From an optimization exercise on the open Yosys and OpenROAD flow, aimed at small area, a short achievable clock period and few clock cycles per item; shortcuts taken in it are not production practice. RTL that was checked went through simulation tests only; none was proved equivalent to the original. The series may have gaps, and a smaller design here may also do less where the tests do not look. The RTL of runs 1 to 6, 14 to 19 and 25 was laid out without a check of its function. Power and IR drop assume default switching activity.

==> flow/design.v <==
module mul24(input [23:0] a, input [23:0] b, output [47:0] r0, output [47:0] r1);
wire [575:0] pp;
wire t1, t2;
wire t3, t4;
wire t5, t6;
wire t7, t8;
wire t9, t10;
wire t11, t12;
wire t13, t14;
wire t15, t16;
wire t17, t18;
wire t19, t20;
wire t21, t22;
wire t23, t24;
wire t25, t26;
wire t27, t28;
wire t29, t30;
wire t31, t32;
wire t33, t34;
wire t35, t36;
wire t37, t38;
wire t39, t40;
wire t41, t42;
wire t43, t44;
wire t45, t46;
wire t47, t48;
wire t49, t50;
wire t51, t52;
wire t53, t54;
wire t55, t56;
wire t57, t58;
wire t59, t60;
wire t61, t62;
wire t63, t64;
wire t65, t66;
wire t67, t68;
wire t69, t70;
wire t71, t72;
wire t73, t74;
wire t75, t76;
wire t77, t78;
wire t79, t80;
wire t81, t82;
wire t83, t84;
wire t85, t86;
wire t87, t88;
wire t89, t90;
wire t91, t92;
wire t93, t94;
wire t95, t96;
wire t97, t98;
wire t99, t100;
wire t101, t102;
wire t103, t104;
wire t105, t106;
wire t107, t108;
wire t109, t110;
wire t111, t112;
wire t113, t114;
wire t115, t116;
wire t117, t118;
wire t119, t120;
wire t121, t122;
wire t123, t124;
wire t125, t126;
wire t127, t128;
wire t129, t130;
wire t131, t132;
wire t133, t134;
wire t135, t136;
wire t137, t138;
wire t139, t140;
wire t141, t142;
wire t143, t144;
wire t145, t146;
wire t147, t148;
wire t149, t150;
wire t151, t152;
wire t153, t154;
wire t155, t156;
wire t157, t158;
wire t159, t160;
wire t161, t162;
wire t163, t164;
wire t165, t166;
wire t167, t168;
wire t169, t170;
wire t171, t172;
wire t173, t174;
wire t175, t176;
wire t177, t178;
wire t179, t180;
wire t181, t182;
wire t183, t184;
wire t185, t186;
wire t187, t188;
wire t189, t190;
wire t191, t192;
wire t193, t194;
wire t195, t196;
wire t197, t198;
wire t199, t200;
wire t201, t202;
wire t203, t204;
wire t205, t206;
wire t207, t208;
wire t209, t210;
wire t211, t212;
wire t213, t214;
wire t215, t216;
wire t217, t218;
wire t219, t220;
wire t221, t222;
wire t223, t224;
wire t225, t226;
wire t227, t228;
wire t229, t230;
wire t231, t232;
wire t233, t234;
wire t235, t236;
wire t237, t238;
wire t239, t240;
wire t241, t242;
wire t243, t244;
wire t245, t246;
wire t247, t248;
wire t249, t250;
wire t251, t252;
wire t253, t254;
wire t255, t256;
wire t257, t258;
wire t259, t260;
wire t261, t262;
wire t263, t264;
wire t265, t266;
wire t267, t268;
wire t269, t270;
wire t271, t272;
wire t273, t274;
wire t275, t276;
wire t277, t278;
wire t279, t280;
wire t281, t282;
wire t283, t284;
wire t285, t286;
wire t287, t288;
wire t289, t290;
wire t291, t292;
wire t293, t294;
wire t295, t296;
wire t297, t298;
wire t299, t300;
wire t301, t302;
wire t303, t304;
wire t305, t306;
wire t307, t308;
wire t309, t310;
wire t311, t312;
wire t313, t314;
wire t315, t316;
wire t317, t318;
wire t319, t320;
wire t321, t322;
wire t323, t324;
wire t325, t326;
wire t327, t328;
wire t329, t330;
wire t331, t332;
wire t333, t334;
wire t335, t336;
wire t337, t338;
wire t339, t340;
wire t341, t342;
wire t343, t344;
wire t345, t346;
wire t347, t348;
wire t349, t350;
wire t351, t352;
wire t353, t354;
wire t355, t356;
wire t357, t358;
wire t359, t360;
wire t361, t362;
wire t363, t364;
wire t365, t366;
wire t367, t368;
wire t369, t370;
wire t371, t372;
wire t373, t374;
wire t375, t376;
wire t377, t378;
wire t379, t380;
wire t381, t382;
wire t383, t384;
wire t385, t386;
wire t387, t388;
wire t389, t390;
wire t391, t392;
wire t393, t394;
wire t395, t396;
wire t397, t398;
wire t399, t400;
wire t401, t402;
wire t403, t404;
wire t405, t406;
wire t407, t408;
wire t409, t410;
wire t411, t412;
wire t413, t414;
wire t415, t416;
wire t417, t418;
wire t419, t420;
wire t421, t422;
wire t423, t424;
wire t425, t426;
wire t427, t428;
wire t429, t430;
wire t431, t432;
wire t433, t434;
wire t435, t436;
wire t437, t438;
wire t439, t440;
wire t441, t442;
wire t443, t444;
wire t445, t446;
wire t447, t448;
wire t449, t450;
wire t451, t452;
wire t453, t454;
wire t455, t456;
wire t457, t458;
wire t459, t460;
wire t461, t462;
wire t463, t464;
wire t465, t466;
wire t467, t468;
wire t469, t470;
wire t471, t472;
wire t473, t474;
wire t475, t476;
wire t477, t478;
wire t479, t480;
wire t481, t482;
wire t483, t484;
wire t485, t486;
wire t487, t488;
wire t489, t490;
wire t491, t492;
wire t493, t494;
wire t495, t496;
wire t497, t498;
wire t499, t500;
wire t501, t502;
wire t503, t504;
wire t505, t506;
wire t507, t508;
wire t509, t510;
wire t511, t512;
wire t513, t514;
wire t515, t516;
wire t517, t518;
wire t519, t520;
wire t521, t522;
wire t523, t524;
wire t525, t526;
wire t527, t528;
wire t529, t530;
wire t531, t532;
wire t533, t534;
wire t535, t536;
wire t537, t538;
wire t539, t540;
wire t541, t542;
wire t543, t544;
wire t545, t546;
wire t547, t548;
wire t549, t550;
wire t551, t552;
wire t553, t554;
wire t555, t556;
wire t557, t558;
wire t559, t560;
wire t561, t562;
wire t563, t564;
wire t565, t566;
wire t567, t568;
wire t569, t570;
wire t571, t572;
wire t573, t574;
wire t575, t576;
wire t577, t578;
wire t579, t580;
wire t581, t582;
wire t583, t584;
wire t585, t586;
wire t587, t588;
wire t589, t590;
wire t591, t592;
wire t593, t594;
wire t595, t596;
wire t597, t598;
wire t599, t600;
wire t601, t602;
wire t603, t604;
wire t605, t606;
wire t607, t608;
wire t609, t610;
wire t611, t612;
wire t613, t614;
wire t615, t616;
wire t617, t618;
wire t619, t620;
wire t621, t622;
wire t623, t624;
wire t625, t626;
wire t627, t628;
wire t629, t630;
wire t631, t632;
wire t633, t634;
wire t635, t636;
wire t637, t638;
wire t639, t640;
wire t641, t642;
wire t643, t644;
wire t645, t646;
wire t647, t648;
wire t649, t650;
wire t651, t652;
wire t653, t654;
wire t655, t656;
wire t657, t658;
wire t659, t660;
wire t661, t662;
wire t663, t664;
wire t665, t666;
wire t667, t668;
wire t669, t670;
wire t671, t672;
wire t673, t674;
wire t675, t676;
wire t677, t678;
wire t679, t680;
wire t681, t682;
wire t683, t684;
wire t685, t686;
wire t687, t688;
wire t689, t690;
wire t691, t692;
wire t693, t694;
wire t695, t696;
wire t697, t698;
wire t699, t700;
wire t701, t702;
wire t703, t704;
wire t705, t706;
wire t707, t708;
wire t709, t710;
wire t711, t712;
wire t713, t714;
wire t715, t716;
wire t717, t718;
wire t719, t720;
wire t721, t722;
wire t723, t724;
wire t725, t726;
wire t727, t728;
wire t729, t730;
wire t731, t732;
wire t733, t734;
wire t735, t736;
wire t737, t738;
wire t739, t740;
wire t741, t742;
wire t743, t744;
wire t745, t746;
wire t747, t748;
wire t749, t750;
wire t751, t752;
wire t753, t754;
wire t755, t756;
wire t757, t758;
wire t759, t760;
wire t761, t762;
wire t763, t764;
wire t765, t766;
wire t767, t768;
wire t769, t770;
wire t771, t772;
wire t773, t774;
wire t775, t776;
wire t777, t778;
wire t779, t780;
wire t781, t782;
wire t783, t784;
wire t785, t786;
wire t787, t788;
wire t789, t790;
wire t791, t792;
wire t793, t794;
wire t795, t796;
wire t797, t798;
wire t799, t800;
wire t801, t802;
wire t803, t804;
wire t805, t806;
wire t807, t808;
wire t809, t810;
wire t811, t812;
wire t813, t814;
wire t815, t816;
wire t817, t818;
wire t819, t820;
wire t821, t822;
wire t823, t824;
wire t825, t826;
wire t827, t828;
wire t829, t830;
wire t831, t832;
wire t833, t834;
wire t835, t836;
wire t837, t838;
wire t839, t840;
wire t841, t842;
wire t843, t844;
wire t845, t846;
wire t847, t848;
wire t849, t850;
wire t851, t852;
wire t853, t854;
wire t855, t856;
wire t857, t858;
wire t859, t860;
wire t861, t862;
wire t863, t864;
wire t865, t866;
wire t867, t868;
wire t869, t870;
wire t871, t872;
wire t873, t874;
wire t875, t876;
wire t877, t878;
wire t879, t880;
wire t881, t882;
wire t883, t884;
wire t885, t886;
wire t887, t888;
wire t889, t890;
wire t891, t892;
wire t893, t894;
wire t895, t896;
wire t897, t898;
wire t899, t900;
wire t901, t902;
wire t903, t904;
wire t905, t906;
wire t907, t908;
wire t909, t910;
wire t911, t912;
wire t913, t914;
wire t915, t916;
wire t917, t918;
wire t919, t920;
wire t921, t922;
wire t923, t924;
wire t925, t926;
wire t927, t928;
wire t929, t930;
wire t931, t932;
wire t933, t934;
wire t935, t936;
wire t937, t938;
wire t939, t940;
wire t941, t942;
wire t943, t944;
wire t945, t946;
wire t947, t948;
wire t949, t950;
wire t951, t952;
wire t953, t954;
wire t955, t956;
wire t957, t958;
wire t959, t960;
wire t961, t962;
wire t963, t964;
wire t965, t966;
wire t967, t968;
wire t969, t970;
wire t971, t972;
wire t973, t974;
wire t975, t976;
wire t977, t978;
wire t979, t980;
wire t981, t982;
wire t983, t984;
wire t985, t986;
wire t987, t988;
wire t989, t990;
wire t991, t992;
wire t993, t994;
wire t995, t996;
wire t997, t998;
wire t999, t1000;
wire t1001, t1002;
wire t1003, t1004;
wire t1005, t1006;
wire t1007, t1008;
wire t1009, t1010;
wire t1011, t1012;
genvar gi, gj;
generate for (gi = 0; gi < 24; gi = gi + 1) begin : g_i
  for (gj = 0; gj < 24; gj = gj + 1) begin : g_j
    assign pp[gi*24+gj] = a[gj] & b[gi];
  end
end endgenerate
ha2 ut1(pp[19], pp[42], t1, t2);
fa3 ut3(pp[20], pp[43], pp[66], t3, t4);
ha2 ut5(pp[89], pp[112], t5, t6);
fa3 ut7(pp[21], pp[44], pp[67], t7, t8);
fa3 ut9(pp[90], pp[113], pp[136], t9, t10);
ha2 ut11(pp[159], pp[182], t11, t12);
fa3 ut13(pp[22], pp[45], pp[68], t13, t14);
fa3 ut15(pp[91], pp[114], pp[137], t15, t16);
fa3 ut17(pp[160], pp[183], pp[206], t17, t18);
ha2 ut19(pp[229], pp[252], t19, t20);
fa3 ut21(pp[23], pp[46], pp[69], t21, t22);
fa3 ut23(pp[92], pp[115], pp[138], t23, t24);
fa3 ut25(pp[161], pp[184], pp[207], t25, t26);
fa3 ut27(pp[230], pp[253], pp[276], t27, t28);
ha2 ut29(pp[299], pp[322], t29, t30);
fa3 ut31(pp[47], pp[70], pp[93], t31, t32);
fa3 ut33(pp[116], pp[139], pp[162], t33, t34);
fa3 ut35(pp[185], pp[208], pp[231], t35, t36);
fa3 ut37(pp[254], pp[277], pp[300], t37, t38);
ha2 ut39(pp[323], pp[346], t39, t40);
fa3 ut41(pp[71], pp[94], pp[117], t41, t42);
fa3 ut43(pp[140], pp[163], pp[186], t43, t44);
fa3 ut45(pp[209], pp[232], pp[255], t45, t46);
fa3 ut47(pp[278], pp[301], pp[324], t47, t48);
fa3 ut49(pp[95], pp[118], pp[141], t49, t50);
fa3 ut51(pp[164], pp[187], pp[210], t51, t52);
fa3 ut53(pp[233], pp[256], pp[279], t53, t54);
fa3 ut55(pp[119], pp[142], pp[165], t55, t56);
fa3 ut57(pp[188], pp[211], pp[234], t57, t58);
fa3 ut59(pp[143], pp[166], pp[189], t59, t60);
ha2 ut61(pp[13], pp[36], t61, t62);
fa3 ut63(pp[14], pp[37], pp[60], t63, t64);
ha2 ut65(pp[83], pp[106], t65, t66);
fa3 ut67(pp[15], pp[38], pp[61], t67, t68);
fa3 ut69(pp[84], pp[107], pp[130], t69, t70);
ha2 ut71(pp[153], pp[176], t71, t72);
fa3 ut73(pp[16], pp[39], pp[62], t73, t74);
fa3 ut75(pp[85], pp[108], pp[131], t75, t76);
fa3 ut77(pp[154], pp[177], pp[200], t77, t78);
ha2 ut79(pp[223], pp[246], t79, t80);
fa3 ut81(pp[17], pp[40], pp[63], t81, t82);
fa3 ut83(pp[86], pp[109], pp[132], t83, t84);
fa3 ut85(pp[155], pp[178], pp[201], t85, t86);
fa3 ut87(pp[224], pp[247], pp[270], t87, t88);
ha2 ut89(pp[293], pp[316], t89, t90);
fa3 ut91(pp[18], pp[41], pp[64], t91, t92);
fa3 ut93(pp[87], pp[110], pp[133], t93, t94);
fa3 ut95(pp[156], pp[179], pp[202], t95, t96);
fa3 ut97(pp[225], pp[248], pp[271], t97, t98);
fa3 ut99(pp[294], pp[317], pp[340], t99, t100);
ha2 ut101(pp[363], pp[386], t101, t102);
fa3 ut103(t1, pp[65], pp[88], t103, t104);
fa3 ut105(pp[111], pp[134], pp[157], t105, t106);
fa3 ut107(pp[180], pp[203], pp[226], t107, t108);
fa3 ut109(pp[249], pp[272], pp[295], t109, t110);
fa3 ut111(pp[318], pp[341], pp[364], t111, t112);
fa3 ut113(pp[387], pp[410], pp[433], t113, t114);
fa3 ut115(t2, t3, t5, t115, t116);
fa3 ut117(pp[135], pp[158], pp[181], t117, t118);
fa3 ut119(pp[204], pp[227], pp[250], t119, t120);
fa3 ut121(pp[273], pp[296], pp[319], t121, t122);
fa3 ut123(pp[342], pp[365], pp[388], t123, t124);
fa3 ut125(pp[411], pp[434], pp[457], t125, t126);
fa3 ut127(t4, t6, t7, t127, t128);
fa3 ut129(t9, t11, pp[205], t129, t130);
fa3 ut131(pp[228], pp[251], pp[274], t131, t132);
fa3 ut133(pp[297], pp[320], pp[343], t133, t134);
fa3 ut135(pp[366], pp[389], pp[412], t135, t136);
fa3 ut137(pp[435], pp[458], pp[481], t137, t138);
fa3 ut139(t8, t10, t12, t139, t140);
fa3 ut141(t13, t15, t17, t141, t142);
fa3 ut143(t19, pp[275], pp[298], t143, t144);
fa3 ut145(pp[321], pp[344], pp[367], t145, t146);
fa3 ut147(pp[390], pp[413], pp[436], t147, t148);
fa3 ut149(pp[459], pp[482], pp[505], t149, t150);
fa3 ut151(t14, t16, t18, t151, t152);
fa3 ut153(t20, t21, t23, t153, t154);
fa3 ut155(t25, t27, t29, t155, t156);
fa3 ut157(pp[345], pp[368], pp[391], t157, t158);
fa3 ut159(pp[414], pp[437], pp[460], t159, t160);
fa3 ut161(pp[483], pp[506], pp[529], t161, t162);
fa3 ut163(t22, t24, t26, t163, t164);
fa3 ut165(t28, t30, t31, t165, t166);
fa3 ut167(t33, t35, t37, t167, t168);
fa3 ut169(t39, pp[369], pp[392], t169, t170);
fa3 ut171(pp[415], pp[438], pp[461], t171, t172);
fa3 ut173(pp[484], pp[507], pp[530], t173, t174);
fa3 ut175(t32, t34, t36, t175, t176);
fa3 ut177(t38, t40, t41, t177, t178);
fa3 ut179(t43, t45, t47, t179, t180);
fa3 ut181(pp[347], pp[370], pp[393], t181, t182);
fa3 ut183(pp[416], pp[439], pp[462], t183, t184);
fa3 ut185(pp[485], pp[508], pp[531], t185, t186);
fa3 ut187(t42, t44, t46, t187, t188);
fa3 ut189(t48, t49, t51, t189, t190);
fa3 ut191(t53, pp[302], pp[325], t191, t192);
fa3 ut193(pp[348], pp[371], pp[394], t193, t194);
fa3 ut195(pp[417], pp[440], pp[463], t195, t196);
fa3 ut197(pp[486], pp[509], pp[532], t197, t198);
fa3 ut199(t50, t52, t54, t199, t200);
fa3 ut201(t55, t57, pp[257], t201, t202);
fa3 ut203(pp[280], pp[303], pp[326], t203, t204);
fa3 ut205(pp[349], pp[372], pp[395], t205, t206);
fa3 ut207(pp[418], pp[441], pp[464], t207, t208);
fa3 ut209(pp[487], pp[510], pp[533], t209, t210);
fa3 ut211(t56, t58, t59, t211, t212);
fa3 ut213(pp[212], pp[235], pp[258], t213, t214);
fa3 ut215(pp[281], pp[304], pp[327], t215, t216);
fa3 ut217(pp[350], pp[373], pp[396], t217, t218);
fa3 ut219(pp[419], pp[442], pp[465], t219, t220);
fa3 ut221(pp[488], pp[511], pp[534], t221, t222);
fa3 ut223(t60, pp[167], pp[190], t223, t224);
fa3 ut225(pp[213], pp[236], pp[259], t225, t226);
fa3 ut227(pp[282], pp[305], pp[328], t227, t228);
fa3 ut229(pp[351], pp[374], pp[397], t229, t230);
fa3 ut231(pp[420], pp[443], pp[466], t231, t232);
fa3 ut233(pp[489], pp[512], pp[535], t233, t234);
fa3 ut235(pp[191], pp[214], pp[237], t235, t236);
fa3 ut237(pp[260], pp[283], pp[306], t237, t238);
fa3 ut239(pp[329], pp[352], pp[375], t239, t240);
fa3 ut241(pp[398], pp[421], pp[444], t241, t242);
fa3 ut243(pp[467], pp[490], pp[513], t243, t244);
fa3 ut245(pp[215], pp[238], pp[261], t245, t246);
fa3 ut247(pp[284], pp[307], pp[330], t247, t248);
fa3 ut249(pp[353], pp[376], pp[399], t249, t250);
fa3 ut251(pp[422], pp[445], pp[468], t251, t252);
fa3 ut253(pp[239], pp[262], pp[285], t253, t254);
fa3 ut255(pp[308], pp[331], pp[354], t255, t256);
fa3 ut257(pp[377], pp[400], pp[423], t257, t258);
fa3 ut259(pp[263], pp[286], pp[309], t259, t260);
fa3 ut261(pp[332], pp[355], pp[378], t261, t262);
fa3 ut263(pp[287], pp[310], pp[333], t263, t264);
ha2 ut265(pp[9], pp[32], t265, t266);
fa3 ut267(pp[10], pp[33], pp[56], t267, t268);
ha2 ut269(pp[79], pp[102], t269, t270);
fa3 ut271(pp[11], pp[34], pp[57], t271, t272);
fa3 ut273(pp[80], pp[103], pp[126], t273, t274);
ha2 ut275(pp[149], pp[172], t275, t276);
fa3 ut277(pp[12], pp[35], pp[58], t277, t278);
fa3 ut279(pp[81], pp[104], pp[127], t279, t280);
fa3 ut281(pp[150], pp[173], pp[196], t281, t282);
ha2 ut283(pp[219], pp[242], t283, t284);
fa3 ut285(t61, pp[59], pp[82], t285, t286);
fa3 ut287(pp[105], pp[128], pp[151], t287, t288);
fa3 ut289(pp[174], pp[197], pp[220], t289, t290);
fa3 ut291(pp[243], pp[266], pp[289], t291, t292);
fa3 ut293(t62, t63, t65, t293, t294);
fa3 ut295(pp[129], pp[152], pp[175], t295, t296);
fa3 ut297(pp[198], pp[221], pp[244], t297, t298);
fa3 ut299(pp[267], pp[290], pp[313], t299, t300);
fa3 ut301(t64, t66, t67, t301, t302);
fa3 ut303(t69, t71, pp[199], t303, t304);
fa3 ut305(pp[222], pp[245], pp[268], t305, t306);
fa3 ut307(pp[291], pp[314], pp[337], t307, t308);
fa3 ut309(t68, t70, t72, t309, t310);
fa3 ut311(t73, t75, t77, t311, t312);
fa3 ut313(t79, pp[269], pp[292], t313, t314);
fa3 ut315(pp[315], pp[338], pp[361], t315, t316);
fa3 ut317(t74, t76, t78, t317, t318);
fa3 ut319(t80, t81, t83, t319, t320);
fa3 ut321(t85, t87, t89, t321, t322);
fa3 ut323(pp[339], pp[362], pp[385], t323, t324);
fa3 ut325(t82, t84, t86, t325, t326);
fa3 ut327(t88, t90, t91, t327, t328);
fa3 ut329(t93, t95, t97, t329, t330);
fa3 ut331(t99, t101, pp[409], t331, t332);
fa3 ut333(t92, t94, t96, t333, t334);
fa3 ut335(t98, t100, t102, t335, t336);
fa3 ut337(t103, t105, t107, t337, t338);
fa3 ut339(t109, t111, t113, t339, t340);
fa3 ut341(t104, t106, t108, t341, t342);
fa3 ut343(t110, t112, t114, t343, t344);
fa3 ut345(t115, t117, t119, t345, t346);
fa3 ut347(t121, t123, t125, t347, t348);
fa3 ut349(t116, t118, t120, t349, t350);
fa3 ut351(t122, t124, t126, t351, t352);
fa3 ut353(t127, t129, t131, t353, t354);
fa3 ut355(t133, t135, t137, t355, t356);
fa3 ut357(t128, t130, t132, t357, t358);
fa3 ut359(t134, t136, t138, t359, t360);
fa3 ut361(t139, t141, t143, t361, t362);
fa3 ut363(t145, t147, t149, t363, t364);
fa3 ut365(t140, t142, t144, t365, t366);
fa3 ut367(t146, t148, t150, t367, t368);
fa3 ut369(t151, t153, t155, t369, t370);
fa3 ut371(t157, t159, t161, t371, t372);
fa3 ut373(t152, t154, t156, t373, t374);
fa3 ut375(t158, t160, t162, t375, t376);
fa3 ut377(t163, t165, t167, t377, t378);
fa3 ut379(t169, t171, t173, t379, t380);
fa3 ut381(t164, t166, t168, t381, t382);
fa3 ut383(t170, t172, t174, t383, t384);
fa3 ut385(t175, t177, t179, t385, t386);
fa3 ut387(t181, t183, t185, t387, t388);
fa3 ut389(t176, t178, t180, t389, t390);
fa3 ut391(t182, t184, t186, t391, t392);
fa3 ut393(t187, t189, t191, t393, t394);
fa3 ut395(t193, t195, t197, t395, t396);
fa3 ut397(t188, t190, t192, t397, t398);
fa3 ut399(t194, t196, t198, t399, t400);
fa3 ut401(t199, t201, t203, t401, t402);
fa3 ut403(t205, t207, t209, t403, t404);
fa3 ut405(t200, t202, t204, t405, t406);
fa3 ut407(t206, t208, t210, t407, t408);
fa3 ut409(t211, t213, t215, t409, t410);
fa3 ut411(t217, t219, t221, t411, t412);
fa3 ut413(t212, t214, t216, t413, t414);
fa3 ut415(t218, t220, t222, t415, t416);
fa3 ut417(t223, t225, t227, t417, t418);
fa3 ut419(t229, t231, t233, t419, t420);
fa3 ut421(t224, t226, t228, t421, t422);
fa3 ut423(t230, t232, t234, t423, t424);
fa3 ut425(t235, t237, t239, t425, t426);
fa3 ut427(t241, t243, pp[536], t427, t428);
fa3 ut429(t236, t238, t240, t429, t430);
fa3 ut431(t242, t244, t245, t431, t432);
fa3 ut433(t247, t249, t251, t433, t434);
fa3 ut435(pp[491], pp[514], pp[537], t435, t436);
fa3 ut437(t246, t248, t250, t437, t438);
fa3 ut439(t252, t253, t255, t439, t440);
fa3 ut441(t257, pp[446], pp[469], t441, t442);
fa3 ut443(pp[492], pp[515], pp[538], t443, t444);
fa3 ut445(t254, t256, t258, t445, t446);
fa3 ut447(t259, t261, pp[401], t447, t448);
fa3 ut449(pp[424], pp[447], pp[470], t449, t450);
fa3 ut451(pp[493], pp[516], pp[539], t451, t452);
fa3 ut453(t260, t262, t263, t453, t454);
fa3 ut455(pp[356], pp[379], pp[402], t455, t456);
fa3 ut457(pp[425], pp[448], pp[471], t457, t458);
fa3 ut459(pp[494], pp[517], pp[540], t459, t460);
fa3 ut461(t264, pp[311], pp[334], t461, t462);
fa3 ut463(pp[357], pp[380], pp[403], t463, t464);
fa3 ut465(pp[426], pp[449], pp[472], t465, t466);
fa3 ut467(pp[495], pp[518], pp[541], t467, t468);
fa3 ut469(pp[335], pp[358], pp[381], t469, t470);
fa3 ut471(pp[404], pp[427], pp[450], t471, t472);
fa3 ut473(pp[473], pp[496], pp[519], t473, t474);
fa3 ut475(pp[359], pp[382], pp[405], t475, t476);
fa3 ut477(pp[428], pp[451], pp[474], t477, t478);
fa3 ut479(pp[383], pp[406], pp[429], t479, t480);
ha2 ut481(pp[6], pp[29], t481, t482);
fa3 ut483(pp[7], pp[30], pp[53], t483, t484);
ha2 ut485(pp[76], pp[99], t485, t486);
fa3 ut487(pp[8], pp[31], pp[54], t487, t488);
fa3 ut489(pp[77], pp[100], pp[123], t489, t490);
ha2 ut491(pp[146], pp[169], t491, t492);
fa3 ut493(t265, pp[55], pp[78], t493, t494);
fa3 ut495(pp[101], pp[124], pp[147], t495, t496);
fa3 ut497(pp[170], pp[193], pp[216], t497, t498);
fa3 ut499(t266, t267, t269, t499, t500);
fa3 ut501(pp[125], pp[148], pp[171], t501, t502);
fa3 ut503(pp[194], pp[217], pp[240], t503, t504);
fa3 ut505(t268, t270, t271, t505, t506);
fa3 ut507(t273, t275, pp[195], t507, t508);
fa3 ut509(pp[218], pp[241], pp[264], t509, t510);
fa3 ut511(t272, t274, t276, t511, t512);
fa3 ut513(t277, t279, t281, t513, t514);
fa3 ut515(t283, pp[265], pp[288], t515, t516);
fa3 ut517(t278, t280, t282, t517, t518);
fa3 ut519(t284, t285, t287, t519, t520);
fa3 ut521(t289, t291, pp[312], t521, t522);
fa3 ut523(t286, t288, t290, t523, t524);
fa3 ut525(t292, t293, t295, t525, t526);
fa3 ut527(t297, t299, pp[336], t527, t528);
fa3 ut529(t294, t296, t298, t529, t530);
fa3 ut531(t300, t301, t303, t531, t532);
fa3 ut533(t305, t307, pp[360], t533, t534);
fa3 ut535(t302, t304, t306, t535, t536);
fa3 ut537(t308, t309, t311, t537, t538);
fa3 ut539(t313, t315, pp[384], t539, t540);
fa3 ut541(t310, t312, t314, t541, t542);
fa3 ut543(t316, t317, t319, t543, t544);
fa3 ut545(t321, t323, pp[408], t545, t546);
fa3 ut547(t318, t320, t322, t547, t548);
fa3 ut549(t324, t325, t327, t549, t550);
fa3 ut551(t329, t331, pp[432], t551, t552);
fa3 ut553(t326, t328, t330, t553, t554);
fa3 ut555(t332, t333, t335, t555, t556);
fa3 ut557(t337, t339, pp[456], t557, t558);
fa3 ut559(t334, t336, t338, t559, t560);
fa3 ut561(t340, t341, t343, t561, t562);
fa3 ut563(t345, t347, pp[480], t563, t564);
fa3 ut565(t342, t344, t346, t565, t566);
fa3 ut567(t348, t349, t351, t567, t568);
fa3 ut569(t353, t355, pp[504], t569, t570);
fa3 ut571(t350, t352, t354, t571, t572);
fa3 ut573(t356, t357, t359, t573, t574);
fa3 ut575(t361, t363, pp[528], t575, t576);
fa3 ut577(t358, t360, t362, t577, t578);
fa3 ut579(t364, t365, t367, t579, t580);
fa3 ut581(t369, t371, pp[552], t581, t582);
fa3 ut583(t366, t368, t370, t583, t584);
fa3 ut585(t372, t373, t375, t585, t586);
fa3 ut587(t377, t379, pp[553], t587, t588);
fa3 ut589(t374, t376, t378, t589, t590);
fa3 ut591(t380, t381, t383, t591, t592);
fa3 ut593(t385, t387, pp[554], t593, t594);
fa3 ut595(t382, t384, t386, t595, t596);
fa3 ut597(t388, t389, t391, t597, t598);
fa3 ut599(t393, t395, pp[555], t599, t600);
fa3 ut601(t390, t392, t394, t601, t602);
fa3 ut603(t396, t397, t399, t603, t604);
fa3 ut605(t401, t403, pp[556], t605, t606);
fa3 ut607(t398, t400, t402, t607, t608);
fa3 ut609(t404, t405, t407, t609, t610);
fa3 ut611(t409, t411, pp[557], t611, t612);
fa3 ut613(t406, t408, t410, t613, t614);
fa3 ut615(t412, t413, t415, t615, t616);
fa3 ut617(t417, t419, pp[558], t617, t618);
fa3 ut619(t414, t416, t418, t619, t620);
fa3 ut621(t420, t421, t423, t621, t622);
fa3 ut623(t425, t427, pp[559], t623, t624);
fa3 ut625(t422, t424, t426, t625, t626);
fa3 ut627(t428, t429, t431, t627, t628);
fa3 ut629(t433, t435, pp[560], t629, t630);
fa3 ut631(t430, t432, t434, t631, t632);
fa3 ut633(t436, t437, t439, t633, t634);
fa3 ut635(t441, t443, pp[561], t635, t636);
fa3 ut637(t438, t440, t442, t637, t638);
fa3 ut639(t444, t445, t447, t639, t640);
fa3 ut641(t449, t451, pp[562], t641, t642);
fa3 ut643(t446, t448, t450, t643, t644);
fa3 ut645(t452, t453, t455, t645, t646);
fa3 ut647(t457, t459, pp[563], t647, t648);
fa3 ut649(t454, t456, t458, t649, t650);
fa3 ut651(t460, t461, t463, t651, t652);
fa3 ut653(t465, t467, pp[564], t653, t654);
fa3 ut655(t462, t464, t466, t655, t656);
fa3 ut657(t468, t469, t471, t657, t658);
fa3 ut659(t473, pp[542], pp[565], t659, t660);
fa3 ut661(t470, t472, t474, t661, t662);
fa3 ut663(t475, t477, pp[497], t663, t664);
fa3 ut665(pp[520], pp[543], pp[566], t665, t666);
fa3 ut667(t476, t478, t479, t667, t668);
fa3 ut669(pp[452], pp[475], pp[498], t669, t670);
fa3 ut671(pp[521], pp[544], pp[567], t671, t672);
fa3 ut673(t480, pp[407], pp[430], t673, t674);
fa3 ut675(pp[453], pp[476], pp[499], t675, t676);
fa3 ut677(pp[522], pp[545], pp[568], t677, t678);
fa3 ut679(pp[431], pp[454], pp[477], t679, t680);
fa3 ut681(pp[500], pp[523], pp[546], t681, t682);
fa3 ut683(pp[455], pp[478], pp[501], t683, t684);
ha2 ut685(pp[4], pp[27], t685, t686);
fa3 ut687(pp[5], pp[28], pp[51], t687, t688);
ha2 ut689(pp[74], pp[97], t689, t690);
fa3 ut691(t481, pp[52], pp[75], t691, t692);
fa3 ut693(pp[98], pp[121], pp[144], t693, t694);
fa3 ut695(t482, t483, t485, t695, t696);
fa3 ut697(pp[122], pp[145], pp[168], t697, t698);
fa3 ut699(t484, t486, t487, t699, t700);
fa3 ut701(t489, t491, pp[192], t701, t702);
fa3 ut703(t488, t490, t492, t703, t704);
fa3 ut705(t493, t495, t497, t705, t706);
fa3 ut707(t494, t496, t498, t707, t708);
fa3 ut709(t499, t501, t503, t709, t710);
fa3 ut711(t500, t502, t504, t711, t712);
fa3 ut713(t505, t507, t509, t713, t714);
fa3 ut715(t506, t508, t510, t715, t716);
fa3 ut717(t511, t513, t515, t717, t718);
fa3 ut719(t512, t514, t516, t719, t720);
fa3 ut721(t517, t519, t521, t721, t722);
fa3 ut723(t518, t520, t522, t723, t724);
fa3 ut725(t523, t525, t527, t725, t726);
fa3 ut727(t524, t526, t528, t727, t728);
fa3 ut729(t529, t531, t533, t729, t730);
fa3 ut731(t530, t532, t534, t731, t732);
fa3 ut733(t535, t537, t539, t733, t734);
fa3 ut735(t536, t538, t540, t735, t736);
fa3 ut737(t541, t543, t545, t737, t738);
fa3 ut739(t542, t544, t546, t739, t740);
fa3 ut741(t547, t549, t551, t741, t742);
fa3 ut743(t548, t550, t552, t743, t744);
fa3 ut745(t553, t555, t557, t745, t746);
fa3 ut747(t554, t556, t558, t747, t748);
fa3 ut749(t559, t561, t563, t749, t750);
fa3 ut751(t560, t562, t564, t751, t752);
fa3 ut753(t565, t567, t569, t753, t754);
fa3 ut755(t566, t568, t570, t755, t756);
fa3 ut757(t571, t573, t575, t757, t758);
fa3 ut759(t572, t574, t576, t759, t760);
fa3 ut761(t577, t579, t581, t761, t762);
fa3 ut763(t578, t580, t582, t763, t764);
fa3 ut765(t583, t585, t587, t765, t766);
fa3 ut767(t584, t586, t588, t767, t768);
fa3 ut769(t589, t591, t593, t769, t770);
fa3 ut771(t590, t592, t594, t771, t772);
fa3 ut773(t595, t597, t599, t773, t774);
fa3 ut775(t596, t598, t600, t775, t776);
fa3 ut777(t601, t603, t605, t777, t778);
fa3 ut779(t602, t604, t606, t779, t780);
fa3 ut781(t607, t609, t611, t781, t782);
fa3 ut783(t608, t610, t612, t783, t784);
fa3 ut785(t613, t615, t617, t785, t786);
fa3 ut787(t614, t616, t618, t787, t788);
fa3 ut789(t619, t621, t623, t789, t790);
fa3 ut791(t620, t622, t624, t791, t792);
fa3 ut793(t625, t627, t629, t793, t794);
fa3 ut795(t626, t628, t630, t795, t796);
fa3 ut797(t631, t633, t635, t797, t798);
fa3 ut799(t632, t634, t636, t799, t800);
fa3 ut801(t637, t639, t641, t801, t802);
fa3 ut803(t638, t640, t642, t803, t804);
fa3 ut805(t643, t645, t647, t805, t806);
fa3 ut807(t644, t646, t648, t807, t808);
fa3 ut809(t649, t651, t653, t809, t810);
fa3 ut811(t650, t652, t654, t811, t812);
fa3 ut813(t655, t657, t659, t813, t814);
fa3 ut815(t656, t658, t660, t815, t816);
fa3 ut817(t661, t663, t665, t817, t818);
fa3 ut819(t662, t664, t666, t819, t820);
fa3 ut821(t667, t669, t671, t821, t822);
fa3 ut823(t668, t670, t672, t823, t824);
fa3 ut825(t673, t675, t677, t825, t826);
fa3 ut827(t674, t676, t678, t827, t828);
fa3 ut829(t679, t681, pp[569], t829, t830);
fa3 ut831(t680, t682, t683, t831, t832);
fa3 ut833(pp[524], pp[547], pp[570], t833, t834);
fa3 ut835(t684, pp[479], pp[502], t835, t836);
fa3 ut837(pp[525], pp[548], pp[571], t837, t838);
fa3 ut839(pp[503], pp[526], pp[549], t839, t840);
ha2 ut841(pp[3], pp[26], t841, t842);
fa3 ut843(t685, pp[50], pp[73], t843, t844);
fa3 ut845(t686, t687, t689, t845, t846);
fa3 ut847(t688, t690, t691, t847, t848);
fa3 ut849(t692, t694, t695, t849, t850);
fa3 ut851(t696, t698, t699, t851, t852);
fa3 ut853(t700, t702, t703, t853, t854);
fa3 ut855(t704, t706, t707, t855, t856);
fa3 ut857(t708, t710, t711, t857, t858);
fa3 ut859(t712, t714, t715, t859, t860);
fa3 ut861(t716, t718, t719, t861, t862);
fa3 ut863(t720, t722, t723, t863, t864);
fa3 ut865(t724, t726, t727, t865, t866);
fa3 ut867(t728, t730, t731, t867, t868);
fa3 ut869(t732, t734, t735, t869, t870);
fa3 ut871(t736, t738, t739, t871, t872);
fa3 ut873(t740, t742, t743, t873, t874);
fa3 ut875(t744, t746, t747, t875, t876);
fa3 ut877(t748, t750, t751, t877, t878);
fa3 ut879(t752, t754, t755, t879, t880);
fa3 ut881(t756, t758, t759, t881, t882);
fa3 ut883(t760, t762, t763, t883, t884);
fa3 ut885(t764, t766, t767, t885, t886);
fa3 ut887(t768, t770, t771, t887, t888);
fa3 ut889(t772, t774, t775, t889, t890);
fa3 ut891(t776, t778, t779, t891, t892);
fa3 ut893(t780, t782, t783, t893, t894);
fa3 ut895(t784, t786, t787, t895, t896);
fa3 ut897(t788, t790, t791, t897, t898);
fa3 ut899(t792, t794, t795, t899, t900);
fa3 ut901(t796, t798, t799, t901, t902);
fa3 ut903(t800, t802, t803, t903, t904);
fa3 ut905(t804, t806, t807, t905, t906);
fa3 ut907(t808, t810, t811, t907, t908);
fa3 ut909(t812, t814, t815, t909, t910);
fa3 ut911(t816, t818, t819, t911, t912);
fa3 ut913(t820, t822, t823, t913, t914);
fa3 ut915(t824, t826, t827, t915, t916);
fa3 ut917(t828, t830, t831, t917, t918);
fa3 ut919(t832, t834, t835, t919, t920);
fa3 ut921(t836, t838, t839, t921, t922);
fa3 ut923(t840, pp[527], pp[550], t923, t924);
ha2 ut925(pp[2], pp[25], t925, t926);
fa3 ut927(t841, pp[49], pp[72], t927, t928);
fa3 ut929(t842, t843, pp[96], t929, t930);
fa3 ut931(t844, t845, pp[120], t931, t932);
fa3 ut933(t846, t847, t693, t933, t934);
fa3 ut935(t848, t849, t697, t935, t936);
fa3 ut937(t850, t851, t701, t937, t938);
fa3 ut939(t852, t853, t705, t939, t940);
fa3 ut941(t854, t855, t709, t941, t942);
fa3 ut943(t856, t857, t713, t943, t944);
fa3 ut945(t858, t859, t717, t945, t946);
fa3 ut947(t860, t861, t721, t947, t948);
fa3 ut949(t862, t863, t725, t949, t950);
fa3 ut951(t864, t865, t729, t951, t952);
fa3 ut953(t866, t867, t733, t953, t954);
fa3 ut955(t868, t869, t737, t955, t956);
fa3 ut957(t870, t871, t741, t957, t958);
fa3 ut959(t872, t873, t745, t959, t960);
fa3 ut961(t874, t875, t749, t961, t962);
fa3 ut963(t876, t877, t753, t963, t964);
fa3 ut965(t878, t879, t757, t965, t966);
fa3 ut967(t880, t881, t761, t967, t968);
fa3 ut969(t882, t883, t765, t969, t970);
fa3 ut971(t884, t885, t769, t971, t972);
fa3 ut973(t886, t887, t773, t973, t974);
fa3 ut975(t888, t889, t777, t975, t976);
fa3 ut977(t890, t891, t781, t977, t978);
fa3 ut979(t892, t893, t785, t979, t980);
fa3 ut981(t894, t895, t789, t981, t982);
fa3 ut983(t896, t897, t793, t983, t984);
fa3 ut985(t898, t899, t797, t985, t986);
fa3 ut987(t900, t901, t801, t987, t988);
fa3 ut989(t902, t903, t805, t989, t990);
fa3 ut991(t904, t905, t809, t991, t992);
fa3 ut993(t906, t907, t813, t993, t994);
fa3 ut995(t908, t909, t817, t995, t996);
fa3 ut997(t910, t911, t821, t997, t998);
fa3 ut999(t912, t913, t825, t999, t1000);
fa3 ut1001(t914, t915, t829, t1001, t1002);
fa3 ut1003(t916, t917, t833, t1003, t1004);
fa3 ut1005(t918, t919, t837, t1005, t1006);
fa3 ut1007(t920, t921, pp[572], t1007, t1008);
fa3 ut1009(t922, t923, pp[573], t1009, t1010);
fa3 ut1011(t924, pp[551], pp[574], t1011, t1012);
assign r0 = {1'b0, t1012, t1010, t1008, t1006, t1004, t1002, t1000, t998, t996, t994, t992, t990, t988, t986, t984, t982, t980, t978, t976, t974, t972, t970, t968, t966, t964, t962, t960, t958, t956, t954, t952, t950, t948, t946, t944, t942, t940, t938, t936, t934, t932, t930, t928, t926, t925, pp[1], pp[0]};
assign r1 = {1'b0, pp[575], t1011, t1009, t1007, t1005, t1003, t1001, t999, t997, t995, t993, t991, t989, t987, t985, t983, t981, t979, t977, t975, t973, t971, t969, t967, t965, t963, t961, t959, t957, t955, t953, t951, t949, t947, t945, t943, t941, t939, t937, t935, t933, t931, t929, t927, pp[48], pp[24], 1'b0};
endmodule
module fa3(input a, input b, input c, output s, output co);
assign s = a ^ b ^ c;
assign co = (a & b) | (a & c) | (b & c);
endmodule
module ha2(input a, input b, output s, output co);
assign s = a ^ b;
assign co = a & b;
endmodule
module FPU(
input [31:0] Data1,
input [31:0] Data2,
input Clock,
input Reset,
input In_Data_Valid,
input Op,
output reg [31:0] Data_Out,
output reg Out_Data_Valid
);
reg [31:0] a0, b0;
reg op0;
reg [2:0] vp;
always @(posedge Clock) begin
	a0 <= Data1;
	b0 <= Data2;
	op0 <= Op;
end
always @(posedge Clock)
if (Reset) begin
	vp <= 3'd0;
	Out_Data_Valid <= 1'b0;
end else begin
	vp <= {vp[1:0], In_Data_Valid};
	Out_Data_Valid <= vp[2];
end
wire s1 = a0[31];
wire s2 = b0[31];
wire [7:0] e1 = a0[30:23];
wire [7:0] e2 = b0[30:23];
wire [23:0] MA = {|e1, a0[22:0]};
wire [23:0] MB = {|e2, b0[22:0]};
wire addm = ~op0;
wire [47:0] t0, t1;
mul24 mul(.a(MA), .b(MB & {24{op0}}), .r0(t0), .r1(t1));
wire swap = b0[30:0] > a0[30:0];
wire ge = e1 >= e2;
wire [7:0] d = ge ? (e1 - e2) : (e2 - e1);
wire [7:0] eL = ge ? e1 : e2;
wire [23:0] ML = swap ? MB : MA;
wire [23:0] MS = swap ? MA : MB;
wire sub = addm & (s1 ^ s2);
wire [23:0] MSs = (op0 || d > 8'd23) ? 24'd0 : (MS >> d[4:0]);
wire [47:0] A0 = {1'b0, ML & {24{addm}}, sub, 22'd0};
wire [47:0] A1 = {sub, MSs ^ {24{sub}}, sub, 22'd0};
wire [9:0] expm = {2'b00, e1} + {2'b00, e2} - 10'd127;
wire [9:0] base = op0 ? expm : {2'b00, eL};
wire ff1 = &e1;
wire ff2 = &e2;
wire mz1 = ~|a0[22:0];
wire mz2 = ~|b0[22:0];
wire z1 = ~|a0[30:0];
wire z2 = ~|b0[30:0];
wire nan = (ff1 & ~mz1) | (ff2 & ~mz2);
wire inf1 = ff1 & mz1;
wire inf2 = ff2 & mz2;
wire efa = nan | (inf1 & inf2 & (s1 ^ s2));
wire efm = nan | (z1 & inf2) | (z2 & inf1);
reg [47:0] row0, row1;
reg [9:0] bp1;
reg op1, sg1, ef1, nzand1, andz1, e254_1;
always @(posedge Clock) begin
	row0 <= t0 | A0;
	row1 <= t1 | A1;
	bp1 <= base + 10'd1;
	op1 <= op0;
	sg1 <= op0 ? (s1 ^ s2) : (swap ? s2 : s1);
	ef1 <= op0 ? efm : efa;
	nzand1 <= ~z1 & ~z2;
	andz1 <= ~|(a0[30:0] & b0[30:0]);
	e254_1 <= (eL == 8'd254);
end
wire [47:0] X = row0 + row1;
wire neg = bp1[9];
wire [24:0] mask = (!neg && bp1 <= 10'd24) ? (25'h1000000 >> bp1[4:0]) : 25'd0;
wire [31:0] lzin32 = {X[47:23] | mask, 7'h7f};
wire [31:0] lz_z0 = ~lzin32;
wire [15:0] lz_z1;
wire [15:0] lz_c1;
assign lz_z1[0] = lz_z0[1] & lz_z0[0];
assign lz_c1[0] = lz_z0[1];
assign lz_z1[1] = lz_z0[3] & lz_z0[2];
assign lz_c1[1] = lz_z0[3];
assign lz_z1[2] = lz_z0[5] & lz_z0[4];
assign lz_c1[2] = lz_z0[5];
assign lz_z1[3] = lz_z0[7] & lz_z0[6];
assign lz_c1[3] = lz_z0[7];
assign lz_z1[4] = lz_z0[9] & lz_z0[8];
assign lz_c1[4] = lz_z0[9];
assign lz_z1[5] = lz_z0[11] & lz_z0[10];
assign lz_c1[5] = lz_z0[11];
assign lz_z1[6] = lz_z0[13] & lz_z0[12];
assign lz_c1[6] = lz_z0[13];
assign lz_z1[7] = lz_z0[15] & lz_z0[14];
assign lz_c1[7] = lz_z0[15];
assign lz_z1[8] = lz_z0[17] & lz_z0[16];
assign lz_c1[8] = lz_z0[17];
assign lz_z1[9] = lz_z0[19] & lz_z0[18];
assign lz_c1[9] = lz_z0[19];
assign lz_z1[10] = lz_z0[21] & lz_z0[20];
assign lz_c1[10] = lz_z0[21];
assign lz_z1[11] = lz_z0[23] & lz_z0[22];
assign lz_c1[11] = lz_z0[23];
assign lz_z1[12] = lz_z0[25] & lz_z0[24];
assign lz_c1[12] = lz_z0[25];
assign lz_z1[13] = lz_z0[27] & lz_z0[26];
assign lz_c1[13] = lz_z0[27];
assign lz_z1[14] = lz_z0[29] & lz_z0[28];
assign lz_c1[14] = lz_z0[29];
assign lz_z1[15] = lz_z0[31] & lz_z0[30];
assign lz_c1[15] = lz_z0[31];
wire [7:0] lz_z2;
wire [15:0] lz_c2;
assign lz_z2[0] = lz_z1[1] & lz_z1[0];
assign lz_c2[1:0] = lz_z1[1] ? {1'b1, lz_c1[0:0]} : {1'b0, lz_c1[1:1]};
assign lz_z2[1] = lz_z1[3] & lz_z1[2];
assign lz_c2[3:2] = lz_z1[3] ? {1'b1, lz_c1[2:2]} : {1'b0, lz_c1[3:3]};
assign lz_z2[2] = lz_z1[5] & lz_z1[4];
assign lz_c2[5:4] = lz_z1[5] ? {1'b1, lz_c1[4:4]} : {1'b0, lz_c1[5:5]};
assign lz_z2[3] = lz_z1[7] & lz_z1[6];
assign lz_c2[7:6] = lz_z1[7] ? {1'b1, lz_c1[6:6]} : {1'b0, lz_c1[7:7]};
assign lz_z2[4] = lz_z1[9] & lz_z1[8];
assign lz_c2[9:8] = lz_z1[9] ? {1'b1, lz_c1[8:8]} : {1'b0, lz_c1[9:9]};
assign lz_z2[5] = lz_z1[11] & lz_z1[10];
assign lz_c2[11:10] = lz_z1[11] ? {1'b1, lz_c1[10:10]} : {1'b0, lz_c1[11:11]};
assign lz_z2[6] = lz_z1[13] & lz_z1[12];
assign lz_c2[13:12] = lz_z1[13] ? {1'b1, lz_c1[12:12]} : {1'b0, lz_c1[13:13]};
assign lz_z2[7] = lz_z1[15] & lz_z1[14];
assign lz_c2[15:14] = lz_z1[15] ? {1'b1, lz_c1[14:14]} : {1'b0, lz_c1[15:15]};
wire [3:0] lz_z3;
wire [11:0] lz_c3;
assign lz_z3[0] = lz_z2[1] & lz_z2[0];
assign lz_c3[2:0] = lz_z2[1] ? {1'b1, lz_c2[1:0]} : {1'b0, lz_c2[3:2]};
assign lz_z3[1] = lz_z2[3] & lz_z2[2];
assign lz_c3[5:3] = lz_z2[3] ? {1'b1, lz_c2[5:4]} : {1'b0, lz_c2[7:6]};
assign lz_z3[2] = lz_z2[5] & lz_z2[4];
assign lz_c3[8:6] = lz_z2[5] ? {1'b1, lz_c2[9:8]} : {1'b0, lz_c2[11:10]};
assign lz_z3[3] = lz_z2[7] & lz_z2[6];
assign lz_c3[11:9] = lz_z2[7] ? {1'b1, lz_c2[13:12]} : {1'b0, lz_c2[15:14]};
wire [1:0] lz_z4;
wire [7:0] lz_c4;
assign lz_z4[0] = lz_z3[1] & lz_z3[0];
assign lz_c4[3:0] = lz_z3[1] ? {1'b1, lz_c3[2:0]} : {1'b0, lz_c3[5:3]};
assign lz_z4[1] = lz_z3[3] & lz_z3[2];
assign lz_c4[7:4] = lz_z3[3] ? {1'b1, lz_c3[8:6]} : {1'b0, lz_c3[11:9]};
wire [0:0] lz_z5;
wire [4:0] lz_c5;
assign lz_z5[0] = lz_z4[1] & lz_z4[0];
assign lz_c5[4:0] = lz_z4[1] ? {1'b1, lz_c4[3:0]} : {1'b0, lz_c4[7:4]};
wire [4:0] cnt = lz_c5;
wire zeroM = ~|X[47:23];
reg [47:0] X2;
reg [4:0] cnt2;
reg [9:0] bp2;
reg op2, sg2, ef2, nzand2, andz2, e254_2, zeroM2;
always @(posedge Clock) begin
	X2 <= X;
	cnt2 <= cnt;
	bp2 <= bp1;
	op2 <= op1;
	sg2 <= sg1;
	ef2 <= ef1;
	nzand2 <= nzand1;
	andz2 <= andz1;
	e254_2 <= e254_1;
	zeroM2 <= zeroM;
end
wire [47:0] shl = X2 << cnt2;
wire [9:0] et = bp2 - {5'd0, cnt2};
wire negx = bp2[9];
wire OFm = !et[9] && (et[8:0] >= 9'd255);
wire OFa = zeroM2 ? e254_2 : (et[8:0] == 9'd255);
wire OF = op2 ? OFm : OFa;
wire [22:0] mres = (OF || negx || cnt2 == 5'd25 || (op2 && andz2)) ? 23'd0 : shl[46:24];
wire [7:0] eres = OF ? 8'hFF :
                  (op2 ? ((nzand2 && !negx) ? et[7:0] : 8'd0)
                       : (zeroM2 ? 8'd0 : et[7:0]));
always @(posedge Clock)
	Data_Out <= ef2 ? 32'hFFFFFFFF : {sg2, eres, mres};
endmodule
==> flow/run.sh <==
#!/bin/bash
# synth_recipe.tcl (not shown) runs the flow's synth.tcl, then flattens the netlist and writes it again
# the make line also repeats each setting of config.mk as NAME=value (left out here)
make -C /OpenROAD-flow-scripts/flow DESIGN_CONFIG=/design/flow/config.mk WORK_HOME=/design/flow/orfs CLKGATE_MAP_FILE= SYNTH_SCRIPT=/design/flow/synth_recipe.tcl finish
==> flow/config.mk <==
export PLATFORM = sky130hd
export DESIGN_NAME = FPU
export DESIGN_NICKNAME = FPU
export VERILOG_FILES = /design/flow/design.v
export SDC_FILE = /design/flow/constraint.sdc
export NUM_CORES = 8
export LEC_CHECK = 0
export CAP_MARGIN = 20
export CORE_MARGIN = 2
export CORE_UTILIZATION = 55
export PLACE_DENSITY = 0.65
export SLEW_MARGIN = 20
export SYNTH_HIERARCHICAL = 1
export SYNTH_MINIMUM_KEEP_SIZE = 0
==> flow/constraint.sdc <==
create_clock -name core_clock -period 15.0 [get_ports {Clock}]
set_input_delay 3.0000 -clock core_clock [delete_from_list [all_inputs] [get_ports {Clock}]]
set_output_delay 3.0000 -clock core_clock [all_outputs]
set_load 0.01 [all_outputs]
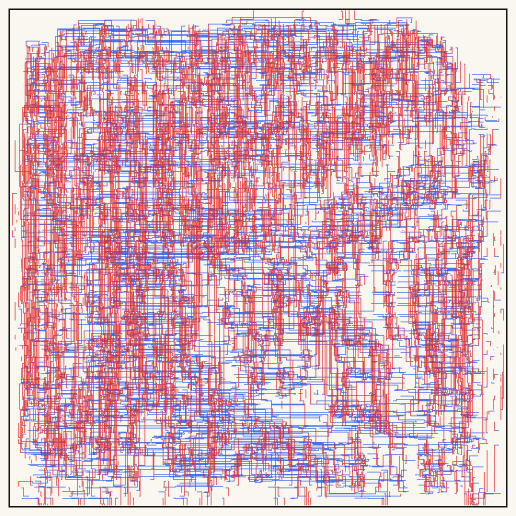
**Above:** run 1 (routed metal, one colour a layer).
Drawn at 2 px/um. Two of the layers only.
layer	colour	wire length
metal 2	red	47.7 mm
metal 1	blue	40.0 mm
wire length per cell: 25.1 um
all-layer global routing usage: 32.8%
WL final: 98700 um
via count: 24520

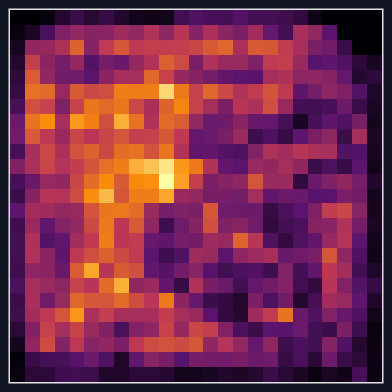
**Above:** run 1 (routed metal per tile).
Drawn at 1.5 px/um. The die is cut into 25 by 25 equal tiles; black is low, pale yellow is high, scaled to the fullest tile. Values are wire area over tile area, all layers added.
mean over tiles	0.26
nearly empty tiles	1.9%
fullest tile	0.73

==> metrics.md, run 1 <==
| Metric | Value |
|---|---|
| Mapped Avg Cell Area | 10.2 um^2 |
| Share of the synthesized area in the top cell type | 29.8% |
| Ranking of synthesized cells by area | fa_1 30%, dfxtp_1 17%, and2_1 12% |
| Worst R2R Path Depth | 12 |
| Pint | 3.04 mW |
| Fmax | 165 MHz |
| Initial antenna violation count | 2 |
| Crit share post-route | 40.4% |
| IO Port Bufs | 100 |
| Share of cells above drive strength 1 | 6.87% |
| Worst Path Required | 15.42 ns |
| Ys flop type | dfxtp_1 |
| LEAKAGE | 15.3 nW |
| Drt drc | 0 |
| Global-route wire length before repair | 153000 um |
| Dpl hpwl | 72800 um |
| Initial DRC Count | 1959 |
| CP startpoint | op0 |
| Die Span Y | 248 um |
| Worst slack, placed | 8.72 ns |
| Post-synth top cells | 614 x and2_1, 488 x fa_1, 282 x dfxtp_1, 156 x nand2_1, 155 x ha_1 |
| Largest net degree at the start of global routing | 70 |
| Final worst clock skew | 0.0204 ns |
| Multi-input gates | 2556 |
| Placed cells | 3863 |
| Site row count | 89 |
| Vias per Instance | 6.24 |
| Vias in the first global route | 25932 |
| Comb power | 3.52 mW |
| Clk pwr | 0.909 mW |
| Sequential power share | 21.0% |
| Synthesized area | 32700 um^2 |
| Worst Path Class, Setup | flip-flop to flip-flop |
| Postcts setup bufs | 0 |
| Setup TNS | 0 ns |
| Largest class | multi-input gates |
| Fin crit period | 6.05 ns |
| Stages on the worst setup path | 12 |
| Launching point of the worst reg2reg path | op0 |
| Fill count | 5071 |
| TritonCTS clock tree | done |
| Max_cap viols | 0 |
| Slowest CP cell | and2_1 |
| Cell mode on critical path | fa_1 |
| Setup-failing EPs final | 0 |
| Hold crit path type | flip-flop to flip-flop |
| Power Density | 163 nW/um^2 |
| Antenna-violating nets left | 0 |
| Fin cells | 3930 |
| Critical Path Max Stage Delay | 1.02 ns |
| Sequential cell count | 282 |
| Seq pwr | 1.18 mW |
| Crit path max fanout | 69 |
| Area grow syn2layout | 5.23% |
| Logic inverters | 100 |
| CTS root buffer | clkbuf_16 |
| Cells after Synth | 3223 |
| Sequential share of cell area | 16.4% |
| Main power group | combinational cells |
| DRT Pass-1 Iters | 6 |
| Hold Path Origin | e254_1 |
| Signal buffers | 153 |
| Fin. max-slew vios | 0 |
| Final cell utilization of the core | 58.5% |
| Worst vdd ir | 0.182 mV |
| Status | finished clean |
| Synth Warn # | 7 |
| Die Wd | 248 um |
| Seq/Total Area, Yosys | 17.2% |
| Max clock buf depth | 3 |
| Sequential standard cell area | 5650 um^2 |
| Switching share of power | 45.7% |
| Fin Hold WS | 0.327 ns |
| Total gr overflow | 0 |
| Fin worst setup slack | 8.95 ns |
| Share of power burned in combinational logic | 62.8% |
| Most frequent cells in the layout | 613 x and2_1, 488 x fa_1, 277 x dfxtp_1 |
| Largest area contributor in the netlist | fa_1 |
| Fin. Hold Viols | 0 |
| Clock power share | 16.2% |
| Clock latency on the worst-skew pair | 0.57 ns |
| CP arrival | 6.48 ns |
| Buf/Inv on CP | 1 |
| R2r setup slk | 8.95 ns |
| CP endpoint kind | flip-flop |
| Clkbuf count | 44 |
| Routability cong. | 0.924 |
| CP top delay family | adder cells |
| Hold Path Sink | e254_2 |
| Commonest non-fill, non-tap cell in the layout | and2_1 |
| Nets | 3840 |
| Worst hold stages | 0 |
| Sinks on the clock net | 282 |
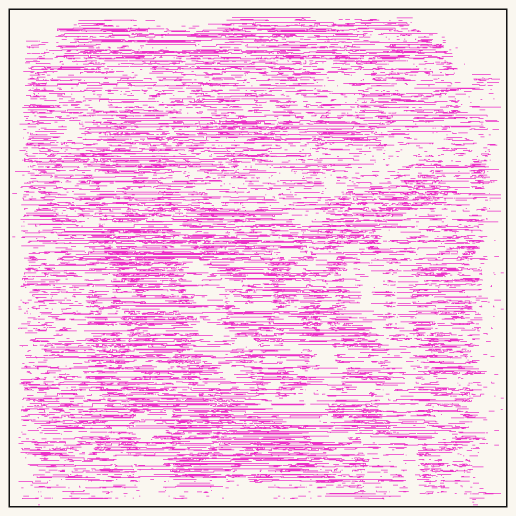
**Above:** run 1 (M1 wires).
Drawn at 2 px/um.
nets with wire on the layer	3452
share of all routed wire	41%
longest straight run	82.8 um
met1 Resource Use GR: 42.4%

run 1: state kept, by name, summed over array words and instances, names as in the netlist, 3 cells and up:
name      cells
bp1          10
vp            3
Data_Out     32
b0           32
a0           32
row1         48
X2           47
row0         48
cnt2          5
bp2          10
run 1: kinds of logic after synthesis:
family          after synthesis  synth area share [%]
buf+inv                     387                  7.19
simple gates               1141                  19.8
mux                         188                  7.69
compound gates              512                  10.4
other cells                   1                0.0115
xor+xnor                     68                  1.92
flops                       282                  17.2
fa+ha+maj                   644                  35.8
run 1: per-layer routing:
| layer | wire, um | track usage [%] | share of wire (%) | up-vias |
|---|---|---|---|---|
| li1 | - | - | - | 10655 |
| met1 | 40000 | 42.4 | 41 | 12520 |
| met4 | 3680 | 12.4 | 3.7 | 2 |
| met3 | 7360 | 5.83 | 7.5 | 262 |
| met5 | 18 | 0 | 0.018 | - |
| met2 | 47700 | 55.0 | 48 | 1081 |
run 1: modules after synthesis (local to each module, per instance):
module	area (um^2)	cells inside	flip-flops and latches
fa3	20.0	1	0
ha2	12.5	1	0
mul24	5160	769	0
FPU	17600	1948	282
==> run 1 -> run 2 <==
==> flow/flow/run.sh (new file) <==
#!/bin/bash
set -euo pipefail
bash standard.sh SETUP_SLACK_MARGIN=11 finish > standard.log 2>&1
==> flow/standard.sh (new file) <==
#!/bin/bash
# synth_recipe.tcl (not shown) runs the flow's synth.tcl, then flattens the netlist and writes it again
# the make line also repeats each setting of config.mk as NAME=value (left out here)
make -C /OpenROAD-flow-scripts/flow DESIGN_CONFIG=/design/flow/config.mk WORK_HOME=/design/flow/orfs CLKGATE_MAP_FILE= SYNTH_SCRIPT=/design/flow/synth_recipe.tcl "${@:-finish}"
removed: flow/run.sh
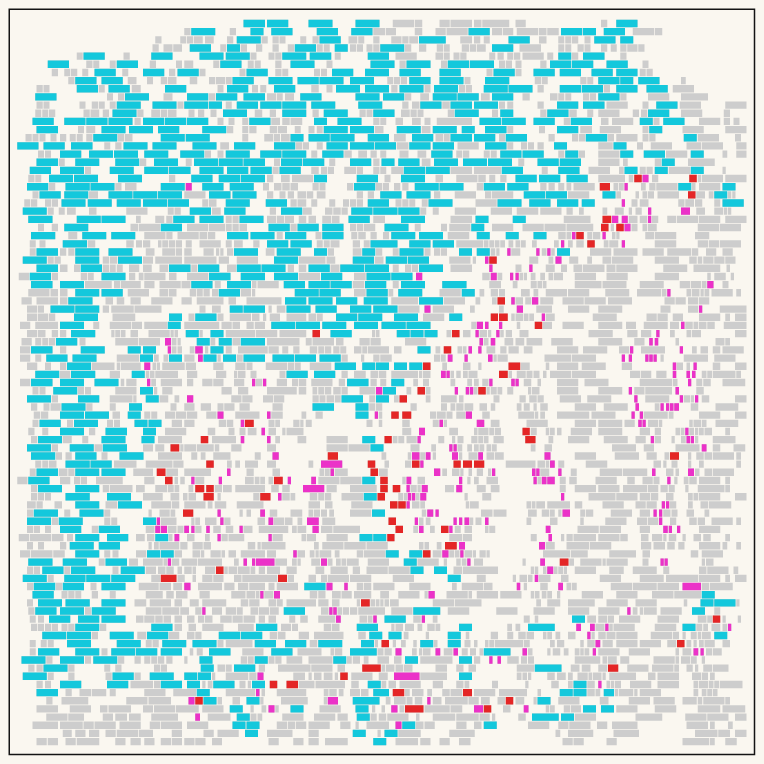
**Above:** run 2 (selected gate families).
Drawn at 3 px/um.
family	colour	cells
adder and majority cells	cyan	644
NAND gates	magenta	247
AND-OR and OR-AND gates	red	79
multi-input logic portion of the cell area: 69.6%
commonest non-fill, non-tap cell in the layout: and2_1

==> metrics.md, run 2 <==
| Metric | Value |
|---|---|
| Post-Synth Simple-Gate Area | 19.8% |
| CTS root buffer | clkbuf_16 |
| IO Port Bufs | 100 |
| Top Metal Used | met5 |
| Worst Path Class, Setup | flip-flop to flip-flop |
| Mapped Avg Cell Area | 10.2 um^2 |
| LEAKAGE | 16.3 nW |
| Max_cap viols | 0 |
| Initial DRC Count | 2377 |
| CP arrival | 5.29 ns |
| Synthesized area | 32700 um^2 |
| Placed cells | 3859 |
| Final cell utilization of the core | 64.6% |
| Status | finished clean |
| Largest net degree at the start of global routing | 55 |
| Crit path max fanout | 8 |
| Die Span Y | 248 um |
| CP endpoint kind | flip-flop |
| Comb power | 3.85 mW |
| Launching point of the worst reg2reg path | op0 |
| Vias per Instance | 6.38 |
| Fin Hold WS | 0.326 ns |
| Synth Area in Adders | 35.8% |
| Switching share of power | 45.0% |
| Worst slack, placed | 8.94 ns |
| Ys flop type | dfxtp_1 |
| Worst R2R Path Depth | 14 |
| Most frequent cells in the layout | 547 x and2_1, 258 x fa_1, 236 x dfxtp_1 |
| Fin worst setup slack | 10.11 ns |
| Share of the synthesized area in the top cell type | 29.8% |
| Max clock buf depth | 3 |
| Fin cells | 4106 |
| Seq pwr | 1.18 mW |
| Hold crit path type | flip-flop to flip-flop |
| All-layer global routing usage | 36.3% |
| Largest area contributor in the netlist | fa_1 |
| Setup TNS | 0 ns |
| Synth Warn # | 7 |
| Nets | 4011 |
| Fmax | 205 MHz |
| XOR/XNOR Fraction of Synth Area | 1.92% |
| Site row count | 89 |
| Clk pwr | 0.986 mW |
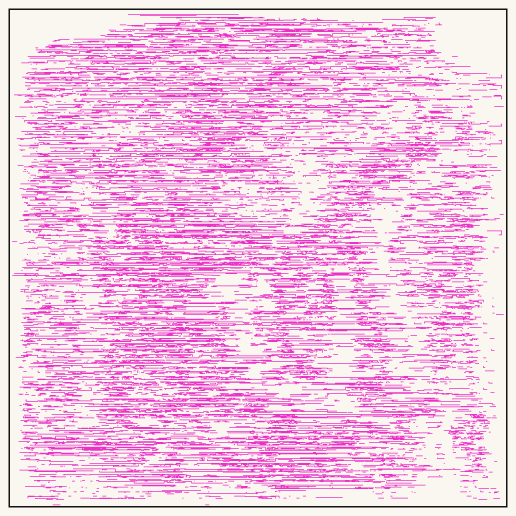
**Above:** run 2 (M1 wires).
Drawn at 2 px/um.
met1 Resource Use GR: 45.2%
WL final: 113000 um

==> run 2: cell counts after synthesis <==
No cell type changed its count.
==> run 2: cell families after synthesis <==
family / Yosys count
buffers and inverters: 387
flip-flops: 282
multiplexers: 188
other: 1
XOR/XNOR: 68
AND/OR/NAND/NOR: 1141
adder cells (fa/ha/maj): 644
AO/OA/AOI/OAI: 512
==> run 2: layout make-up <==
class                   instances  share of cell area, %
well taps                     773                   2.54
clock inverters                21                  0.865
inverters                     100                   1.05
clock buffers                  46                   2.74
diodes                          5                 0.0329
repair buffers                298                   8.11
repair inverters                1                 0.0132
multi-input cells            2580                   69.6
flip-flops and latches        282                   15.0
==> run 2: worst max-delay path: stages (launching register included) <==
cell      delay [ns]
dfxtp_4         0.35
buf_12          0.15
buf_16          0.16
and2_4          0.20
buf_6           0.12
and2_4          0.13
fa_2            0.58
fa_2            0.45
fa_2            0.54
fa_2            0.44
fa_2            0.38
fa_2            0.54
fa_2            0.45
a211oi_2        0.16
a31oi_1         0.07
==> run 2: modules after synthesis (local to each module, per instance) <==
module,copies in the design,cells,flip-flops and latches
fa3,483,1,0
FPU,1,1948,282
ha2,23,1,0
mul24,1,769,0
==> run 2 -> run 3 <==
--- a/flow/design.v
+++ b/flow/design.v
@@ -1041,4 +1041,5 @@
 );
 reg [31:0] a0, b0;
+reg [23:0] bm0;
 reg op0;
 reg [2:0] vp;
@@ -1046,4 +1047,5 @@
 	a0 <= Data1;
 	b0 <= Data2;
+	bm0 <= Op ? {|Data2[30:23], Data2[22:0]} : 24'd0;
 	op0 <= Op;
 end
@@ -1064,5 +1066,5 @@
 wire addm = ~op0;
 wire [47:0] t0, t1;
-mul24 mul(.a(MA), .b(MB & {24{op0}}), .r0(t0), .r1(t1));
+mul24 mul(.a(MA), .b(bm0), .r0(t0), .r1(t1));
 wire swap = b0[30:0] > a0[30:0];
 wire ge = e1 >= e2;
@@ -1077,4 +1079,5 @@
 wire [9:0] expm = {2'b00, e1} + {2'b00, e2} - 10'd127;
 wire [9:0] base = op0 ? expm : {2'b00, eL};
+wire [9:0] thr = base - 10'd254;
 wire ff1 = &e1;
 wire ff2 = &e2;
@@ -1090,4 +1093,6 @@
 reg [47:0] row0, row1;
 reg [9:0] bp1;
+reg [5:0] thr1;
+reg thrbig1;
 reg op1, sg1, ef1, nzand1, andz1, e254_1;
 always @(posedge Clock) begin
@@ -1095,4 +1100,6 @@
 	row1 <= t1 | A1;
 	bp1 <= base + 10'd1;
+	thr1 <= {thr[9], thr[4:0]};
+	thrbig1 <= ~thr[9] & (|thr[8:5]);
 	op1 <= op0;
 	sg1 <= op0 ? (s1 ^ s2) : (swap ? s2 : s1);
@@ -1103,7 +1110,24 @@
 end
 wire [47:0] X = row0 + row1;
-wire neg = bp1[9];
-wire [24:0] mask = (!neg && bp1 <= 10'd24) ? (25'h1000000 >> bp1[4:0]) : 25'd0;
-wire [31:0] lzin32 = {X[47:23] | mask, 7'h7f};
+reg [47:0] X2;
+reg [9:0] bp2;
+reg [5:0] thr2;
+reg thrbig2;
+reg op2, sg2, ef2, nzand2, andz2, e254_2;
+always @(posedge Clock) begin
+	X2 <= X;
+	bp2 <= bp1;
+	thr2 <= thr1;
+	thrbig2 <= thrbig1;
+	op2 <= op1;
+	sg2 <= sg1;
+	ef2 <= ef1;
+	nzand2 <= nzand1;
+	andz2 <= andz1;
+	e254_2 <= e254_1;
+end
+wire negx = bp2[9];
+wire [24:0] mask = (!negx && bp2 <= 10'd24) ? (25'h1000000 >> bp2[4:0]) : 25'd0;
+wire [31:0] lzin32 = {X2[47:23] | mask, 7'h7f};
 wire [31:0] lz_z0 = ~lzin32;
 wire [15:0] lz_z1;
@@ -1180,31 +1204,15 @@
 assign lz_c5[4:0] = lz_z4[1] ? {1'b1, lz_c4[3:0]} : {1'b0, lz_c4[7:4]};
 wire [4:0] cnt = lz_c5;
-wire zeroM = ~|X[47:23];
-reg [47:0] X2;
-reg [4:0] cnt2;
-reg [9:0] bp2;
-reg op2, sg2, ef2, nzand2, andz2, e254_2, zeroM2;
-always @(posedge Clock) begin
-	X2 <= X;
-	cnt2 <= cnt;
-	bp2 <= bp1;
-	op2 <= op1;
-	sg2 <= sg1;
-	ef2 <= ef1;
-	nzand2 <= nzand1;
-	andz2 <= andz1;
-	e254_2 <= e254_1;
-	zeroM2 <= zeroM;
-end
-wire [47:0] shl = X2 << cnt2;
-wire [9:0] et = bp2 - {5'd0, cnt2};
-wire negx = bp2[9];
-wire OFm = !et[9] && (et[8:0] >= 9'd255);
-wire OFa = zeroM2 ? e254_2 : (et[8:0] == 9'd255);
+wire zeroM = ~|X2[47:23];
+wire [47:0] shl = X2 << cnt;
+wire [7:0] et = bp2[7:0] - {3'd0, cnt};
+wire thrneg = thr2[5];
+wire OFm = thrbig2 | (~thrneg & ({1'b0, cnt} <= thr2));
+wire OFa = zeroM ? e254_2 : (~thrneg & ~thrbig2 & ({1'b0, cnt} == thr2));
 wire OF = op2 ? OFm : OFa;
-wire [22:0] mres = (OF || negx || cnt2 == 5'd25 || (op2 && andz2)) ? 23'd0 : shl[46:24];
+wire [22:0] mres = (OF || negx || cnt == 5'd25 || (op2 && andz2)) ? 23'd0 : shl[46:24];
 wire [7:0] eres = OF ? 8'hFF :
-                  (op2 ? ((nzand2 && !negx) ? et[7:0] : 8'd0)
-                       : (zeroM2 ? 8'd0 : et[7:0]));
+                  (op2 ? ((nzand2 && !negx) ? et : 8'd0)
+                       : (zeroM ? 8'd0 : et));
 always @(posedge Clock)
 	Data_Out <= ef2 ? 32'hFFFFFFFF : {sg2, eres, mres};
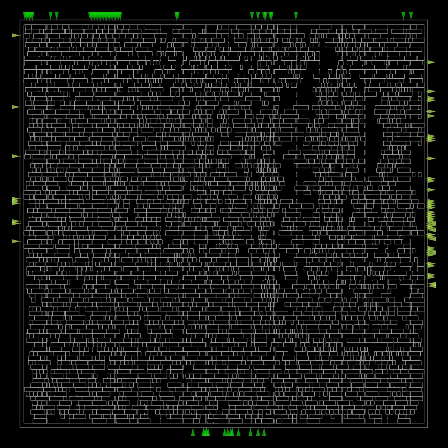
**Above:** run 3 (placement view).
site row count: 89
sequential cell count: 315
fin cells: 4027

==> metrics.md, run 3 <==
| Metric | Value |
|---|---|
| Status | finished clean |
| Signal buffers | 305 |
| CP cell instances | nor4_4 -> nand2_2 -> buf_12 -> and2_4 -> fa_2 -> fa_2 -> fa_2 -> fa_2 -> fa_2 -> fa_2 -> fa_2 -> nor2_1 -> mux2i_1 |
| Share of the synthesized area in the top cell type | 29.9% |
| LEAKAGE | 16.7 nW |
| Fill count | 4650 |
| Comb power | 3.88 mW |
| Top Registers | X2 x48, row0 x48, row1 x48 |
| Clock power share | 15.8% |
| Sequential power share | 21.5% |
| Area grow syn2layout | 16.9% |
| Vias in the first global route | 26929 |
| Met3 WL | 9810 um |
| IO Port Bufs | 100 |
| Max_cap viols | 0 |
| Setup TNS | 0 ns |
| DRT Pass-1 Iters | 6 |
| Wire length per cell | 27.7 um |
| Cell mode on critical path | fa_2 |
| Hold Path Origin | thrbig1 |
| Postcts setup bufs | 97 |
| Main power group | combinational cells |
| Total gr overflow | 0 |
| CP startpoint | a0[23] |
| Largest net degree at the start of global routing | 43 |
| DRT met1 WL | 43300 um |
| Multi-input logic portion of the cell area | 67.2% |
| Clock latency on the worst-skew pair | 0.58 ns |
| Worst Path Required | 15.46 ns |
| Synthesized area | 32700 um^2 |
| Fin crit period | 4.87 ns |
| Global-route wire length before repair | 167000 um |
| Layout clock area frac | 3.47% |
| Met2 Use GR | 58.7% |
| Crit path max fanout | 7 |
| Diodes inserted | 7 |
| Commonest non-fill, non-tap cell in the layout | and2_1 |
| Final worst clock skew | 0.0293 ns |
| Most frequent cells in the layout | 580 x and2_1, 302 x fa_1, 255 x dfxtp_1 |
| Die Span Y | 248 um |
| Drt drc | 0 |
| Synth Warn # | 7 |
| Setup-failing EPs final | 0 |
| Ranking of synthesized cells by area | fa_1 30%, dfxtp_1 19%, and2_1 12% |
| Hold crit path type | flip-flop to flip-flop |
| Global routing's busiest layer | met2 |
| Ys flop type | dfxtp_1 |
| Seq/Total Area, Yosys | 19.3% |
| Critical Path Max Stage Delay | 0.59 ns |
| Share of power burned in combinational logic | 62.7% |
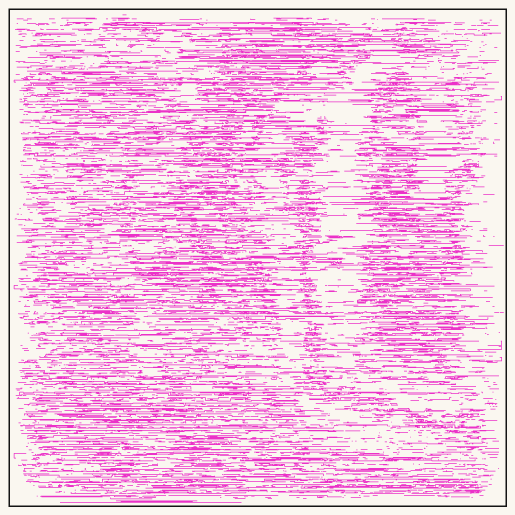
**Above:** run 3 (M1 wires).
Drawn at 2 px/um.
wire length on this layer	43.3 mm
share of all routed wire	39%
longest straight run	90.6 um
WL final: 111000 um
met1 Resource Use GR: 47.1%
via count: 25180

## run 3: kinds of logic after synthesis
| logic type | count (synthesis) | share of synthesized area, % |
|---|---|---|
| buffers and inverters | 356 | 7.04 |
| and+or+nand+nor | 1053 | 18.6 |
| DFF | 315 | 19.3 |
| other | 1 | 0.0115 |
| muxes | 196 | 7.16 |
| xor gates and xnor gates | 70 | 1.88 |
| adders and majority gates | 649 | 36.1 |
| AOI/OAI and AO/OA | 482 | 9.90 |
## run 3: worst max-delay path, delay by kind of cell, from the launching register on
family | cells | cell delay [ns]
adders and majority gates | 7 | 3.39
buffers and inverters | 1 | 0.16
DFF | 1 | 0.35
muxes | 1 | 0.25
and+or+nand+nor | 4 | 0.59
## run 3: modules after synthesis (local to each module, per instance)
module | cells inside | flip-flops and latches
ha2 | 1 | 0
FPU | 1847 | 315
fa3 | 1 | 0
mul24 | 769 | 0
## run 3: through the flow
step,setup WS (ns),util [%],instance area (um^2),std cells,total power [mW]
after floorplan,10.35,-,33200,3124,4.03
after global placement,9.66,57.0,33500,3787,4.71
after CTS,10.17,63.6,37400,3977,6.02
final,10.13,64.8,38200,4027,6.19
after global routing,10.05,64.8,38200,4023,6.56
after detailed placement,9.71,57.0,33500,3787,4.73
==> run 3 -> run 4 <==
--- a/flow/design.v
+++ b/flow/design.v
@@ -1043,5 +1043,5 @@
 reg [23:0] bm0;
 reg op0;
-reg [2:0] vp;
+reg [1:0] vp;
 always @(posedge Clock) begin
 	a0 <= Data1;
@@ -1052,9 +1052,9 @@
 always @(posedge Clock)
 if (Reset) begin
-	vp <= 3'd0;
+	vp <= 2'd0;
 	Out_Data_Valid <= 1'b0;
 end else begin
-	vp <= {vp[1:0], In_Data_Valid};
-	Out_Data_Valid <= vp[2];
+	vp <= {vp[0], In_Data_Valid};
+	Out_Data_Valid <= vp[1];
 end
 wire s1 = a0[31];
@@ -1110,24 +1110,7 @@
 end
 wire [47:0] X = row0 + row1;
-reg [47:0] X2;
-reg [9:0] bp2;
-reg [5:0] thr2;
-reg thrbig2;
-reg op2, sg2, ef2, nzand2, andz2, e254_2;
-always @(posedge Clock) begin
-	X2 <= X;
-	bp2 <= bp1;
-	thr2 <= thr1;
-	thrbig2 <= thrbig1;
-	op2 <= op1;
-	sg2 <= sg1;
-	ef2 <= ef1;
-	nzand2 <= nzand1;
-	andz2 <= andz1;
-	e254_2 <= e254_1;
-end
-wire negx = bp2[9];
-wire [24:0] mask = (!negx && bp2 <= 10'd24) ? (25'h1000000 >> bp2[4:0]) : 25'd0;
-wire [31:0] lzin32 = {X2[47:23] | mask, 7'h7f};
+wire negx = bp1[9];
+wire [24:0] mask = (!negx && bp1 <= 10'd24) ? (25'h1000000 >> bp1[4:0]) : 25'd0;
+wire [31:0] lzin32 = {X[47:23] | mask, 7'h7f};
 wire [31:0] lz_z0 = ~lzin32;
 wire [15:0] lz_z1;
@@ -1204,16 +1187,16 @@
 assign lz_c5[4:0] = lz_z4[1] ? {1'b1, lz_c4[3:0]} : {1'b0, lz_c4[7:4]};
 wire [4:0] cnt = lz_c5;
-wire zeroM = ~|X2[47:23];
-wire [47:0] shl = X2 << cnt;
-wire [7:0] et = bp2[7:0] - {3'd0, cnt};
-wire thrneg = thr2[5];
-wire OFm = thrbig2 | (~thrneg & ({1'b0, cnt} <= thr2));
-wire OFa = zeroM ? e254_2 : (~thrneg & ~thrbig2 & ({1'b0, cnt} == thr2));
-wire OF = op2 ? OFm : OFa;
-wire [22:0] mres = (OF || negx || cnt == 5'd25 || (op2 && andz2)) ? 23'd0 : shl[46:24];
+wire zeroM = ~|X[47:23];
+wire [47:0] shl = X << cnt;
+wire [7:0] et = bp1[7:0] - {3'd0, cnt};
+wire thrneg = thr1[5];
+wire OFm = thrbig1 | (~thrneg & ({1'b0, cnt} <= thr1));
+wire OFa = zeroM ? e254_1 : (~thrneg & ~thrbig1 & ({1'b0, cnt} == thr1));
+wire OF = op1 ? OFm : OFa;
+wire [22:0] mres = (OF || negx || cnt == 5'd25 || (op1 && andz1)) ? 23'd0 : shl[46:24];
 wire [7:0] eres = OF ? 8'hFF :
-                  (op2 ? ((nzand2 && !negx) ? et : 8'd0)
+                  (op1 ? ((nzand1 && !negx) ? et : 8'd0)
                        : (zeroM ? 8'd0 : et));
 always @(posedge Clock)
-	Data_Out <= ef2 ? 32'hFFFFFFFF : {sg2, eres, mres};
+	Data_Out <= ef1 ? 32'hFFFFFFFF : {sg1, eres, mres};
 endmodule
==> flow/flow/run.sh (replaced) <==
#!/bin/bash
set -euo pipefail
bash standard.sh SETUP_SLACK_MARGIN=10 finish > standard.log 2>&1
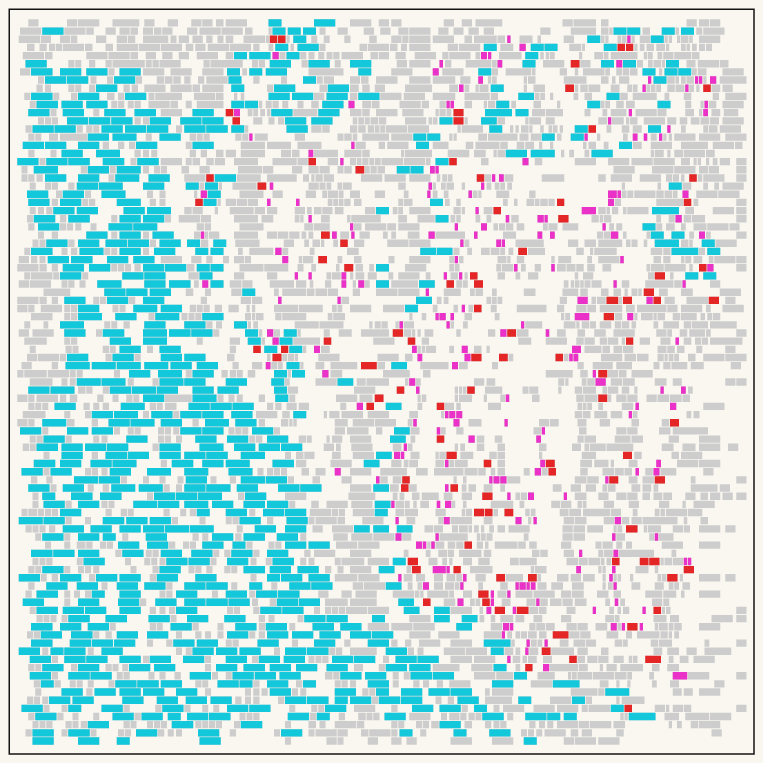
**Above:** run 4 (selected gate families).
Drawn at 3 px/um.
family	colour	cells
NAND gates	magenta	217
AND-OR and OR-AND gates	red	101
adder and majority cells	cyan	649
fin cells: 4070
multi-input logic portion of the cell area: 73.4%

==> metrics.md, run 4 <==
| Metric | Value |
|---|---|
| Share of the synthesized area in the top cell type | 29.9% |
| LEAKAGE | 15.8 nW |
| Stages on the worst setup path | 30 |
| Fin. Hold Viols | 0 |
| Area grow syn2layout | 11.5% |
| Seq/Total Area, Yosys | 14.9% |
| Dpl hpwl | 78000 um |
| CTS root buffer | clkbuf_16 |
| Share of cells above drive strength 1 | 18.2% |
| Hold Path Origin | vp[1] |
| Initial DRC Count | 1847 |
| Fin crit period | 5.57 ns |
| Mapped Avg Cell Area | 9.97 um^2 |
| Crit share post-route | 37.1% |
| Critical Path Max Stage Delay | 0.49 ns |
| Final cell utilization of the core | 61.9% |
| Setup TNS | 0 ns |
| Launching point of the worst reg2reg path | row1[0] |
| Postcts setup bufs | 45 |
| Final worst clock skew | 0.0156 ns |
| Clock latency on the worst-skew pair | 0.60 ns |
| DRT met1 WL | 42500 um |
| Routing usage on met3 | 6.69% |
| Clk pwr | 0.737 mW |
| Ys flop type | dfxtp_1 |
| Worst Path Class, Setup | flip-flop to flip-flop |
| Die Wd | 248 um |
| Met3 WL | 9270 um |
| Site row count | 89 |
| Die Span Y | 248 um |
| Met1 Resource Use GR | 45.9% |
| Status | finished clean |
| Final instance area | 36400 um^2 |
| Share of power burned in combinational logic | 78.3% |
| Global routing's busiest layer | met2 |
| Hold Path Sink | Out_Data_Valid |
| Buf/Inv on CP | 4 |
| Clock power share | 9.6% |
| Met2 Use GR | 58.9% |
| Worst R2R Path Depth | 30 |
| Main power group | combinational cells |
| Nets | 3991 |
| Sinks on the clock net | 243 |
| TritonCTS clock tree | done |
| Vias per Instance | 6.35 |
| Top Registers | row0 x48, row1 x48 |
| DR WL met2 | 51100 um |
| Slowest CP cell | or4_1 |
| Drt drc | 0 |
| CP arrival | 6.03 ns |
| Vias in the first global route | 27347 |
| Setup-failing EPs final | 0 |
| Placed cells | 3918 |
| Max clock buf depth | 3 |
| Antenna-violating nets left | 0 |
| Pint | 3.74 mW |
| Worst hold stages | 1 |
| Worst slack, placed | 8.25 ns |
| CP top delay family | compound AO/OA/AOI/OAI gates |
| Crit path max fanout | 6 |
| Fin. max-slew vios | 0 |
| Post-synth top cells | 608 x and2_1, 488 x fa_1, 243 x dfxtp_1, 161 x ha_1, 146 x a21oi_1 |
| Total gr overflow | 0 |
| Synthesized area | 32700 um^2 |
| Synth Warn # | 7 |
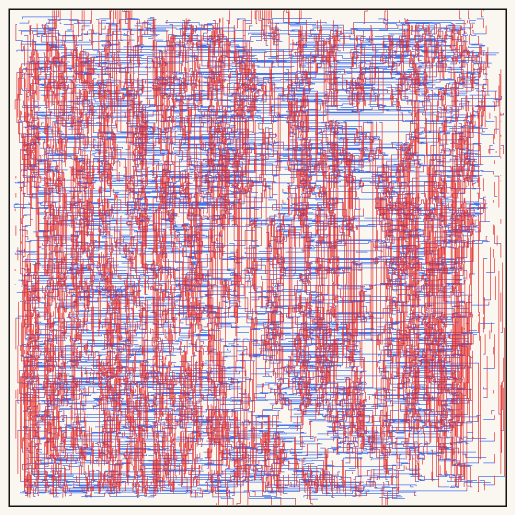
**Above:** run 4 (routed metal, one colour a layer).
Drawn at 2 px/um. Two of the layers only.
via count: 25837
WL final: 108000 um
all-layer global routing usage: 35.6%
wire length per cell: 26.6 um

run 4: cell count changes after synthesis, sizes merged, moves of 19 or more:
cell and delta:
a21oi +38, nand4 +19, buf +30, nand2 +21, nor3 +22, mux2 +20, nor2 +44, dfxtp -72
run 4: layout make-up:
| type | instances | area (um^2) | area share, % |
|---|---|---|---|
| clock inverter | 19 | 219 | 0.601 |
| timing repair buffer | 253 | 2460 | 6.74 |
| inverter | 97 | 393 | 1.08 |
| clock buffer | 32 | 757 | 2.08 |
| timing repair inverter | 1 | 8.76 | 0.0240 |
| multi-input combinational | 2649 | 26700 | 73.4 |
| antenna | 3 | 7.51 | 0.0206 |
| sequential | 243 | 4900 | 13.4 |
| tap | 773 | 967 | 2.65 |
run 4: logic make-up (layout without fill, tap and decap cells):
logic type      count (synthesis)  in the layout  share of synthesized area, %
compound gates                560            560                          11.9
xor+xnor                       64             64                          1.74
fa+ha+maj                     649            649                          36.1
buf+inv                       388            402                          7.34
flops                         243            243                          14.9
mux                           209            209                          7.68
other cells                     1              6                        0.0115
simple gates                 1163           1164                          20.4
--- run 5 (changed files replaced; the others as in run 4) ---
==> flow/design.v <==
module mul24(input [23:0] a, input [23:0] a2, input [11:0] one, input [11:0] two, input [11:0] neg, input b23, input en, input [25:0] x0, input [25:0] x1, output [47:0] r0, output [47:0] r1);
wire [299:0] pv;
wire [25:0] ax = {1'b0, a, 1'b0};
wire [25:0] ax2 = {1'b0, a2, 1'b0};
wire [23:0] pl = a & {24{b23}};
wire [11:0] nn = ~neg & {12{en}};
wire t1, t2;
wire t3, t4;
wire t5, t6;
wire t7, t8;
wire t9, t10;
wire t11, t12;
wire t13, t14;
wire t15, t16;
wire t17, t18;
wire t19, t20;
wire t21, t22;
wire t23, t24;
wire t25, t26;
wire t27, t28;
wire t29, t30;
wire t31, t32;
wire t33, t34;
wire t35, t36;
wire t37, t38;
wire t39, t40;
wire t41, t42;
wire t43, t44;
wire t45, t46;
wire t47, t48;
wire t49, t50;
wire t51, t52;
wire t53, t54;
wire t55, t56;
wire t57, t58;
wire t59, t60;
wire t61, t62;
wire t63, t64;
wire t65, t66;
wire t67, t68;
wire t69, t70;
wire t71, t72;
wire t73, t74;
wire t75, t76;
wire t77, t78;
wire t79, t80;
wire t81, t82;
wire t83, t84;
wire t85, t86;
wire t87, t88;
wire t89, t90;
wire t91, t92;
wire t93, t94;
wire t95, t96;
wire t97, t98;
wire t99, t100;
wire t101, t102;
wire t103, t104;
wire t105, t106;
wire t107, t108;
wire t109, t110;
wire t111, t112;
wire t113, t114;
wire t115, t116;
wire t117, t118;
wire t119, t120;
wire t121, t122;
wire t123, t124;
wire t125, t126;
wire t127, t128;
wire t129, t130;
wire t131, t132;
wire t133, t134;
wire t135, t136;
wire t137, t138;
wire t139, t140;
wire t141, t142;
wire t143, t144;
wire t145, t146;
wire t147, t148;
wire t149, t150;
wire t151, t152;
wire t153, t154;
wire t155, t156;
wire t157, t158;
wire t159, t160;
wire t161, t162;
wire t163, t164;
wire t165, t166;
wire t167, t168;
wire t169, t170;
wire t171, t172;
wire t173, t174;
wire t175, t176;
wire t177, t178;
wire t179, t180;
wire t181, t182;
wire t183, t184;
wire t185, t186;
wire t187, t188;
wire t189, t190;
wire t191, t192;
wire t193, t194;
wire t195, t196;
wire t197, t198;
wire t199, t200;
wire t201, t202;
wire t203, t204;
wire t205, t206;
wire t207, t208;
wire t209, t210;
wire t211, t212;
wire t213, t214;
wire t215, t216;
wire t217, t218;
wire t219, t220;
wire t221, t222;
wire t223, t224;
wire t225, t226;
wire t227, t228;
wire t229, t230;
wire t231, t232;
wire t233, t234;
wire t235, t236;
wire t237, t238;
wire t239, t240;
wire t241, t242;
wire t243, t244;
wire t245, t246;
wire t247, t248;
wire t249, t250;
wire t251, t252;
wire t253, t254;
wire t255, t256;
wire t257, t258;
wire t259, t260;
wire t261, t262;
wire t263, t264;
wire t265, t266;
wire t267, t268;
wire t269, t270;
wire t271, t272;
wire t273, t274;
wire t275, t276;
wire t277, t278;
wire t279, t280;
wire t281, t282;
wire t283, t284;
wire t285, t286;
wire t287, t288;
wire t289, t290;
wire t291, t292;
wire t293, t294;
wire t295, t296;
wire t297, t298;
wire t299, t300;
wire t301, t302;
wire t303, t304;
wire t305, t306;
wire t307, t308;
wire t309, t310;
wire t311, t312;
wire t313, t314;
wire t315, t316;
wire t317, t318;
wire t319, t320;
wire t321, t322;
wire t323, t324;
wire t325, t326;
wire t327, t328;
wire t329, t330;
wire t331, t332;
wire t333, t334;
wire t335, t336;
wire t337, t338;
wire t339, t340;
wire t341, t342;
wire t343, t344;
wire t345, t346;
wire t347, t348;
wire t349, t350;
wire t351, t352;
wire t353, t354;
wire t355, t356;
wire t357, t358;
wire t359, t360;
wire t361, t362;
wire t363, t364;
wire t365, t366;
wire t367, t368;
wire t369, t370;
wire t371, t372;
wire t373, t374;
wire t375, t376;
wire t377, t378;
wire t379, t380;
wire t381, t382;
wire t383, t384;
wire t385, t386;
wire t387, t388;
wire t389, t390;
wire t391, t392;
wire t393, t394;
wire t395, t396;
wire t397, t398;
wire t399, t400;
wire t401, t402;
wire t403, t404;
wire t405, t406;
wire t407, t408;
wire t409, t410;
wire t411, t412;
wire t413, t414;
wire t415, t416;
wire t417, t418;
wire t419, t420;
wire t421, t422;
wire t423, t424;
wire t425, t426;
wire t427, t428;
wire t429, t430;
wire t431, t432;
wire t433, t434;
wire t435, t436;
wire t437, t438;
wire t439, t440;
wire t441, t442;
wire t443, t444;
wire t445, t446;
wire t447, t448;
wire t449, t450;
wire t451, t452;
wire t453, t454;
wire t455, t456;
wire t457, t458;
wire t459, t460;
wire t461, t462;
wire t463, t464;
wire t465, t466;
wire t467, t468;
wire t469, t470;
wire t471, t472;
wire t473, t474;
wire t475, t476;
wire t477, t478;
wire t479, t480;
wire t481, t482;
wire t483, t484;
wire t485, t486;
wire t487, t488;
wire t489, t490;
wire t491, t492;
wire t493, t494;
wire t495, t496;
wire t497, t498;
wire t499, t500;
wire t501, t502;
wire t503, t504;
wire t505, t506;
wire t507, t508;
wire t509, t510;
wire t511, t512;
wire t513, t514;
wire t515, t516;
wire t517, t518;
wire t519, t520;
wire t521, t522;
wire t523, t524;
wire t525, t526;
wire t527, t528;
wire t529, t530;
wire t531, t532;
wire t533, t534;
wire t535, t536;
wire t537, t538;
wire t539, t540;
wire t541, t542;
wire t543, t544;
wire t545, t546;
wire t547, t548;
wire t549, t550;
wire t551, t552;
wire t553, t554;
wire t555, t556;
wire t557, t558;
wire t559, t560;
wire t561, t562;
wire t563, t564;
wire t565, t566;
wire t567, t568;
wire t569, t570;
wire t571, t572;
wire t573, t574;
wire t575, t576;
wire t577, t578;
wire t579, t580;
wire t581, t582;
wire t583, t584;
wire t585, t586;
wire t587, t588;
wire t589, t590;
wire t591, t592;
genvar gi, gj;
generate for (gi = 0; gi < 6; gi = gi + 1) begin : g_pp
  for (gj = 0; gj < 25; gj = gj + 1) begin : g_j
    bpp u(one[gi], two[gi], neg[gi], ax2[gj+1], ax2[gj], pv[gi*25+gj]);
  end
end endgenerate
generate for (gi = 6; gi < 12; gi = gi + 1) begin : g_pq
  for (gj = 0; gj < 25; gj = gj + 1) begin : g_j
    bpp u(one[gi], two[gi], neg[gi], ax[gj+1], ax[gj], pv[gi*25+gj]);
  end
end endgenerate
ha2 ut1(pv[16], pv[39], t1, t2);
ha2 ut3(pv[17], pv[40], t3, t4);
fa3 ut5(pv[18], pv[41], pv[64], t5, t6);
ha2 ut7(pv[87], pv[110], t7, t8);
fa3 ut9(pv[19], pv[42], pv[65], t9, t10);
ha2 ut11(pv[88], pv[111], t11, t12);
fa3 ut13(pv[20], pv[43], pv[66], t13, t14);
fa3 ut15(pv[89], pv[112], pv[135], t15, t16);
ha2 ut17(pv[158], pv[181], t17, t18);
fa3 ut19(pv[21], pv[44], pv[67], t19, t20);
fa3 ut21(pv[90], pv[113], pv[136], t21, t22);
ha2 ut23(pv[159], pv[182], t23, t24);
fa3 ut25(pv[22], pv[45], pv[68], t25, t26);
fa3 ut27(pv[91], pv[114], pv[137], t27, t28);
fa3 ut29(pv[160], pv[183], pv[206], t29, t30);
ha2 ut31(pv[229], pv[252], t31, t32);
fa3 ut33(pv[23], pv[46], pv[69], t33, t34);
fa3 ut35(pv[92], pv[115], pv[138], t35, t36);
fa3 ut37(pv[161], pv[184], pv[207], t37, t38);
ha2 ut39(pv[230], pv[253], t39, t40);
fa3 ut41(pv[24], pv[47], pv[70], t41, t42);
fa3 ut43(pv[93], pv[116], pv[139], t43, t44);
fa3 ut45(pv[162], pv[185], pv[208], t45, t46);
fa3 ut47(pv[231], pv[254], pv[277], t47, t48);
fa3 ut49(neg[0], pv[48], pv[71], t49, t50);
fa3 ut51(pv[94], pv[117], pv[140], t51, t52);
fa3 ut53(pv[163], pv[186], pv[209], t53, t54);
fa3 ut55(pv[232], pv[255], pv[278], t55, t56);
fa3 ut57(neg[0], pv[49], pv[72], t57, t58);
fa3 ut59(pv[95], pv[118], pv[141], t59, t60);
fa3 ut61(pv[164], pv[187], pv[210], t61, t62);
fa3 ut63(pv[233], pv[256], pv[279], t63, t64);
fa3 ut65(nn[0], nn[1], pv[73], t65, t66);
fa3 ut67(pv[96], pv[119], pv[142], t67, t68);
fa3 ut69(pv[165], pv[188], pv[211], t69, t70);
fa3 ut71(pv[234], pv[257], pv[280], t71, t72);
fa3 ut73(en, pv[74], pv[97], t73, t74);
fa3 ut75(pv[120], pv[143], pv[166], t75, t76);
fa3 ut77(pv[189], pv[212], pv[235], t77, t78);
ha2 ut79(pv[258], pv[281], t79, t80);
fa3 ut81(nn[2], pv[98], pv[121], t81, t82);
fa3 ut83(pv[144], pv[167], pv[190], t83, t84);
fa3 ut85(pv[213], pv[236], pv[259], t85, t86);
fa3 ut87(en, pv[99], pv[122], t87, t88);
fa3 ut89(pv[145], pv[168], pv[191], t89, t90);
ha2 ut91(pv[214], pv[237], t91, t92);
fa3 ut93(nn[3], pv[123], pv[146], t93, t94);
fa3 ut95(pv[169], pv[192], pv[215], t95, t96);
fa3 ut97(en, pv[124], pv[147], t97, t98);
ha2 ut99(pv[170], pv[193], t99, t100);
fa3 ut101(nn[4], pv[148], pv[171], t101, t102);
ha2 ut103(en, pv[149], t103, t104);
ha2 ut105(pv[10], pv[33], t105, t106);
ha2 ut107(pv[11], pv[34], t107, t108);
fa3 ut109(pv[12], pv[35], pv[58], t109, t110);
ha2 ut111(pv[81], pv[104], t111, t112);
fa3 ut113(pv[13], pv[36], pv[59], t113, t114);
ha2 ut115(pv[82], pv[105], t115, t116);
fa3 ut117(pv[14], pv[37], pv[60], t117, t118);
fa3 ut119(pv[83], pv[106], pv[129], t119, t120);
ha2 ut121(pv[152], pv[175], t121, t122);
fa3 ut123(pv[15], pv[38], pv[61], t123, t124);
fa3 ut125(pv[84], pv[107], pv[130], t125, t126);
ha2 ut127(pv[153], pv[176], t127, t128);
fa3 ut129(t1, pv[62], pv[85], t129, t130);
fa3 ut131(pv[108], pv[131], pv[154], t131, t132);
fa3 ut133(pv[177], pv[200], neg[8], t133, t134);
fa3 ut135(t2, t3, pv[63], t135, t136);
fa3 ut137(pv[86], pv[109], pv[132], t137, t138);
fa3 ut139(pv[155], pv[178], pv[201], t139, t140);
fa3 ut141(t4, t5, t7, t141, t142);
fa3 ut143(pv[133], pv[156], pv[179], t143, t144);
fa3 ut145(pv[202], pv[225], neg[9], t145, t146);
fa3 ut147(t6, t8, t9, t147, t148);
fa3 ut149(t11, pv[134], pv[157], t149, t150);
fa3 ut151(pv[180], pv[203], pv[226], t151, t152);
fa3 ut153(t10, t12, t13, t153, t154);
fa3 ut155(t15, t17, pv[204], t155, t156);
fa3 ut157(pv[227], pv[250], neg[10], t157, t158);
fa3 ut159(t14, t16, t18, t159, t160);
fa3 ut161(t19, t21, t23, t161, t162);
fa3 ut163(pv[205], pv[228], pv[251], t163, t164);
fa3 ut165(t20, t22, t24, t165, t166);
fa3 ut167(t25, t27, t29, t167, t168);
fa3 ut169(t31, pv[275], neg[11], t169, t170);
fa3 ut171(t26, t28, t30, t171, t172);
fa3 ut173(t32, t33, t35, t173, t174);
fa3 ut175(t37, t39, pv[276], t175, t176);
fa3 ut177(t34, t36, t38, t177, t178);
fa3 ut179(t40, t41, t43, t179, t180);
fa3 ut181(t45, t47, pl[0], t181, t182);
fa3 ut183(t42, t44, t46, t183, t184);
fa3 ut185(t48, t49, t51, t185, t186);
fa3 ut187(t53, t55, pl[1], t187, t188);
fa3 ut189(t50, t52, t54, t189, t190);
fa3 ut191(t56, t57, t59, t191, t192);
fa3 ut193(t61, t63, pl[2], t193, t194);
fa3 ut195(t58, t60, t62, t195, t196);
fa3 ut197(t64, t65, t67, t197, t198);
fa3 ut199(t69, t71, pl[3], t199, t200);
fa3 ut201(t66, t68, t70, t201, t202);
fa3 ut203(t72, t73, t75, t203, t204);
fa3 ut205(t77, t79, pl[4], t205, t206);
fa3 ut207(t74, t76, t78, t207, t208);
fa3 ut209(t80, t81, t83, t209, t210);
fa3 ut211(t85, pv[282], pl[5], t211, t212);
fa3 ut213(t82, t84, t86, t213, t214);
fa3 ut215(t87, t89, t91, t215, t216);
fa3 ut217(pv[260], pv[283], pl[6], t217, t218);
fa3 ut219(t88, t90, t92, t219, t220);
fa3 ut221(t93, t95, pv[238], t221, t222);
fa3 ut223(pv[261], pv[284], pl[7], t223, t224);
fa3 ut225(t94, t96, t97, t225, t226);
fa3 ut227(t99, pv[216], pv[239], t227, t228);
fa3 ut229(pv[262], pv[285], pl[8], t229, t230);
fa3 ut231(t98, t100, t101, t231, t232);
fa3 ut233(pv[194], pv[217], pv[240], t233, t234);
fa3 ut235(pv[263], pv[286], pl[9], t235, t236);
fa3 ut237(t102, t103, pv[172], t237, t238);
fa3 ut239(pv[195], pv[218], pv[241], t239, t240);
fa3 ut241(pv[264], pv[287], pl[10], t241, t242);
fa3 ut243(t104, nn[5], pv[173], t243, t244);
fa3 ut245(pv[196], pv[219], pv[242], t245, t246);
fa3 ut247(pv[265], pv[288], pl[11], t247, t248);
fa3 ut249(en, pv[174], pv[197], t249, t250);
fa3 ut251(pv[220], pv[243], pv[266], t251, t252);
ha2 ut253(pv[289], pl[12], t253, t254);
fa3 ut255(nn[6], pv[198], pv[221], t255, t256);
fa3 ut257(pv[244], pv[267], pv[290], t257, t258);
fa3 ut259(en, pv[199], pv[222], t259, t260);
ha2 ut261(pv[245], pv[268], t261, t262);
fa3 ut263(nn[7], pv[223], pv[246], t263, t264);
ha2 ut265(en, pv[224], t265, t266);
ha2 ut267(pv[6], pv[29], t267, t268);
ha2 ut269(pv[7], pv[30], t269, t270);
fa3 ut271(pv[8], pv[31], pv[54], t271, t272);
ha2 ut273(pv[77], pv[100], t273, t274);
fa3 ut275(pv[9], pv[32], pv[55], t275, t276);
ha2 ut277(pv[78], pv[101], t277, t278);
fa3 ut279(t105, pv[56], pv[79], t279, t280);
fa3 ut281(pv[102], pv[125], neg[5], t281, t282);
fa3 ut283(t106, t107, pv[57], t283, t284);
fa3 ut285(pv[80], pv[103], pv[126], t285, t286);
fa3 ut287(t108, t109, t111, t287, t288);
fa3 ut289(pv[127], pv[150], neg[6], t289, t290);
fa3 ut291(t110, t112, t113, t291, t292);
fa3 ut293(t115, pv[128], pv[151], t293, t294);
fa3 ut295(t114, t116, t117, t295, t296);
fa3 ut297(t119, t121, neg[7], t297, t298);
fa3 ut299(t118, t120, t122, t299, t300);
fa3 ut301(t123, t125, t127, t301, t302);
fa3 ut303(t124, t126, t128, t303, t304);
fa3 ut305(t129, t131, t133, t305, t306);
fa3 ut307(t130, t132, t134, t307, t308);
fa3 ut309(t135, t137, t139, t309, t310);
fa3 ut311(t136, t138, t140, t311, t312);
fa3 ut313(t141, t143, t145, t313, t314);
fa3 ut315(t142, t144, t146, t315, t316);
fa3 ut317(t147, t149, t151, t317, t318);
fa3 ut319(t148, t150, t152, t319, t320);
fa3 ut321(t153, t155, t157, t321, t322);
fa3 ut323(t154, t156, t158, t323, t324);
fa3 ut325(t159, t161, t163, t325, t326);
fa3 ut327(t160, t162, t164, t327, t328);
fa3 ut329(t165, t167, t169, t329, t330);
fa3 ut331(t166, t168, t170, t331, t332);
fa3 ut333(t171, t173, t175, t333, t334);
fa3 ut335(t172, t174, t176, t335, t336);
fa3 ut337(t177, t179, t181, t337, t338);
fa3 ut339(t178, t180, t182, t339, t340);
fa3 ut341(t183, t185, t187, t341, t342);
fa3 ut343(t184, t186, t188, t343, t344);
fa3 ut345(t189, t191, t193, t345, t346);
fa3 ut347(t190, t192, t194, t347, t348);
fa3 ut349(t195, t197, t199, t349, t350);
fa3 ut351(t196, t198, t200, t351, t352);
fa3 ut353(t201, t203, t205, t353, t354);
fa3 ut355(t202, t204, t206, t355, t356);
fa3 ut357(t207, t209, t211, t357, t358);
fa3 ut359(t208, t210, t212, t359, t360);
fa3 ut361(t213, t215, t217, t361, t362);
fa3 ut363(t214, t216, t218, t363, t364);
fa3 ut365(t219, t221, t223, t365, t366);
fa3 ut367(t220, t222, t224, t367, t368);
fa3 ut369(t225, t227, t229, t369, t370);
fa3 ut371(t226, t228, t230, t371, t372);
fa3 ut373(t231, t233, t235, t373, t374);
fa3 ut375(t232, t234, t236, t375, t376);
fa3 ut377(t237, t239, t241, t377, t378);
fa3 ut379(t238, t240, t242, t379, t380);
fa3 ut381(t243, t245, t247, t381, t382);
fa3 ut383(t244, t246, t248, t383, t384);
fa3 ut385(t249, t251, t253, t385, t386);
fa3 ut387(t250, t252, t254, t387, t388);
fa3 ut389(t255, t257, pl[13], t389, t390);
fa3 ut391(t256, t258, t259, t391, t392);
fa3 ut393(t261, pv[291], pl[14], t393, t394);
fa3 ut395(t260, t262, t263, t395, t396);
fa3 ut397(pv[269], pv[292], pl[15], t397, t398);
fa3 ut399(t264, t265, pv[247], t399, t400);
fa3 ut401(pv[270], pv[293], pl[16], t401, t402);
fa3 ut403(t266, nn[8], pv[248], t403, t404);
fa3 ut405(pv[271], pv[294], pl[17], t405, t406);
fa3 ut407(en, pv[249], pv[272], t407, t408);
ha2 ut409(pv[295], pl[18], t409, t410);
fa3 ut411(nn[9], pv[273], pv[296], t411, t412);
ha2 ut413(en, pv[274], t413, t414);
ha2 ut415(pv[4], pv[27], t415, t416);
ha2 ut417(pv[5], pv[28], t417, t418);
fa3 ut419(t267, pv[52], pv[75], t419, t420);
fa3 ut421(t268, t269, pv[53], t421, t422);
fa3 ut423(t270, t271, t273, t423, t424);
fa3 ut425(t272, t274, t275, t425, t426);
fa3 ut427(t276, t278, t279, t427, t428);
fa3 ut429(t280, t282, t283, t429, t430);
fa3 ut431(t284, t286, t287, t431, t432);
fa3 ut433(t288, t290, t291, t433, t434);
fa3 ut435(t292, t294, t295, t435, t436);
fa3 ut437(t296, t298, t299, t437, t438);
fa3 ut439(t300, t302, t303, t439, t440);
fa3 ut441(t304, t306, t307, t441, t442);
fa3 ut443(t308, t310, t311, t443, t444);
fa3 ut445(t312, t314, t315, t445, t446);
fa3 ut447(t316, t318, t319, t447, t448);
fa3 ut449(t320, t322, t323, t449, t450);
fa3 ut451(t324, t326, t327, t451, t452);
fa3 ut453(t328, t330, t331, t453, t454);
fa3 ut455(t332, t334, t335, t455, t456);
fa3 ut457(t336, t338, t339, t457, t458);
fa3 ut459(t340, t342, t343, t459, t460);
fa3 ut461(t344, t346, t347, t461, t462);
fa3 ut463(t348, t350, t351, t463, t464);
fa3 ut465(t352, t354, t355, t465, t466);
fa3 ut467(t356, t358, t359, t467, t468);
fa3 ut469(t360, t362, t363, t469, t470);
fa3 ut471(t364, t366, t367, t471, t472);
fa3 ut473(t368, t370, t371, t473, t474);
fa3 ut475(t372, t374, t375, t475, t476);
fa3 ut477(t376, t378, t379, t477, t478);
fa3 ut479(t380, t382, t383, t479, t480);
fa3 ut481(t384, t386, t387, t481, t482);
fa3 ut483(t388, t390, t391, t483, t484);
fa3 ut485(t392, t394, t395, t485, t486);
fa3 ut487(t396, t398, t399, t487, t488);
fa3 ut489(t400, t402, t403, t489, t490);
fa3 ut491(t404, t406, t407, t491, t492);
fa3 ut493(t408, t410, t411, t493, t494);
fa3 ut495(t412, t413, pv[297], t495, t496);
fa3 ut497(t414, nn[10], pv[298], t497, t498);
ha2 ut499(en, pv[299], t499, t500);
ha2 ut501(pv[2], pv[25], t501, t502);
ha2 ut503(pv[3], pv[26], t503, t504);
fa3 ut505(t415, pv[50], neg[2], t505, t506);
fa3 ut507(t416, t417, pv[51], t507, t508);
fa3 ut509(t418, t419, neg[3], t509, t510);
fa3 ut511(t420, t421, pv[76], t511, t512);
fa3 ut513(t422, t423, neg[4], t513, t514);
fa3 ut515(t424, t425, t277, t515, t516);
fa3 ut517(t426, t427, t281, t517, t518);
fa3 ut519(t428, t429, t285, t519, t520);
fa3 ut521(t430, t431, t289, t521, t522);
fa3 ut523(t432, t433, t293, t523, t524);
fa3 ut525(t434, t435, t297, t525, t526);
fa3 ut527(t436, t437, t301, t527, t528);
fa3 ut529(t438, t439, t305, t529, t530);
fa3 ut531(t440, t441, t309, t531, t532);
fa3 ut533(t442, t443, t313, t533, t534);
fa3 ut535(t444, t445, t317, t535, t536);
fa3 ut537(t446, t447, t321, t537, t538);
fa3 ut539(t448, t449, t325, t539, t540);
fa3 ut541(t450, t451, t329, t541, t542);
fa3 ut543(t452, t453, t333, t543, t544);
fa3 ut545(t454, t455, t337, t545, t546);
fa3 ut547(t456, t457, t341, t547, t548);
fa3 ut549(t458, t459, t345, t549, t550);
fa3 ut551(t460, t461, t349, t551, t552);
fa3 ut553(t462, t463, t353, t553, t554);
fa3 ut555(t464, t465, t357, t555, t556);
fa3 ut557(t466, t467, t361, t557, t558);
fa3 ut559(t468, t469, t365, t559, t560);
fa3 ut561(t470, t471, t369, t561, t562);
fa3 ut563(t472, t473, t373, t563, t564);
fa3 ut565(t474, t475, t377, t565, t566);
fa3 ut567(t476, t477, t381, t567, t568);
fa3 ut569(t478, t479, t385, t569, t570);
fa3 ut571(t480, t481, t389, t571, t572);
fa3 ut573(t482, t483, t393, t573, t574);
fa3 ut575(t484, t485, t397, t575, t576);
fa3 ut577(t486, t487, t401, t577, t578);
fa3 ut579(t488, t489, t405, t579, t580);
fa3 ut581(t490, t491, t409, t581, t582);
fa3 ut583(t492, t493, pl[19], t583, t584);
fa3 ut585(t494, t495, pl[20], t585, t586);
fa3 ut587(t496, t497, pl[21], t587, t588);
fa3 ut589(t498, t499, pl[22], t589, t590);
fa3 ut591(t500, nn[11], pl[23], t591, t592);
assign r0 = {t590, t588, t586, t584, t582, t580, t578, t576, t574, t572, t570, t568, t566, t564, t562, t560, t558, t556, t554, t552, t550, t548, t546, t544, t542, t540, t538, t536, t534, t532, t530, t528, t526, t524, t522, t520, t518, t516, t514, t512, t510, t508, t506, t504, t502, t501, pv[1], pv[0]} | {x0, 22'd0};
assign r1 = {t591, t589, t587, t585, t583, t581, t579, t577, t575, t573, t571, t569, t567, t565, t563, t561, t559, t557, t555, t553, t551, t549, t547, t545, t543, t541, t539, t537, t535, t533, t531, t529, t527, t525, t523, t521, t519, t517, t515, t513, t511, t509, t507, t505, t503, neg[1], 1'b0, neg[0]} | {x1, 22'd0};
endmodule
module fa3(input a, input b, input c, output s, output co);
assign s = a ^ b ^ c;
assign co = (a & b) | (a & c) | (b & c);
endmodule
module bpp(input one, input two, input neg, input x, input xl, output p);
assign p = ((one & x) | (two & xl)) ^ neg;
endmodule
module ha2(input a, input b, output s, output co);
assign s = a ^ b;
assign co = a & b;
endmodule
module FPU(
input [31:0] Data1,
input [31:0] Data2,
input Clock,
input Reset,
input In_Data_Valid,
input Op,
output reg [31:0] Data_Out,
output reg Out_Data_Valid
);
reg [31:0] a0, b0;
reg [23:0] am0;
reg [11:0] one0, two0, neg0;
reg b23_0, ha0;
reg op0;
wire [25:0] be = {1'b0, |Data2[30:23], Data2[22:0], 1'b0};
integer i;
reg [2:0] vp;
always @(posedge Clock) begin
	a0 <= Data1;
	b0 <= Data2;
	op0 <= Op;
	ha0 <= |Data1[30:23];
	am0 <= Op ? {|Data1[30:23], Data1[22:0]} : 24'd0;
	b23_0 <= Op & (|Data2[30:23]);
	for (i = 0; i < 12; i = i + 1) begin
		one0[i] <= Op & (be[2*i+1] ^ be[2*i]);
		two0[i] <= Op & ((be[2*i+2] & ~be[2*i+1] & ~be[2*i]) | (~be[2*i+2] & be[2*i+1] & be[2*i]));
		neg0[i] <= Op & be[2*i+2];
	end
end
always @(posedge Clock)
if (Reset) begin
	vp <= 3'd0;
	Out_Data_Valid <= 1'b0;
end else begin
	vp <= {vp[1:0], In_Data_Valid};
	Out_Data_Valid <= vp[2];
end
wire s1 = a0[31];
wire s2 = b0[31];
wire [7:0] e1 = a0[30:23];
wire [7:0] e2 = b0[30:23];
wire [23:0] MA = {ha0, a0[22:0]};
wire [23:0] MB = {|e2, b0[22:0]};
wire addm = ~op0;
wire swap = b0[30:0] > a0[30:0];
wire ge = e1 >= e2;
wire [7:0] d = ge ? (e1 - e2) : (e2 - e1);
wire [7:0] eL = ge ? e1 : e2;
wire [23:0] ML = swap ? MB : {|e1, a0[22:0]};
wire [23:0] MS = swap ? {|e1, a0[22:0]} : MB;
wire sub = addm & (s1 ^ s2);
wire [23:0] MSs = (op0 || d > 8'd23) ? 24'd0 : (MS >> d[4:0]);
wire [47:0] A0 = {1'b0, ML & {24{addm}}, sub, 22'd0};
wire [47:0] A1 = {sub, MSs ^ {24{sub}}, sub, 22'd0};
wire [47:0] r0, r1;
mul24 mul(.a(MA), .a2(am0), .one(one0), .two(two0), .neg(neg0), .b23(b23_0), .en(op0),
	.x0(A0[47:22]), .x1(A1[47:22]), .r0(r0), .r1(r1));
wire [9:0] expm = {2'b00, e1} + {2'b00, e2} - 10'd127;
wire [9:0] base = op0 ? expm : {2'b00, eL};
wire [9:0] thr = base - 10'd254;
wire ff1 = &e1;
wire ff2 = &e2;
wire mz1 = ~|a0[22:0];
wire mz2 = ~|b0[22:0];
wire z1 = ~|a0[30:0];
wire z2 = ~|b0[30:0];
wire nan = (ff1 & ~mz1) | (ff2 & ~mz2);
wire inf1 = ff1 & mz1;
wire inf2 = ff2 & mz2;
wire efa = nan | (inf1 & inf2 & (s1 ^ s2));
wire efm = nan | (z1 & inf2) | (z2 & inf1);
wire [9:0] bp = base + 10'd1;
reg [47:0] row0, row1;
reg [7:0] bp1;
reg men1, negx1;
reg thrv1, thrge1;
reg op1, sg1, ef1, nzand1, andz1;
always @(posedge Clock) begin
	row0 <= r0;
	row1 <= r1;
	bp1 <= bp[7:0];
	men1 <= ~bp[9] & (bp <= 10'd24);
	negx1 <= bp[9];
	thrv1 <= ~thr[9] & (thr <= 10'd24);
	thrge1 <= ~thr[9] & (thr >= 10'd25);
	op1 <= op0;
	sg1 <= op0 ? (s1 ^ s2) : (swap ? s2 : s1);
	ef1 <= op0 ? efm : efa;
	nzand1 <= ~z1 & ~z2;
	andz1 <= ~|(a0[30:0] & b0[30:0]);
end
wire [47:0] X = row0 + row1;
reg [47:0] X2;
reg [7:0] bp2;
reg men2, negx2;
reg thrv2, thrge2;
reg op2, sg2, ef2, nzand2, andz2;
always @(posedge Clock) begin
	X2 <= X;
	bp2 <= bp1;
	men2 <= men1;
	negx2 <= negx1;
	thrv2 <= thrv1;
	thrge2 <= thrge1;
	op2 <= op1;
	sg2 <= sg1;
	ef2 <= ef1;
	nzand2 <= nzand1;
	andz2 <= andz1;
end
wire negx = negx2;
wire [24:0] mask = men2 ? (25'h1000000 >> bp2[4:0]) : 25'd0;
wire [31:0] lzin32 = {X2[47:23] | mask, 7'h7f};
wire [31:0] lz_z0 = ~lzin32;
wire [15:0] lz_z1;
wire [15:0] lz_c1;
assign lz_z1[0] = lz_z0[1] & lz_z0[0];
assign lz_c1[0] = lz_z0[1];
assign lz_z1[1] = lz_z0[3] & lz_z0[2];
assign lz_c1[1] = lz_z0[3];
assign lz_z1[2] = lz_z0[5] & lz_z0[4];
assign lz_c1[2] = lz_z0[5];
assign lz_z1[3] = lz_z0[7] & lz_z0[6];
assign lz_c1[3] = lz_z0[7];
assign lz_z1[4] = lz_z0[9] & lz_z0[8];
assign lz_c1[4] = lz_z0[9];
assign lz_z1[5] = lz_z0[11] & lz_z0[10];
assign lz_c1[5] = lz_z0[11];
assign lz_z1[6] = lz_z0[13] & lz_z0[12];
assign lz_c1[6] = lz_z0[13];
assign lz_z1[7] = lz_z0[15] & lz_z0[14];
assign lz_c1[7] = lz_z0[15];
assign lz_z1[8] = lz_z0[17] & lz_z0[16];
assign lz_c1[8] = lz_z0[17];
assign lz_z1[9] = lz_z0[19] & lz_z0[18];
assign lz_c1[9] = lz_z0[19];
assign lz_z1[10] = lz_z0[21] & lz_z0[20];
assign lz_c1[10] = lz_z0[21];
assign lz_z1[11] = lz_z0[23] & lz_z0[22];
assign lz_c1[11] = lz_z0[23];
assign lz_z1[12] = lz_z0[25] & lz_z0[24];
assign lz_c1[12] = lz_z0[25];
assign lz_z1[13] = lz_z0[27] & lz_z0[26];
assign lz_c1[13] = lz_z0[27];
assign lz_z1[14] = lz_z0[29] & lz_z0[28];
assign lz_c1[14] = lz_z0[29];
assign lz_z1[15] = lz_z0[31] & lz_z0[30];
assign lz_c1[15] = lz_z0[31];
wire [7:0] lz_z2;
wire [15:0] lz_c2;
assign lz_z2[0] = lz_z1[1] & lz_z1[0];
assign lz_c2[1:0] = lz_z1[1] ? {1'b1, lz_c1[0:0]} : {1'b0, lz_c1[1:1]};
assign lz_z2[1] = lz_z1[3] & lz_z1[2];
assign lz_c2[3:2] = lz_z1[3] ? {1'b1, lz_c1[2:2]} : {1'b0, lz_c1[3:3]};
assign lz_z2[2] = lz_z1[5] & lz_z1[4];
assign lz_c2[5:4] = lz_z1[5] ? {1'b1, lz_c1[4:4]} : {1'b0, lz_c1[5:5]};
assign lz_z2[3] = lz_z1[7] & lz_z1[6];
assign lz_c2[7:6] = lz_z1[7] ? {1'b1, lz_c1[6:6]} : {1'b0, lz_c1[7:7]};
assign lz_z2[4] = lz_z1[9] & lz_z1[8];
assign lz_c2[9:8] = lz_z1[9] ? {1'b1, lz_c1[8:8]} : {1'b0, lz_c1[9:9]};
assign lz_z2[5] = lz_z1[11] & lz_z1[10];
assign lz_c2[11:10] = lz_z1[11] ? {1'b1, lz_c1[10:10]} : {1'b0, lz_c1[11:11]};
assign lz_z2[6] = lz_z1[13] & lz_z1[12];
assign lz_c2[13:12] = lz_z1[13] ? {1'b1, lz_c1[12:12]} : {1'b0, lz_c1[13:13]};
assign lz_z2[7] = lz_z1[15] & lz_z1[14];
assign lz_c2[15:14] = lz_z1[15] ? {1'b1, lz_c1[14:14]} : {1'b0, lz_c1[15:15]};
wire [3:0] lz_z3;
wire [11:0] lz_c3;
assign lz_z3[0] = lz_z2[1] & lz_z2[0];
assign lz_c3[2:0] = lz_z2[1] ? {1'b1, lz_c2[1:0]} : {1'b0, lz_c2[3:2]};
assign lz_z3[1] = lz_z2[3] & lz_z2[2];
assign lz_c3[5:3] = lz_z2[3] ? {1'b1, lz_c2[5:4]} : {1'b0, lz_c2[7:6]};
assign lz_z3[2] = lz_z2[5] & lz_z2[4];
assign lz_c3[8:6] = lz_z2[5] ? {1'b1, lz_c2[9:8]} : {1'b0, lz_c2[11:10]};
assign lz_z3[3] = lz_z2[7] & lz_z2[6];
assign lz_c3[11:9] = lz_z2[7] ? {1'b1, lz_c2[13:12]} : {1'b0, lz_c2[15:14]};
wire [1:0] lz_z4;
wire [7:0] lz_c4;
assign lz_z4[0] = lz_z3[1] & lz_z3[0];
assign lz_c4[3:0] = lz_z3[1] ? {1'b1, lz_c3[2:0]} : {1'b0, lz_c3[5:3]};
assign lz_z4[1] = lz_z3[3] & lz_z3[2];
assign lz_c4[7:4] = lz_z3[3] ? {1'b1, lz_c3[8:6]} : {1'b0, lz_c3[11:9]};
wire [0:0] lz_z5;
wire [4:0] lz_c5;
assign lz_z5[0] = lz_z4[1] & lz_z4[0];
assign lz_c5[4:0] = lz_z4[1] ? {1'b1, lz_c4[3:0]} : {1'b0, lz_c4[7:4]};
wire [4:0] cnt = lz_c5;
wire zeroM = ~|X2[47:23];
wire [46:0] q0 = X2[46:0];
wire [46:0] q1 = cnt[4] ? {q0[30:0], 16'd0} : q0;
wire [46:0] q2 = cnt[3] ? {q1[38:0], 8'd0} : q1;
wire [46:0] q3 = cnt[2] ? {q2[42:0], 4'd0} : q2;
wire [46:0] q4 = cnt[1] ? {q3[44:0], 2'd0} : q3;
wire [46:0] shl = cnt[0] ? {q4[45:0], 1'd0} : q4;
wire [7:0] et = bp2 - {3'd0, cnt};
wire [4:0] thr5 = bp2[4:0] + 5'd1;
wire [24:0] therm = ~(25'h0ffffff >> thr5);
wire OFm = thrge2 | (thrv2 & (|(X2[47:23] & therm)));
wire bp255 = (bp2 == 8'd255);
wire OFa = zeroM ? bp255 : ((bp255 & X2[47]) | ((bp2 == 8'd0) & ~X2[47] & X2[46]));
wire OF = op2 ? OFm : OFa;
wire zero25 = ~|lzin32[31:7];
wire [22:0] mres = (OF || negx || zero25 || (op2 && andz2)) ? 23'd0 : shl[46:24];
wire [7:0] eres = OF ? 8'hFF :
                  (op2 ? ((nzand2 && !negx) ? et : 8'd0)
                       : (zeroM ? 8'd0 : et));
always @(posedge Clock)
	Data_Out <= ef2 ? 32'hFFFFFFFF : {sg2, eres, mres};
endmodule
==> flow/flow/run.sh <==
#!/bin/bash
set -euo pipefail
bash standard.sh SETUP_SLACK_MARGIN=10.9 'BUFFER_PORTS_ARGS=-buffer_cell sky130_fd_sc_hd__buf_1' finish > standard.log 2>&1
==> flow/config.mk <==
export PLATFORM = sky130hd
export DESIGN_NAME = FPU
export DESIGN_NICKNAME = FPU
export VERILOG_FILES = /design/flow/design.v
export SDC_FILE = /design/flow/constraint.sdc
export NUM_CORES = 8
export LEC_CHECK = 0
export CAP_MARGIN = 20
export CORE_MARGIN = 2
export CORE_UTILIZATION = 55
export PLACE_DENSITY = 0.65
export SLEW_MARGIN = 20
export SYNTH_HIERARCHICAL = 1
export SYNTH_MINIMUM_KEEP_SIZE = 0
export TNS_END_PERCENT = 5
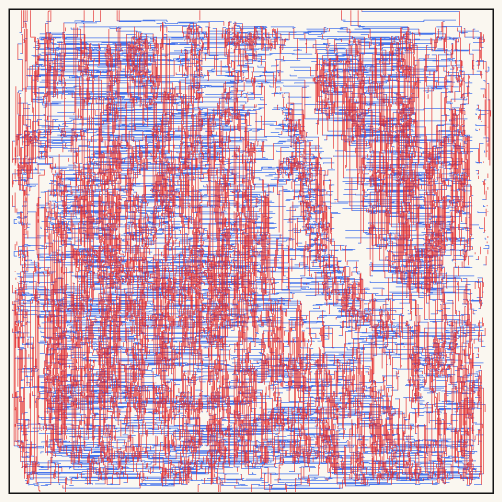
**Above:** run 5 (routed metal, one colour a layer).
Drawn at 2 px/um. Two of the layers only.
wire length per cell: 24.6 um
via count: 24645
WL final: 97200 um

==> metrics.md, run 5 <==
| Metric | Value |
|---|---|
| Status | finished clean |
| Buf/Inv on CP | 4 |
| DRT met1 WL | 40400 um |
| Main power group | combinational cells |
| Sequential cell count | 340 |
| Global routing's busiest layer | met2 |
| Antenna-violating nets left | 0 |
| Clkbuf count | 50 |
| Slowest CP cell | or4b_4 |
| Largest class | multi-input gates |
| Multi-input logic portion of the cell area | 67.1% |
| Most frequent cells in the layout | 358 x xnor2_1, 302 x dfxtp_1, 300 x a22oi_2 |
| Commonest non-fill, non-tap cell in the layout | xnor2_1 |
| LEAKAGE | 13.4 nW |
| IO Port Bufs | 100 |
| Signal buffers | 251 |
| Dpl hpwl | 69700 um |
| Ranking of synthesized cells by area | dfxtp_1 22%, fa_1 17%, a22oi_2 12% |
| Die Wd | 241 um |
| Multi-input logic area | 23500 um^2 |
| Worst Path Class, Setup | flip-flop to flip-flop |
| Sequential share of cell area | 19.7% |
| Initial DRC Count | 2317 |
| DRT Pass-1 Iters | 6 |
| Final worst clock skew | 0.0171 ns |
| Post-synth top cells | 360 x xnor2_1, 340 x dfxtp_1, 300 x a22oi_2, 269 x fa_1, 196 x nand2_1 |
| Routing usage on met3 | 5.73% |
| DR WL met2 | 45700 um |
| Fin. Hold Viols | 0 |
| NonClk Buf Share | 5.33% |
| CP cell instances | inv_2 -> ha_4 -> or2_0 -> a311o_1 -> or4b_4 -> nor4_4 -> buf_4 -> buf_4 -> a41o_4 -> inv_4 -> ha_1 -> nor2b_1 -> o21ai_1 -> nand2b_1 -> a21o_1 -> a21o_1 -> nor3_2 -> xnor2_1 -> o21ai_0 |
| Final instance area | 35100 um^2 |
| Top Metal Used | met4 |
| Setup-failing EPs final | 0 |
| Nets | 3678 |
| Taps Inserted | 748 |
| Top Registers | X2 x48, row0 x48, row1 x48 |
| Worst vdd ir | 0.133 mV |
| Fill count | 4606 |
| Clock power share | 16.7% |
| Setup TNS | 0 ns |
| Seq/Total Area, Yosys | 22.0% |
| Initial antenna violation count | 0 |
| Max_cap viols | 0 |
| Mapped Avg Cell Area | 10.4 um^2 |
| Cells after Synth | 2964 |
| Synth Warn # | 7 |
| Crit path max fanout | 10 |
| Fin cells | 3946 |
| Fin crit period | 4.13 ns |
| Largest area contributor in the netlist | dfxtp_1 |
| Met3 WL | 7450 um |
| Fin Hold WS | 0.325 ns |
| CP top delay family | simple AND/OR/NAND/NOR gates |
| Multi-input gates | 2440 |
| Largest net degree at the start of global routing | 56 |
| Share of the synthesized area in the top cell type | 22.0% |
| Fin. max-slew vios | 0 |
| Routability cong. | 0.957 |
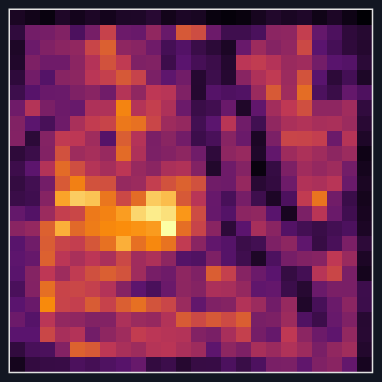
**Above:** run 5 (routed metal per tile).
Drawn at 1.5 px/um. The die is cut into 24 by 24 equal tiles; black is low, pale yellow is high, scaled to the fullest tile. Values are wire area over tile area, all layers added.
all-layer global routing usage: 33.8%

run 5: cell count changes in the layout (fill, tap and decap cells not counted), moves of 49 or more:
cell / change
and2_1: -535
xnor2_1: +319
a22oi_2: +297
fa_1: -164
clkdlybuf4s50_1: -100
buf_1: +97
dfxtp_1: +78
nand2_1: +72
fa_2: -55
mux2i_1: -49
run 5: path summary, 6_finish.rpt:
check             startpoint           end  slack (ns)  cells after the start
hold reg to reg       bp1[3]        bp2[3]        0.32                      0
setup / recovery      bp2[0]  Data_Out[30]       10.87                     19
setup reg to reg      bp2[0]  Data_Out[30]       10.87                     19
hold / removal        bp1[3]        bp2[3]        0.32                      0
run 5: cell families after synthesis:
group	count (synthesis)	synth area share, %
AOI/OAI and AO/OA	773	22.1
xor gates and xnor gates	410	11.6
adders and majority gates	445	24.5
buffers and inverters	211	3.58
DFF	340	22.0
muxes	129	5.22
other	2	0.0243
and+or+nand+nor	654	11.0
run 5: what timing repair did:
item,in CTS,in global routing
resized for setup,121,67
setup endpoints to repair,87,71
endpoints found under the hold margin,0,0
pin swaps,20,16
buffers inserted,34,55
gates cloned,6,1
==> run 5 -> run 6 <==
--- a/flow/config.mk
+++ b/flow/config.mk
@@ -9,4 +9,6 @@
 export CORE_MARGIN = 2
 export CORE_UTILIZATION = 55
+export CTS_CLUSTER_DIAMETER = 120
+export CTS_CLUSTER_SIZE = 28
 export PLACE_DENSITY = 0.65
 export SLEW_MARGIN = 20
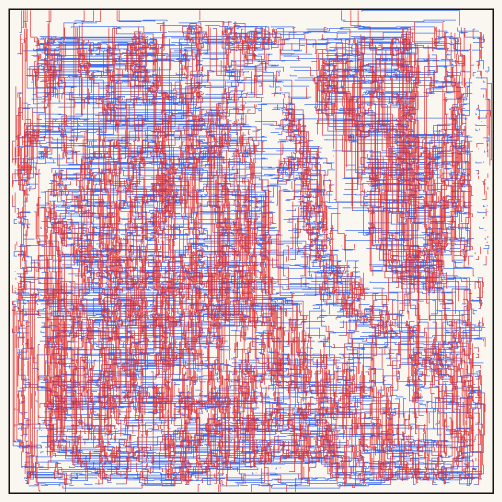
**Above:** run 6 (routed metal, one colour a layer).
Drawn at 2 px/um. Two of the layers only.
layer	colour	wire length
metal 2	red	44.7 mm
metal 1	blue	40.3 mm
WL final: 95700 um
wire length per cell: 24.7 um
via count: 24315

==> metrics.md, run 6 <==
| Metric | Value |
|---|---|
| Buf/Inv on CP | 2 |
| All-layer global routing usage | 33.3% |
| Postcts setup bufs | 30 |
| Antenna-violating nets left | 0 |
| Fin. max-slew vios | 0 |
| Met2 Use GR | 55.2% |
| R2r setup slk | 10.80 ns |
| Largest area contributor in the netlist | dfxtp_1 |
| Vias in the first global route | 25281 |
| Total gr overflow | 0 |
| Diodes inserted | 1 |
| Synth Warn # | 7 |
| Crit share post-route | 28.0% |
| TritonCTS clock tree | done |
| Seq/Total Area, Yosys | 22.0% |
| CP endpoint kind | flip-flop |
| Vias per Instance | 6.28 |
| Site row count | 86 |
| Status | finished clean |
| Sequential cell count | 340 |
| Fin. Hold Viols | 0 |
| Met1 Resource Use GR | 44.1% |
| Taps Inserted | 748 |
| Max_cap viols | 0 |
| Global-route wire length before repair | 149000 um |
| Setup TNS | 0 ns |
| Stages on the worst setup path | 15 |
| Worst reg2reg path endpoint | row1[29] |
| Power Density | 174 nW/um^2 |
| Fin worst setup slack | 10.80 ns |
| Multi-input logic area | 23500 um^2 |
| Routing usage on met3 | 5.66% |
| Placed cells | 3775 |
| NonClk Buf Share | 4.75% |
| Initial DRC Count | 2220 |
| DRT met1 WL | 40300 um |
| Multi-input gates | 2439 |
| Worst Path Class, Setup | flip-flop to flip-flop |
| Fmax | 238 MHz |
| Most frequent cells in the layout | 358 x xnor2_1, 302 x dfxtp_1, 300 x a22oi_2 |
| Global routing's busiest layer | met2 |
| DRT Pass-1 Iters | 5 |
| Hold crit path type | flip-flop to flip-flop |
| Final cell utilization of the core | 61.1% |
| Worst Path Required | 15.46 ns |
| Worst R2R Path Depth | 15 |
| Hold Path Origin | bp1[2] |
| Critical Path Max Stage Delay | 0.44 ns |
| Fill count | 4738 |
| Hold Path Sink | bp2[2] |
| IO Port Bufs | 100 |
| CTS root buffer | clkbuf_16 |
| Dpl hpwl | 69700 um |
| Tot Pwr | 5.89 mW |
| Signal buffers | 222 |
| Layout clock area frac | 1.78% |
| Area grow syn2layout | 9.46% |
| Top Metal Used | met5 |
| Fin crit period | 4.20 ns |
| Sinks on the clock net | 340 |
| Largest class | multi-input gates |
| Worst vdd ir | 0.140 mV |
| Launching point of the worst reg2reg path | a0[26] |
| Setup-failing EPs final | 0 |
| CP startpoint | a0[26] |
| Logic inverters | 92 |
| Nets | 3626 |
| CP top delay family | compound AO/OA/AOI/OAI gates |
| Mapped Avg Cell Area | 10.4 um^2 |
| Crit path capture | row1[29] |
| CP arrival | 4.65 ns |
| Top Registers | X2 x48, row0 x48, row1 x48 |
| Final worst clock skew | 0.0263 ns |
| Max clock buf depth | 3 |
| Ys flop type | dfxtp_1 |
| Share of cells above drive strength 1 | 21.7% |
| Worst slack, placed | 9.66 ns |
| Ranking of synthesized cells by area | dfxtp_1 22%, fa_1 17%, a22oi_2 12% |
| LEAKAGE | 12.8 nW |
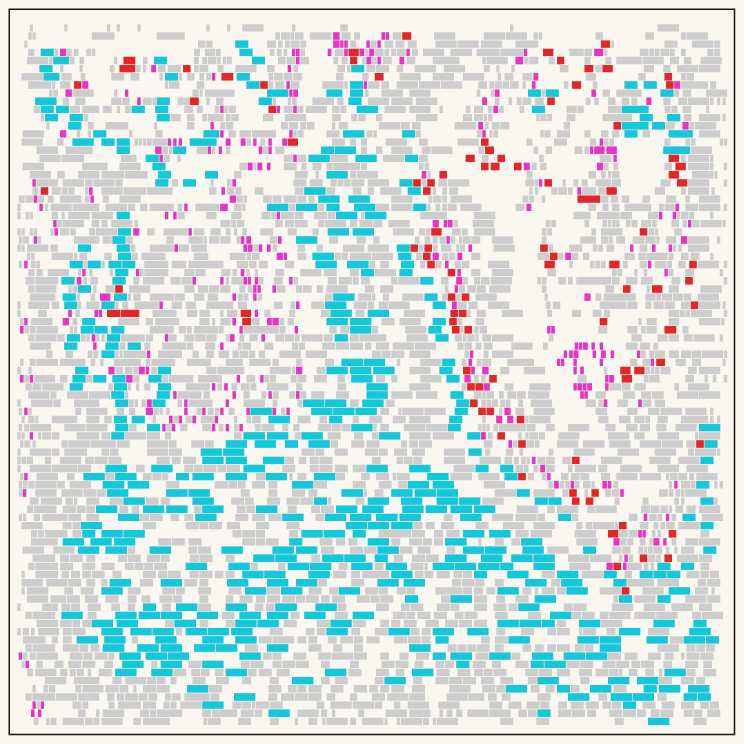
**Above:** run 6 (selected gate families).
Drawn at 3 px/um.
family	colour	cells
NAND gates	magenta	277
AND-OR and OR-AND gates	red	100
adder and majority cells	cyan	445
commonest non-fill, non-tap cell in the layout: xnor2_1
fin cells: 3869
multi-input logic portion of the cell area: 69.3%

-- run 6: cell count changes in the layout (fill, tap and decap cells not counted), sizes merged --
cell      delta
buf         -30
clkbuf      -29
clkinv       -9
bufinv       -5
clkinvlp     -3
bufbuf       -1
inv          +1
o21a         -1
-- run 6: power breakdown --
part | leakage, nW | total, mW | switching (mW) | internal, mW
Combinational | 9.68 | 3.80 | 2.10 | 1.70
Sequential | 2.86 | 1.50 | 0.285 | 1.21
Clock | 0.292 | 0.593 | 0.337 | 0.256
-- run 6: per-stage QoR --
step	hold slack, ns	cell area (um^2)
floorplan	0.310	31100
global placement	0.310	32100
detailed placement	0.312	32100
CTS	0.333	33400
global route	0.341	33900
finish	0.332	33900
-- run 6: cells by family (layout without fill, tap and decap cells) --
| group | after synthesis | count (layout) | share of synthesized area [%] |
|---|---|---|---|
| other cells | 2 | 27 | 0.0243 |
| fa+ha+maj | 445 | 445 | 24.5 |
| buf+inv | 211 | 341 | 3.58 |
| simple gates | 654 | 655 | 11.0 |
| mux | 129 | 129 | 5.22 |
| compound gates | 773 | 774 | 22.1 |
| xor+xnor | 410 | 410 | 11.6 |
| flops | 340 | 340 | 22.0 |
==> run 6 -> run 7 <==
--- a/flow/design.v
+++ b/flow/design.v
@@ -632,6 +632,8 @@
 output reg Out_Data_Valid
 );
-reg [31:0] a0, b0;
-reg [23:0] am0;
+reg [31:0] a0;
+reg [31:23] b0;
+reg [23:0] ab0;
+reg mz2_0, andz0;
 reg [11:0] one0, two0, neg0;
 reg b23_0, ha0;
@@ -642,8 +644,10 @@
 always @(posedge Clock) begin
 	a0 <= Data1;
-	b0 <= Data2;
+	b0 <= Data2[31:23];
 	op0 <= Op;
 	ha0 <= |Data1[30:23];
-	am0 <= Op ? {|Data1[30:23], Data1[22:0]} : 24'd0;
+	ab0 <= Op ? {|Data1[30:23], Data1[22:0]} : {|Data2[30:23], Data2[22:0]};
+	mz2_0 <= ~|Data2[22:0];
+	andz0 <= ~|(Data1[30:0] & Data2[30:0]);
 	b23_0 <= Op & (|Data2[30:23]);
 	for (i = 0; i < 12; i = i + 1) begin
@@ -666,7 +670,7 @@
 wire [7:0] e2 = b0[30:23];
 wire [23:0] MA = {ha0, a0[22:0]};
-wire [23:0] MB = {|e2, b0[22:0]};
+wire [23:0] MB = ab0;    
 wire addm = ~op0;
-wire swap = b0[30:0] > a0[30:0];
+wire swap = {e2, ab0[22:0]} > a0[30:0];
 wire ge = e1 >= e2;
 wire [7:0] d = ge ? (e1 - e2) : (e2 - e1);
@@ -679,5 +683,5 @@
 wire [47:0] A1 = {sub, MSs ^ {24{sub}}, sub, 22'd0};
 wire [47:0] r0, r1;
-mul24 mul(.a(MA), .a2(am0), .one(one0), .two(two0), .neg(neg0), .b23(b23_0), .en(op0),
+mul24 mul(.a(MA), .a2(ab0), .one(one0), .two(two0), .neg(neg0), .b23(b23_0), .en(op0),
 	.x0(A0[47:22]), .x1(A1[47:22]), .r0(r0), .r1(r1));
 wire [9:0] expm = {2'b00, e1} + {2'b00, e2} - 10'd127;
@@ -687,7 +691,7 @@
 wire ff2 = &e2;
 wire mz1 = ~|a0[22:0];
-wire mz2 = ~|b0[22:0];
+wire mz2 = mz2_0;
 wire z1 = ~|a0[30:0];
-wire z2 = ~|b0[30:0];
+wire z2 = ~|e2 & mz2_0;
 wire nan = (ff1 & ~mz1) | (ff2 & ~mz2);
 wire inf1 = ff1 & mz1;
@@ -713,5 +717,5 @@
 	ef1 <= op0 ? efm : efa;
 	nzand1 <= ~z1 & ~z2;
-	andz1 <= ~|(a0[30:0] & b0[30:0]);
+	andz1 <= andz0;
 end
 wire [47:0] X = row0 + row1;
==> flow/flow/run.sh (replaced) <==
#!/bin/bash
set -euo pipefail
bash standard.sh SETUP_SLACK_MARGIN=10.9 REMOVE_ABC_BUFFERS=1 'BUFFER_PORTS_ARGS=-buffer_cell sky130_fd_sc_hd__buf_1' finish > standard.log 2>&1
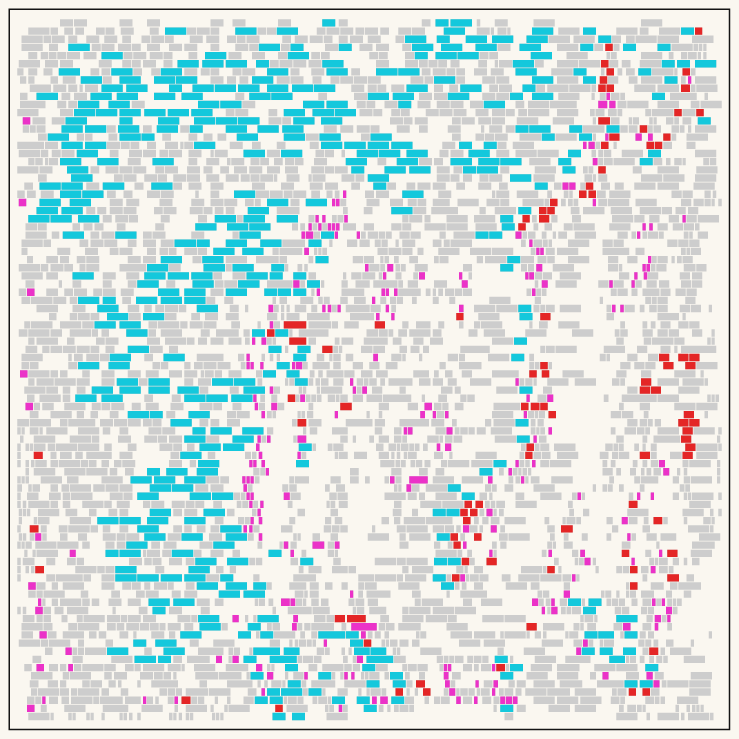
**Above:** run 7 (selected gate families).
Drawn at 3 px/um.
family	colour	cells
adder and majority cells	cyan	420
AND-OR and OR-AND gates	red	99
NAND gates	magenta	233
fin cells: 3858
multi-input logic portion of the cell area: 71.0%

==> metrics.md, run 7 <==
| Metric | Value |
|---|---|
| Status | finished clean |
| Ys flop type | dfxtp_1 |
| Taps Inserted | 748 |
| Clkbuf count | 17 |
| Nets | 3591 |
| Final cell utilization of the core | 60.8% |
| Sequential share of cell area | 19.2% |
| Critical Path Max Stage Delay | 0.65 ns |
| Share of power burned in combinational logic | 70.2% |
| Seq pwr | 1.38 mW |
| Power Density | 192 nW/um^2 |
| Fin Hold WS | 0.331 ns |
| Top Registers | X2 x48, row0 x48, row1 x48 |
| Antenna-violating nets left | 0 |
| R2r setup slk | 10.80 ns |
| Sequential standard cell area | 6430 um^2 |
| Via count | 25158 |
| Post-Synth Simple-Gate Area | 10.6% |
| Vias in the first global route | 25477 |
| Most frequent cells in the layout | 379 x xnor2_1, 301 x a22oi_2, 296 x dfxtp_1 |
| Fin. Hold Viols | 0 |
| Synthesized area | 30500 um^2 |
| Multi-input gates | 2452 |
| Routing usage on met3 | 6.22% |
| Die Span Y | 240 um |
| Clock power share | 8.3% |
| Setup-failing EPs final | 0 |
| IO Port Bufs | 100 |
| Fin worst setup slack | 10.80 ns |
| Pint | 3.29 mW |
| Cell mode on critical path | fa_1 |
| Mapped Avg Cell Area | 10.3 um^2 |
| Multi-input logic area | 23700 um^2 |
| CP top delay family | adder cells |
| Sinks on the clock net | 319 |
| Buf/Inv on CP | 1 |
| Fin crit period | 4.20 ns |
| Cells after Synth | 2965 |
| Max_cap viols | 0 |
| DRT Pass-1 Iters | 5 |
| Initial DRC Count | 2312 |
| Met2 Use GR | 59.0% |
| Fill count | 4719 |
| Ranking of synthesized cells by area | dfxtp_1 21%, fa_1 18%, a22oi_2 12% |
| CP arrival | 4.66 ns |
| Switch Pwr | 3.14 mW |
| CP endpoint kind | flip-flop |
| Final worst clock skew | 0.0211 ns |
| Worst Path Required | 15.46 ns |
| All-layer global routing usage | 36.2% |
| Commonest non-fill, non-tap cell in the layout | xnor2_1 |
| Total gr overflow | 0 |
| Initial antenna violation count | 6 |
| Post-synthesis compound-gate area fraction | 23.6% |
| Largest class | multi-input gates |
| Hold crit path type | flip-flop to flip-flop |
| Signal buffers | 223 |
| Max clock buf depth | 3 |
| Diodes inserted | 2 |
| Largest family of logic cells by synthesized area | adder cells |
| Slowest CP cell | fa_1 |
| Setup TNS | 0 ns |
| Largest area contributor in the netlist | dfxtp_1 |
| Main power group | combinational cells |
| Die Wd | 240 um |
| NonClk Buf Share | 4.36% |
| Fmax | 238 MHz |
| Crit share post-route | 28.0% |
| Global routing's busiest layer | met2 |
| XOR/XNOR Fraction of Synth Area | 11.8% |
| Area grow syn2layout | 9.52% |
| Logic inverters | 90 |
| Post-synth top cells | 380 x xnor2_1, 319 x dfxtp_1, 301 x a22oi_2, 269 x fa_1, 151 x ha_1 |
Testbench counts for the RTL of run 7, summed over its fixed seeds: cycles 14,231, items 8,000.
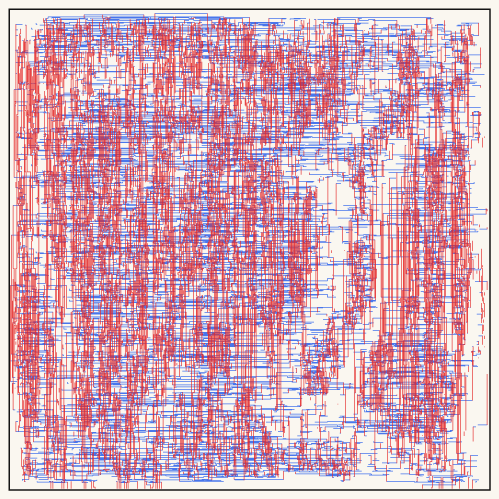
**Above:** run 7 (routed metal, one colour a layer).
Drawn at 2 px/um. Two of the layers only.
wire length per cell: 27.0 um
WL final: 104000 um

-- run 7: what timing repair did --
action                     in CTS  in global routing
gates resized for setup        76                 73
buffers inserted               21                 14
setup endpoints to repair      76                 84
gates cloned                    4                  0
pin swaps                       9                 13
-- run 7: through the flow --
step	total power, mW	cells
detailed placement	5.69	3793
floorplan	3.99	2859
CTS	6.28	3842
finish	6.43	3858
global placement	5.62	3793
global route	6.80	3856
-- run 7: worst paths after layout --
kind           start  endpoint  cells past startpoint
max          two0[9]  row1[27]                      9
min           bp1[3]    bp2[3]                      0
max reg2reg  two0[9]  row1[27]                      9
min reg2reg   bp1[3]    bp2[3]                      0
-- run 7: per-layer routing --
| layer | routed length, um | vias up |
|---|---|---|
| met3 | 8570 | 289 |
| met2 | 48200 | 1296 |
| met4 | 5270 | 4 |
| li1 | - | 10973 |
| met5 | 23 | - |
| met1 | 42300 | 12596 |
-- run 7: per-module statistics from Yosys, one instance, submodules excluded --
| module | cell area [um^2] | flops+latches | cells inside |
|---|---|---|---|
| mul24 | 936 | 0 | 136 |
| FPU | 17500 | 319 | 1933 |
| fa3 | 20.0 | 0 | 1 |
| ha2 | 12.5 | 0 | 1 |
| bpp | 21.3 | 0 | 2 |
==> run 7 -> run 8 <==
==> flow/flow/run.sh (replaced) <==
#!/bin/bash
set -euo pipefail
bash standard.sh SETUP_SLACK_MARGIN=10.6 'BUFFER_PORTS_ARGS=-buffer_cell sky130_fd_sc_hd__buf_1' finish > standard.log 2>&1
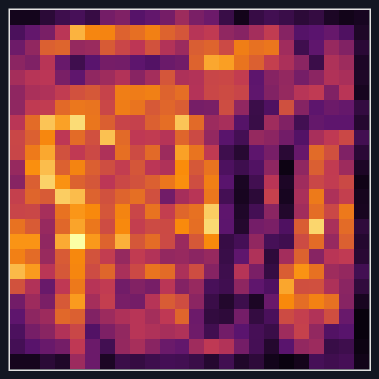
**Above:** run 8 (routed metal per tile).
Drawn at 1.5 px/um. The die is cut into 24 by 24 equal tiles; black is low, pale yellow is high, scaled to the fullest tile. Values are wire area over tile area, all layers added.
via count: 24535
wire length per cell: 25.9 um
all-layer global routing usage: 34.7%
WL final: 99600 um

==> metrics.md, run 8 <==
| Metric | Value |
|---|---|
| Status | finished clean |
| Final worst clock skew | 0.0259 ns |
| Max clock buf depth | 3 |
| Share of the synthesized area in the top cell type | 20.9% |
| DRT met1 WL | 40800 um |
| Commonest non-fill, non-tap cell in the layout | xnor2_1 |
| Synth Area in Adders | 23.8% |
| Vias per Instance | 6.38 |
| Worst reg2reg path endpoint | row1[32] |
| Final cell utilization of the core | 59.9% |
| Initial antenna violation count | 5 |
| Worst slack, placed | 9.59 ns |
| Fill count | 4813 |
| Synthesized area | 30500 um^2 |
| Cell mode on critical path | fa_1 |
| Setup-failing EPs final | 0 |
| CP arrival | 4.89 ns |
| CTS root buffer | clkbuf_16 |
| Post-DP Area | 31900 um^2 |
| Clk pin slew, worst setup/hold paths | 0.12 ns |
| R2r setup slk | 10.53 ns |
| Worst Path Class, Setup | flip-flop to flip-flop |
| Final instance area | 33000 um^2 |
| CP cell instances | buf_4 -> nor2b_1 -> fa_1 -> fa_1 -> fa_1 -> fa_1 -> fa_1 -> or2_2 |
| Routability cong. | 0.963 |
| DRT Pass-1 Iters | 6 |
| Critical Path Max Stage Delay | 0.72 ns |
| Global-route wire length before repair | 153000 um |
| Fin worst setup slack | 10.53 ns |
| Fin. max-slew vios | 0 |
| Multi-input logic area | 23400 um^2 |
| Worst vdd ir | 0.158 mV |
| Die Wd | 240 um |
| Crit path capture | row1[32] |
| Met3 WL | 6990 um |
| Post-synthesis mux area share | 5.79% |
| Global routing's busiest layer | met2 |
| Area grow syn2layout | 7.95% |
| TritonCTS clock tree | done |
| Total gr overflow | 0 |
| Fin. Hold Viols | 0 |
| Dpl hpwl | 75100 um |
| Tot Pwr | 6.31 mW |
| Post-synth top cells | 380 x xnor2_1, 319 x dfxtp_1, 301 x a22oi_2, 269 x fa_1, 151 x ha_1 |
| Site row count | 86 |
| Synth Warn # | 7 |
| Top Metal Used | met4 |
| Top Registers | X2 x48, row0 x48, row1 x48 |
| Seq/Total Area, Yosys | 20.9% |
| Ranking of synthesized cells by area | dfxtp_1 21%, fa_1 18%, a22oi_2 12% |
| Worst Path Required | 15.43 ns |
| Routing usage on met3 | 4.52% |
| Ys flop type | dfxtp_1 |
| CP endpoint kind | flip-flop |
| Largest net degree at the start of global routing | 71 |
| Most frequent cells in the layout | 379 x xnor2_1, 301 x a22oi_2, 297 x dfxtp_1 |
| Nets | 3579 |
| Initial DRC Count | 2280 |
| Worst hold stages | 0 |
| Power Density | 192 nW/um^2 |
| Largest area contributor in the netlist | dfxtp_1 |
| CP startpoint | op0 |
| Mapped Avg Cell Area | 10.3 um^2 |
| Worst R2R Path Depth | 8 |
| Post-Synth Simple-Gate Area | 10.6% |
| Cells after Synth | 2965 |
| Crit share post-route | 29.8% |
| Vias in the first global route | 25020 |
| Post-synthesis compound-gate area fraction | 23.6% |
| Max_cap viols | 0 |
| IO Port Bufs | 100 |
| Clock latency on the worst-skew pair | 0.55 ns |
| Largest family of logic cells by synthesized area | adder cells |
| Fin crit period | 4.47 ns |
| Die Span Y | 240 um |
| Setup TNS | 0 ns |
| Fin Hold WS | 0.322 ns |
| DR WL met2 | 46900 um |
| Antenna-violating nets left | 0 |
| Hold crit path type | flip-flop to flip-flop |
| LEAKAGE | 12.3 nW |
| Launching point of the worst reg2reg path | op0 |
| Met1 Resource Use GR | 45.6% |
| Crit path max fanout | 70 |
| Drt drc | 0 |
| Sinks on the clock net | 319 |
| Fmax | 224 MHz |
| Sequential standard cell area | 6420 um^2 |
| Placed cells | 3788 |
| Buf/Inv on CP | 1 |
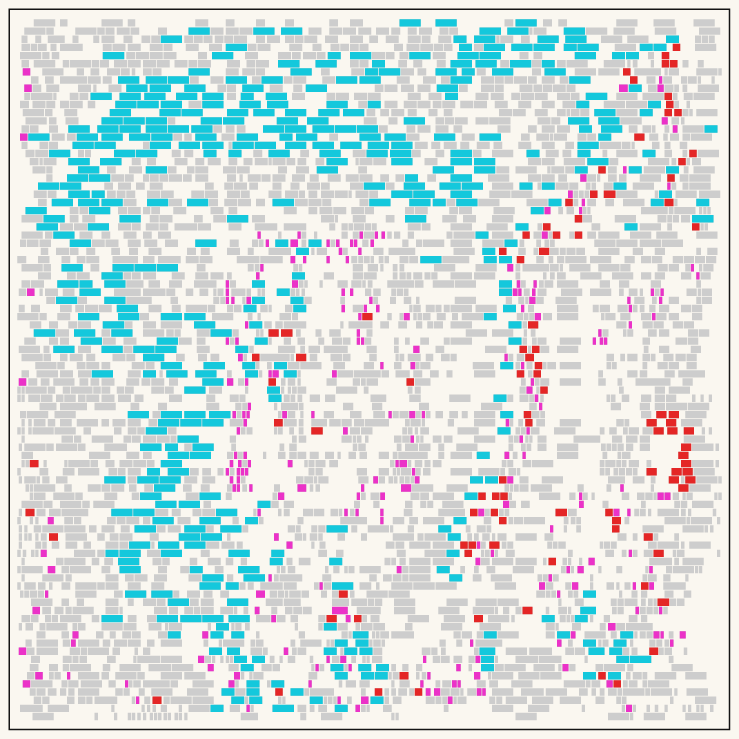
**Above:** run 8 (selected gate families).
Drawn at 3 px/um.
family	colour	cells
AND-OR and OR-AND gates	red	99
adder and majority cells	cyan	420
NAND gates	magenta	233
fin cells: 3847
multi-input logic portion of the cell area: 71.1%

run 8: worst min path at each step:
stage	start	to
2_1_floorplan	andz0	andz1
3_3_place_gp	bp1[2]	bp2[2]
3_5_place_dp	bp1[2]	bp2[2]
4_1_cts	op1	op2
5_1_grt	andz1	andz2
6_report	op1	op2
run 8: final cells by class:
class / instances / share of cell area (%)
Clock buffer: 20 / 1.36
Sequential cell: 319 / 19.5
Timing Repair Buffer: 211 / 4.02
Antenna cell: 3 / 0.0228
Tap cell: 748 / 2.84
Multi-Input combinational cell: 2453 / 71.1
Inverter: 90 / 1.03
Clock inverter: 3 / 0.148
run 8: Yosys stat by module (local to each module, per instance):
module	cells inside	area, um^2	flops+latches
mul24	136	936	0
bpp	2	21.3	0
ha2	1	12.5	0
fa3	1	20.0	0
FPU	1933	17500	319
run 8: where the power goes:
part	switching [mW]	internal, mW	leakage (nW)	total, mW
logic	2.55	1.87	9.39	4.42
clock network	0.298	0.220	0.241	0.517
registers	0.216	1.16	2.68	1.38
run 8: what timing repair did:
item / in CTS / in global routing
buffers inserted: 20 / 8
endpoints found under the setup margin: 47 / 52
gates resized for setup: 36 / 32
pin swaps: 9 / 4
gates cloned: 3 / 2
==> run 8 -> run 9 <==
==> flow/flow/run.sh (replaced) <==
#!/bin/bash
set -euo pipefail
bash standard.sh SETUP_SLACK_MARGIN=11.05 'BUFFER_PORTS_ARGS=-buffer_cell sky130_fd_sc_hd__buf_1' finish > standard.log 2>&1
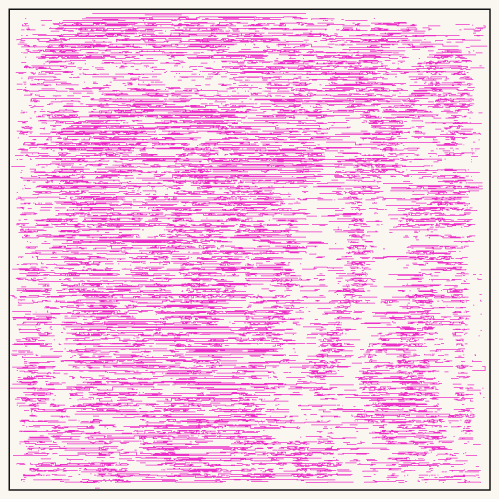
**Above:** run 9 (M1 wires).
Drawn at 2 px/um.
share of all routed wire	39%
wire length on this layer	41.3 mm
nets with wire on the layer	3273
main direction	horizontal
longest straight run	107 um
met1 Resource Use GR: 45.8%
via count: 25259
WL final: 105000 um

==> metrics.md, run 9 <==
| Metric | Value |
|---|---|
| Worst Path Required | 15.46 ns |
| Seq/Total Area, Yosys | 20.9% |
| Synthesized area | 30500 um^2 |
| Post-synthesis compound-gate area fraction | 23.6% |
| XOR/XNOR Fraction of Synth Area | 11.8% |
| Cells after Synth | 2965 |
| Worst Path Class, Setup | flip-flop to flip-flop |
| Nets | 3629 |
| Drt drc | 0 |
| Share of cells above drive strength 1 | 26.2% |
| Max clock buf depth | 3 |
| Commonest non-fill, non-tap cell in the layout | xnor2_1 |
| Fmax | 245 MHz |
| Synth Warn # | 7 |
| Setup TNS | 0 ns |
| Met2 Use GR | 58.9% |
| Routability cong. | 0.963 |
| Most frequent cells in the layout | 380 x xnor2_1, 301 x a22oi_2, 267 x fa_1 |
| Global routing's busiest layer | met2 |
| Vias per Instance | 6.48 |
| Max_cap viols | 0 |
| Setup-failing EPs final | 0 |
| Startpoint Class | flip-flop |
| Crit path max fanout | 5 |
| TritonCTS clock tree | done |
| Status | finished clean |
| DRT Pass-1 Iters | 6 |
| Ranking of synthesized cells by area | dfxtp_1 21%, fa_1 18%, a22oi_2 12% |
| LEAKAGE | 12.8 nW |
| Slew margin rel. | 32.2% |
| Vias in the first global route | 25792 |
| Hold crit path type | flip-flop to flip-flop |
| RSZ-0062 raised after global routing | yes |
| CP top delay family | compound AO/OA/AOI/OAI gates |
| Netlist cell types | 91 |
| Most numerous cell in the Yosys netlist | xnor2_1 |
| Post-DP Area | 31700 um^2 |
| Total gr overflow | 0 |
| Slowest CP cell | nor4_4 |
| DRT met1 WL | 41300 um |
| Crit share post-route | 27.2% |
| Core area | 55000 um^2 |
| Fin. max-slew vios | 0 |
| Worst vdd ir | 0.169 mV |
| IO Port Bufs | 100 |
| Tot Pwr | 6.48 mW |
| TritonCTS Buffers | 17 |
| Placed cells | 3764 |
| Antenna-violating nets left | 0 |
| Synth Area in Adders | 23.8% |
| Power Density | 188 nW/um^2 |
| Max H-tree Level | 1 |
| Post_cts resized | 169 |
| Worst slack, placed | 9.77 ns |
| Mapped Avg Cell Area | 10.3 um^2 |
| Cts hold-fix bufs | 0 |
| Dpl hpwl | 74800 um |
| Die Wd | 240 um |
| DR WL met2 | 47800 um |
| CP cell instances | inv_4 -> ha_4 -> buf_12 -> nand4b_1 -> buf_6 -> nor4_4 -> a21bo_4 -> a41o_4 -> a21oi_4 -> buf_6 -> mux2i_4 -> mux2_4 -> mux2_4 -> a21o_1 -> a2111oi_4 -> xnor2_1 -> or2_4 |
| Ys flop type | dfxtp_1 |
| Ys async rst share | 0% |
| Routing usage on met3 | 8.03% |
| Fin. Hold Viols | 0 |
| Site row count | 86 |
| Post-synthesis mux area share | 5.79% |
| Die Span Y | 240 um |
| Initial antenna violation count | 4 |
| Share of the synthesized area in the top cell type | 20.9% |
| Buf/Inv on CP | 4 |
| Initial Util | 55.5% |
| Clk pin slew, worst setup/hold paths | 0.11 ns |
| Met3 WL | 9500 um |
| CTS root buffer | clkbuf_16 |
| Seq cells post-synth | 319 |
| Largest family of logic cells by synthesized area | adder cells |
| Postcts setup bufs | 72 |
| Largest area contributor in the netlist | dfxtp_1 |
| CP arrival | 4.53 ns |
| CP endpoint kind | flip-flop |
| Initial DRC Count | 2274 |
| Top Metal Used | met5 |
| Final instance area | 34500 um^2 |
| Largest net degree at the start of global routing | 62 |
| Top Registers | X2 x48, row0 x48, row1 x48 |
| Worst Max-Slew Pin Slew | 1.00 ns |
| Fin cells | 3896 |
| Post-synth top cells | 380 x xnor2_1, 319 x dfxtp_1, 301 x a22oi_2, 269 x fa_1, 151 x ha_1 |
| IO Pins | 101 |
| Post-Synth Simple-Gate Area | 10.6% |
| Die footprint | 57400 um^2 |
| Critical Path Max Stage Delay | 0.38 ns |
| Final worst clock skew | 0.0311 ns |
| Fin worst setup slack | 10.92 ns |
| Sinks on the clock net | 319 |
| Clock latency on the worst-skew pair | 0.57 ns |
| Post-synth EDFFs | 0 |
| Area grow syn2layout | 13.1% |
| Global-route wire length before repair | 159000 um |
| Fin crit period | 4.08 ns |
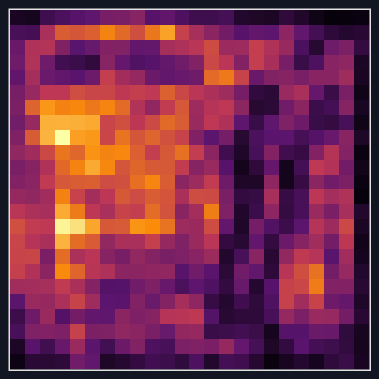
**Above:** run 9 (routed metal per tile).
Drawn at 1.5 px/um. The die is cut into 24 by 24 equal tiles; black is low, pale yellow is high, scaled to the fullest tile. Values are wire area over tile area, all layers added.
tiles over half the peak	25%
mean over tiles	0.31
nearly empty tiles	0.30%
all-layer global routing usage: 36.5%
wire length per cell: 27.1 um

## run 9: area by class of cell
cell class	count	area (um^2)
well taps	748	936
multi-input cells	2451	24000
clock buffers	18	439
repair buffers	262	2130
fillers	4617	20500
flip-flops and latches	319	6580
diodes	1	2.50
inverters	90	360
clock inverters	7	88.8
## run 9: where the power goes
part / switching, mW / leakage, nW / total [mW] / internal [mW]
Clock: 0.314 / 0.258 / 0.539 / 0.225
Combinational: 2.56 / 9.81 / 4.52 / 1.97
Sequential: 0.258 / 2.70 / 1.42 / 1.16
## run 9: final timing paths
path | from | endpoint | slack (ns) | cells after the start
max | a0[23] | row1[27] | 10.92 | 17
min | bp1[2] | bp2[2] | 0.33 | 0
max reg2reg | a0[23] | row1[27] | 10.92 | 17
min reg2reg | bp1[2] | bp2[2] | 0.33 | 0
## run 9: per-stage QoR
step                hold slack [ns]  utilization [%]
finish                        0.330             62.8
global route                  0.335             62.8
CTS                           0.332             61.4
detailed placement            0.312             57.7
global placement              0.313             57.7
floorplan                     0.310                -
## run 9: Yosys stat by module (local to each module, per instance)
module  copies in the design  cells inside  area [um^2]
FPU                        1          1933        17500
bpp                      300             2         21.3
fa3                      264             1         20.0
ha2                       32             1         12.5
mul24                      1           136          936
==> run 9 -> run 10 <==
==> flow/flow/run.sh (replaced) <==
#!/bin/bash
set -euo pipefail
bash standard.sh SETUP_SLACK_MARGIN=10.9 'BUFFER_PORTS_ARGS=-buffer_cell sky130_fd_sc_hd__buf_1' finish > standard.log 2>&1
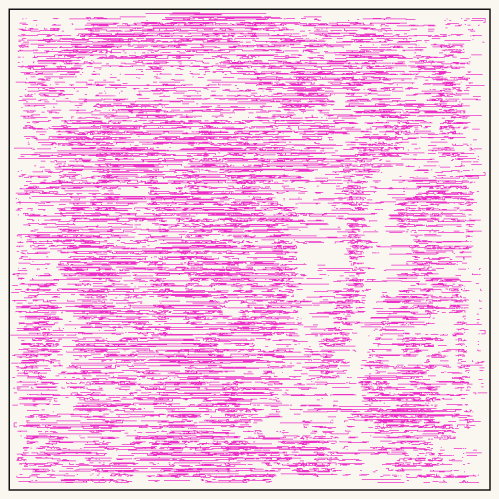
**Above:** run 10 (M1 wires).
Drawn at 2 px/um.
nets with wire on the layer	3222
share of all routed wire	40%
longest straight run	81.0 um
wire length on this layer	41.4 mm
WL final: 102000 um
met1 Resource Use GR: 45.4%
via count: 24838

==> metrics.md, run 10 <==
| Metric | Value |
|---|---|
| Share of the synthesized area in the top cell type | 20.9% |
| Vias per Instance | 6.43 |
| Site row count | 86 |
| Switching share of power | 48.7% |
| Clock latency on the worst-skew pair | 0.55 ns |
| Fin. Hold Viols | 0 |
| IO Port Bufs | 100 |
| Die Wd | 240 um |
| Stages on the worst setup path | 9 |
| CP cell instances | buf_4 -> a22oi_2 -> xnor2_1 -> fa_1 -> fa_1 -> fa_1 -> fa_1 -> fa_1 -> or2_2 |
| Buf/Inv on CP | 1 |
| Launching point of the worst reg2reg path | ab0[23] |
| Clock power share | 7.4% |
| Drt drc | 0 |
| Worst slack, placed | 9.50 ns |
| Area grow syn2layout | 10.2% |
| Cells after Synth | 2965 |
| Pint | 3.27 mW |
| Crit share post-route | 27.9% |
| Netlist cell types | 91 |
| Fill count | 4706 |
| IO Pins | 101 |
| Die footprint | 57400 um^2 |
| Post-synth EDFFs | 0 |
| Sequential standard cell area | 6500 um^2 |
| Fin worst setup slack | 10.81 ns |
| Sequential power share | 22.0% |
| Fmax | 239 MHz |
| Initial antenna violation count | 5 |
| Post-synthesis mux area share | 5.79% |
| Status | finished clean |
| Setup-failing EPs final | 0 |
| Core area | 55000 um^2 |
| Seq cells post-synth | 319 |
| Worst R2R Path Depth | 9 |
| Worst Path Required | 15.43 ns |
| Max_cap viols | 0 |
| DRT Pass-1 Iters | 7 |
| Post-synth top cells | 380 x xnor2_1, 319 x dfxtp_1, 301 x a22oi_2, 269 x fa_1, 151 x ha_1 |
| Total gr overflow | 0 |
| Slowest CP cell | fa_1 |
| CP top delay family | adder cells |
| Seq pwr | 1.40 mW |
| Commonest non-fill, non-tap cell in the layout | xnor2_1 |
| Initial Util | 55.5% |
| Final instance area | 33600 um^2 |
| Fin Hold WS | 0.328 ns |
| Routability cong. | 0.977 |
| Hold Path Sink | nzand2 |
| Multi-input logic area | 23800 um^2 |
| Post-synthesis compound-gate area fraction | 23.6% |
| CTS root buffer | clkbuf_16 |
| Largest area contributor in the netlist | dfxtp_1 |
| Vias in the first global route | 25083 |
| Synthesized area | 30500 um^2 |
| XOR/XNOR Fraction of Synth Area | 11.8% |
| Comb power | 4.50 mW |
| Critical Path Max Stage Delay | 0.60 ns |
| Worst reg2reg path endpoint | row1[31] |
| Crit path capture | row1[31] |
| Synth Warn # | 7 |
| Top Registers | X2 x48, row0 x48, row1 x48 |
| TritonCTS Buffers | 15 |
| Power Density | 190 nW/um^2 |
| Hold Path Origin | nzand1 |
| RSZ-0062 raised after global routing | yes |
| Placed cells | 3780 |
| Sinks on the clock net | 319 |
| Hold crit path type | flip-flop to flip-flop |
| Slew margin rel. | 23.2% |
| Clk pin slew, worst setup/hold paths | 0.11 ns |
| Mapped Avg Cell Area | 10.3 um^2 |
| Tot Pwr | 6.38 mW |
| R2r setup slk | 10.81 ns |
| Switch Pwr | 3.11 mW |
| Clk pwr | 0.471 mW |
| Most numerous cell in the Yosys netlist | xnor2_1 |
| LEAKAGE | 12.5 nW |
| TritonCTS clock tree | done |
| Share of power burned in combinational logic | 70.6% |
| Crit path max fanout | 16 |
| Antenna-violating nets left | 0 |
| Die Span Y | 240 um |
| Max H-tree Level | 1 |
| Postcts setup bufs | 29 |
| Global-route wire length before repair | 154000 um |
| Ys async rst share | 0% |
| CP endpoint kind | flip-flop |
| Startpoint Class | flip-flop |
| Cell mode on critical path | fa_1 |
| Dpl hpwl | 75300 um |
| Worst vdd ir | 0.230 mV |
| Fin crit period | 4.19 ns |
| Most frequent cells in the layout | 379 x xnor2_1, 301 x a22oi_2, 277 x dfxtp_1 |
| Max clock buf depth | 3 |
| Largest family of logic cells by synthesized area | adder cells |
| Ys flop type | dfxtp_1 |
| CP startpoint | ab0[23] |
| CP arrival | 4.62 ns |
| Largest net degree at the start of global routing | 71 |
| Final cell utilization of the core | 61.2% |
| Ranking of synthesized cells by area | dfxtp_1 21%, fa_1 18%, a22oi_2 12% |
| Post-Synth Simple-Gate Area | 10.6% |
| Setup TNS | 0 ns |
| Worst Path Class, Setup | flip-flop to flip-flop |
| Post_cts resized | 96 |
| Synth Area in Adders | 23.8% |
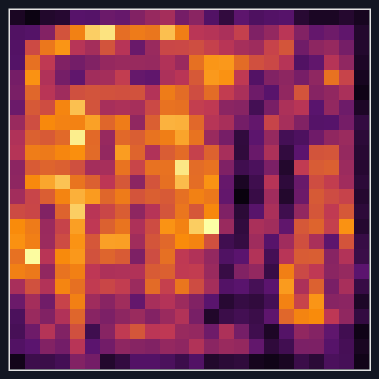
**Above:** run 10 (routed metal per tile).
Drawn at 1.5 px/um. The die is cut into 24 by 24 equal tiles; black is low, pale yellow is high, scaled to the fullest tile. Values are wire area over tile area, all layers added.
fullest tile	0.67
tiles over half the peak	40%
densest ninth of the die	west
mean over tiles	0.30
all-layer global routing usage: 35.1%
wire length per cell: 26.5 um

run 10: changes by cell type in the layout (fill, tap and decap cells not counted), moves of 4 or more:
cell     delta
buf_16      -7
buf_6      -18
buf_8       -9
dfxtp_1    +30
dfxtp_2    -11
dfxtp_4    -19
ha_1        +6
ha_2        -4
mux2i_2     +4
nor3_1      -4
nor3_2      +4
run 10: area by class of cell:
type                    count  area share, %
well taps                 748           2.78
inverters                  90           1.03
repair buffers            232           4.90
flip-flops and latches    319           19.3
clock inverters             2         0.0633
diodes                      1        0.00744
clock buffers              16           1.13
multi-input cells        2452           70.8
run 10: modules after synthesis (local to each module, per instance):
module,cells inside,copies in the design,flip-flops and latches,cell area [um^2]
FPU,1933,1,319,17500
bpp,2,300,0,21.3
fa3,1,264,0,20.0
ha2,1,32,0,12.5
mul24,136,1,0,936
run 10: metal layers:
layer  part of all wire, %  wire length [um]  global-route usage (%)
met5                 0.025                26                       0
met4                   5.0              5120                    15.2
met3                   7.1              7260                    5.16
met2                    47             48600                    58.5
met1                    40             41400                    45.4
==> run 10 -> run 11 <==
--- a/flow/config.mk
+++ b/flow/config.mk
@@ -8,8 +8,8 @@
 export CAP_MARGIN = 20
 export CORE_MARGIN = 2
-export CORE_UTILIZATION = 55
+export CORE_UTILIZATION = 62
 export CTS_CLUSTER_DIAMETER = 120
 export CTS_CLUSTER_SIZE = 28
-export PLACE_DENSITY = 0.65
+export PLACE_DENSITY = 0.7
 export SLEW_MARGIN = 20
 export SYNTH_HIERARCHICAL = 1
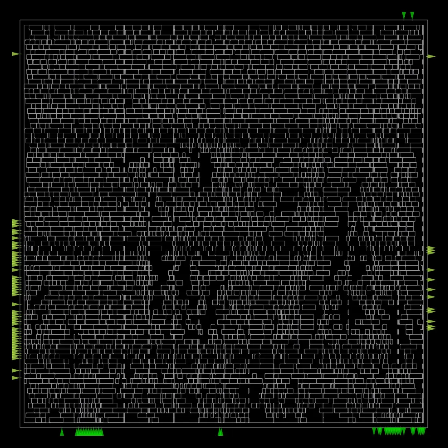
**Above:** run 11 (placement view).
final cell utilization of the core: 67.9%
Taps Inserted: 664
sequential share of cell area: 19.6%
fin cells: 3757

==> metrics.md, run 11 <==
| Metric | Value |
|---|---|
| Area grow syn2layout | 8.46% |
| Site row count | 81 |
| Worst slack, placed | 9.70 ns |
| Share of cells above drive strength 1 | 22.3% |
| Slowest CP cell | mux4_2 |
| Fin worst setup slack | 10.77 ns |
| Worst Path Required | 15.46 ns |
| Share of power burned in combinational logic | 69.7% |
| Vias in the first global route | 25573 |
| TritonCTS clock tree | done |
| Final instance area | 33100 um^2 |
| Core area | 48700 um^2 |
| Ranking of synthesized cells by area | dfxtp_1 21%, fa_1 18%, a22oi_2 12% |
| Initial DRC Count | 2594 |
| Seq/Total Area, Yosys | 20.9% |
| Post_cts resized | 87 |
| Largest area contributor in the netlist | dfxtp_1 |
| Seq pwr | 1.39 mW |
| Buf/Inv on CP | 5 |
| Share of the synthesized area in the top cell type | 20.9% |
| Post-synthesis mux area share | 5.79% |
| Netlist cell types | 91 |
| Post-synth top cells | 380 x xnor2_1, 319 x dfxtp_1, 301 x a22oi_2, 269 x fa_1, 151 x ha_1 |
| Post-DP Area | 31700 um^2 |
| Diodes inserted | 0 |
| TritonCTS Buffers | 16 |
| Global-route wire length before repair | 150000 um |
| Die Span Y | 226 um |
| CP endpoint kind | flip-flop |
| Switching share of power | 48.3% |
| R2r setup slk | 10.77 ns |
| Placed cells | 3698 |
| Ys flop type | dfxtp_1 |
| Sinks on the clock net | 319 |
| Setup TNS | 0 ns |
| Comb power | 4.35 mW |
| XOR/XNOR Fraction of Synth Area | 11.8% |
| Fin Hold WS | 0.331 ns |
| RSZ-0062 raised after global routing | yes |
| DRT Pass-1 Iters | 5 |
| Most frequent cells in the layout | 380 x xnor2_1, 301 x a22oi_2, 282 x dfxtp_1 |
| Post-synth EDFFs | 0 |
| Final worst clock skew | 0.0452 ns |
| IO Pins | 101 |
| Seq cells post-synth | 319 |
| CP top delay family | compound AO/OA/AOI/OAI gates |
| CTS root buffer | clkbuf_16 |
| Fin. max-slew vios | 0 |
| Commonest non-fill, non-tap cell in the layout | xnor2_1 |
| Largest family of logic cells by synthesized area | adder cells |
| Switch Pwr | 3.01 mW |
| Hold crit path type | flip-flop to flip-flop |
| Ys async rst share | 0% |
| Status | finished clean |
| Dpl hpwl | 73200 um |
| Clk pin slew, worst setup/hold paths | 0.10 ns |
| Pint | 3.23 mW |
| Clk pwr | 0.501 mW |
| Die footprint | 51000 um^2 |
| Fill count | 3937 |
| Slew margin rel. | 26.4% |
| Post-Synth Simple-Gate Area | 10.6% |
| Postcts setup bufs | 19 |
| Max clock buf depth | 3 |
| Fin. Hold Viols | 0 |
| Vias per Instance | 6.69 |
| CP arrival | 4.68 ns |
| Synthesized area | 30500 um^2 |
| Worst Path Class, Setup | flip-flop to flip-flop |
| Power Density | 188 nW/um^2 |
| Critical Path Max Stage Delay | 0.51 ns |
| Post-synthesis compound-gate area fraction | 23.6% |
| Fin crit period | 4.23 ns |
| Clock latency on the worst-skew pair | 0.57 ns |
| CP cell instances | inv_4 -> ha_4 -> buf_12 -> nand4b_1 -> buf_6 -> nor4_4 -> a21bo_4 -> a41o_4 -> a21oi_4 -> buf_12 -> mux2_2 -> mux4_2 -> buf_6 -> o31ai_4 -> a2111oi_4 -> xnor2_1 -> or2_4 |
| Drt drc | 0 |
| Nets | 3577 |
| Die Wd | 226 um |
| Total gr overflow | 0 |
| Cells after Synth | 2965 |
| Most numerous cell in the Yosys netlist | xnor2_1 |
| Max H-tree Level | 1 |
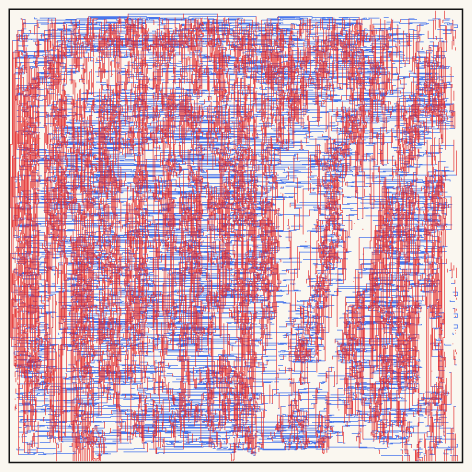
**Above:** run 11 (routed metal, one colour a layer).
Drawn at 2 px/um. Two of the layers only.
layer	colour	wire length
metal 2	red	45.4 mm
metal 1	blue	38.0 mm
via count: 25121
WL final: 98100 um
wire length per cell: 26.1 um
all-layer global routing usage: 38.3%

-- run 11: cell counts after synthesis --
Identical to the previous run, type by type.
-- run 11: stage by stage --
step | utilization, % | total power [mW]
2_1_floorplan | - | 4.22
3_3_place_gp | 65.1 | 5.49
3_5_place_dp | 65.1 | 5.58
4_1_cts | 67.1 | 6.11
5_1_grt | 67.9 | 6.61
6_report | 67.9 | 6.24
-- run 11: routing by layer --
layer  routed length, um  GRT usage (%)  share of wire (%)
met5                  18              0              0.018
met4                6490           21.8                6.6
met3                8230           6.75                8.4
met2               45400           62.2                 46
met1               38000           48.2                 39
-- run 11: final cells by class --
| class | count | area, um^2 | area share (%) |
|---|---|---|---|
| timing repair buffer | 210 | 1340 | 4.05 |
| sequential | 319 | 6480 | 19.6 |
| tap | 664 | 831 | 2.51 |
| clock inverter | 4 | 53.8 | 0.163 |
| clock buffer | 18 | 429 | 1.30 |
| multi-input combinational | 2452 | 23600 | 71.4 |
| inverter | 90 | 348 | 1.05 |
-- run 11: final timing paths --
check | from | end | depth (start not counted)
setup reg to reg | b0[23] | row1[27] | 17
setup / recovery | b0[23] | row1[27] | 17
hold / removal | bp1[0] | bp2[0] | 0
hold reg to reg | bp1[0] | bp2[0] | 0
==> run 11 -> run 12 <==
--- a/flow/config.mk
+++ b/flow/config.mk
@@ -15,3 +15,3 @@
 export SYNTH_HIERARCHICAL = 1
 export SYNTH_MINIMUM_KEEP_SIZE = 0
-export TNS_END_PERCENT = 5
+export TNS_END_PERCENT = 20
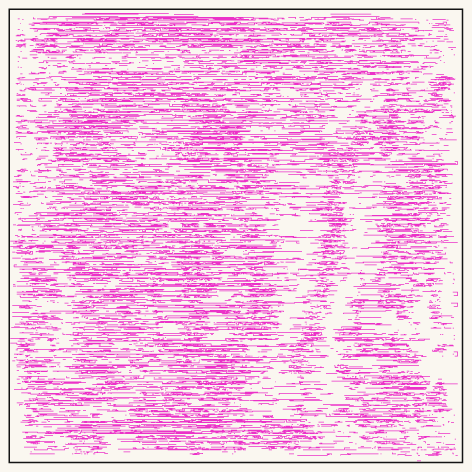
**Above:** run 12 (M1 wires).
Drawn at 2 px/um.
share of all routed wire	37%
nets with wire on the layer	3258
wire length on this layer	38.2 mm
main direction	horizontal
WL final: 102000 um
via count: 25684

==> metrics.md, run 12 <==
| Metric | Value |
|---|---|
| Status | finished clean |
| Worst Path Required | 15.43 ns |
| Worst reg2reg path endpoint | row1[27] |
| Drt drc | 0 |
| TritonCTS Buffers | 15 |
| Post-Synth Simple-Gate Area | 10.6% |
| Netlist cell types | 91 |
| Ys flop type | dfxtp_1 |
| Die Span Y | 226 um |
| IO Pins | 101 |
| Post-synthesis mux area share | 5.79% |
| Sequential standard cell area | 6480 um^2 |
| Worst Max-Slew Pin Slew | 1.03 ns |
| Crit share post-route | 27.9% |
| Ys async rst share | 0% |
| Hold Path Sink | sg2 |
| Mapped Avg Cell Area | 10.3 um^2 |
| Routing usage on met3 | 9.06% |
| Fin Hold WS | 0.322 ns |
| Clock latency on the worst-skew pair | 0.56 ns |
| Cts hold-fix bufs | 0 |
| IO Port Bufs | 100 |
| Slew margin rel. | 31.5% |
| Global-route wire length before repair | 153000 um |
| Dpl hpwl | 73600 um |
| Routability cong. | 1.04 |
| Core area | 48700 um^2 |
| Worst slack, placed | 9.73 ns |
| Ranking of synthesized cells by area | dfxtp_1 21%, fa_1 18%, a22oi_2 12% |
| Total gr overflow | 0 |
| Area grow syn2layout | 11.1% |
| Nets | 3612 |
| Critical Path Max Stage Delay | 0.50 ns |
| Vias in the first global route | 26114 |
| CP arrival | 4.61 ns |
| DR WL met2 | 47000 um |
| Worst R2R Path Depth | 17 |
| Slowest CP cell | mux4_2 |
| Vias per Instance | 6.77 |
| Fin cells | 3792 |
| DRT Pass-1 Iters | 7 |
| Fill count | 3730 |
| Stages on the worst setup path | 17 |
| Post-synth EDFFs | 0 |
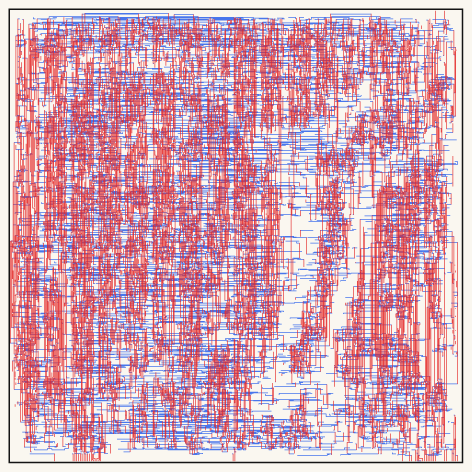
**Above:** run 12 (routed metal, one colour a layer).
Drawn at 2 px/um. Two of the layers only.
layer	colour	wire length
metal 2	red	47.0 mm
metal 1	blue	38.2 mm
all-layer global routing usage: 39.2%
wire length per cell: 27.0 um

## run 12: cell counts after synthesis
Identical to the previous run, type by type.
## run 12: layout make-up
cell class / instances / share of cell area (%)
diodes: 2 / 0.0148
clock buffers: 17 / 1.19
clock inverters: 2 / 0.0738
inverters: 90 / 1.02
multi-input cells: 2452 / 70.4
flip-flops and latches: 319 / 19.1
well taps: 664 / 2.45
repair buffers: 246 / 5.71
## run 12: power by group
group | switching (mW) | leakage, nW | internal (mW) | total (mW)
registers | 0.226 | 2.69 | 1.16 | 1.38
logic | 2.51 | 9.72 | 1.91 | 4.42
clock network | 0.280 | 0.211 | 0.196 | 0.476
## run 12: worst reg2reg max path, cell delays in order (launching register included)
cell and delay, ns:
dfxtp_4 0.40, inv_4 0.05, ha_4 0.24, buf_12 0.12
nand4b_1 0.17, buf_6 0.14, nor4_4 0.39, a21bo_4 0.30
a41o_4 0.27, a21oi_4 0.23, buf_6 0.14, mux2_4 0.29
mux4_2 0.50, buf_6 0.15, o31ai_4 0.24, a2111oi_4 0.05
xnor2_1 0.15, or2_4 0.23
==> run 12 -> run 13 <==
--- a/flow/config.mk
+++ b/flow/config.mk
@@ -11,7 +11,7 @@
 export CTS_CLUSTER_DIAMETER = 120
 export CTS_CLUSTER_SIZE = 28
-export PLACE_DENSITY = 0.7
+export PLACE_DENSITY = 0.75
 export SLEW_MARGIN = 20
 export SYNTH_HIERARCHICAL = 1
 export SYNTH_MINIMUM_KEEP_SIZE = 0
-export TNS_END_PERCENT = 20
+export TNS_END_PERCENT = 5
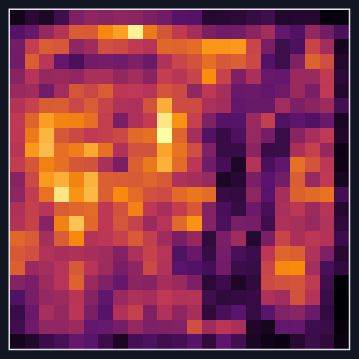
**Above:** run 13 (routed metal per tile).
Drawn at 1.5 px/um. The die is cut into 23 by 23 equal tiles; black is low, pale yellow is high, scaled to the fullest tile. Values are wire area over tile area, all layers added.
tiles over half the peak	33%
densest ninth of the die	west
mean over tiles	0.34
fullest tile	0.82
nearly empty tiles	0.80%
WL final: 101000 um
via count: 25469
wire length per cell: 26.6 um
all-layer global routing usage: 38.5%

==> metrics.md, run 13 <==
| Metric | Value |
|---|---|
| Status | finished clean |
| Final worst clock skew | 0.0393 ns |
| Die footprint | 51000 um^2 |
| Drt drc | 0 |
| CTS root buffer | clkbuf_16 |
| Ys async rst share | 0% |
| Multi-input logic area | 23800 um^2 |
| Setup TNS | 0 ns |
| Die Wd | 226 um |
| Clkbuf count | 18 |
| Clk pwr | 0.546 mW |
| Most frequent cells in the layout | 377 x xnor2_1, 301 x a22oi_2, 277 x dfxtp_1 |
| Seq/Total Area, Yosys | 20.9% |
| Routing usage on met3 | 6.15% |
| Worst hold stages | 0 |
| Vias per Instance | 6.72 |
| Die Span Y | 226 um |
| Nets | 3609 |
| Initial antenna violation count | 6 |
| Antenna-violating nets left | 0 |
| Largest area contributor in the netlist | dfxtp_1 |
| Post_cts resized | 110 |
| Clock power share | 8.5% |
| Met3 WL | 8880 um |
| Power Density | 190 nW/um^2 |
| Sinks on the clock net | 319 |
| Fin. Hold Viols | 0 |
| Total gr overflow | 0 |
| CP cell instances | inv_4 -> ha_4 -> buf_12 -> nand4b_1 -> buf_6 -> nor4_4 -> buf_4 -> and3_4 -> clkinvlp_4 -> o21ai_4 -> buf_8 -> mux2_4 -> mux4_2 -> buf_6 -> o31ai_4 -> a2111oi_4 -> xnor2_1 -> or2_4 |
| Multi-input logic portion of the cell area | 70.3% |
| CP top delay family | simple AND/OR/NAND/NOR gates |
| Setup-failing EPs final | 0 |
| Initial Util | 62.6% |
| Initial DRC Count | 2933 |
| Fin Hold WS | 0.321 ns |
| Tot Pwr | 6.44 mW |
| Layout clock area frac | 1.60% |
| Switch Pwr | 3.10 mW |
| Main power group | combinational cells |
| Crit path max fanout | 5 |
| Fin crit period | 4.23 ns |
| Share of cells above drive strength 1 | 23.9% |
| Hold crit path type | flip-flop to flip-flop |
| Worst Path Required | 15.43 ns |
| Placed cells | 3700 |
| Fin. max-slew vios | 0 |
| Ranking of synthesized cells by area | dfxtp_1 21%, fa_1 18%, a22oi_2 12% |
| Area grow syn2layout | 11.0% |
| Signal buffers | 242 |
| Slowest CP cell | mux4_2 |
| Synthesized area | 30500 um^2 |
| Max clock buf depth | 3 |
| Ys flop type | dfxtp_1 |
| DR WL met2 | 46500 um |
| Diodes inserted | 0 |
| Share of power burned in combinational logic | 69.9% |
| Seq pwr | 1.39 mW |
| Cell mode on critical path | buf_6 |
| Switching share of power | 48.1% |
| Post-synth top cells | 380 x xnor2_1, 319 x dfxtp_1, 301 x a22oi_2, 269 x fa_1, 151 x ha_1 |
| Startpoint Class | flip-flop |
| IO Port Bufs | 100 |
| Sequential standard cell area | 6490 um^2 |
| Worst vdd ir | 0.204 mV |
| Worst R2R Path Depth | 18 |
| Postcts setup bufs | 28 |
| Pint | 3.34 mW |
| Post-DP Area | 31700 um^2 |
| Comb power | 4.50 mW |
| IO Pins | 101 |
| Most numerous cell in the Yosys netlist | xnor2_1 |
| Met2 Use GR | 62.9% |
| Mapped Avg Cell Area | 10.3 um^2 |
| Slew margin rel. | 28.7% |
| Max H-tree Level | 1 |
| Vias in the first global route | 25218 |
| Cells after Synth | 2965 |
| Buf/Inv on CP | 7 |
| CP arrival | 4.66 ns |
| Cts hold-fix bufs | 0 |
| Global routing's busiest layer | met2 |
| Clock latency on the worst-skew pair | 0.57 ns |
| Post-synth EDFFs | 0 |
| Max_cap viols | 0 |
| Critical Path Max Stage Delay | 0.52 ns |
| Largest class | multi-input gates |
| Sequential cell count | 319 |
| DRT met1 WL | 39000 um |
| Multi-input gates | 2452 |
| Final instance area | 33900 um^2 |
| Taps Inserted | 664 |
| Routability cong. | 1.04 |
| RSZ-0062 raised after global routing | yes |
| Netlist cell types | 91 |
| TritonCTS clock tree | done |
| Stages on the worst setup path | 18 |
| Share of the synthesized area in the top cell type | 20.9% |
| Worst Max-Slew Pin Slew | 1.06 ns |
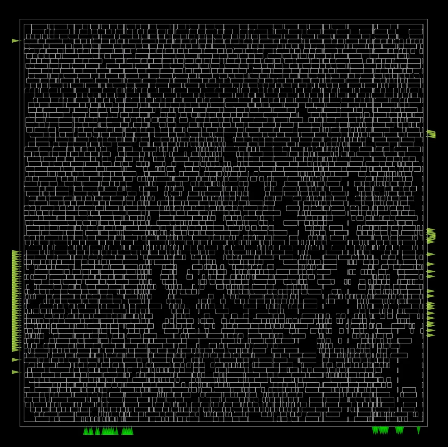
**Above:** run 13 (placement view).
fin cells: 3790
core area: 48700 um^2
fill count: 3713
site row count: 81
sequential share of cell area: 19.1%

[run 13: path summary, 6_finish.rpt]
path	start	endpoint	slack, ns
worst min register to register	thrv1	thrv2	0.32
worst max register to register	b0[23]	row1[27]	10.77
worst max-delay path	b0[23]	row1[27]	10.77
worst min-delay path	thrv1	thrv2	0.32
[run 13: logic make-up after synthesis]
| family | count (synthesis) | synth area share, % |
|---|---|---|
| muxes | 167 | 5.79 |
| and+or+nand+nor | 607 | 10.6 |
| AOI/OAI and AO/OA | 818 | 23.6 |
| adders and majority gates | 420 | 23.8 |
| DFF | 319 | 20.9 |
| xor gates and xnor gates | 412 | 11.8 |
| buffers and inverters | 220 | 3.46 |
| other | 2 | 0.0246 |
[run 13: modules after synthesis, one instance, submodules excluded]
| module | copies in the design | flip-flops and latches |
|---|---|---|
| FPU | 1 | 319 |
| mul24 | 1 | 0 |
| bpp | 300 | 0 |
| fa3 | 264 | 0 |
| ha2 | 32 | 0 |
[run 13: stage by stage]
| stage | util (%) | worst slack, ns |
|---|---|---|
| finish | 69.5 | 10.77 |
| global route | 69.5 | 10.71 |
| CTS | 67.7 | 10.87 |
| detailed placement | 65.1 | 9.61 |
| global placement | 65.1 | 9.71 |
| floorplan | - | 10.88 |
==> run 13 -> run 14 <==
--- a/flow/design.v
+++ b/flow/design.v
@@ -677,7 +677,8 @@
 wire [7:0] eL = ge ? e1 : e2;
 wire [23:0] ML = swap ? MB : {|e1, a0[22:0]};
-wire [23:0] MS = swap ? {|e1, a0[22:0]} : MB;
+wire [23:0] MSe = ge ? MB : {|e1, a0[22:0]};
+wire [23:0] MS0 = swap ? {|e1, a0[22:0]} : MB;
 wire sub = addm & (s1 ^ s2);
-wire [23:0] MSs = (op0 || d > 8'd23) ? 24'd0 : (MS >> d[4:0]);
+wire [23:0] MSs = (op0 || d > 8'd23) ? 24'd0 : ((d == 8'd0) ? MS0 : (MSe >> d[4:0]));
 wire [47:0] A0 = {1'b0, ML & {24{addm}}, sub, 22'd0};
 wire [47:0] A1 = {sub, MSs ^ {24{sub}}, sub, 22'd0};
--- a/flow/config.mk
+++ b/flow/config.mk
@@ -8,8 +8,8 @@
 export CAP_MARGIN = 20
 export CORE_MARGIN = 2
-export CORE_UTILIZATION = 62
+export CORE_UTILIZATION = 55
 export CTS_CLUSTER_DIAMETER = 120
 export CTS_CLUSTER_SIZE = 28
-export PLACE_DENSITY = 0.75
+export PLACE_DENSITY = 0.65
 export SLEW_MARGIN = 20
 export SYNTH_HIERARCHICAL = 1
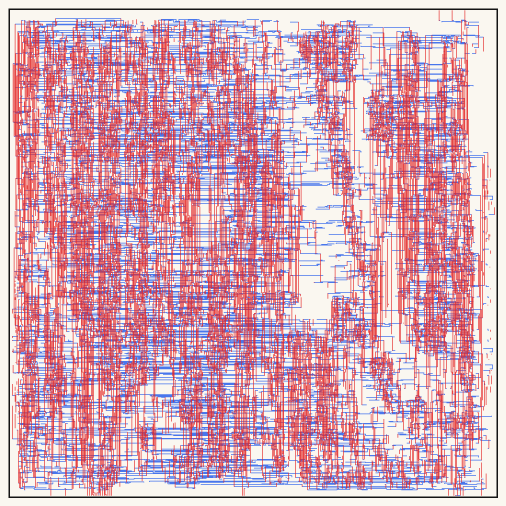
**Above:** run 14 (routed metal, one colour a layer).
Drawn at 2 px/um. Two of the layers only.
wire length per cell: 29.4 um
all-layer global routing usage: 37.9%
via count: 26191
WL final: 114000 um

==> metrics.md, run 14 <==
| Metric | Value |
|---|---|
| Status | finished clean |
| NonClk Buf Share | 4.31% |
| Initial DRC Count | 2576 |
| Placed cells | 3832 |
| Stages on the worst setup path | 9 |
| Max clock buf depth | 3 |
| Largest class | multi-input gates |
| Netlist cell types | 103 |
| DRT met1 WL | 43100 um |
| Post-synthesis compound-gate area fraction | 24.7% |
| Worst vdd ir | 0.232 mV |
| Diodes inserted | 1 |
| Worst Path Required | 15.45 ns |
| Worst R2R Path Depth | 9 |
| Initial Util | 55.7% |
| Initial antenna violation count | 5 |
| Clk pin slew, worst setup/hold paths | 0.10 ns |
| Post-synthesis mux area share | 6.63% |
| Layout clock area frac | 1.54% |
| CP endpoint kind | flip-flop |
| Die Span Y | 243 um |
| Ys flop type | dfxtp_1 |
| Post-DP Area | 32600 um^2 |
| Sequential share of cell area | 18.9% |
| R2r setup slk | 10.77 ns |
| Fin worst setup slack | 10.77 ns |
| Post-synth EDFFs | 0 |
| Tot Pwr | 6.39 mW |
| Switching share of power | 48.4% |
| Most frequent cells in the layout | 362 x xnor2_1, 301 x a22oi_2, 294 x dfxtp_1 |
| Routing usage on met3 | 8.96% |
| Cell mode on critical path | fa_1 |
| Sinks on the clock net | 319 |
| Fin. max-slew vios | 0 |
| Pint | 3.30 mW |
| Multi-input logic area | 24300 um^2 |
| Ranking of synthesized cells by area | dfxtp_1 20%, fa_1 17%, a22oi_2 12% |
| CP top delay family | adder cells |
| Postcts setup bufs | 15 |
| Vias per Instance | 6.73 |
| Core area | 56500 um^2 |
| Logic inverters | 95 |
| DR WL met2 | 51800 um |
| Critical Path Max Stage Delay | 0.61 ns |
| Seq/Total Area, Yosys | 20.3% |
| Dpl hpwl | 80500 um |
| Sequential standard cell area | 6450 um^2 |
| Crit share post-route | 28.2% |
| Final cell utilization of the core | 60.3% |
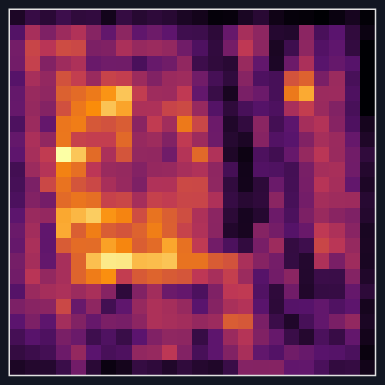
**Above:** run 14 (routed metal per tile).
Drawn at 1.5 px/um. The die is cut into 24 by 24 equal tiles; black is low, pale yellow is high, scaled to the fullest tile. Values are wire area over tile area, all layers added.
tiles over half the peak	21%
densest ninth of the die	west
mean over tiles	0.34
fullest tile	0.96
nearly empty tiles	1.9%

## run 14: cell types whose count changed in the layout (fill, tap and decap cells not counted), moves of 11 or more
cell      before  now
a211oi_1      12   27
a21o_1        45   57
a31oi_1       34   19
buf_6         25   14
dfxtp_1      277  294
mux2_2        35   48
mux2i_1      114  100
mux4_2         3   22
nand2_1      135   74
nor2_1        99  115
xnor2_1      377  362
## run 14: power groups by stage
stage	Clock, mW	Sequential (mW)	Combinational (mW)
2_1_floorplan	0	1.40	2.91
3_3_place_gp	0	1.44	4.13
3_5_place_dp	0	1.44	4.18
4_1_cts	0.545	1.43	4.24
5_1_grt	0.569	1.45	4.77
6_report	0.535	1.43	4.43
## run 14: worst paths after layout
path	startpoint	end
setup / recovery	one0[8]	row1[30]
hold / removal	thrge1	thrge2
setup reg to reg	one0[8]	row1[30]
hold reg to reg	thrge1	thrge2
## run 14: logic make-up after synthesis
logic type      count (synthesis)
buf+inv                       243
simple gates                  580
xor+xnor                      398
flops                         319
mux                           175
compound gates                881
fa+ha+maj                     420
other cells                     2
## run 14: per-module statistics from Yosys (local to each module, per instance)
module / flip-flops and latches / cells
fa3: 0 / 1
FPU: 319 / 1986
bpp: 0 / 2
mul24: 0 / 136
ha2: 0 / 1
==> run 14 -> run 15 <==
--- a/flow/config.mk
+++ b/flow/config.mk
@@ -8,8 +8,8 @@
 export CAP_MARGIN = 20
 export CORE_MARGIN = 2
-export CORE_UTILIZATION = 55
+export CORE_UTILIZATION = 62
 export CTS_CLUSTER_DIAMETER = 120
 export CTS_CLUSTER_SIZE = 28
-export PLACE_DENSITY = 0.65
+export PLACE_DENSITY = 0.7
 export SLEW_MARGIN = 20
 export SYNTH_HIERARCHICAL = 1
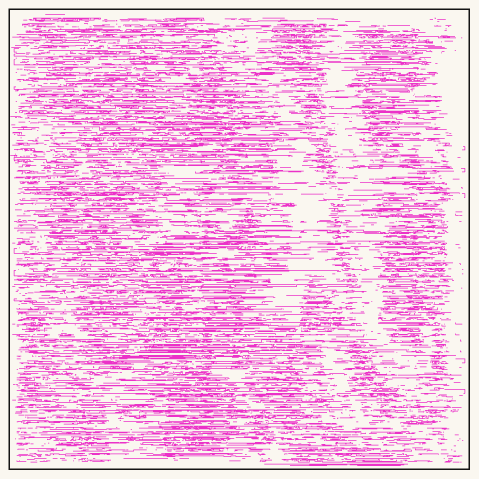
**Above:** run 15 (M1 wires).
Drawn at 2 px/um.
wire length on this layer	38.9 mm
share of all routed wire	35%
via count: 26761
WL final: 111000 um
met1 Resource Use GR: 48.7%

==> metrics.md, run 15 <==
| Metric | Value |
|---|---|
| Status | finished clean |
| Startpoint Class | flip-flop |
| Multi-input gates | 2481 |
| Dpl hpwl | 78800 um |
| Netlist cell types | 103 |
| Taps Inserted | 672 |
| Crit path max fanout | 25 |
| Signal buffers | 232 |
| Worst R2R Path Depth | 9 |
| Post-synth top cells | 362 x xnor2_1, 319 x dfxtp_1, 300 x a22oi_2, 269 x fa_1, 151 x ha_1 |
| Core area | 50200 um^2 |
| Sequential share of cell area | 18.9% |
| Site row count | 82 |
| Power Density | 187 nW/um^2 |
| Initial DRC Count | 3113 |
| Worst Path Required | 15.43 ns |
| Seq cells post-synth | 319 |
| Post-synthesis compound-gate area fraction | 24.7% |
| Slew margin rel. | 29.2% |
| Cells after Synth | 3018 |
| Worst vdd ir | 0.216 mV |
| Share of the synthesized area in the top cell type | 20.3% |
| Worst slack, placed | 9.54 ns |
| Ranking of synthesized cells by area | dfxtp_1 20%, fa_1 17%, a22oi_2 12% |
| Most numerous cell in the Yosys netlist | xnor2_1 |
| Seq/Total Area, Yosys | 20.3% |
| NonClk Buf Share | 4.77% |
| Vias in the first global route | 27683 |
| CP arrival | 4.63 ns |
| Total gr overflow | 0 |
| Largest area contributor in the netlist | dfxtp_1 |
| Fmax | 238 MHz |
| Post-synth EDFFs | 0 |
| Worst hold stages | 0 |
| Ys flop type | dfxtp_1 |
| Worst Max-Slew Pin Slew | 1.06 ns |
| Nets | 3633 |
| Synth Area in Adders | 23.1% |
| Top Metal Used | met5 |
| Diodes inserted | 1 |
| Hold crit path type | flip-flop to flip-flop |
| Layout clock area frac | 1.41% |
| RSZ-0062 raised after global routing | yes |
| Die footprint | 52600 um^2 |
| Setup TNS | 0 ns |
| Clk pin slew, worst setup/hold paths | 0.11 ns |
| All-layer global routing usage | 41.5% |
| Final worst clock skew | 0.0291 ns |
| Multi-input logic area | 24300 um^2 |
| CTS root buffer | clkbuf_16 |
| Post_cts resized | 65 |
| Global-route wire length before repair | 167000 um |
| Mapped Avg Cell Area | 10.4 um^2 |
| Share of power burned in combinational logic | 69.6% |
| Worst Path Class, Setup | flip-flop to flip-flop |
| TritonCTS Buffers | 16 |
| Logic inverters | 95 |
| Vias per Instance | 7.00 |
| DRT met1 WL | 38900 um |
| Sequential power share | 22.4% |
| Met2 Use GR | 66.2% |
| IO Pins | 101 |
| Drt drc | 0 |
| Die Wd | 229 um |
| Largest class | multi-input gates |
| Synth Warn # | 7 |
| Tot Pwr | 6.37 mW |
| Sinks on the clock net | 319 |
| Top Registers | X2 x48, row0 x48, row1 x48 |
| LEAKAGE | 12.7 nW |
| Routability cong. | 0.998 |
| Die Span Y | 229 um |
| Max clock buf depth | 3 |
| Clkbuf count | 17 |
| Placed cells | 3750 |
| Clock latency on the worst-skew pair | 0.55 ns |
| Clock power share | 8.0% |
| Largest family of logic cells by synthesized area | compound AO/OA/AOI/OAI gates |
| Setup-failing EPs final | 0 |
| Max H-tree Level | 1 |
| Fin. max-slew vios | 0 |
| DRT Pass-1 Iters | 8 |
| Routing usage on met3 | 12.4% |
| Post-DP Area | 32600 um^2 |
| Post-Synth Simple-Gate Area | 10.2% |
| Share of cells above drive strength 1 | 23.2% |
| Sequential cell count | 319 |
| Synthesized area | 31500 um^2 |
| Most frequent cells in the layout | 362 x xnor2_1, 301 x a22oi_2, 294 x dfxtp_1 |
| Fin crit period | 4.20 ns |
| Ys async rst share | 0% |
| Post-synthesis mux area share | 6.63% |
| TritonCTS clock tree | done |
| Cts hold-fix bufs | 0 |
| CP endpoint kind | flip-flop |
| Initial antenna violation count | 3 |
| Antenna-violating nets left | 0 |
| Max_cap viols | 0 |
| IO Port Bufs | 100 |
| Crit share post-route | 28.0% |
| Sequential standard cell area | 6450 um^2 |
| Fin Hold WS | 0.326 ns |
| Switching share of power | 48.2% |
| Wire length per cell | 29.1 um |
| Fill count | 3824 |
| Fin. Hold Viols | 0 |
| XOR/XNOR Fraction of Synth Area | 11.1% |
| Commonest non-fill, non-tap cell in the layout | xnor2_1 |
| Switch Pwr | 3.07 mW |
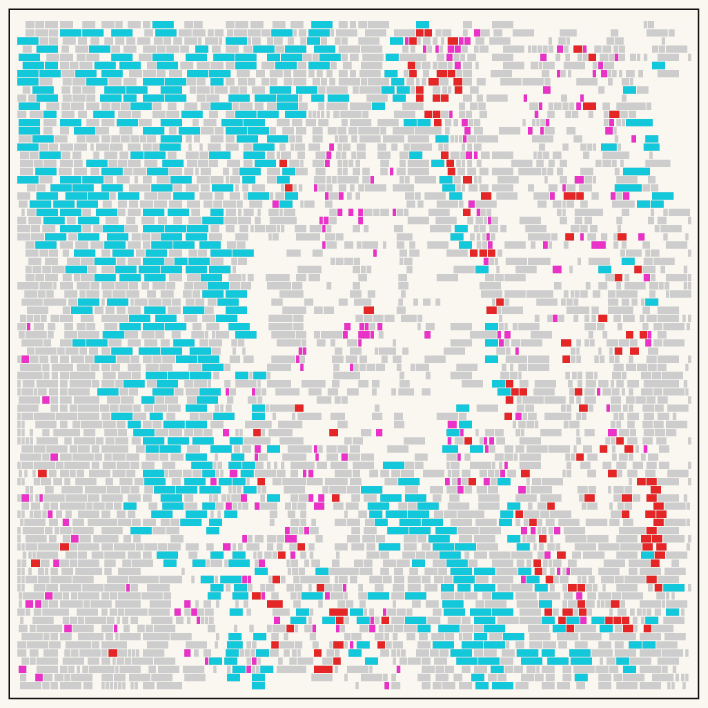
**Above:** run 15 (selected gate families).
Drawn at 3 px/um.
fin cells: 3821
multi-input logic portion of the cell area: 71.4%

==> run 15: power by group through the flow <==
stage / logic [mW] / clock network (mW) / registers (mW)
final: 4.43 / 0.508 / 1.43
after global routing: 4.75 / 0.544 / 1.45
after CTS: 4.19 / 0.517 / 1.42
after detailed placement: 4.13 / 0 / 1.44
after global placement: 4.05 / 0 / 1.44
after floorplan: 2.91 / 0 / 1.40
==> run 15: critical path, cell delays in order (launching register included) <==
cell	delay, ns
dfxtp_1	0.34
buf_4	0.47
a22oi_2	0.17
xnor2_1	0.27
fa_1	0.50
fa_1	0.51
fa_1	0.42
fa_1	0.59
fa_1	0.49
or2_2	0.30
==> run 15: worst paths after layout <==
| kind | start | endpoint | slack (ns) |
|---|---|---|---|
| worst max-delay path | one0[2] | row1[23] | 10.80 |
| worst min register to register | bp1[2] | bp2[2] | 0.33 |
| worst max register to register | one0[2] | row1[23] | 10.80 |
| worst min-delay path | bp1[2] | bp2[2] | 0.33 |
==> run 15 -> run 16 <==
--- a/flow/config.mk
+++ b/flow/config.mk
@@ -11,5 +11,5 @@
 export CTS_CLUSTER_DIAMETER = 120
 export CTS_CLUSTER_SIZE = 28
-export PLACE_DENSITY = 0.7
+export PLACE_DENSITY = 0.75
 export SLEW_MARGIN = 20
 export SYNTH_HIERARCHICAL = 1
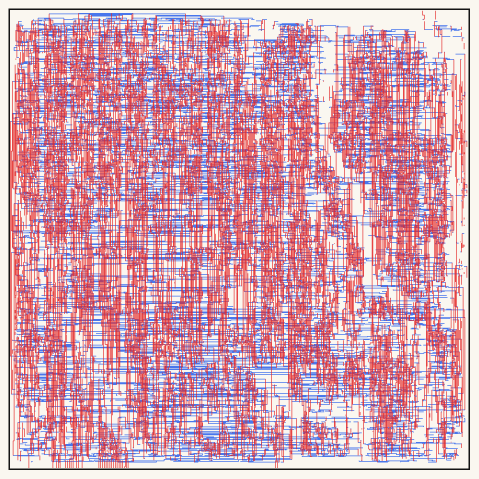
**Above:** run 16 (routed metal, one colour a layer).
Drawn at 2 px/um. Two of the layers only.
layer	colour	wire length
metal 1	blue	41.1 mm
metal 2	red	52.0 mm
wire length per cell: 30.8 um
WL final: 117000 um

==> metrics.md, run 16 <==
| Metric | Value |
|---|---|
| Status | finished clean |
| Buf/Inv on CP | 2 |
| Tot Pwr | 6.21 mW |
| Fin. Hold Viols | 0 |
| Initial antenna violation count | 4 |
| XOR/XNOR Fraction of Synth Area | 11.1% |
| Main power group | combinational cells |
| Met3 WL | 14100 um |
| Seq/Total Area, Yosys | 20.3% |
| Top Metal Used | met5 |
| Crit path capture | row1[31] |
| Share of power burned in combinational logic | 67.8% |
| TritonCTS Buffers | 17 |
| Most numerous cell in the Yosys netlist | xnor2_1 |
| All-layer global routing usage | 43.8% |
| Worst slack, placed | 9.73 ns |
| Total gr overflow | 0 |
| Ys async rst share | 0% |
| Fin worst setup slack | 10.89 ns |
| Slew margin rel. | 30.8% |
| DR WL met2 | 52000 um |
| Core area | 50200 um^2 |
| Via count | 27054 |
| Worst vdd ir | 0.130 mV |
| TritonCTS clock tree | done |
| CP cell instances | buf_6 -> buf_16 -> nor2b_1 -> fa_1 -> fa_1 -> fa_1 -> fa_1 -> fa_1 -> or2_2 |
| Ys flop type | dfxtp_1 |
| Die Span Y | 229 um |
| Area grow syn2layout | 8.26% |
| Sequential power share | 23.6% |
| Worst Max-Slew Pin Slew | 1.04 ns |
| Final instance area | 34100 um^2 |
| Power Density | 182 nW/um^2 |
| Initial DRC Count | 2843 |
| Vias in the first global route | 27745 |
| Final worst clock skew | 0.0316 ns |
| Fin cells | 3811 |
| Crit share post-route | 27.4% |
| Post-Synth Simple-Gate Area | 10.2% |
| Post-DP Area | 32600 um^2 |
| IO Port Bufs | 100 |
| DRT Pass-1 Iters | 8 |
| Post-synthesis compound-gate area fraction | 24.7% |
| Switching share of power | 47.7% |
| Share of cells above drive strength 1 | 22.7% |
| CP arrival | 4.56 ns |
| Synthesized area | 31500 um^2 |
| Fmax | 243 MHz |
| Slowest CP cell | fa_1 |
| RSZ-0062 raised after global routing | yes |
| Initial Util | 62.7% |
| Cells after Synth | 3018 |
| Pint | 3.24 mW |
| Post-synth EDFFs | 0 |
| Vias per Instance | 7.10 |
| Ranking of synthesized cells by area | dfxtp_1 20%, fa_1 17%, a22oi_2 12% |
| Global-route wire length before repair | 173000 um |
| Setup-failing EPs final | 0 |
| Fin crit period | 4.11 ns |
| Largest family of logic cells by synthesized area | compound AO/OA/AOI/OAI gates |
| Routing usage on met3 | 12.1% |
| Critical Path Max Stage Delay | 0.61 ns |
| Met2 Use GR | 69.5% |
| Clk pwr | 0.536 mW |
| Dpl hpwl | 79500 um |
| DRT met1 WL | 41100 um |
| Top Registers | X2 x48, row0 x48, row1 x48 |
| Worst Path Required | 15.45 ns |
| Synth Warn # | 7 |
| Hold Path Origin | negx1 |
| Sinks on the clock net | 319 |
| Mapped Avg Cell Area | 10.4 um^2 |
| Global routing's busiest layer | met2 |
| CP top delay family | adder cells |
| Fin. max-slew vios | 0 |
| IO Pins | 101 |
| Worst hold stages | 0 |
| Worst reg2reg path endpoint | row1[31] |
| Seq cells post-synth | 319 |
| Antenna-violating nets left | 0 |
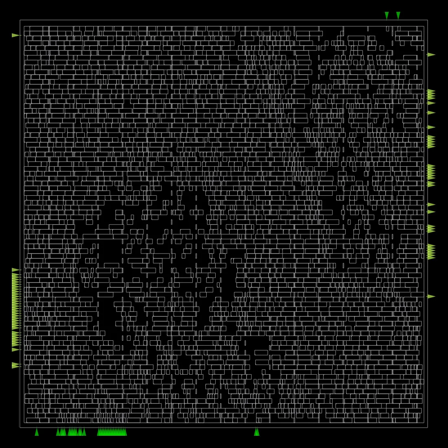
**Above:** run 16 (placement view).
fill count: 3846
site row count: 82
final cell utilization of the core: 67.9%
Taps Inserted: 672

==> run 16: cell counts after synthesis <==
No cell type changed its count.
==> run 16: per-module statistics from Yosys, one instance, submodules excluded <==
module | cell area (um^2) | cells inside
ha2 | 12.5 | 1
FPU | 18500 | 1986
mul24 | 936 | 136
fa3 | 20.0 | 1
bpp | 21.3 | 2
==> run 16: final cells by class <==
| type | instances | area [um^2] |
|---|---|---|
| inverter | 95 | 357 |
| timing repair buffer | 215 | 1530 |
| fill | 3846 | 16100 |
| sequential | 319 | 6450 |
| clock inverter | 7 | 92.6 |
| multi-input combinational | 2482 | 24400 |
| clock buffer | 18 | 429 |
| antenna | 3 | 7.51 |
| tap | 672 | 841 |
==> run 16: timing repair <==
action | in CTS | in global routing
endpoints found under the setup margin | 79 | 69
hold buffers | 0 | 0
buffers inserted | 13 | 14
pin swaps | 8 | 9
gates cloned | 3 | 1
gates resized for setup | 70 | 80
==> run 16: logic make-up after synthesis <==
logic type | count (synthesis)
compound gates | 881
simple gates | 580
fa+ha+maj | 420
xor+xnor | 398
flops | 319
buf+inv | 243
mux | 175
other cells | 2
==> run 16 -> run 17 <==
--- a/flow/design.v
+++ b/flow/design.v
@@ -723,5 +723,6 @@
 reg [47:0] X2;
 reg [7:0] bp2;
-reg men2, negx2;
+reg [24:0] mask2;
+reg negx2;
 reg thrv2, thrge2;
 reg op2, sg2, ef2, nzand2, andz2;
@@ -729,5 +730,5 @@
 	X2 <= X;
 	bp2 <= bp1;
-	men2 <= men1;
+	mask2 <= men1 ? (25'h1000000 >> bp1[4:0]) : 25'd0;
 	negx2 <= negx1;
 	thrv2 <= thrv1;
@@ -740,5 +741,5 @@
 end
 wire negx = negx2;
-wire [24:0] mask = men2 ? (25'h1000000 >> bp2[4:0]) : 25'd0;
+wire [24:0] mask = mask2;
 wire [31:0] lzin32 = {X2[47:23] | mask, 7'h7f};
 wire [31:0] lz_z0 = ~lzin32;
--- a/flow/config.mk
+++ b/flow/config.mk
@@ -11,5 +11,5 @@
 export CTS_CLUSTER_DIAMETER = 120
 export CTS_CLUSTER_SIZE = 28
-export PLACE_DENSITY = 0.75
+export PLACE_DENSITY = 0.7
 export SLEW_MARGIN = 20
 export SYNTH_HIERARCHICAL = 1
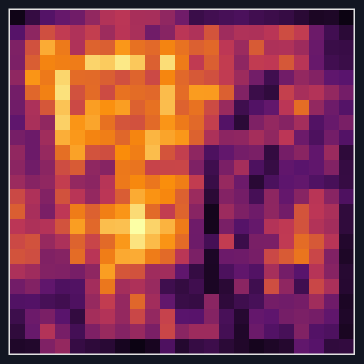
**Above:** run 17 (routed metal per tile).
Drawn at 1.5 px/um. The die is cut into 23 by 23 equal tiles; black is low, pale yellow is high, scaled to the fullest tile. Values are wire area over tile area, all layers added.
fullest tile	0.83
mean over tiles	0.36
tiles over half the peak	35%
wire length per cell: 27.9 um
all-layer global routing usage: 39.9%
WL final: 107000 um

==> metrics.md, run 17 <==
| Metric | Value |
|---|---|
| Status | finished clean |
| Hold Path Sink | sg2 |
| Core area | 50100 um^2 |
| Via count | 25882 |
| LEAKAGE | 12.6 nW |
| Post_cts resized | 42 |
| Max clock buf depth | 3 |
| XOR/XNOR Fraction of Synth Area | 11.2% |
| Post-synthesis compound-gate area fraction | 21.8% |
| Antenna-violating nets left | 0 |
| Die Span Y | 229 um |
| CP startpoint | one0[11] |
| Switching share of power | 47.7% |
| Largest net degree at the start of global routing | 62 |
| Most numerous cell in the Yosys netlist | xnor2_1 |
| Clock power share | 9.0% |
| Critical Path Max Stage Delay | 0.59 ns |
| Initial Util | 62.7% |
| Share of power burned in combinational logic | 67.6% |
| Cts hold-fix bufs | 0 |
| Crit path capture | row1[26] |
| Share of cells above drive strength 1 | 20.7% |
| Fin. Hold Viols | 0 |
| Slowest CP cell | fa_1 |
| Routability cong. | 0.965 |
| Ys async rst share | 0% |
| Final worst clock skew | 0.0259 ns |
| Nets | 3629 |
| Pint | 3.27 mW |
| Switch Pwr | 2.98 mW |
| Worst vdd ir | 0.133 mV |
| Sequential power share | 23.4% |
| Share of the synthesized area in the top cell type | 21.9% |
| Area grow syn2layout | 7.57% |
| Post-synth EDFFs | 0 |
| Max_cap viols | 0 |
| Site row count | 82 |
| Post-synth top cells | 363 x xnor2_1, 343 x dfxtp_1, 300 x a22oi_2, 269 x fa_1, 151 x mux2i_1 |
| Hold Path Origin | sg1 |
| Mapped Avg Cell Area | 10.4 um^2 |
| Synthesized area | 31400 um^2 |
| Worst Path Class, Setup | flip-flop to flip-flop |
| Postcts setup bufs | 8 |
| CP arrival | 4.63 ns |
| Fin. max-slew vios | 0 |
| Synth Area in Adders | 23.1% |
| Largest area contributor in the netlist | dfxtp_1 |
| CP endpoint kind | flip-flop |
| IO Pins | 101 |
| Setup-failing EPs final | 0 |
| Total gr overflow | 0 |
| TritonCTS clock tree | done |
| Die Wd | 229 um |
| Worst hold stages | 0 |
| Cells after Synth | 3026 |
| Drt drc | 0 |
| CP cell instances | buf_4 -> a22oi_2 -> xnor2_1 -> fa_1 -> fa_1 -> fa_1 -> fa_1 -> fa_1 -> or2_2 |
| Die footprint | 52500 um^2 |
| Tot Pwr | 6.25 mW |
| Crit path max fanout | 25 |
| Post-synthesis mux area share | 7.50% |
| Most frequent cells in the layout | 363 x xnor2_1, 316 x dfxtp_1, 301 x a22oi_2 |
| Global-route wire length before repair | 161000 um |
| RSZ-0062 raised after global routing | yes |
| Initial antenna violation count | 7 |
| Clock latency on the worst-skew pair | 0.56 ns |
| Seq cells post-synth | 343 |
| DRT Pass-1 Iters | 8 |
| Slew margin rel. | 29.9% |
| Launching point of the worst reg2reg path | one0[11] |
| Hold crit path type | flip-flop to flip-flop |
| Seq/Total Area, Yosys | 21.9% |
| Fmax | 240 MHz |
| Worst Max-Slew Pin Slew | 1.05 ns |
| Largest family of logic cells by synthesized area | adder cells |
| Power Density | 185 nW/um^2 |
| Fin crit period | 4.17 ns |
| Ys flop type | dfxtp_1 |
| Placed cells | 3774 |
| Commonest non-fill, non-tap cell in the layout | xnor2_1 |
| Startpoint Class | flip-flop |
| Fill count | 4075 |
| IO Port Bufs | 100 |
| Final cell utilization of the core | 67.5% |
| Setup TNS | 0 ns |
| Post-Synth Simple-Gate Area | 11.1% |
| Max H-tree Level | 1 |
| Vias in the first global route | 26572 |
| Worst R2R Path Depth | 9 |
| Top Registers | X2 x48, row0 x48, row1 x48 |
| Cell mode on critical path | fa_1 |
| Fin Hold WS | 0.338 ns |
| Fin worst setup slack | 10.83 ns |
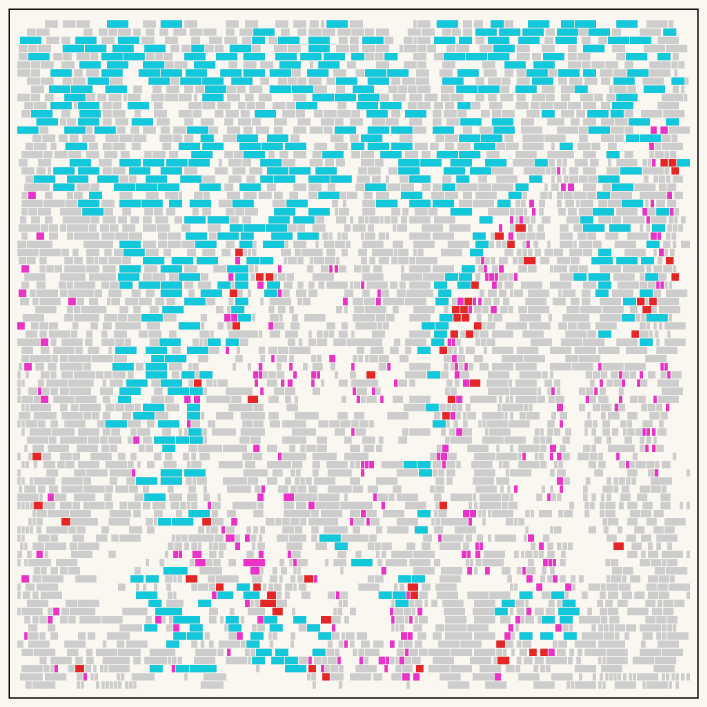
**Above:** run 17 (selected gate families).
Drawn at 3 px/um.
family	colour	cells
adder and majority cells	cyan	418
NAND gates	magenta	235
AND-OR and OR-AND gates	red	58
fin cells: 3824
multi-input logic portion of the cell area: 70.6%

[run 17: worst max-delay path: cells and delay by family, from the launching register on]
family                   cells  cell delay [ns]
buffers and inverters        1             0.48
AND/OR/NAND/NOR              1             0.32
adder cells (fa/ha/maj)      5             2.49
flip-flops                   1             0.33
AO/OA/AOI/OAI                1             0.18
XOR/XNOR                     1             0.23
[run 17: metal layers]
layer | GRT usage (%) | up-vias | share of wire [%]
met5 | 0 | - | 0.058
met3 | 9.64 | 466 | 10
met2 | 63.4 | 1648 | 45
met1 | 49.8 | 12665 | 38
met4 | 22.7 | 10 | 6.7
li1 | - | 11093 | -
[run 17: cell type report]
type	instances	area, um^2	share of cell area [%]
Multi-Input combinational cell	2491	23900	70.6
Sequential cell	343	6930	20.5
Timing Repair Buffer	204	1260	3.74
Tap cell	672	841	2.49
Clock buffer	19	454	1.34
Inverter	85	324	0.959
Clock inverter	7	111	0.330
Antenna cell	3	7.51	0.0222
[run 17: power groups by stage]
stage                     clock [mW]  sequential (mW)  combinational (mW)
final                          0.564             1.46                4.22
after global placement             0             1.48                3.97
after global routing           0.607             1.48                4.52
after CTS                      0.574             1.46                4.09
after floorplan                    0             1.46                2.81
after detailed placement           0             1.48                4.06
==> run 17 -> run 18 <==
==> flow/flow/run.sh (replaced) <==
#!/bin/bash
set -euo pipefail
bash standard.sh SETUP_SLACK_MARGIN=11.0 'BUFFER_PORTS_ARGS=-buffer_cell sky130_fd_sc_hd__buf_1' finish > standard.log 2>&1
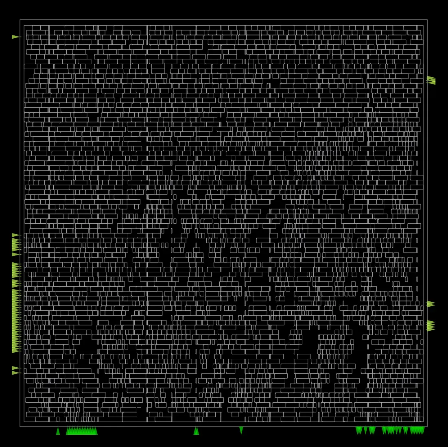
**Above:** run 18 (placement view).
final cell utilization of the core: 68.7%
fin cells: 3834
fill count: 3899

==> metrics.md, run 18 <==
| Metric | Value |
|---|---|
| Share of cells above drive strength 1 | 22.5% |
| CP endpoint kind | flip-flop |
| Stages on the worst setup path | 8 |
| DRT Pass-1 Iters | 6 |
| IO Port Bufs | 100 |
| Max H-tree Level | 1 |
| Clkbuf count | 18 |
| Drt drc | 0 |
| Share of the synthesized area in the top cell type | 21.9% |
| TritonCTS Buffers | 18 |
| Fin crit period | 4.06 ns |
| Status | finished clean |
| Placed cells | 3757 |
| RSZ-0062 raised after global routing | yes |
| Final worst clock skew | 0.0448 ns |
| Commonest non-fill, non-tap cell in the layout | xnor2_1 |
| Worst Max-Slew Pin Slew | 1.00 ns |
| Switch Pwr | 2.97 mW |
| Nets | 3642 |
| Ys async rst share | 0% |
| Signal buffers | 216 |
| Synth Warn # | 7 |
| Sequential share of cell area | 20.4% |
| Critical Path Max Stage Delay | 0.64 ns |
| Comb power | 4.21 mW |
| Startpoint Class | flip-flop |
| TritonCTS clock tree | done |
| Max clock buf depth | 3 |
| Layout clock area frac | 1.65% |
| Vias per Instance | 6.82 |
| Most frequent cells in the layout | 363 x xnor2_1, 301 x a22oi_2, 295 x dfxtp_1 |
| Sequential standard cell area | 7010 um^2 |
| Slowest CP cell | fa_1 |
| Mapped Avg Cell Area | 10.4 um^2 |
| Cells after Synth | 3026 |
| Worst R2R Path Depth | 8 |
| Cell mode on critical path | fa_1 |
| Final instance area | 34400 um^2 |
| Ranking of synthesized cells by area | dfxtp_1 22%, fa_1 17%, a22oi_2 12% |
| Vias in the first global route | 26710 |
| Area grow syn2layout | 9.55% |
| Sinks on the clock net | 343 |
| Cts hold-fix bufs | 0 |
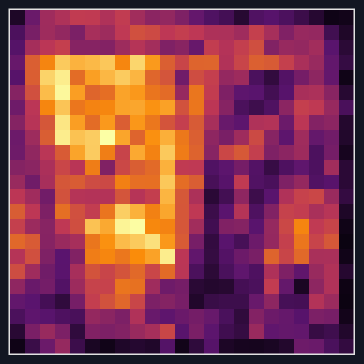
**Above:** run 18 (routed metal per tile).
Drawn at 1.5 px/um. The die is cut into 23 by 23 equal tiles; black is low, pale yellow is high, scaled to the fullest tile. Values are wire area over tile area, all layers added.
fullest tile	0.83
tiles over half the peak	37%
mean over tiles	0.36
WL final: 107000 um
wire length per cell: 27.9 um
all-layer global routing usage: 39.0%

[run 18: cell types whose count changed in the layout (fill, tap and decap cells not counted), sizes merged]
cell | before | now
a21o | 28 | 29
buf | 202 | 211
bufbuf | 1 | 2
clkbuf | 20 | 21
clkinv | 5 | 4
diode | 3 | 2
[run 18: worst register-to-register path, cell delays in order, from the launching register on]
cell     delay (ns)
dfxtp_2        0.32
buf_4          0.45
xnor2_1        0.26
fa_1           0.64
fa_1           0.45
fa_1           0.41
fa_1           0.49
fa_1           0.64
or2_2          0.33
[run 18: logic make-up after synthesis]
logic type	count (synthesis)	share of synthesized area, %
AOI/OAI and AO/OA	776	21.8
and+or+nand+nor	666	11.1
adders and majority gates	418	23.1
xor gates and xnor gates	402	11.2
DFF	343	21.9
buffers and inverters	217	3.38
muxes	202	7.50
other	2	0.0239
[run 18: metal layers]
| metal | part of all wire, % | global-route usage [%] |
|---|---|---|
| met5 | 0.059 | 0 |
| met4 | 6.6 | 22.3 |
| met3 | 12 | 8.93 |
| met2 | 44 | 62.1 |
| met1 | 37 | 49.0 |
==> run 18 -> run 19 <==
--- a/flow/design.v
+++ b/flow/design.v
@@ -723,6 +723,5 @@
 reg [47:0] X2;
 reg [7:0] bp2;
-reg [24:0] mask2;
-reg negx2;
+reg men2, negx2;
 reg thrv2, thrge2;
 reg op2, sg2, ef2, nzand2, andz2;
@@ -730,5 +729,5 @@
 	X2 <= X;
 	bp2 <= bp1;
-	mask2 <= men1 ? (25'h1000000 >> bp1[4:0]) : 25'd0;
+	men2 <= men1;
 	negx2 <= negx1;
 	thrv2 <= thrv1;
@@ -741,5 +740,5 @@
 end
 wire negx = negx2;
-wire [24:0] mask = mask2;
+wire [24:0] mask = men2 ? (25'h1000000 >> bp2[4:0]) : 25'd0;
 wire [31:0] lzin32 = {X2[47:23] | mask, 7'h7f};
 wire [31:0] lz_z0 = ~lzin32;
--- a/flow/config.mk
+++ b/flow/config.mk
@@ -15,3 +15,3 @@
 export SYNTH_HIERARCHICAL = 1
 export SYNTH_MINIMUM_KEEP_SIZE = 0
-export TNS_END_PERCENT = 5
+export TNS_END_PERCENT = 20
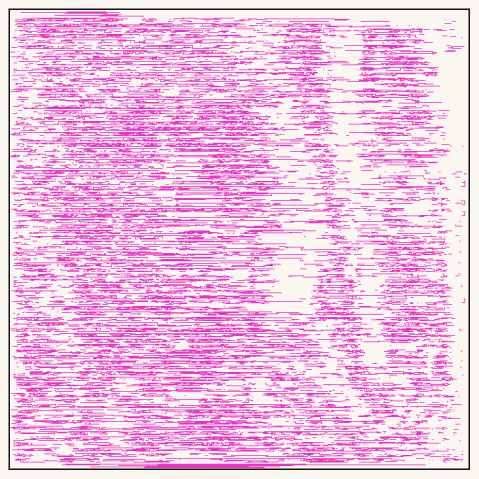
**Above:** run 19 (M1 wires).
Drawn at 2 px/um.
nets with wire on the layer	3347
longest straight run	134 um
wire length on this layer	41.0 mm
met1 Resource Use GR: 48.4%
WL final: 123000 um
via count: 28002

==> metrics.md, run 19 <==
| Metric | Value |
|---|---|
| Post-synth top cells | 362 x xnor2_1, 319 x dfxtp_1, 300 x a22oi_2, 269 x fa_1, 151 x ha_1 |
| Sinks on the clock net | 319 |
| Max_cap viols | 0 |
| Fin cells | 3853 |
| DRT met1 WL | 41000 um |
| DRT Pass-1 Iters | 9 |
| Largest net degree at the start of global routing | 62 |
| Clk pwr | 0.520 mW |
| Worst Path Class, Setup | flip-flop to flip-flop |
| Global routing's busiest layer | met2 |
| Nets | 3664 |
| Die Span Y | 229 um |
| Placed cells | 3726 |
| IO Pins | 101 |
| CP arrival | 4.58 ns |
| Mapped Avg Cell Area | 10.4 um^2 |
| Clock latency on the worst-skew pair | 0.55 ns |
| Crit path capture | row1[29] |
| Ranking of synthesized cells by area | dfxtp_1 20%, fa_1 17%, a22oi_2 12% |
| Hold Path Origin | bp1[7] |
| Comb power | 4.58 mW |
| Routing usage on met3 | 13.0% |
| Ys flop type | dfxtp_1 |
| Final cell utilization of the core | 70.7% |
| Stages on the worst setup path | 9 |
| Hold Path Sink | bp2[7] |
| Routability cong. | 0.984 |
| Synth Area in Adders | 23.1% |
| Clock power share | 7.9% |
| Main power group | combinational cells |
| Area grow syn2layout | 12.7% |
| Final instance area | 35500 um^2 |
| Seq/Total Area, Yosys | 20.3% |
| Worst Path Required | 15.44 ns |
| Post-synthesis mux area share | 6.63% |
| Fin. Hold Viols | 0 |
| Post-DP Area | 32400 um^2 |
| Initial Util | 62.7% |
| CP cell instances | buf_6 -> a22oi_2 -> xnor2_1 -> fa_1 -> fa_1 -> fa_1 -> fa_1 -> fa_1 -> or2_2 |
| TritonCTS Buffers | 16 |
| CP startpoint | a0[15] |
| IO Port Bufs | 100 |
| Final worst clock skew | 0.0334 ns |
| Met3 WL | 15700 um |
| Startpoint Class | flip-flop |
| Site row count | 82 |
| Multi-input logic area | 24800 um^2 |
| Met2 Use GR | 68.9% |
| Dpl hpwl | 80000 um |
| Launching point of the worst reg2reg path | a0[15] |
| Slowest CP cell | fa_1 |
| Seq pwr | 1.46 mW |
| Worst R2R Path Depth | 9 |
| Post-Synth Simple-Gate Area | 10.2% |
| Status | finished clean |
| Total gr overflow | 0 |
| Clk pin slew, worst setup/hold paths | 0.11 ns |
| Most numerous cell in the Yosys netlist | xnor2_1 |
| R2r setup slk | 10.87 ns |
| Core area | 50200 um^2 |
| Fin. max-slew vios | 0 |
| Crit path max fanout | 18 |
| Tot Pwr | 6.56 mW |
| XOR/XNOR Fraction of Synth Area | 11.1% |
| Global-route wire length before repair | 170000 um |
| Die footprint | 52600 um^2 |
| Initial DRC Count | 3589 |
| Sequential power share | 22.2% |
| Crit share post-route | 27.6% |
| Switch Pwr | 3.18 mW |
| Synth Warn # | 7 |
| Vias in the first global route | 27901 |
| Top Registers | X2 x48, row0 x48, row1 x48 |
| Fin crit period | 4.13 ns |
| Antenna-violating nets left | 0 |
| CP endpoint kind | flip-flop |
| Worst Max-Slew Pin Slew | 1.20 ns |
| Vias per Instance | 7.27 |
| LEAKAGE | 13.1 nW |
| Worst vdd ir | 0.259 mV |
| Share of cells above drive strength 1 | 26.4% |
| DR WL met2 | 53600 um |
| Max clock buf depth | 3 |
| CTS root buffer | clkbuf_16 |
| Sequential standard cell area | 6540 um^2 |
| Worst reg2reg path endpoint | row1[29] |
| Pint | 3.38 mW |
| Critical Path Max Stage Delay | 0.73 ns |
| Top Metal Used | met5 |
| Netlist cell types | 103 |
| Switching share of power | 48.5% |
| RSZ-0062 raised after global routing | yes |
| Die Wd | 229 um |
| Hold crit path type | flip-flop to flip-flop |
| Power Density | 185 nW/um^2 |
| Fill count | 3456 |
| Share of power burned in combinational logic | 69.8% |
| Cell mode on critical path | fa_1 |
| Cells after Synth | 3018 |
| Slew margin rel. | 19.7% |
| Commonest non-fill, non-tap cell in the layout | xnor2_1 |
| CP top delay family | adder cells |
| Worst hold stages | 0 |
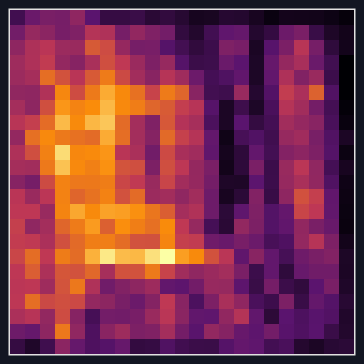
**Above:** run 19 (routed metal per tile).
Drawn at 1.5 px/um. The die is cut into 23 by 23 equal tiles; black is low, pale yellow is high, scaled to the fullest tile. Values are wire area over tile area, all layers added.
wire length per cell: 31.8 um
all-layer global routing usage: 42.6%

## run 19: cell types whose count changed in the layout (fill, tap and decap cells not counted), moves of 23 or more
cell / delta
nand2_1: -55
nor2_1: -23
dfxtp_1: -29
mux2i_1: -60
a21o_1: +30
a21oi_1: +29
o21ai_0: -29
## run 19: final cells by class
cell class              instances  share of cell area, %
clock inverters                 3                  0.155
well taps                     672                   2.37
flip-flops and latches        319                   18.4
clock buffers                  18                   1.24
inverters                      95                   1.02
multi-input cells            2487                   70.0
diodes                          2                 0.0141
repair buffers                257                   6.80
## run 19: timing repair
item / in CTS / in global routing
pin swaps: 13 / 21
setup buffers: 30 / 62
gates resized for setup: 143 / 133
hold buffers: 0 / 0
cloned: 5 / 7
setup endpoints to repair: 117 / 93
## run 19: Yosys stat by module, one instance, submodules excluded
module | cell area (um^2) | flip-flops and latches
fa3 | 20.0 | 0
bpp | 21.3 | 0
ha2 | 12.5 | 0
mul24 | 936 | 0
FPU | 18500 | 319
==> run 19 -> run 20 <==
--- a/flow/design.v
+++ b/flow/design.v
@@ -677,8 +677,7 @@
 wire [7:0] eL = ge ? e1 : e2;
 wire [23:0] ML = swap ? MB : {|e1, a0[22:0]};
-wire [23:0] MSe = ge ? MB : {|e1, a0[22:0]};
-wire [23:0] MS0 = swap ? {|e1, a0[22:0]} : MB;
+wire [23:0] MS = swap ? {|e1, a0[22:0]} : MB;
 wire sub = addm & (s1 ^ s2);
-wire [23:0] MSs = (op0 || d > 8'd23) ? 24'd0 : ((d == 8'd0) ? MS0 : (MSe >> d[4:0]));
+wire [23:0] MSs = (op0 || d > 8'd23) ? 24'd0 : (MS >> d[4:0]);
 wire [47:0] A0 = {1'b0, ML & {24{addm}}, sub, 22'd0};
 wire [47:0] A1 = {sub, MSs ^ {24{sub}}, sub, 22'd0};
--- a/flow/config.mk
+++ b/flow/config.mk
@@ -15,3 +15,3 @@
 export SYNTH_HIERARCHICAL = 1
 export SYNTH_MINIMUM_KEEP_SIZE = 0
-export TNS_END_PERCENT = 20
+export TNS_END_PERCENT = 5
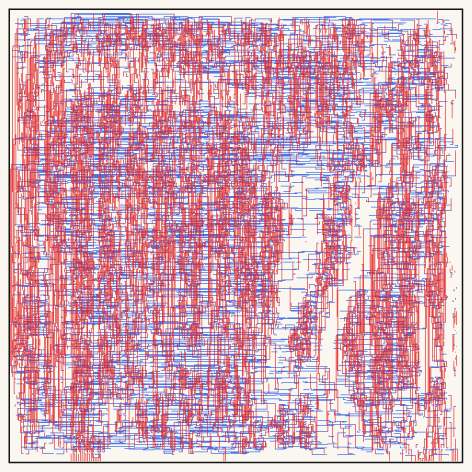
**Above:** run 20 (routed metal, one colour a layer).
Drawn at 2 px/um. Two of the layers only.
layer	colour	wire length
metal 1	blue	38.2 mm
metal 2	red	46.3 mm
WL final: 101000 um
all-layer global routing usage: 39.5%

==> metrics.md, run 20 <==
| Metric | Value |
|---|---|
| Status | finished clean |
| Fin crit period | 4.14 ns |
| Top Registers | X2 x48, row0 x48, row1 x48 |
| Max H-tree Level | 1 |
| Netlist cell types | 91 |
| Total gr overflow | 0 |
| Met3 WL | 9620 um |
| Fin. Hold Viols | 0 |
| Post-synthesis mux area share | 5.79% |
| Switch Pwr | 3.10 mW |
| Commonest non-fill, non-tap cell in the layout | xnor2_1 |
| CP endpoint kind | flip-flop |
| Mapped Avg Cell Area | 10.3 um^2 |
| Fin worst setup slack | 10.86 ns |
| Fin Hold WS | 0.329 ns |
| Sinks on the clock net | 319 |
| Placed cells | 3674 |
| Largest net degree at the start of global routing | 63 |
| Setup TNS | 0 ns |
| Fill count | 3760 |
| Stages on the worst setup path | 16 |
| Share of the synthesized area in the top cell type | 20.9% |
| Switching share of power | 48.3% |
| Drt drc | 0 |
| Met2 Use GR | 63.4% |
| CP arrival | 4.59 ns |
| Final cell utilization of the core | 69.6% |
| Hold crit path type | flip-flop to flip-flop |
| Final instance area | 33900 um^2 |
| Met1 Resource Use GR | 48.4% |
| Cells after Synth | 2965 |
| Site row count | 81 |
| Initial antenna violation count | 10 |
| Worst Max-Slew Pin Slew | 1.14 ns |
| Worst R2R Path Depth | 16 |
| Post-DP Area | 31600 um^2 |
| Cell mode on critical path | buf_6 |
| Pint | 3.32 mW |
| Worst reg2reg path endpoint | row1[27] |
| Synth Warn # | 7 |
| Die Wd | 226 um |
| DRT Pass-1 Iters | 6 |
| Most numerous cell in the Yosys netlist | xnor2_1 |
| Vias per Instance | 6.71 |
| Global-route wire length before repair | 153000 um |
| Fin cells | 3789 |
| Most frequent cells in the layout | 377 x xnor2_1, 301 x a22oi_2, 268 x fa_1 |
| TritonCTS clock tree | done |
| Worst slack, placed | 9.69 ns |
| Fmax | 242 MHz |
| Fin. max-slew vios | 0 |
| Area grow syn2layout | 11.2% |
| Clock power share | 7.9% |
| Worst vdd ir | 0.219 mV |
| Slew margin rel. | 22.6% |
| Synth Area in Adders | 23.8% |
| Crit share post-route | 27.6% |
| Post-Synth Simple-Gate Area | 10.6% |
| Share of power burned in combinational logic | 69.9% |
| Postcts setup bufs | 67 |
Testbench counts for the RTL of run 20, summed over its fixed seeds: cycles 14,231, items 8,000.
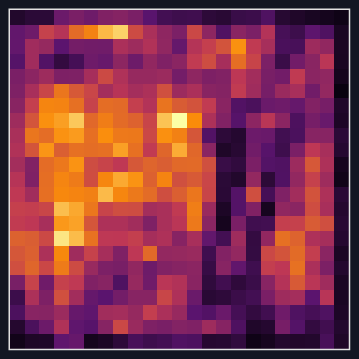
**Above:** run 20 (routed metal per tile).
Drawn at 1.5 px/um. The die is cut into 23 by 23 equal tiles; black is low, pale yellow is high, scaled to the fullest tile. Values are wire area over tile area, all layers added.
via count: 25419
wire length per cell: 26.8 um

[run 20: power by group through the flow]
stage	Clock (mW)	Sequential [mW]	Combinational, mW
floorplan	0	1.38	2.83
global placement	0	1.45	4.09
global route	0.541	1.45	4.80
CTS	0.511	1.42	4.29
detailed placement	0	1.45	4.17
finish	0.506	1.43	4.49
[run 20: final cells by class]
cell class / instances / area [um^2] / share of cell area (%)
timing repair buffer: 241 / 1860 / 5.47
antenna: 2 / 5.00 / 0.0147
clock buffer: 17 / 425 / 1.25
tap: 664 / 831 / 2.45
sequential: 319 / 6590 / 19.4
inverter: 90 / 352 / 1.04
multi-input combinational: 2452 / 23800 / 70.2
clock inverter: 4 / 52.6 / 0.155
[run 20: how the worst min path moves through the flow]
stage / from / depth (start not counted) / to / slack (ns)
after floorplan: andz0 / 0 / andz1 / 0.31
after global placement: bp1[0] / 0 / bp2[0] / 0.31
after detailed placement: bp1[0] / 0 / bp2[0] / 0.31
after CTS: bp1[2] / 0 / bp2[2] / 0.33
after global routing: bp1[4] / 0 / bp2[4] / 0.33
final: bp1[3] / 0 / bp2[3] / 0.33
==> run 20 -> run 21 <==
==> flow/flow/run.sh (replaced) <==
#!/bin/bash
set -euo pipefail
bash standard.sh SETUP_SLACK_MARGIN=10.8 'BUFFER_PORTS_ARGS=-buffer_cell sky130_fd_sc_hd__buf_1' finish > standard.log 2>&1
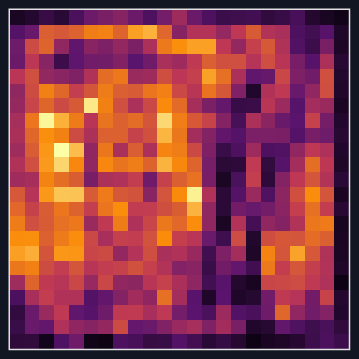
**Above:** run 21 (routed metal per tile).
Drawn at 1.5 px/um. The die is cut into 23 by 23 equal tiles; black is low, pale yellow is high, scaled to the fullest tile. Values are wire area over tile area, all layers added.
all-layer global routing usage: 37.9%
WL final: 97100 um

==> metrics.md, run 21 <==
| Metric | Value |
|---|---|
| Status | finished clean |
| Placed cells | 3707 |
| Tot Pwr | 6.22 mW |
| Final worst clock skew | 0.0221 ns |
| Hold Path Sink | negx2 |
| Via count | 24934 |
| Clock power share | 8.1% |
| TritonCTS Buffers | 16 |
| Comb power | 4.34 mW |
| Hold Path Origin | negx1 |
| Worst Path Required | 15.44 ns |
| Die Span Y | 226 um |
| Share of the synthesized area in the top cell type | 20.9% |
| Met2 Use GR | 61.9% |
| Crit share post-route | 28.5% |
| Global-route wire length before repair | 149000 um |
| Fmax | 234 MHz |
| Die footprint | 51000 um^2 |
| Max clock buf depth | 3 |
| Commonest non-fill, non-tap cell in the layout | xnor2_1 |
| Antenna-violating nets left | 0 |
| Switch Pwr | 2.98 mW |
| Cells after Synth | 2965 |
| Routability cong. | 1.02 |
| Startpoint Class | flip-flop |
| DRT met1 WL | 37700 um |
| CP endpoint kind | flip-flop |
| Crit path max fanout | 30 |
| Synth Area in Adders | 23.8% |
| Global routing's busiest layer | met2 |
| Switching share of power | 48.0% |
| Fill count | 3881 |
| Met3 WL | 8660 um |
| Worst Path Class, Setup | flip-flop to flip-flop |
| Fin. Hold Viols | 0 |
| Max H-tree Level | 1 |
| Ys async rst share | 0% |
| Synthesized area | 30500 um^2 |
| Mapped Avg Cell Area | 10.3 um^2 |
| Largest family of logic cells by synthesized area | adder cells |
| Clk pwr | 0.506 mW |
| Wire length per cell | 25.8 um |
| Cts hold-fix bufs | 0 |
| Share of cells above drive strength 1 | 21.7% |
| IO Port Bufs | 100 |
| Fin worst setup slack | 10.73 ns |
| Post-DP Area | 31800 um^2 |
| Max_cap viols | 0 |
| Final instance area | 33000 um^2 |
| DR WL met2 | 45000 um |
| Ranking of synthesized cells by area | dfxtp_1 21%, fa_1 18%, a22oi_2 12% |
| Core area | 48700 um^2 |
| CP cell instances | inv_2 -> ha_4 -> buf_12 -> nand4b_1 -> nor4_4 -> a21bo_4 -> a41o_4 -> a21oi_4 -> mux2i_2 -> mux2_2 -> mux2_4 -> a21o_1 -> a2111oi_4 -> xnor2_1 -> or2_2 |
| Main power group | combinational cells |
| Total gr overflow | 0 |
| Nets | 3584 |
| CP arrival | 4.71 ns |
| Routing usage on met3 | 6.58% |
| Vias per Instance | 6.62 |
| Setup TNS | 0 ns |
| Fin. max-slew vios | 0 |
| Most numerous cell in the Yosys netlist | xnor2_1 |
| XOR/XNOR Fraction of Synth Area | 11.8% |
| Post-Synth Simple-Gate Area | 10.6% |
| Fin Hold WS | 0.333 ns |
| Sequential power share | 22.0% |
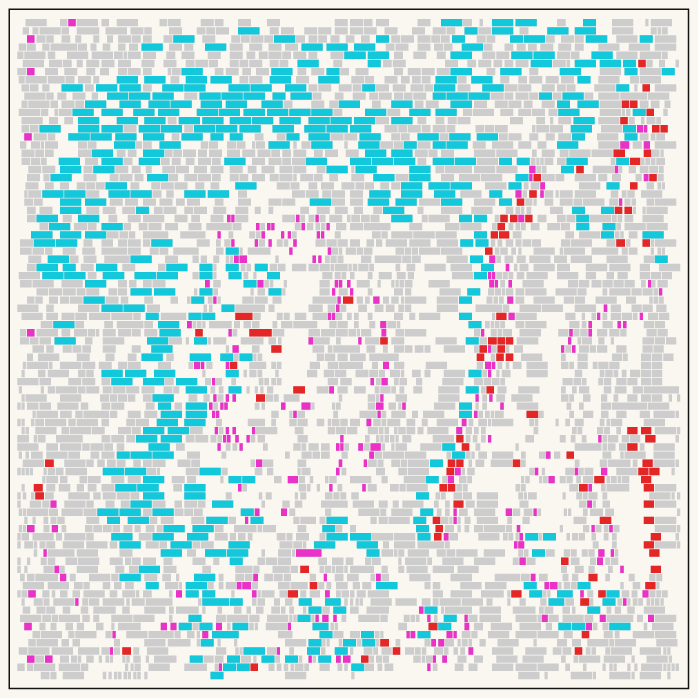
**Above:** run 21 (selected gate families).
Drawn at 3 px/um.
family	colour	cells
adder and majority cells	cyan	420
AND-OR and OR-AND gates	red	99
NAND gates	magenta	233
multi-input logic portion of the cell area: 71.3%
fin cells: 3765

[run 21: cell counts after synthesis]
No cell type changed its count.
[run 21: modules after synthesis (local to each module, per instance)]
module,copies in the design,flip-flops and latches
FPU,1,319
mul24,1,0
bpp,300,0
fa3,264,0
ha2,32,0
[run 21: layout make-up]
class	count	area, um^2	share of cell area, %
inverter	90	343	1.04
timing repair buffer	217	1360	4.13
sequential	319	6440	19.5
multi-input combinational	2452	23500	71.3
antenna	1	2.50	0.00758
tap	664	831	2.52
clock buffer	18	439	1.33
clock inverter	4	53.8	0.163
[run 21: timing repair]
action,CTS,global route
setup buffers,22,9
pin swaps,10,7
endpoints found under the setup margin,47,56
cloned,3,1
gates resized for setup,61,51
[run 21: worst register-to-register path: stages (launching register included)]
cell and delay [ns]:
dfxtp_4 0.38, inv_2 0.09, ha_4 0.21, buf_12 0.16, nand4b_1 0.33, nor4_4 0.42
a21bo_4 0.29, a41o_4 0.29, a21oi_4 0.29, mux2i_2 0.15, mux2_2 0.30, mux2_4 0.29
a21o_1 0.21, a2111oi_4 0.35, xnor2_1 0.10, or2_2 0.30
==> run 21 -> run 22 <==
==> flow/flow/run.sh (replaced) <==
#!/bin/bash
set -euo pipefail
bash standard.sh SETUP_SLACK_MARGIN=10.95 'BUFFER_PORTS_ARGS=-buffer_cell sky130_fd_sc_hd__buf_1' finish > standard.log 2>&1
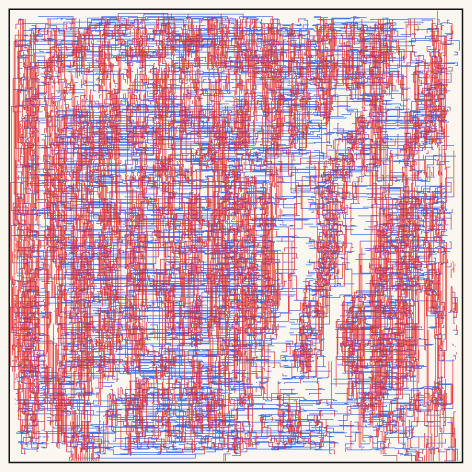
**Above:** run 22 (routed metal, one colour a layer).
Drawn at 2 px/um. Two of the layers only.
WL final: 99000 um
wire length per cell: 26.1 um
via count: 25242
all-layer global routing usage: 38.2%

==> metrics.md, run 22 <==
| Metric | Value |
|---|---|
| Ys flop type | dfxtp_1 |
| Die footprint | 51000 um^2 |
| Clk pwr | 0.523 mW |
| Pint | 3.30 mW |
| Global routing's busiest layer | met2 |
| Status | finished clean |
| IO Port Bufs | 100 |
| Startpoint Class | flip-flop |
| Seq cells post-synth | 319 |
| Total gr overflow | 0 |
| Share of cells above drive strength 1 | 24.8% |
| Sinks on the clock net | 319 |
| Hold Path Origin | bp1[0] |
| Commonest non-fill, non-tap cell in the layout | xnor2_1 |
| Fin Hold WS | 0.332 ns |
| Drt drc | 0 |
| Initial antenna violation count | 6 |
| Ys async rst share | 0% |
| Seq pwr | 1.41 mW |
| Launching point of the worst reg2reg path | a0[23] |
| Max H-tree Level | 1 |
| Final worst clock skew | 0.0242 ns |
| Fin crit period | 4.12 ns |
| Dpl hpwl | 72600 um |
| Netlist cell types | 91 |
| Worst Max-Slew Pin Slew | 1.08 ns |
| Nets | 3609 |
| Core area | 48700 um^2 |
| RSZ-0062 raised after global routing | yes |
| Fin. max-slew vios | 0 |
| Fin cells | 3793 |
| CP startpoint | a0[23] |
| Area grow syn2layout | 10.9% |
| Sequential power share | 22.2% |
| Post_cts resized | 122 |
| Initial Util | 62.6% |
| Crit share post-route | 27.5% |
| Die Span Y | 226 um |
| Top Registers | X2 x48, row0 x48, row1 x48 |
| Critical Path Max Stage Delay | 0.39 ns |
| Met3 WL | 8780 um |
| Mapped Avg Cell Area | 10.3 um^2 |
| Switching share of power | 48.1% |
| Cts hold-fix bufs | 0 |
| Die Wd | 226 um |
| Worst R2R Path Depth | 18 |
| Main power group | combinational cells |
| XOR/XNOR Fraction of Synth Area | 11.8% |
| Hold Path Sink | bp2[0] |
| Placed cells | 3683 |
| Tot Pwr | 6.36 mW |
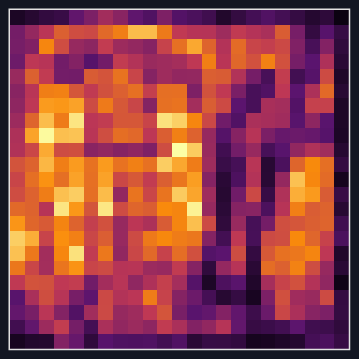
**Above:** run 22 (routed metal per tile).
Drawn at 1.5 px/um. The die is cut into 23 by 23 equal tiles; black is low, pale yellow is high, scaled to the fullest tile. Values are wire area over tile area, all layers added.
tiles over half the peak	45%
fullest tile	0.72
mean over tiles	0.33

[run 22: cell counts after synthesis]
Identical to the previous run, type by type.
[run 22: through the flow]
stage          setup slack (ns)  utilization (%)  instance area [um^2]
2_1_floorplan             10.93                -                 30600
3_3_place_gp               9.81             64.9                 31600
3_5_place_dp               9.68             64.9                 31600
4_1_cts                   10.81             67.5                 32900
5_1_grt                   10.76             69.5                 33900
6_report                  10.88             69.5                 33900
[run 22: critical path, delay by kind of cell, from the launching register on]
| family | cells | cell delay [ns] |
|---|---|---|
| DFF | 1 | 0.39 |
| AOI/OAI and AO/OA | 4 | 0.84 |
| xor gates and xnor gates | 1 | 0.09 |
| adders and majority gates | 1 | 0.22 |
| muxes | 3 | 0.73 |
| buffers and inverters | 5 | 0.63 |
| and+or+nand+nor | 4 | 1.09 |
[run 22: cell type report]
class,instances,area (um^2)
Inverter,90,353
Sequential cell,319,6550
Clock inverter,7,86.3
Timing Repair Buffer,242,1690
Antenna cell,2,5.00
Fill cell,3747,14900
Multi-Input combinational cell,2452,23900
Clock buffer,17,425
Tap cell,664,831
[run 22: logic make-up after synthesis]
family	after synthesis
mux	167
other cells	2
xor+xnor	412
fa+ha+maj	420
simple gates	607
compound gates	818
buf+inv	220
flops	319
==> run 22 -> run 23 <==
==> flow/flow/run.sh (replaced) <==
#!/bin/bash
set -euo pipefail
bash standard.sh SETUP_SLACK_MARGIN=10.85 'BUFFER_PORTS_ARGS=-buffer_cell sky130_fd_sc_hd__buf_1' finish > standard.log 2>&1
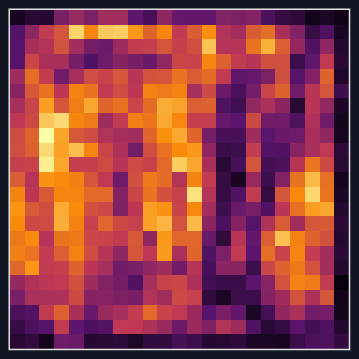
**Above:** run 23 (routed metal per tile).
Drawn at 1.5 px/um. The die is cut into 23 by 23 equal tiles; black is low, pale yellow is high, scaled to the fullest tile. Values are wire area over tile area, all layers added.
all-layer global routing usage: 38.2%
WL final: 97900 um
via count: 24904
wire length per cell: 26.0 um

==> metrics.md, run 23 <==
| Metric | Value |
|---|---|
| Largest family of logic cells by synthesized area | adder cells |
| Global routing's busiest layer | met2 |
| Crit path max fanout | 15 |
| Top Metal Used | met5 |
| IO Pins | 101 |
| Nets | 3594 |
| DR WL met2 | 44900 um |
| Hold crit path type | flip-flop to flip-flop |
| TritonCTS Buffers | 15 |
| Ranking of synthesized cells by area | dfxtp_1 21%, fa_1 18%, a22oi_2 12% |
| Core area | 48700 um^2 |
| Clk pin slew, worst setup/hold paths | 0.11 ns |
| Max H-tree Level | 1 |
| Fin Hold WS | 0.330 ns |
| Max_cap viols | 0 |
| Routability cong. | 1.02 |
| Post-synthesis compound-gate area fraction | 23.6% |
| Worst Path Required | 15.43 ns |
| Routing usage on met3 | 6.78% |
| Worst Max-Slew Pin Slew | 1.09 ns |
| Startpoint Class | flip-flop |
| Met1 Resource Use GR | 48.7% |
| Vias per Instance | 6.61 |
| Total gr overflow | 0 |
| Share of power burned in combinational logic | 70.4% |
| Global-route wire length before repair | 149000 um |
| Post_cts resized | 80 |
| Status | finished clean |
| Met2 Use GR | 61.8% |
| Launching point of the worst reg2reg path | b0[23] |
| IO Port Bufs | 100 |
| Setup TNS | 0 ns |
| Sinks on the clock net | 319 |
| Seq/Total Area, Yosys | 20.9% |
| Taps Inserted | 664 |
| Cts hold-fix bufs | 0 |
| Final instance area | 33200 um^2 |
| Commonest non-fill, non-tap cell in the layout | xnor2_1 |
| Switch Pwr | 2.98 mW |
| Hold Path Origin | ef1 |
| Worst slack, placed | 9.74 ns |
| Share of the synthesized area in the top cell type | 20.9% |
| Initial DRC Count | 2520 |
| Logic inverters | 90 |
| Antenna-violating nets left | 0 |
| Post-Synth Simple-Gate Area | 10.6% |
| Mapped Avg Cell Area | 10.3 um^2 |
| Post-synthesis mux area share | 5.79% |
| Synth Area in Adders | 23.8% |
| DRT Pass-1 Iters | 6 |
| Tot Pwr | 6.19 mW |
| Ys async rst share | 0% |
| Fin worst setup slack | 10.84 ns |
| LEAKAGE | 12.4 nW |
| Slew margin rel. | 27.0% |
| Sequential cell count | 319 |
| Post-DP Area | 31700 um^2 |
| Setup-failing EPs final | 0 |
| Diodes inserted | 0 |
| XOR/XNOR Fraction of Synth Area | 11.8% |
| Seq cells post-synth | 319 |
| Met3 WL | 8110 um |
| Final cell utilization of the core | 68.1% |
| Largest net degree at the start of global routing | 71 |
| Share of cells above drive strength 1 | 22.3% |
| Synthesized area | 30500 um^2 |
| Postcts setup bufs | 22 |
| Comb power | 4.36 mW |
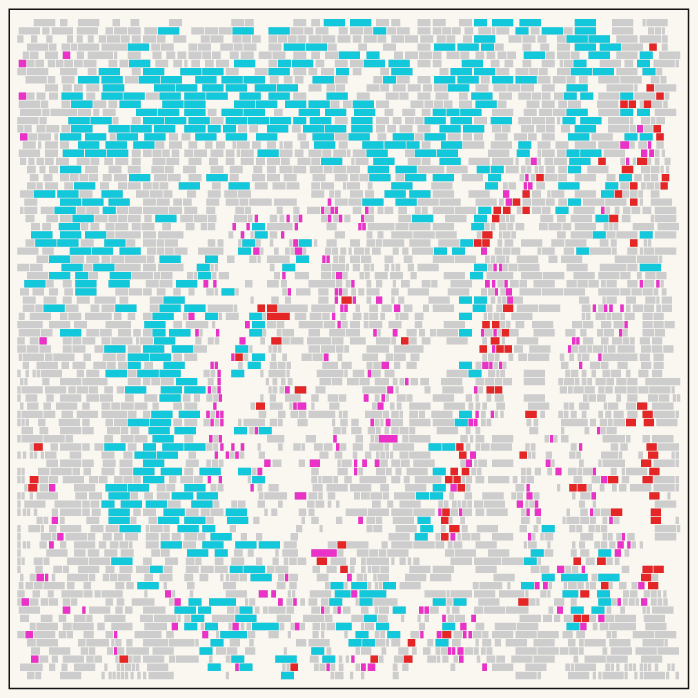
**Above:** run 23 (selected gate families).
Drawn at 3 px/um.
family	colour	cells
AND-OR and OR-AND gates	red	99
NAND gates	magenta	233
adder and majority cells	cyan	420
fin cells: 3770
multi-input logic portion of the cell area: 71.2%

[run 23: critical path, stage by stage (launching register included)]
cell and delay, ns:
dfxtp_4 0.38, inv_2 0.06, ha_4 0.25, buf_12 0.15, nand4b_1 0.30, nor4_4 0.38, a21bo_2 0.30, a41o_4 0.28
a21oi_4 0.21, buf_6 0.14, mux2_2 0.32, mux4_2 0.52, nor2_1 0.16, nor3_2 0.06, a211oi_2 0.18, xnor2_1 0.08
or2_2 0.30
[run 23: how the worst max path moves through the flow]
| stage | start | endpoint | slack, ns | depth (start not counted) |
|---|---|---|---|---|
| global route | bp2[0] | Data_Out[30] | 10.67 | 20 |
| finish | b0[23] | row1[29] | 10.84 | 16 |
| CTS | a0[28] | row1[27] | 10.81 | 15 |
| detailed placement | a0[5] | row1[27] | 9.74 | 15 |
| global placement | a0[22] | row1[27] | 9.82 | 14 |
| floorplan | one0[6] | row1[32] | 10.83 | 8 |
[run 23: modules after synthesis (local to each module, per instance)]
module,flops+latches,cells,copies in the design
FPU,319,1933,1
mul24,0,136,1
bpp,0,2,300
fa3,0,1,264
ha2,0,1,32
==> run 23 -> run 24 <==
==> flow/flow/run.sh (replaced) <==
#!/bin/bash
set -euo pipefail
bash standard.sh SETUP_SLACK_MARGIN=10.9 'BUFFER_PORTS_ARGS=-buffer_cell sky130_fd_sc_hd__buf_1' finish > standard.log 2>&1
--- a/flow/config.mk
+++ b/flow/config.mk
@@ -8,8 +8,8 @@
 export CAP_MARGIN = 20
 export CORE_MARGIN = 2
-export CORE_UTILIZATION = 62
-export CTS_CLUSTER_DIAMETER = 120
-export CTS_CLUSTER_SIZE = 28
-export PLACE_DENSITY = 0.7
+export CORE_UTILIZATION = 60
+export CTS_CLUSTER_DIAMETER = 110
+export CTS_CLUSTER_SIZE = 30
+export PLACE_DENSITY = 0.68
 export SLEW_MARGIN = 20
 export SYNTH_HIERARCHICAL = 1
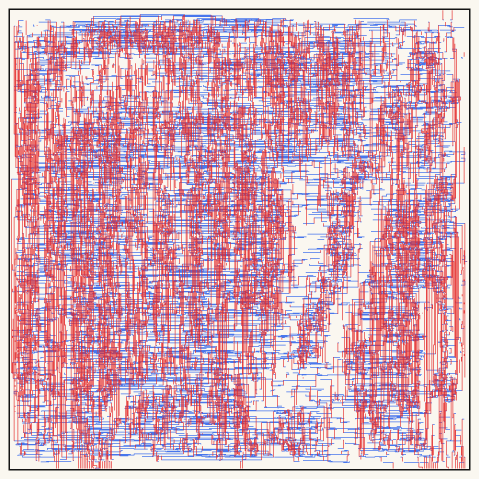
**Above:** run 24 (routed metal, one colour a layer).
Drawn at 2 px/um. Two of the layers only.
WL final: 99500 um
via count: 25090

==> metrics.md, run 24 <==
| Metric | Value |
|---|---|
| Status | finished clean |
| Sequential power share | 22.1% |
| Clock power share | 7.9% |
| CTS root buffer | clkbuf_16 |
| Multi-input gates | 2453 |
| R2r setup slk | 10.75 ns |
| Stages on the worst setup path | 18 |
| Clock latency on the worst-skew pair | 0.56 ns |
| Worst Max-Slew Pin Slew | 1.07 ns |
| Max clock buf depth | 3 |
| Share of power burned in combinational logic | 70.0% |
| Main power group | combinational cells |
| TritonCTS Buffers | 15 |
| Top Metal Used | met5 |
| Seq/Total Area, Yosys | 20.9% |
| Most frequent cells in the layout | 380 x xnor2_1, 301 x a22oi_2, 280 x dfxtp_1 |
| CP arrival | 4.68 ns |
| Clkbuf count | 15 |
| Nets | 3581 |
| Crit path capture | row1[28] |
| CP endpoint kind | flip-flop |
| Crit share post-route | 28.3% |
| Mapped Avg Cell Area | 10.3 um^2 |
| Launching point of the worst reg2reg path | a0[21] |
| Routability cong. | 1.01 |
| CP startpoint | a0[21] |
| Area grow syn2layout | 8.94% |
| Setup TNS | 0 ns |
| Netlist cell types | 91 |
| Diodes inserted | 3 |
| Largest area contributor in the netlist | dfxtp_1 |
| Switch Pwr | 3.08 mW |
| Drt drc | 0 |
| Ys flop type | dfxtp_1 |
| Cts hold-fix bufs | 0 |
| Switching share of power | 48.7% |
| Commonest non-fill, non-tap cell in the layout | xnor2_1 |
| Cells after Synth | 2965 |
| Global-route wire length before repair | 152000 um |
| Comb power | 4.43 mW |
| Fin crit period | 4.25 ns |
| Largest net degree at the start of global routing | 63 |
| Vias per Instance | 6.65 |
| CP top delay family | simple AND/OR/NAND/NOR gates |
| Worst Path Class, Setup | flip-flop to flip-flop |
| Die footprint | 52700 um^2 |
| Met3 WL | 8600 um |
| Share of cells above drive strength 1 | 22.7% |
| Fmax | 235 MHz |
| Ranking of synthesized cells by area | dfxtp_1 21%, fa_1 18%, a22oi_2 12% |
| Critical Path Max Stage Delay | 0.49 ns |
| Total gr overflow | 0 |
| Layout clock area frac | 1.38% |
| Synthesized area | 30500 um^2 |
| All-layer global routing usage | 37.2% |
| TritonCTS clock tree | done |
| NonClk Buf Share | 4.22% |
| Wire length per cell | 26.4 um |
| Largest class | multi-input gates |
| Cell mode on critical path | buf_4 |
| Post-synth top cells | 380 x xnor2_1, 319 x dfxtp_1, 301 x a22oi_2, 269 x fa_1, 151 x ha_1 |
| Initial Util | 60.8% |
| Initial DRC Count | 2678 |
| Crit path max fanout | 17 |
| Die Wd | 230 um |
| IO Port Bufs | 100 |
| Logic inverters | 90 |
| Buf/Inv on CP | 5 |
| Fin. max-slew vios | 0 |
| Worst R2R Path Depth | 18 |
| Final cell utilization of the core | 66.3% |
| Seq cells post-synth | 319 |
| Initial antenna violation count | 10 |
| Final worst clock skew | 0.0290 ns |
| Sinks on the clock net | 319 |
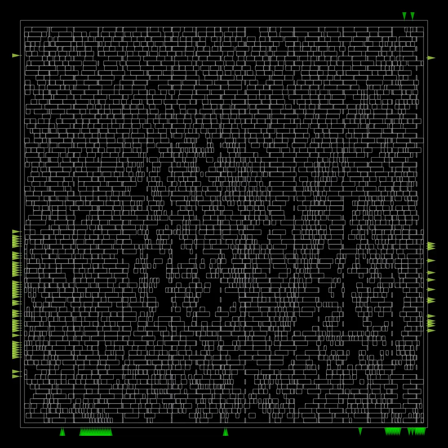
**Above:** run 24 (placement view).
sequential cell count: 319
core area: 50200 um^2
fill count: 4079

run 24: cell counts after synthesis:
No cell type changed its count.
run 24: timing repair:
action / 4_1_cts / 5_1_grt
resized for setup: 87 / 89
buffers inserted: 26 / 15
pin swaps: 10 / 18
gates cloned: 3 / 2
setup endpoints to repair: 75 / 62
run 24: per-stage QoR:
stage	cell area [um^2]	setup WS (ns)	power, mW	hold slack [ns]	instances
after global placement	31700	9.74	5.57	0.313	3702
final	33300	10.75	6.33	0.327	3772
after detailed placement	31700	9.68	5.66	0.312	3702
after floorplan	30600	10.88	4.22	0.310	2989
after global routing	33200	10.61	6.70	0.336	3769
after CTS	32700	10.74	6.18	0.331	3752
run 24: cells by family (layout without fill, tap and decap cells):
group                      Yosys count  after routing  synth area share [%]
AOI/OAI and AO/OA                  818            820                  23.6
and+or+nand+nor                    607            607                  10.6
adders and majority gates          420            420                  23.8
xor gates and xnor gates           412            412                  11.8
DFF                                319            319                  20.9
buffers and inverters              220            325                  3.46
muxes                              167            168                  5.79
other                                2             29                0.0246
run 24: per-layer routing:
layer / global-route usage [%] / vias up
li1: - / 10965
met1: 47.7 / 12347
met2: 60.8 / 1413
met3: 6.50 / 355
met4: 18.1 / 10
met5: 0 / -
==> run 24 -> run 25 <==
--- a/flow/design.v
+++ b/flow/design.v
@@ -4,4 +4,5 @@
 wire [25:0] ax2 = {1'b0, a2, 1'b0};
 wire [23:0] pl = a & {24{b23}};
+wire [11:0] zero = ~(one | two);
 wire [11:0] nn = ~neg & {12{en}};
 wire t1, t2;
@@ -303,11 +304,23 @@
 genvar gi, gj;
 generate for (gi = 0; gi < 6; gi = gi + 1) begin : g_pp
+  wire [25:0] ny;
+  assign ny[0] = ~neg[gi];
+  assign ny[25] = ~neg[gi];
+  for (gj = 0; gj < 24; gj = gj + 1) begin : g_x
+    bxo ux(ax2[gj+1], neg[gi], ny[gj+1]);
+  end
   for (gj = 0; gj < 25; gj = gj + 1) begin : g_j
-    bpp u(one[gi], two[gi], neg[gi], ax2[gj+1], ax2[gj], pv[gi*25+gj]);
+    bsel3 u(one[gi], two[gi], zero[gi], ny[25], ny[gj+1], ny[gj], pv[gi*25+gj]);
   end
 end endgenerate
 generate for (gi = 6; gi < 12; gi = gi + 1) begin : g_pq
+  wire [25:0] ny;
+  assign ny[0] = ~neg[gi];
+  assign ny[25] = ~neg[gi];
+  for (gj = 0; gj < 24; gj = gj + 1) begin : g_x
+    bxo ux(ax[gj+1], neg[gi], ny[gj+1]);
+  end
   for (gj = 0; gj < 25; gj = gj + 1) begin : g_j
-    bpp u(one[gi], two[gi], neg[gi], ax[gj+1], ax[gj], pv[gi*25+gj]);
+    bsel3 u(one[gi], two[gi], zero[gi], ny[25] , ny[gj+1], ny[gj], pv[gi*25+gj]);
   end
 end endgenerate
@@ -615,6 +628,9 @@
 assign co = (a & b) | (a & c) | (b & c);
 endmodule
-module bpp(input one, input two, input neg, input x, input xl, output p);
-assign p = ((one & x) | (two & xl)) ^ neg;
+module bxo(input a, input n, output y);
+assign y = ~(a ^ n);
+endmodule
+module bsel3(input one, input two, input zero, input nneg, input y, input yl, output p);
+assign p = ~((one & y) | (two & yl) | (zero & nneg));
 endmodule
 module ha2(input a, input b, output s, output co);
--- a/flow/config.mk
+++ b/flow/config.mk
@@ -8,8 +8,8 @@
 export CAP_MARGIN = 20
 export CORE_MARGIN = 2
-export CORE_UTILIZATION = 60
-export CTS_CLUSTER_DIAMETER = 110
-export CTS_CLUSTER_SIZE = 30
-export PLACE_DENSITY = 0.68
+export CORE_UTILIZATION = 55
+export CTS_CLUSTER_DIAMETER = 120
+export CTS_CLUSTER_SIZE = 28
+export PLACE_DENSITY = 0.65
 export SLEW_MARGIN = 20
 export SYNTH_HIERARCHICAL = 1
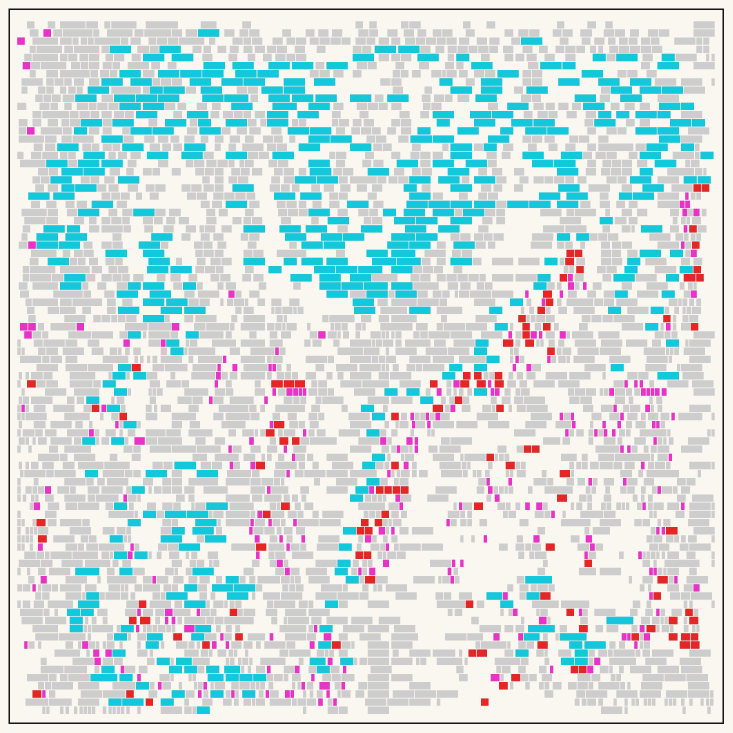
**Above:** run 25 (selected gate families).
Drawn at 3 px/um.
family	colour	cells
NAND gates	magenta	233
AND-OR and OR-AND gates	red	110
adder and majority cells	cyan	421
multi-input logic portion of the cell area: 67.7%
fin cells: 3857

==> metrics.md, run 25 <==
| Metric | Value |
|---|---|
| CP cell instances | buf_1 -> or3b_2 -> a21boi_0 |
| Worst vdd ir | 0.138 mV |
| Buf/Inv on CP | 1 |
| Stages on the worst setup path | 3 |
| Top Registers | X2 x48, row0 x48, row1 x48 |
| Sequential standard cell area | 6570 um^2 |
| Pint | 3.47 mW |
| Most numerous cell in the Yosys netlist | xnor2_1 |
| Power Density | 195 nW/um^2 |
| Final cell utilization of the core | 63.3% |
| Post-synth EDFFs | 0 |
| Crit path capture | two0[2] |
| Placed cells | 3677 |
| Final instance area | 34100 um^2 |
| Total gr overflow | 0 |
| Met2 Use GR | 61.1% |
| Fin Hold WS | 0.336 ns |
| Fin crit period | 4.36 ns |
| Core area | 53800 um^2 |
| CP top delay family | compound AO/OA/AOI/OAI gates |
| Ranking of synthesized cells by area | dfxtp_1 21%, fa_1 18%, xnor2_1 11% |
| Worst Path Class, Setup | input pin to flip-flop |
| Top Metal Used | met5 |
| Setup TNS | 0 ns |
| TritonCTS clock tree | done |
| Synthesized area | 30000 um^2 |
| Vias per Instance | 7.13 |
| All-layer global routing usage | 39.2% |
| Die footprint | 56400 um^2 |
| Post-synth top cells | 365 x xnor2_1, 319 x dfxtp_1, 301 x a222oi_1, 269 x fa_1, 152 x ha_1 |
| Commonest non-fill, non-tap cell in the layout | xnor2_1 |
| WL final | 113000 um |
| R2r setup slk | 10.69 ns |
| TritonCTS Buffers | 17 |
| Ys flop type | dfxtp_1 |
| Synth Warn # | 7 |
| Netlist cell types | 96 |
| Max H-tree Level | 1 |
| Post-DP Area | 31100 um^2 |
| Hold crit path type | flip-flop to flip-flop |
| CTS root buffer | clkbuf_16 |
| RSZ-0062 raised after global routing | yes |
| Initial DRC Count | 5034 |
| Slew margin rel. | 46.0% |
| LEAKAGE | 12.9 nW |
| Share of power burned in combinational logic | 70.3% |
| Share of the synthesized area in the top cell type | 21.3% |
| Initial Util | 55.7% |
| Die Span Y | 238 um |
| Switching share of power | 47.9% |
| Met1 Resource Use GR | 50.1% |
| Max clock buf depth | 3 |
| Setup-failing EPs final | 0 |
| Crit share post-route | 29.1% |
| Fin worst setup slack | 10.64 ns |
| Fin. Hold Viols | 0 |
| Area grow syn2layout | 13.6% |
| IO Pins | 101 |
| Worst slack, placed | 9.16 ns |
| Initial antenna violation count | 5 |
| Largest area contributor in the netlist | dfxtp_1 |
| DR WL met2 | 49400 um |
| Mapped Avg Cell Area | 10.1 um^2 |
| Met3 WL | 13600 um |
| Antenna-violating nets left | 0 |
| Nets | 3641 |
| Seq cells post-synth | 319 |
| Startpoint Class | input pin |
| DRT met1 WL | 42300 um |
| CP endpoint kind | flip-flop |
| Sinks on the clock net | 319 |
| Sequential power share | 21.4% |
| Switch Pwr | 3.19 mW |
| Crit path max fanout | 9 |
| Ys async rst share | 0% |
| Fill count | 4416 |
| Worst reg2reg path endpoint | row1[33] |
| Cts hold-fix bufs | 0 |
| Critical Path Max Stage Delay | 0.66 ns |
| Worst Path Required | 15.38 ns |
| Status | finished clean |
| Fin. max-slew vios | 0 |
| DRT Pass-1 Iters | 15 |
| Global routing's busiest layer | met2 |
| Routing usage on met3 | 9.63% |
| Drt drc | 0 |
| Clk pin slew, worst setup/hold paths | 0.10 ns |
| Worst Max-Slew Pin Slew | 0.805 ns |
| CP startpoint | Data2[5] |
| Final worst clock skew | 0.0388 ns |
| Multi-input logic area | 23100 um^2 |
| Fmax | 229 MHz |
| Most frequent cells in the layout | 361 x xnor2_1, 301 x a222oi_1, 260 x dfxtp_1, 260 x fa_1, 139 x ha_1 |
| Global-route wire length before repair | 168000 um |
| Post_cts resized | 144 |
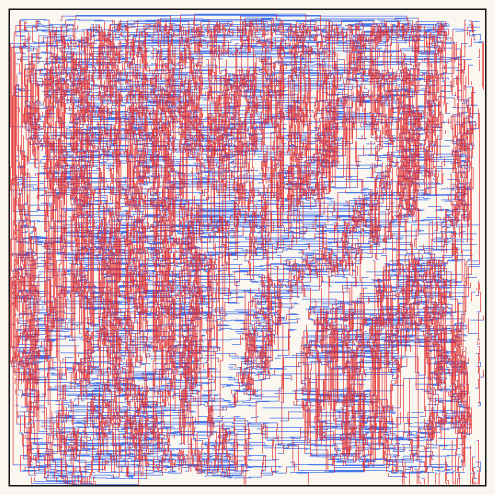
**Above:** run 25 (routed metal, one colour a layer).
Drawn at 2 px/um. Two of the layers only.
layer	colour	wire length
metal 1	blue	42.3 mm
metal 2	red	49.4 mm
wire length per cell: 29.3 um
via count: 27499

[run 25: how the worst min path moves through the flow]
stage             end  startpoint  slack [ns]
2_1_floorplan   andz1       andz0        0.31
4_1_cts        bp2[5]      bp1[5]        0.34
6_report       bp2[5]      bp1[5]        0.34
3_5_place_dp   bp2[5]      bp1[5]        0.31
3_3_place_gp      ef2         ef1        0.31
5_1_grt        bp2[5]      bp1[5]        0.34
[run 25: power groups by stage]
stage          Sequential (mW)  Clock [mW]  Combinational (mW)
5_1_grt                   1.44       0.596                5.01
2_1_floorplan             1.37           0                3.06
3_5_place_dp              1.45           0                4.34
6_report                  1.42       0.556                4.68
4_1_cts                   1.42       0.568                4.51
3_3_place_gp              1.45           0                4.30
[run 25: cell type report]
type	instances	share of cell area (%)
clock buffer	19	1.27
timing repair buffer	296	7.27
tap	696	2.56
antenna	2	0.0147
multi-input combinational	2404	67.7
clock inverter	7	0.364
timing repair inverter	9	0.162
inverter	105	1.33
sequential	319	19.3
[run 25: cell families after synthesis]
family	share of synthesized area, %
other	0.0250
xor gates and xnor gates	11.6
muxes	6.88
buffers and inverters	3.85
DFF	21.3
AOI/OAI and AO/OA	21.1
and+or+nand+nor	11.0
adders and majority gates	24.3

==> gallery <==
Placement view.
image #1
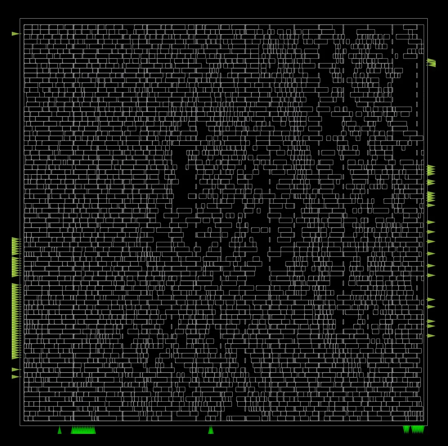
image #2
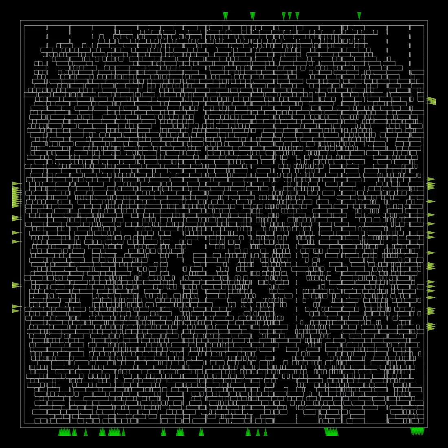
image #3
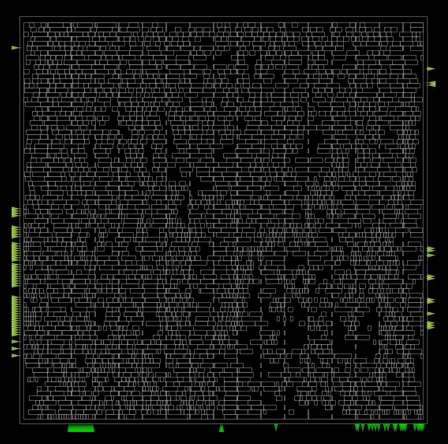
image #4
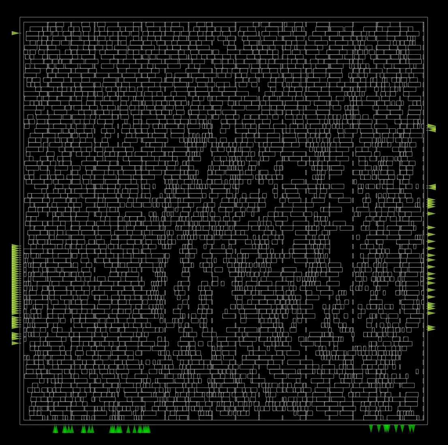
image #5
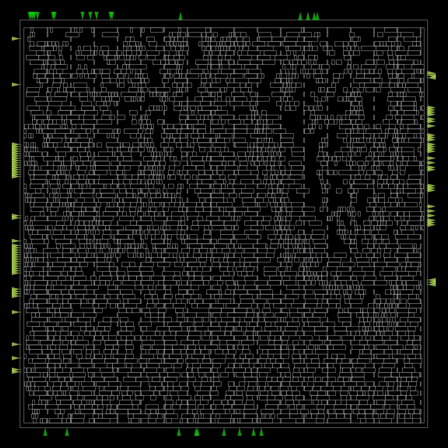
image #6
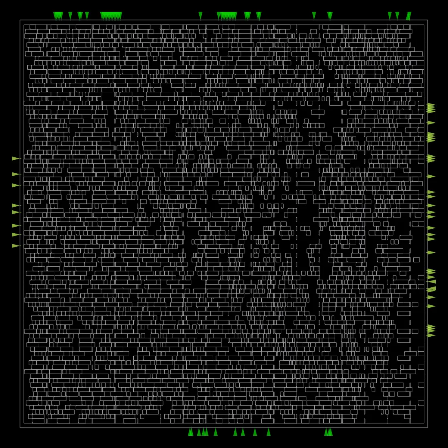
image #1 -> run 19
image #3 -> run 25
image #6 -> run 4
image #4 -> run 7
image #2 -> run 2
image #5 -> run 6
The one with the fewest sequential cells is image #6.

## static timing again, ports no longer ideal
How much do the figures lean on ideal ports? The routed layouts below were timed once more, with nothing changed but the port constraints.
Step 1: set_driving_cell puts a clkbuf_16 on Clock and a buf_2 on each other input, an assumption about the parent block.
Step 2 adds t to the input delays and takes it off the output delays; t is the mean of the earliest and latest rising clock arrival at the registers after step 1. Input paths then give back, and output paths get back, about the clock's delay inside the block.
Three values: ideal, step 1, step 2; two values: the first two.
| run | shift t [ns] | setup slack, ns | latest minus earliest clock arrival (ns) | worst data-port slew with drivers (ns) | cell pins on the clock port's net |
|---|---|---|---|---|---|
| run 1 | 0.613 | 8.947 / 8.947 / 8.947 | 0.021 / 0.021 | 0.04 | 1 |
| run 2 | 0.613 | 10.110 / 10.110 / 10.110 | 0.026 / 0.026 | 0.04 | 1 |
| run 3 | 0.627 | 10.134 / 10.134 / 10.134 | 0.030 / 0.030 | 0.09 | 1 |
| run 4 | 0.653 | 9.430 / 9.430 / 9.430 | 0.016 / 0.015 | 0.09 | 1 |
| run 5 | 0.637 | 10.867 / 10.835 / 10.826 | 0.017 / 0.017 | 0.07 | 1 |
| run 6 | 0.621 | 10.803 / 10.803 / 10.803 | 0.029 / 0.029 | 0.07 | 1 |
| run 7 | 0.620 | 10.799 / 10.799 / 10.475 | 0.024 / 0.024 | 0.06 | 1 |
| run 8 | 0.600 | 10.532 / 10.532 / 10.532 | 0.031 / 0.032 | 0.07 | 1 |
| run 9 | 0.615 | 10.924 / 10.894 / 10.597 | 0.031 / 0.031 | 0.06 | 1 |
| run 10 | 0.601 | 10.809 / 10.809 / 10.532 | 0.033 / 0.032 | 0.05 | 1 |
| run 11 | 0.607 | 10.773 / 10.773 / 10.507 | 0.045 / 0.045 | 0.05 | 1 |
| run 12 | 0.604 | 10.820 / 10.820 / 10.338 | 0.034 / 0.034 | 0.06 | 1 |
| run 13 | 0.608 | 10.768 / 10.768 / 10.585 | 0.040 / 0.040 | 0.11 | 1 |
| run 14 | 0.615 | 10.770 / 10.770 / 10.643 | 0.022 / 0.022 | 0.04 | 1 |
| run 15 | 0.599 | 10.802 / 10.802 / 10.663 | 0.033 / 0.032 | 0.04 | 1 |
| run 16 | 0.615 | 10.890 / 10.859 / 10.633 | 0.032 / 0.032 | 0.04 | 1 |
| run 17 | 0.614 | 10.827 / 10.827 / 10.640 | 0.029 / 0.028 | 0.07 | 1 |
| run 18 | 0.611 | 10.938 / 10.889 / 10.595 | 0.051 / 0.051 | 0.07 | 1 |
| run 19 | 0.599 | 10.866 / 10.860 / 10.540 | 0.034 / 0.034 | 0.06 | 1 |
| run 20 | 0.617 | 10.865 / 10.865 / 10.550 | 0.055 / 0.055 | 0.09 | 1 |
| run 21 | 0.603 | 10.732 / 10.732 / 10.488 | 0.028 / 0.027 | 0.05 | 1 |
| run 22 | 0.597 | 10.877 / 10.877 / 10.551 | 0.026 / 0.026 | 0.05 | 1 |
| run 23 | 0.595 | 10.845 / 10.845 / 10.654 | 0.031 / 0.031 | 0.05 | 1 |
| run 24 | 0.608 | 10.749 / 10.749 / 10.580 | 0.030 / 0.030 | 0.05 | 1 |
| run 25 | 0.635 | 10.638 / 10.674 / 10.038 | 0.041 / 0.041 | 0.09 | 1 |
After both steps setup and hold are still met in every run listed. For run 25, which loses most, drivers alone change the setup slack by +0.036 ns; drivers and shift together by -0.600 ns.
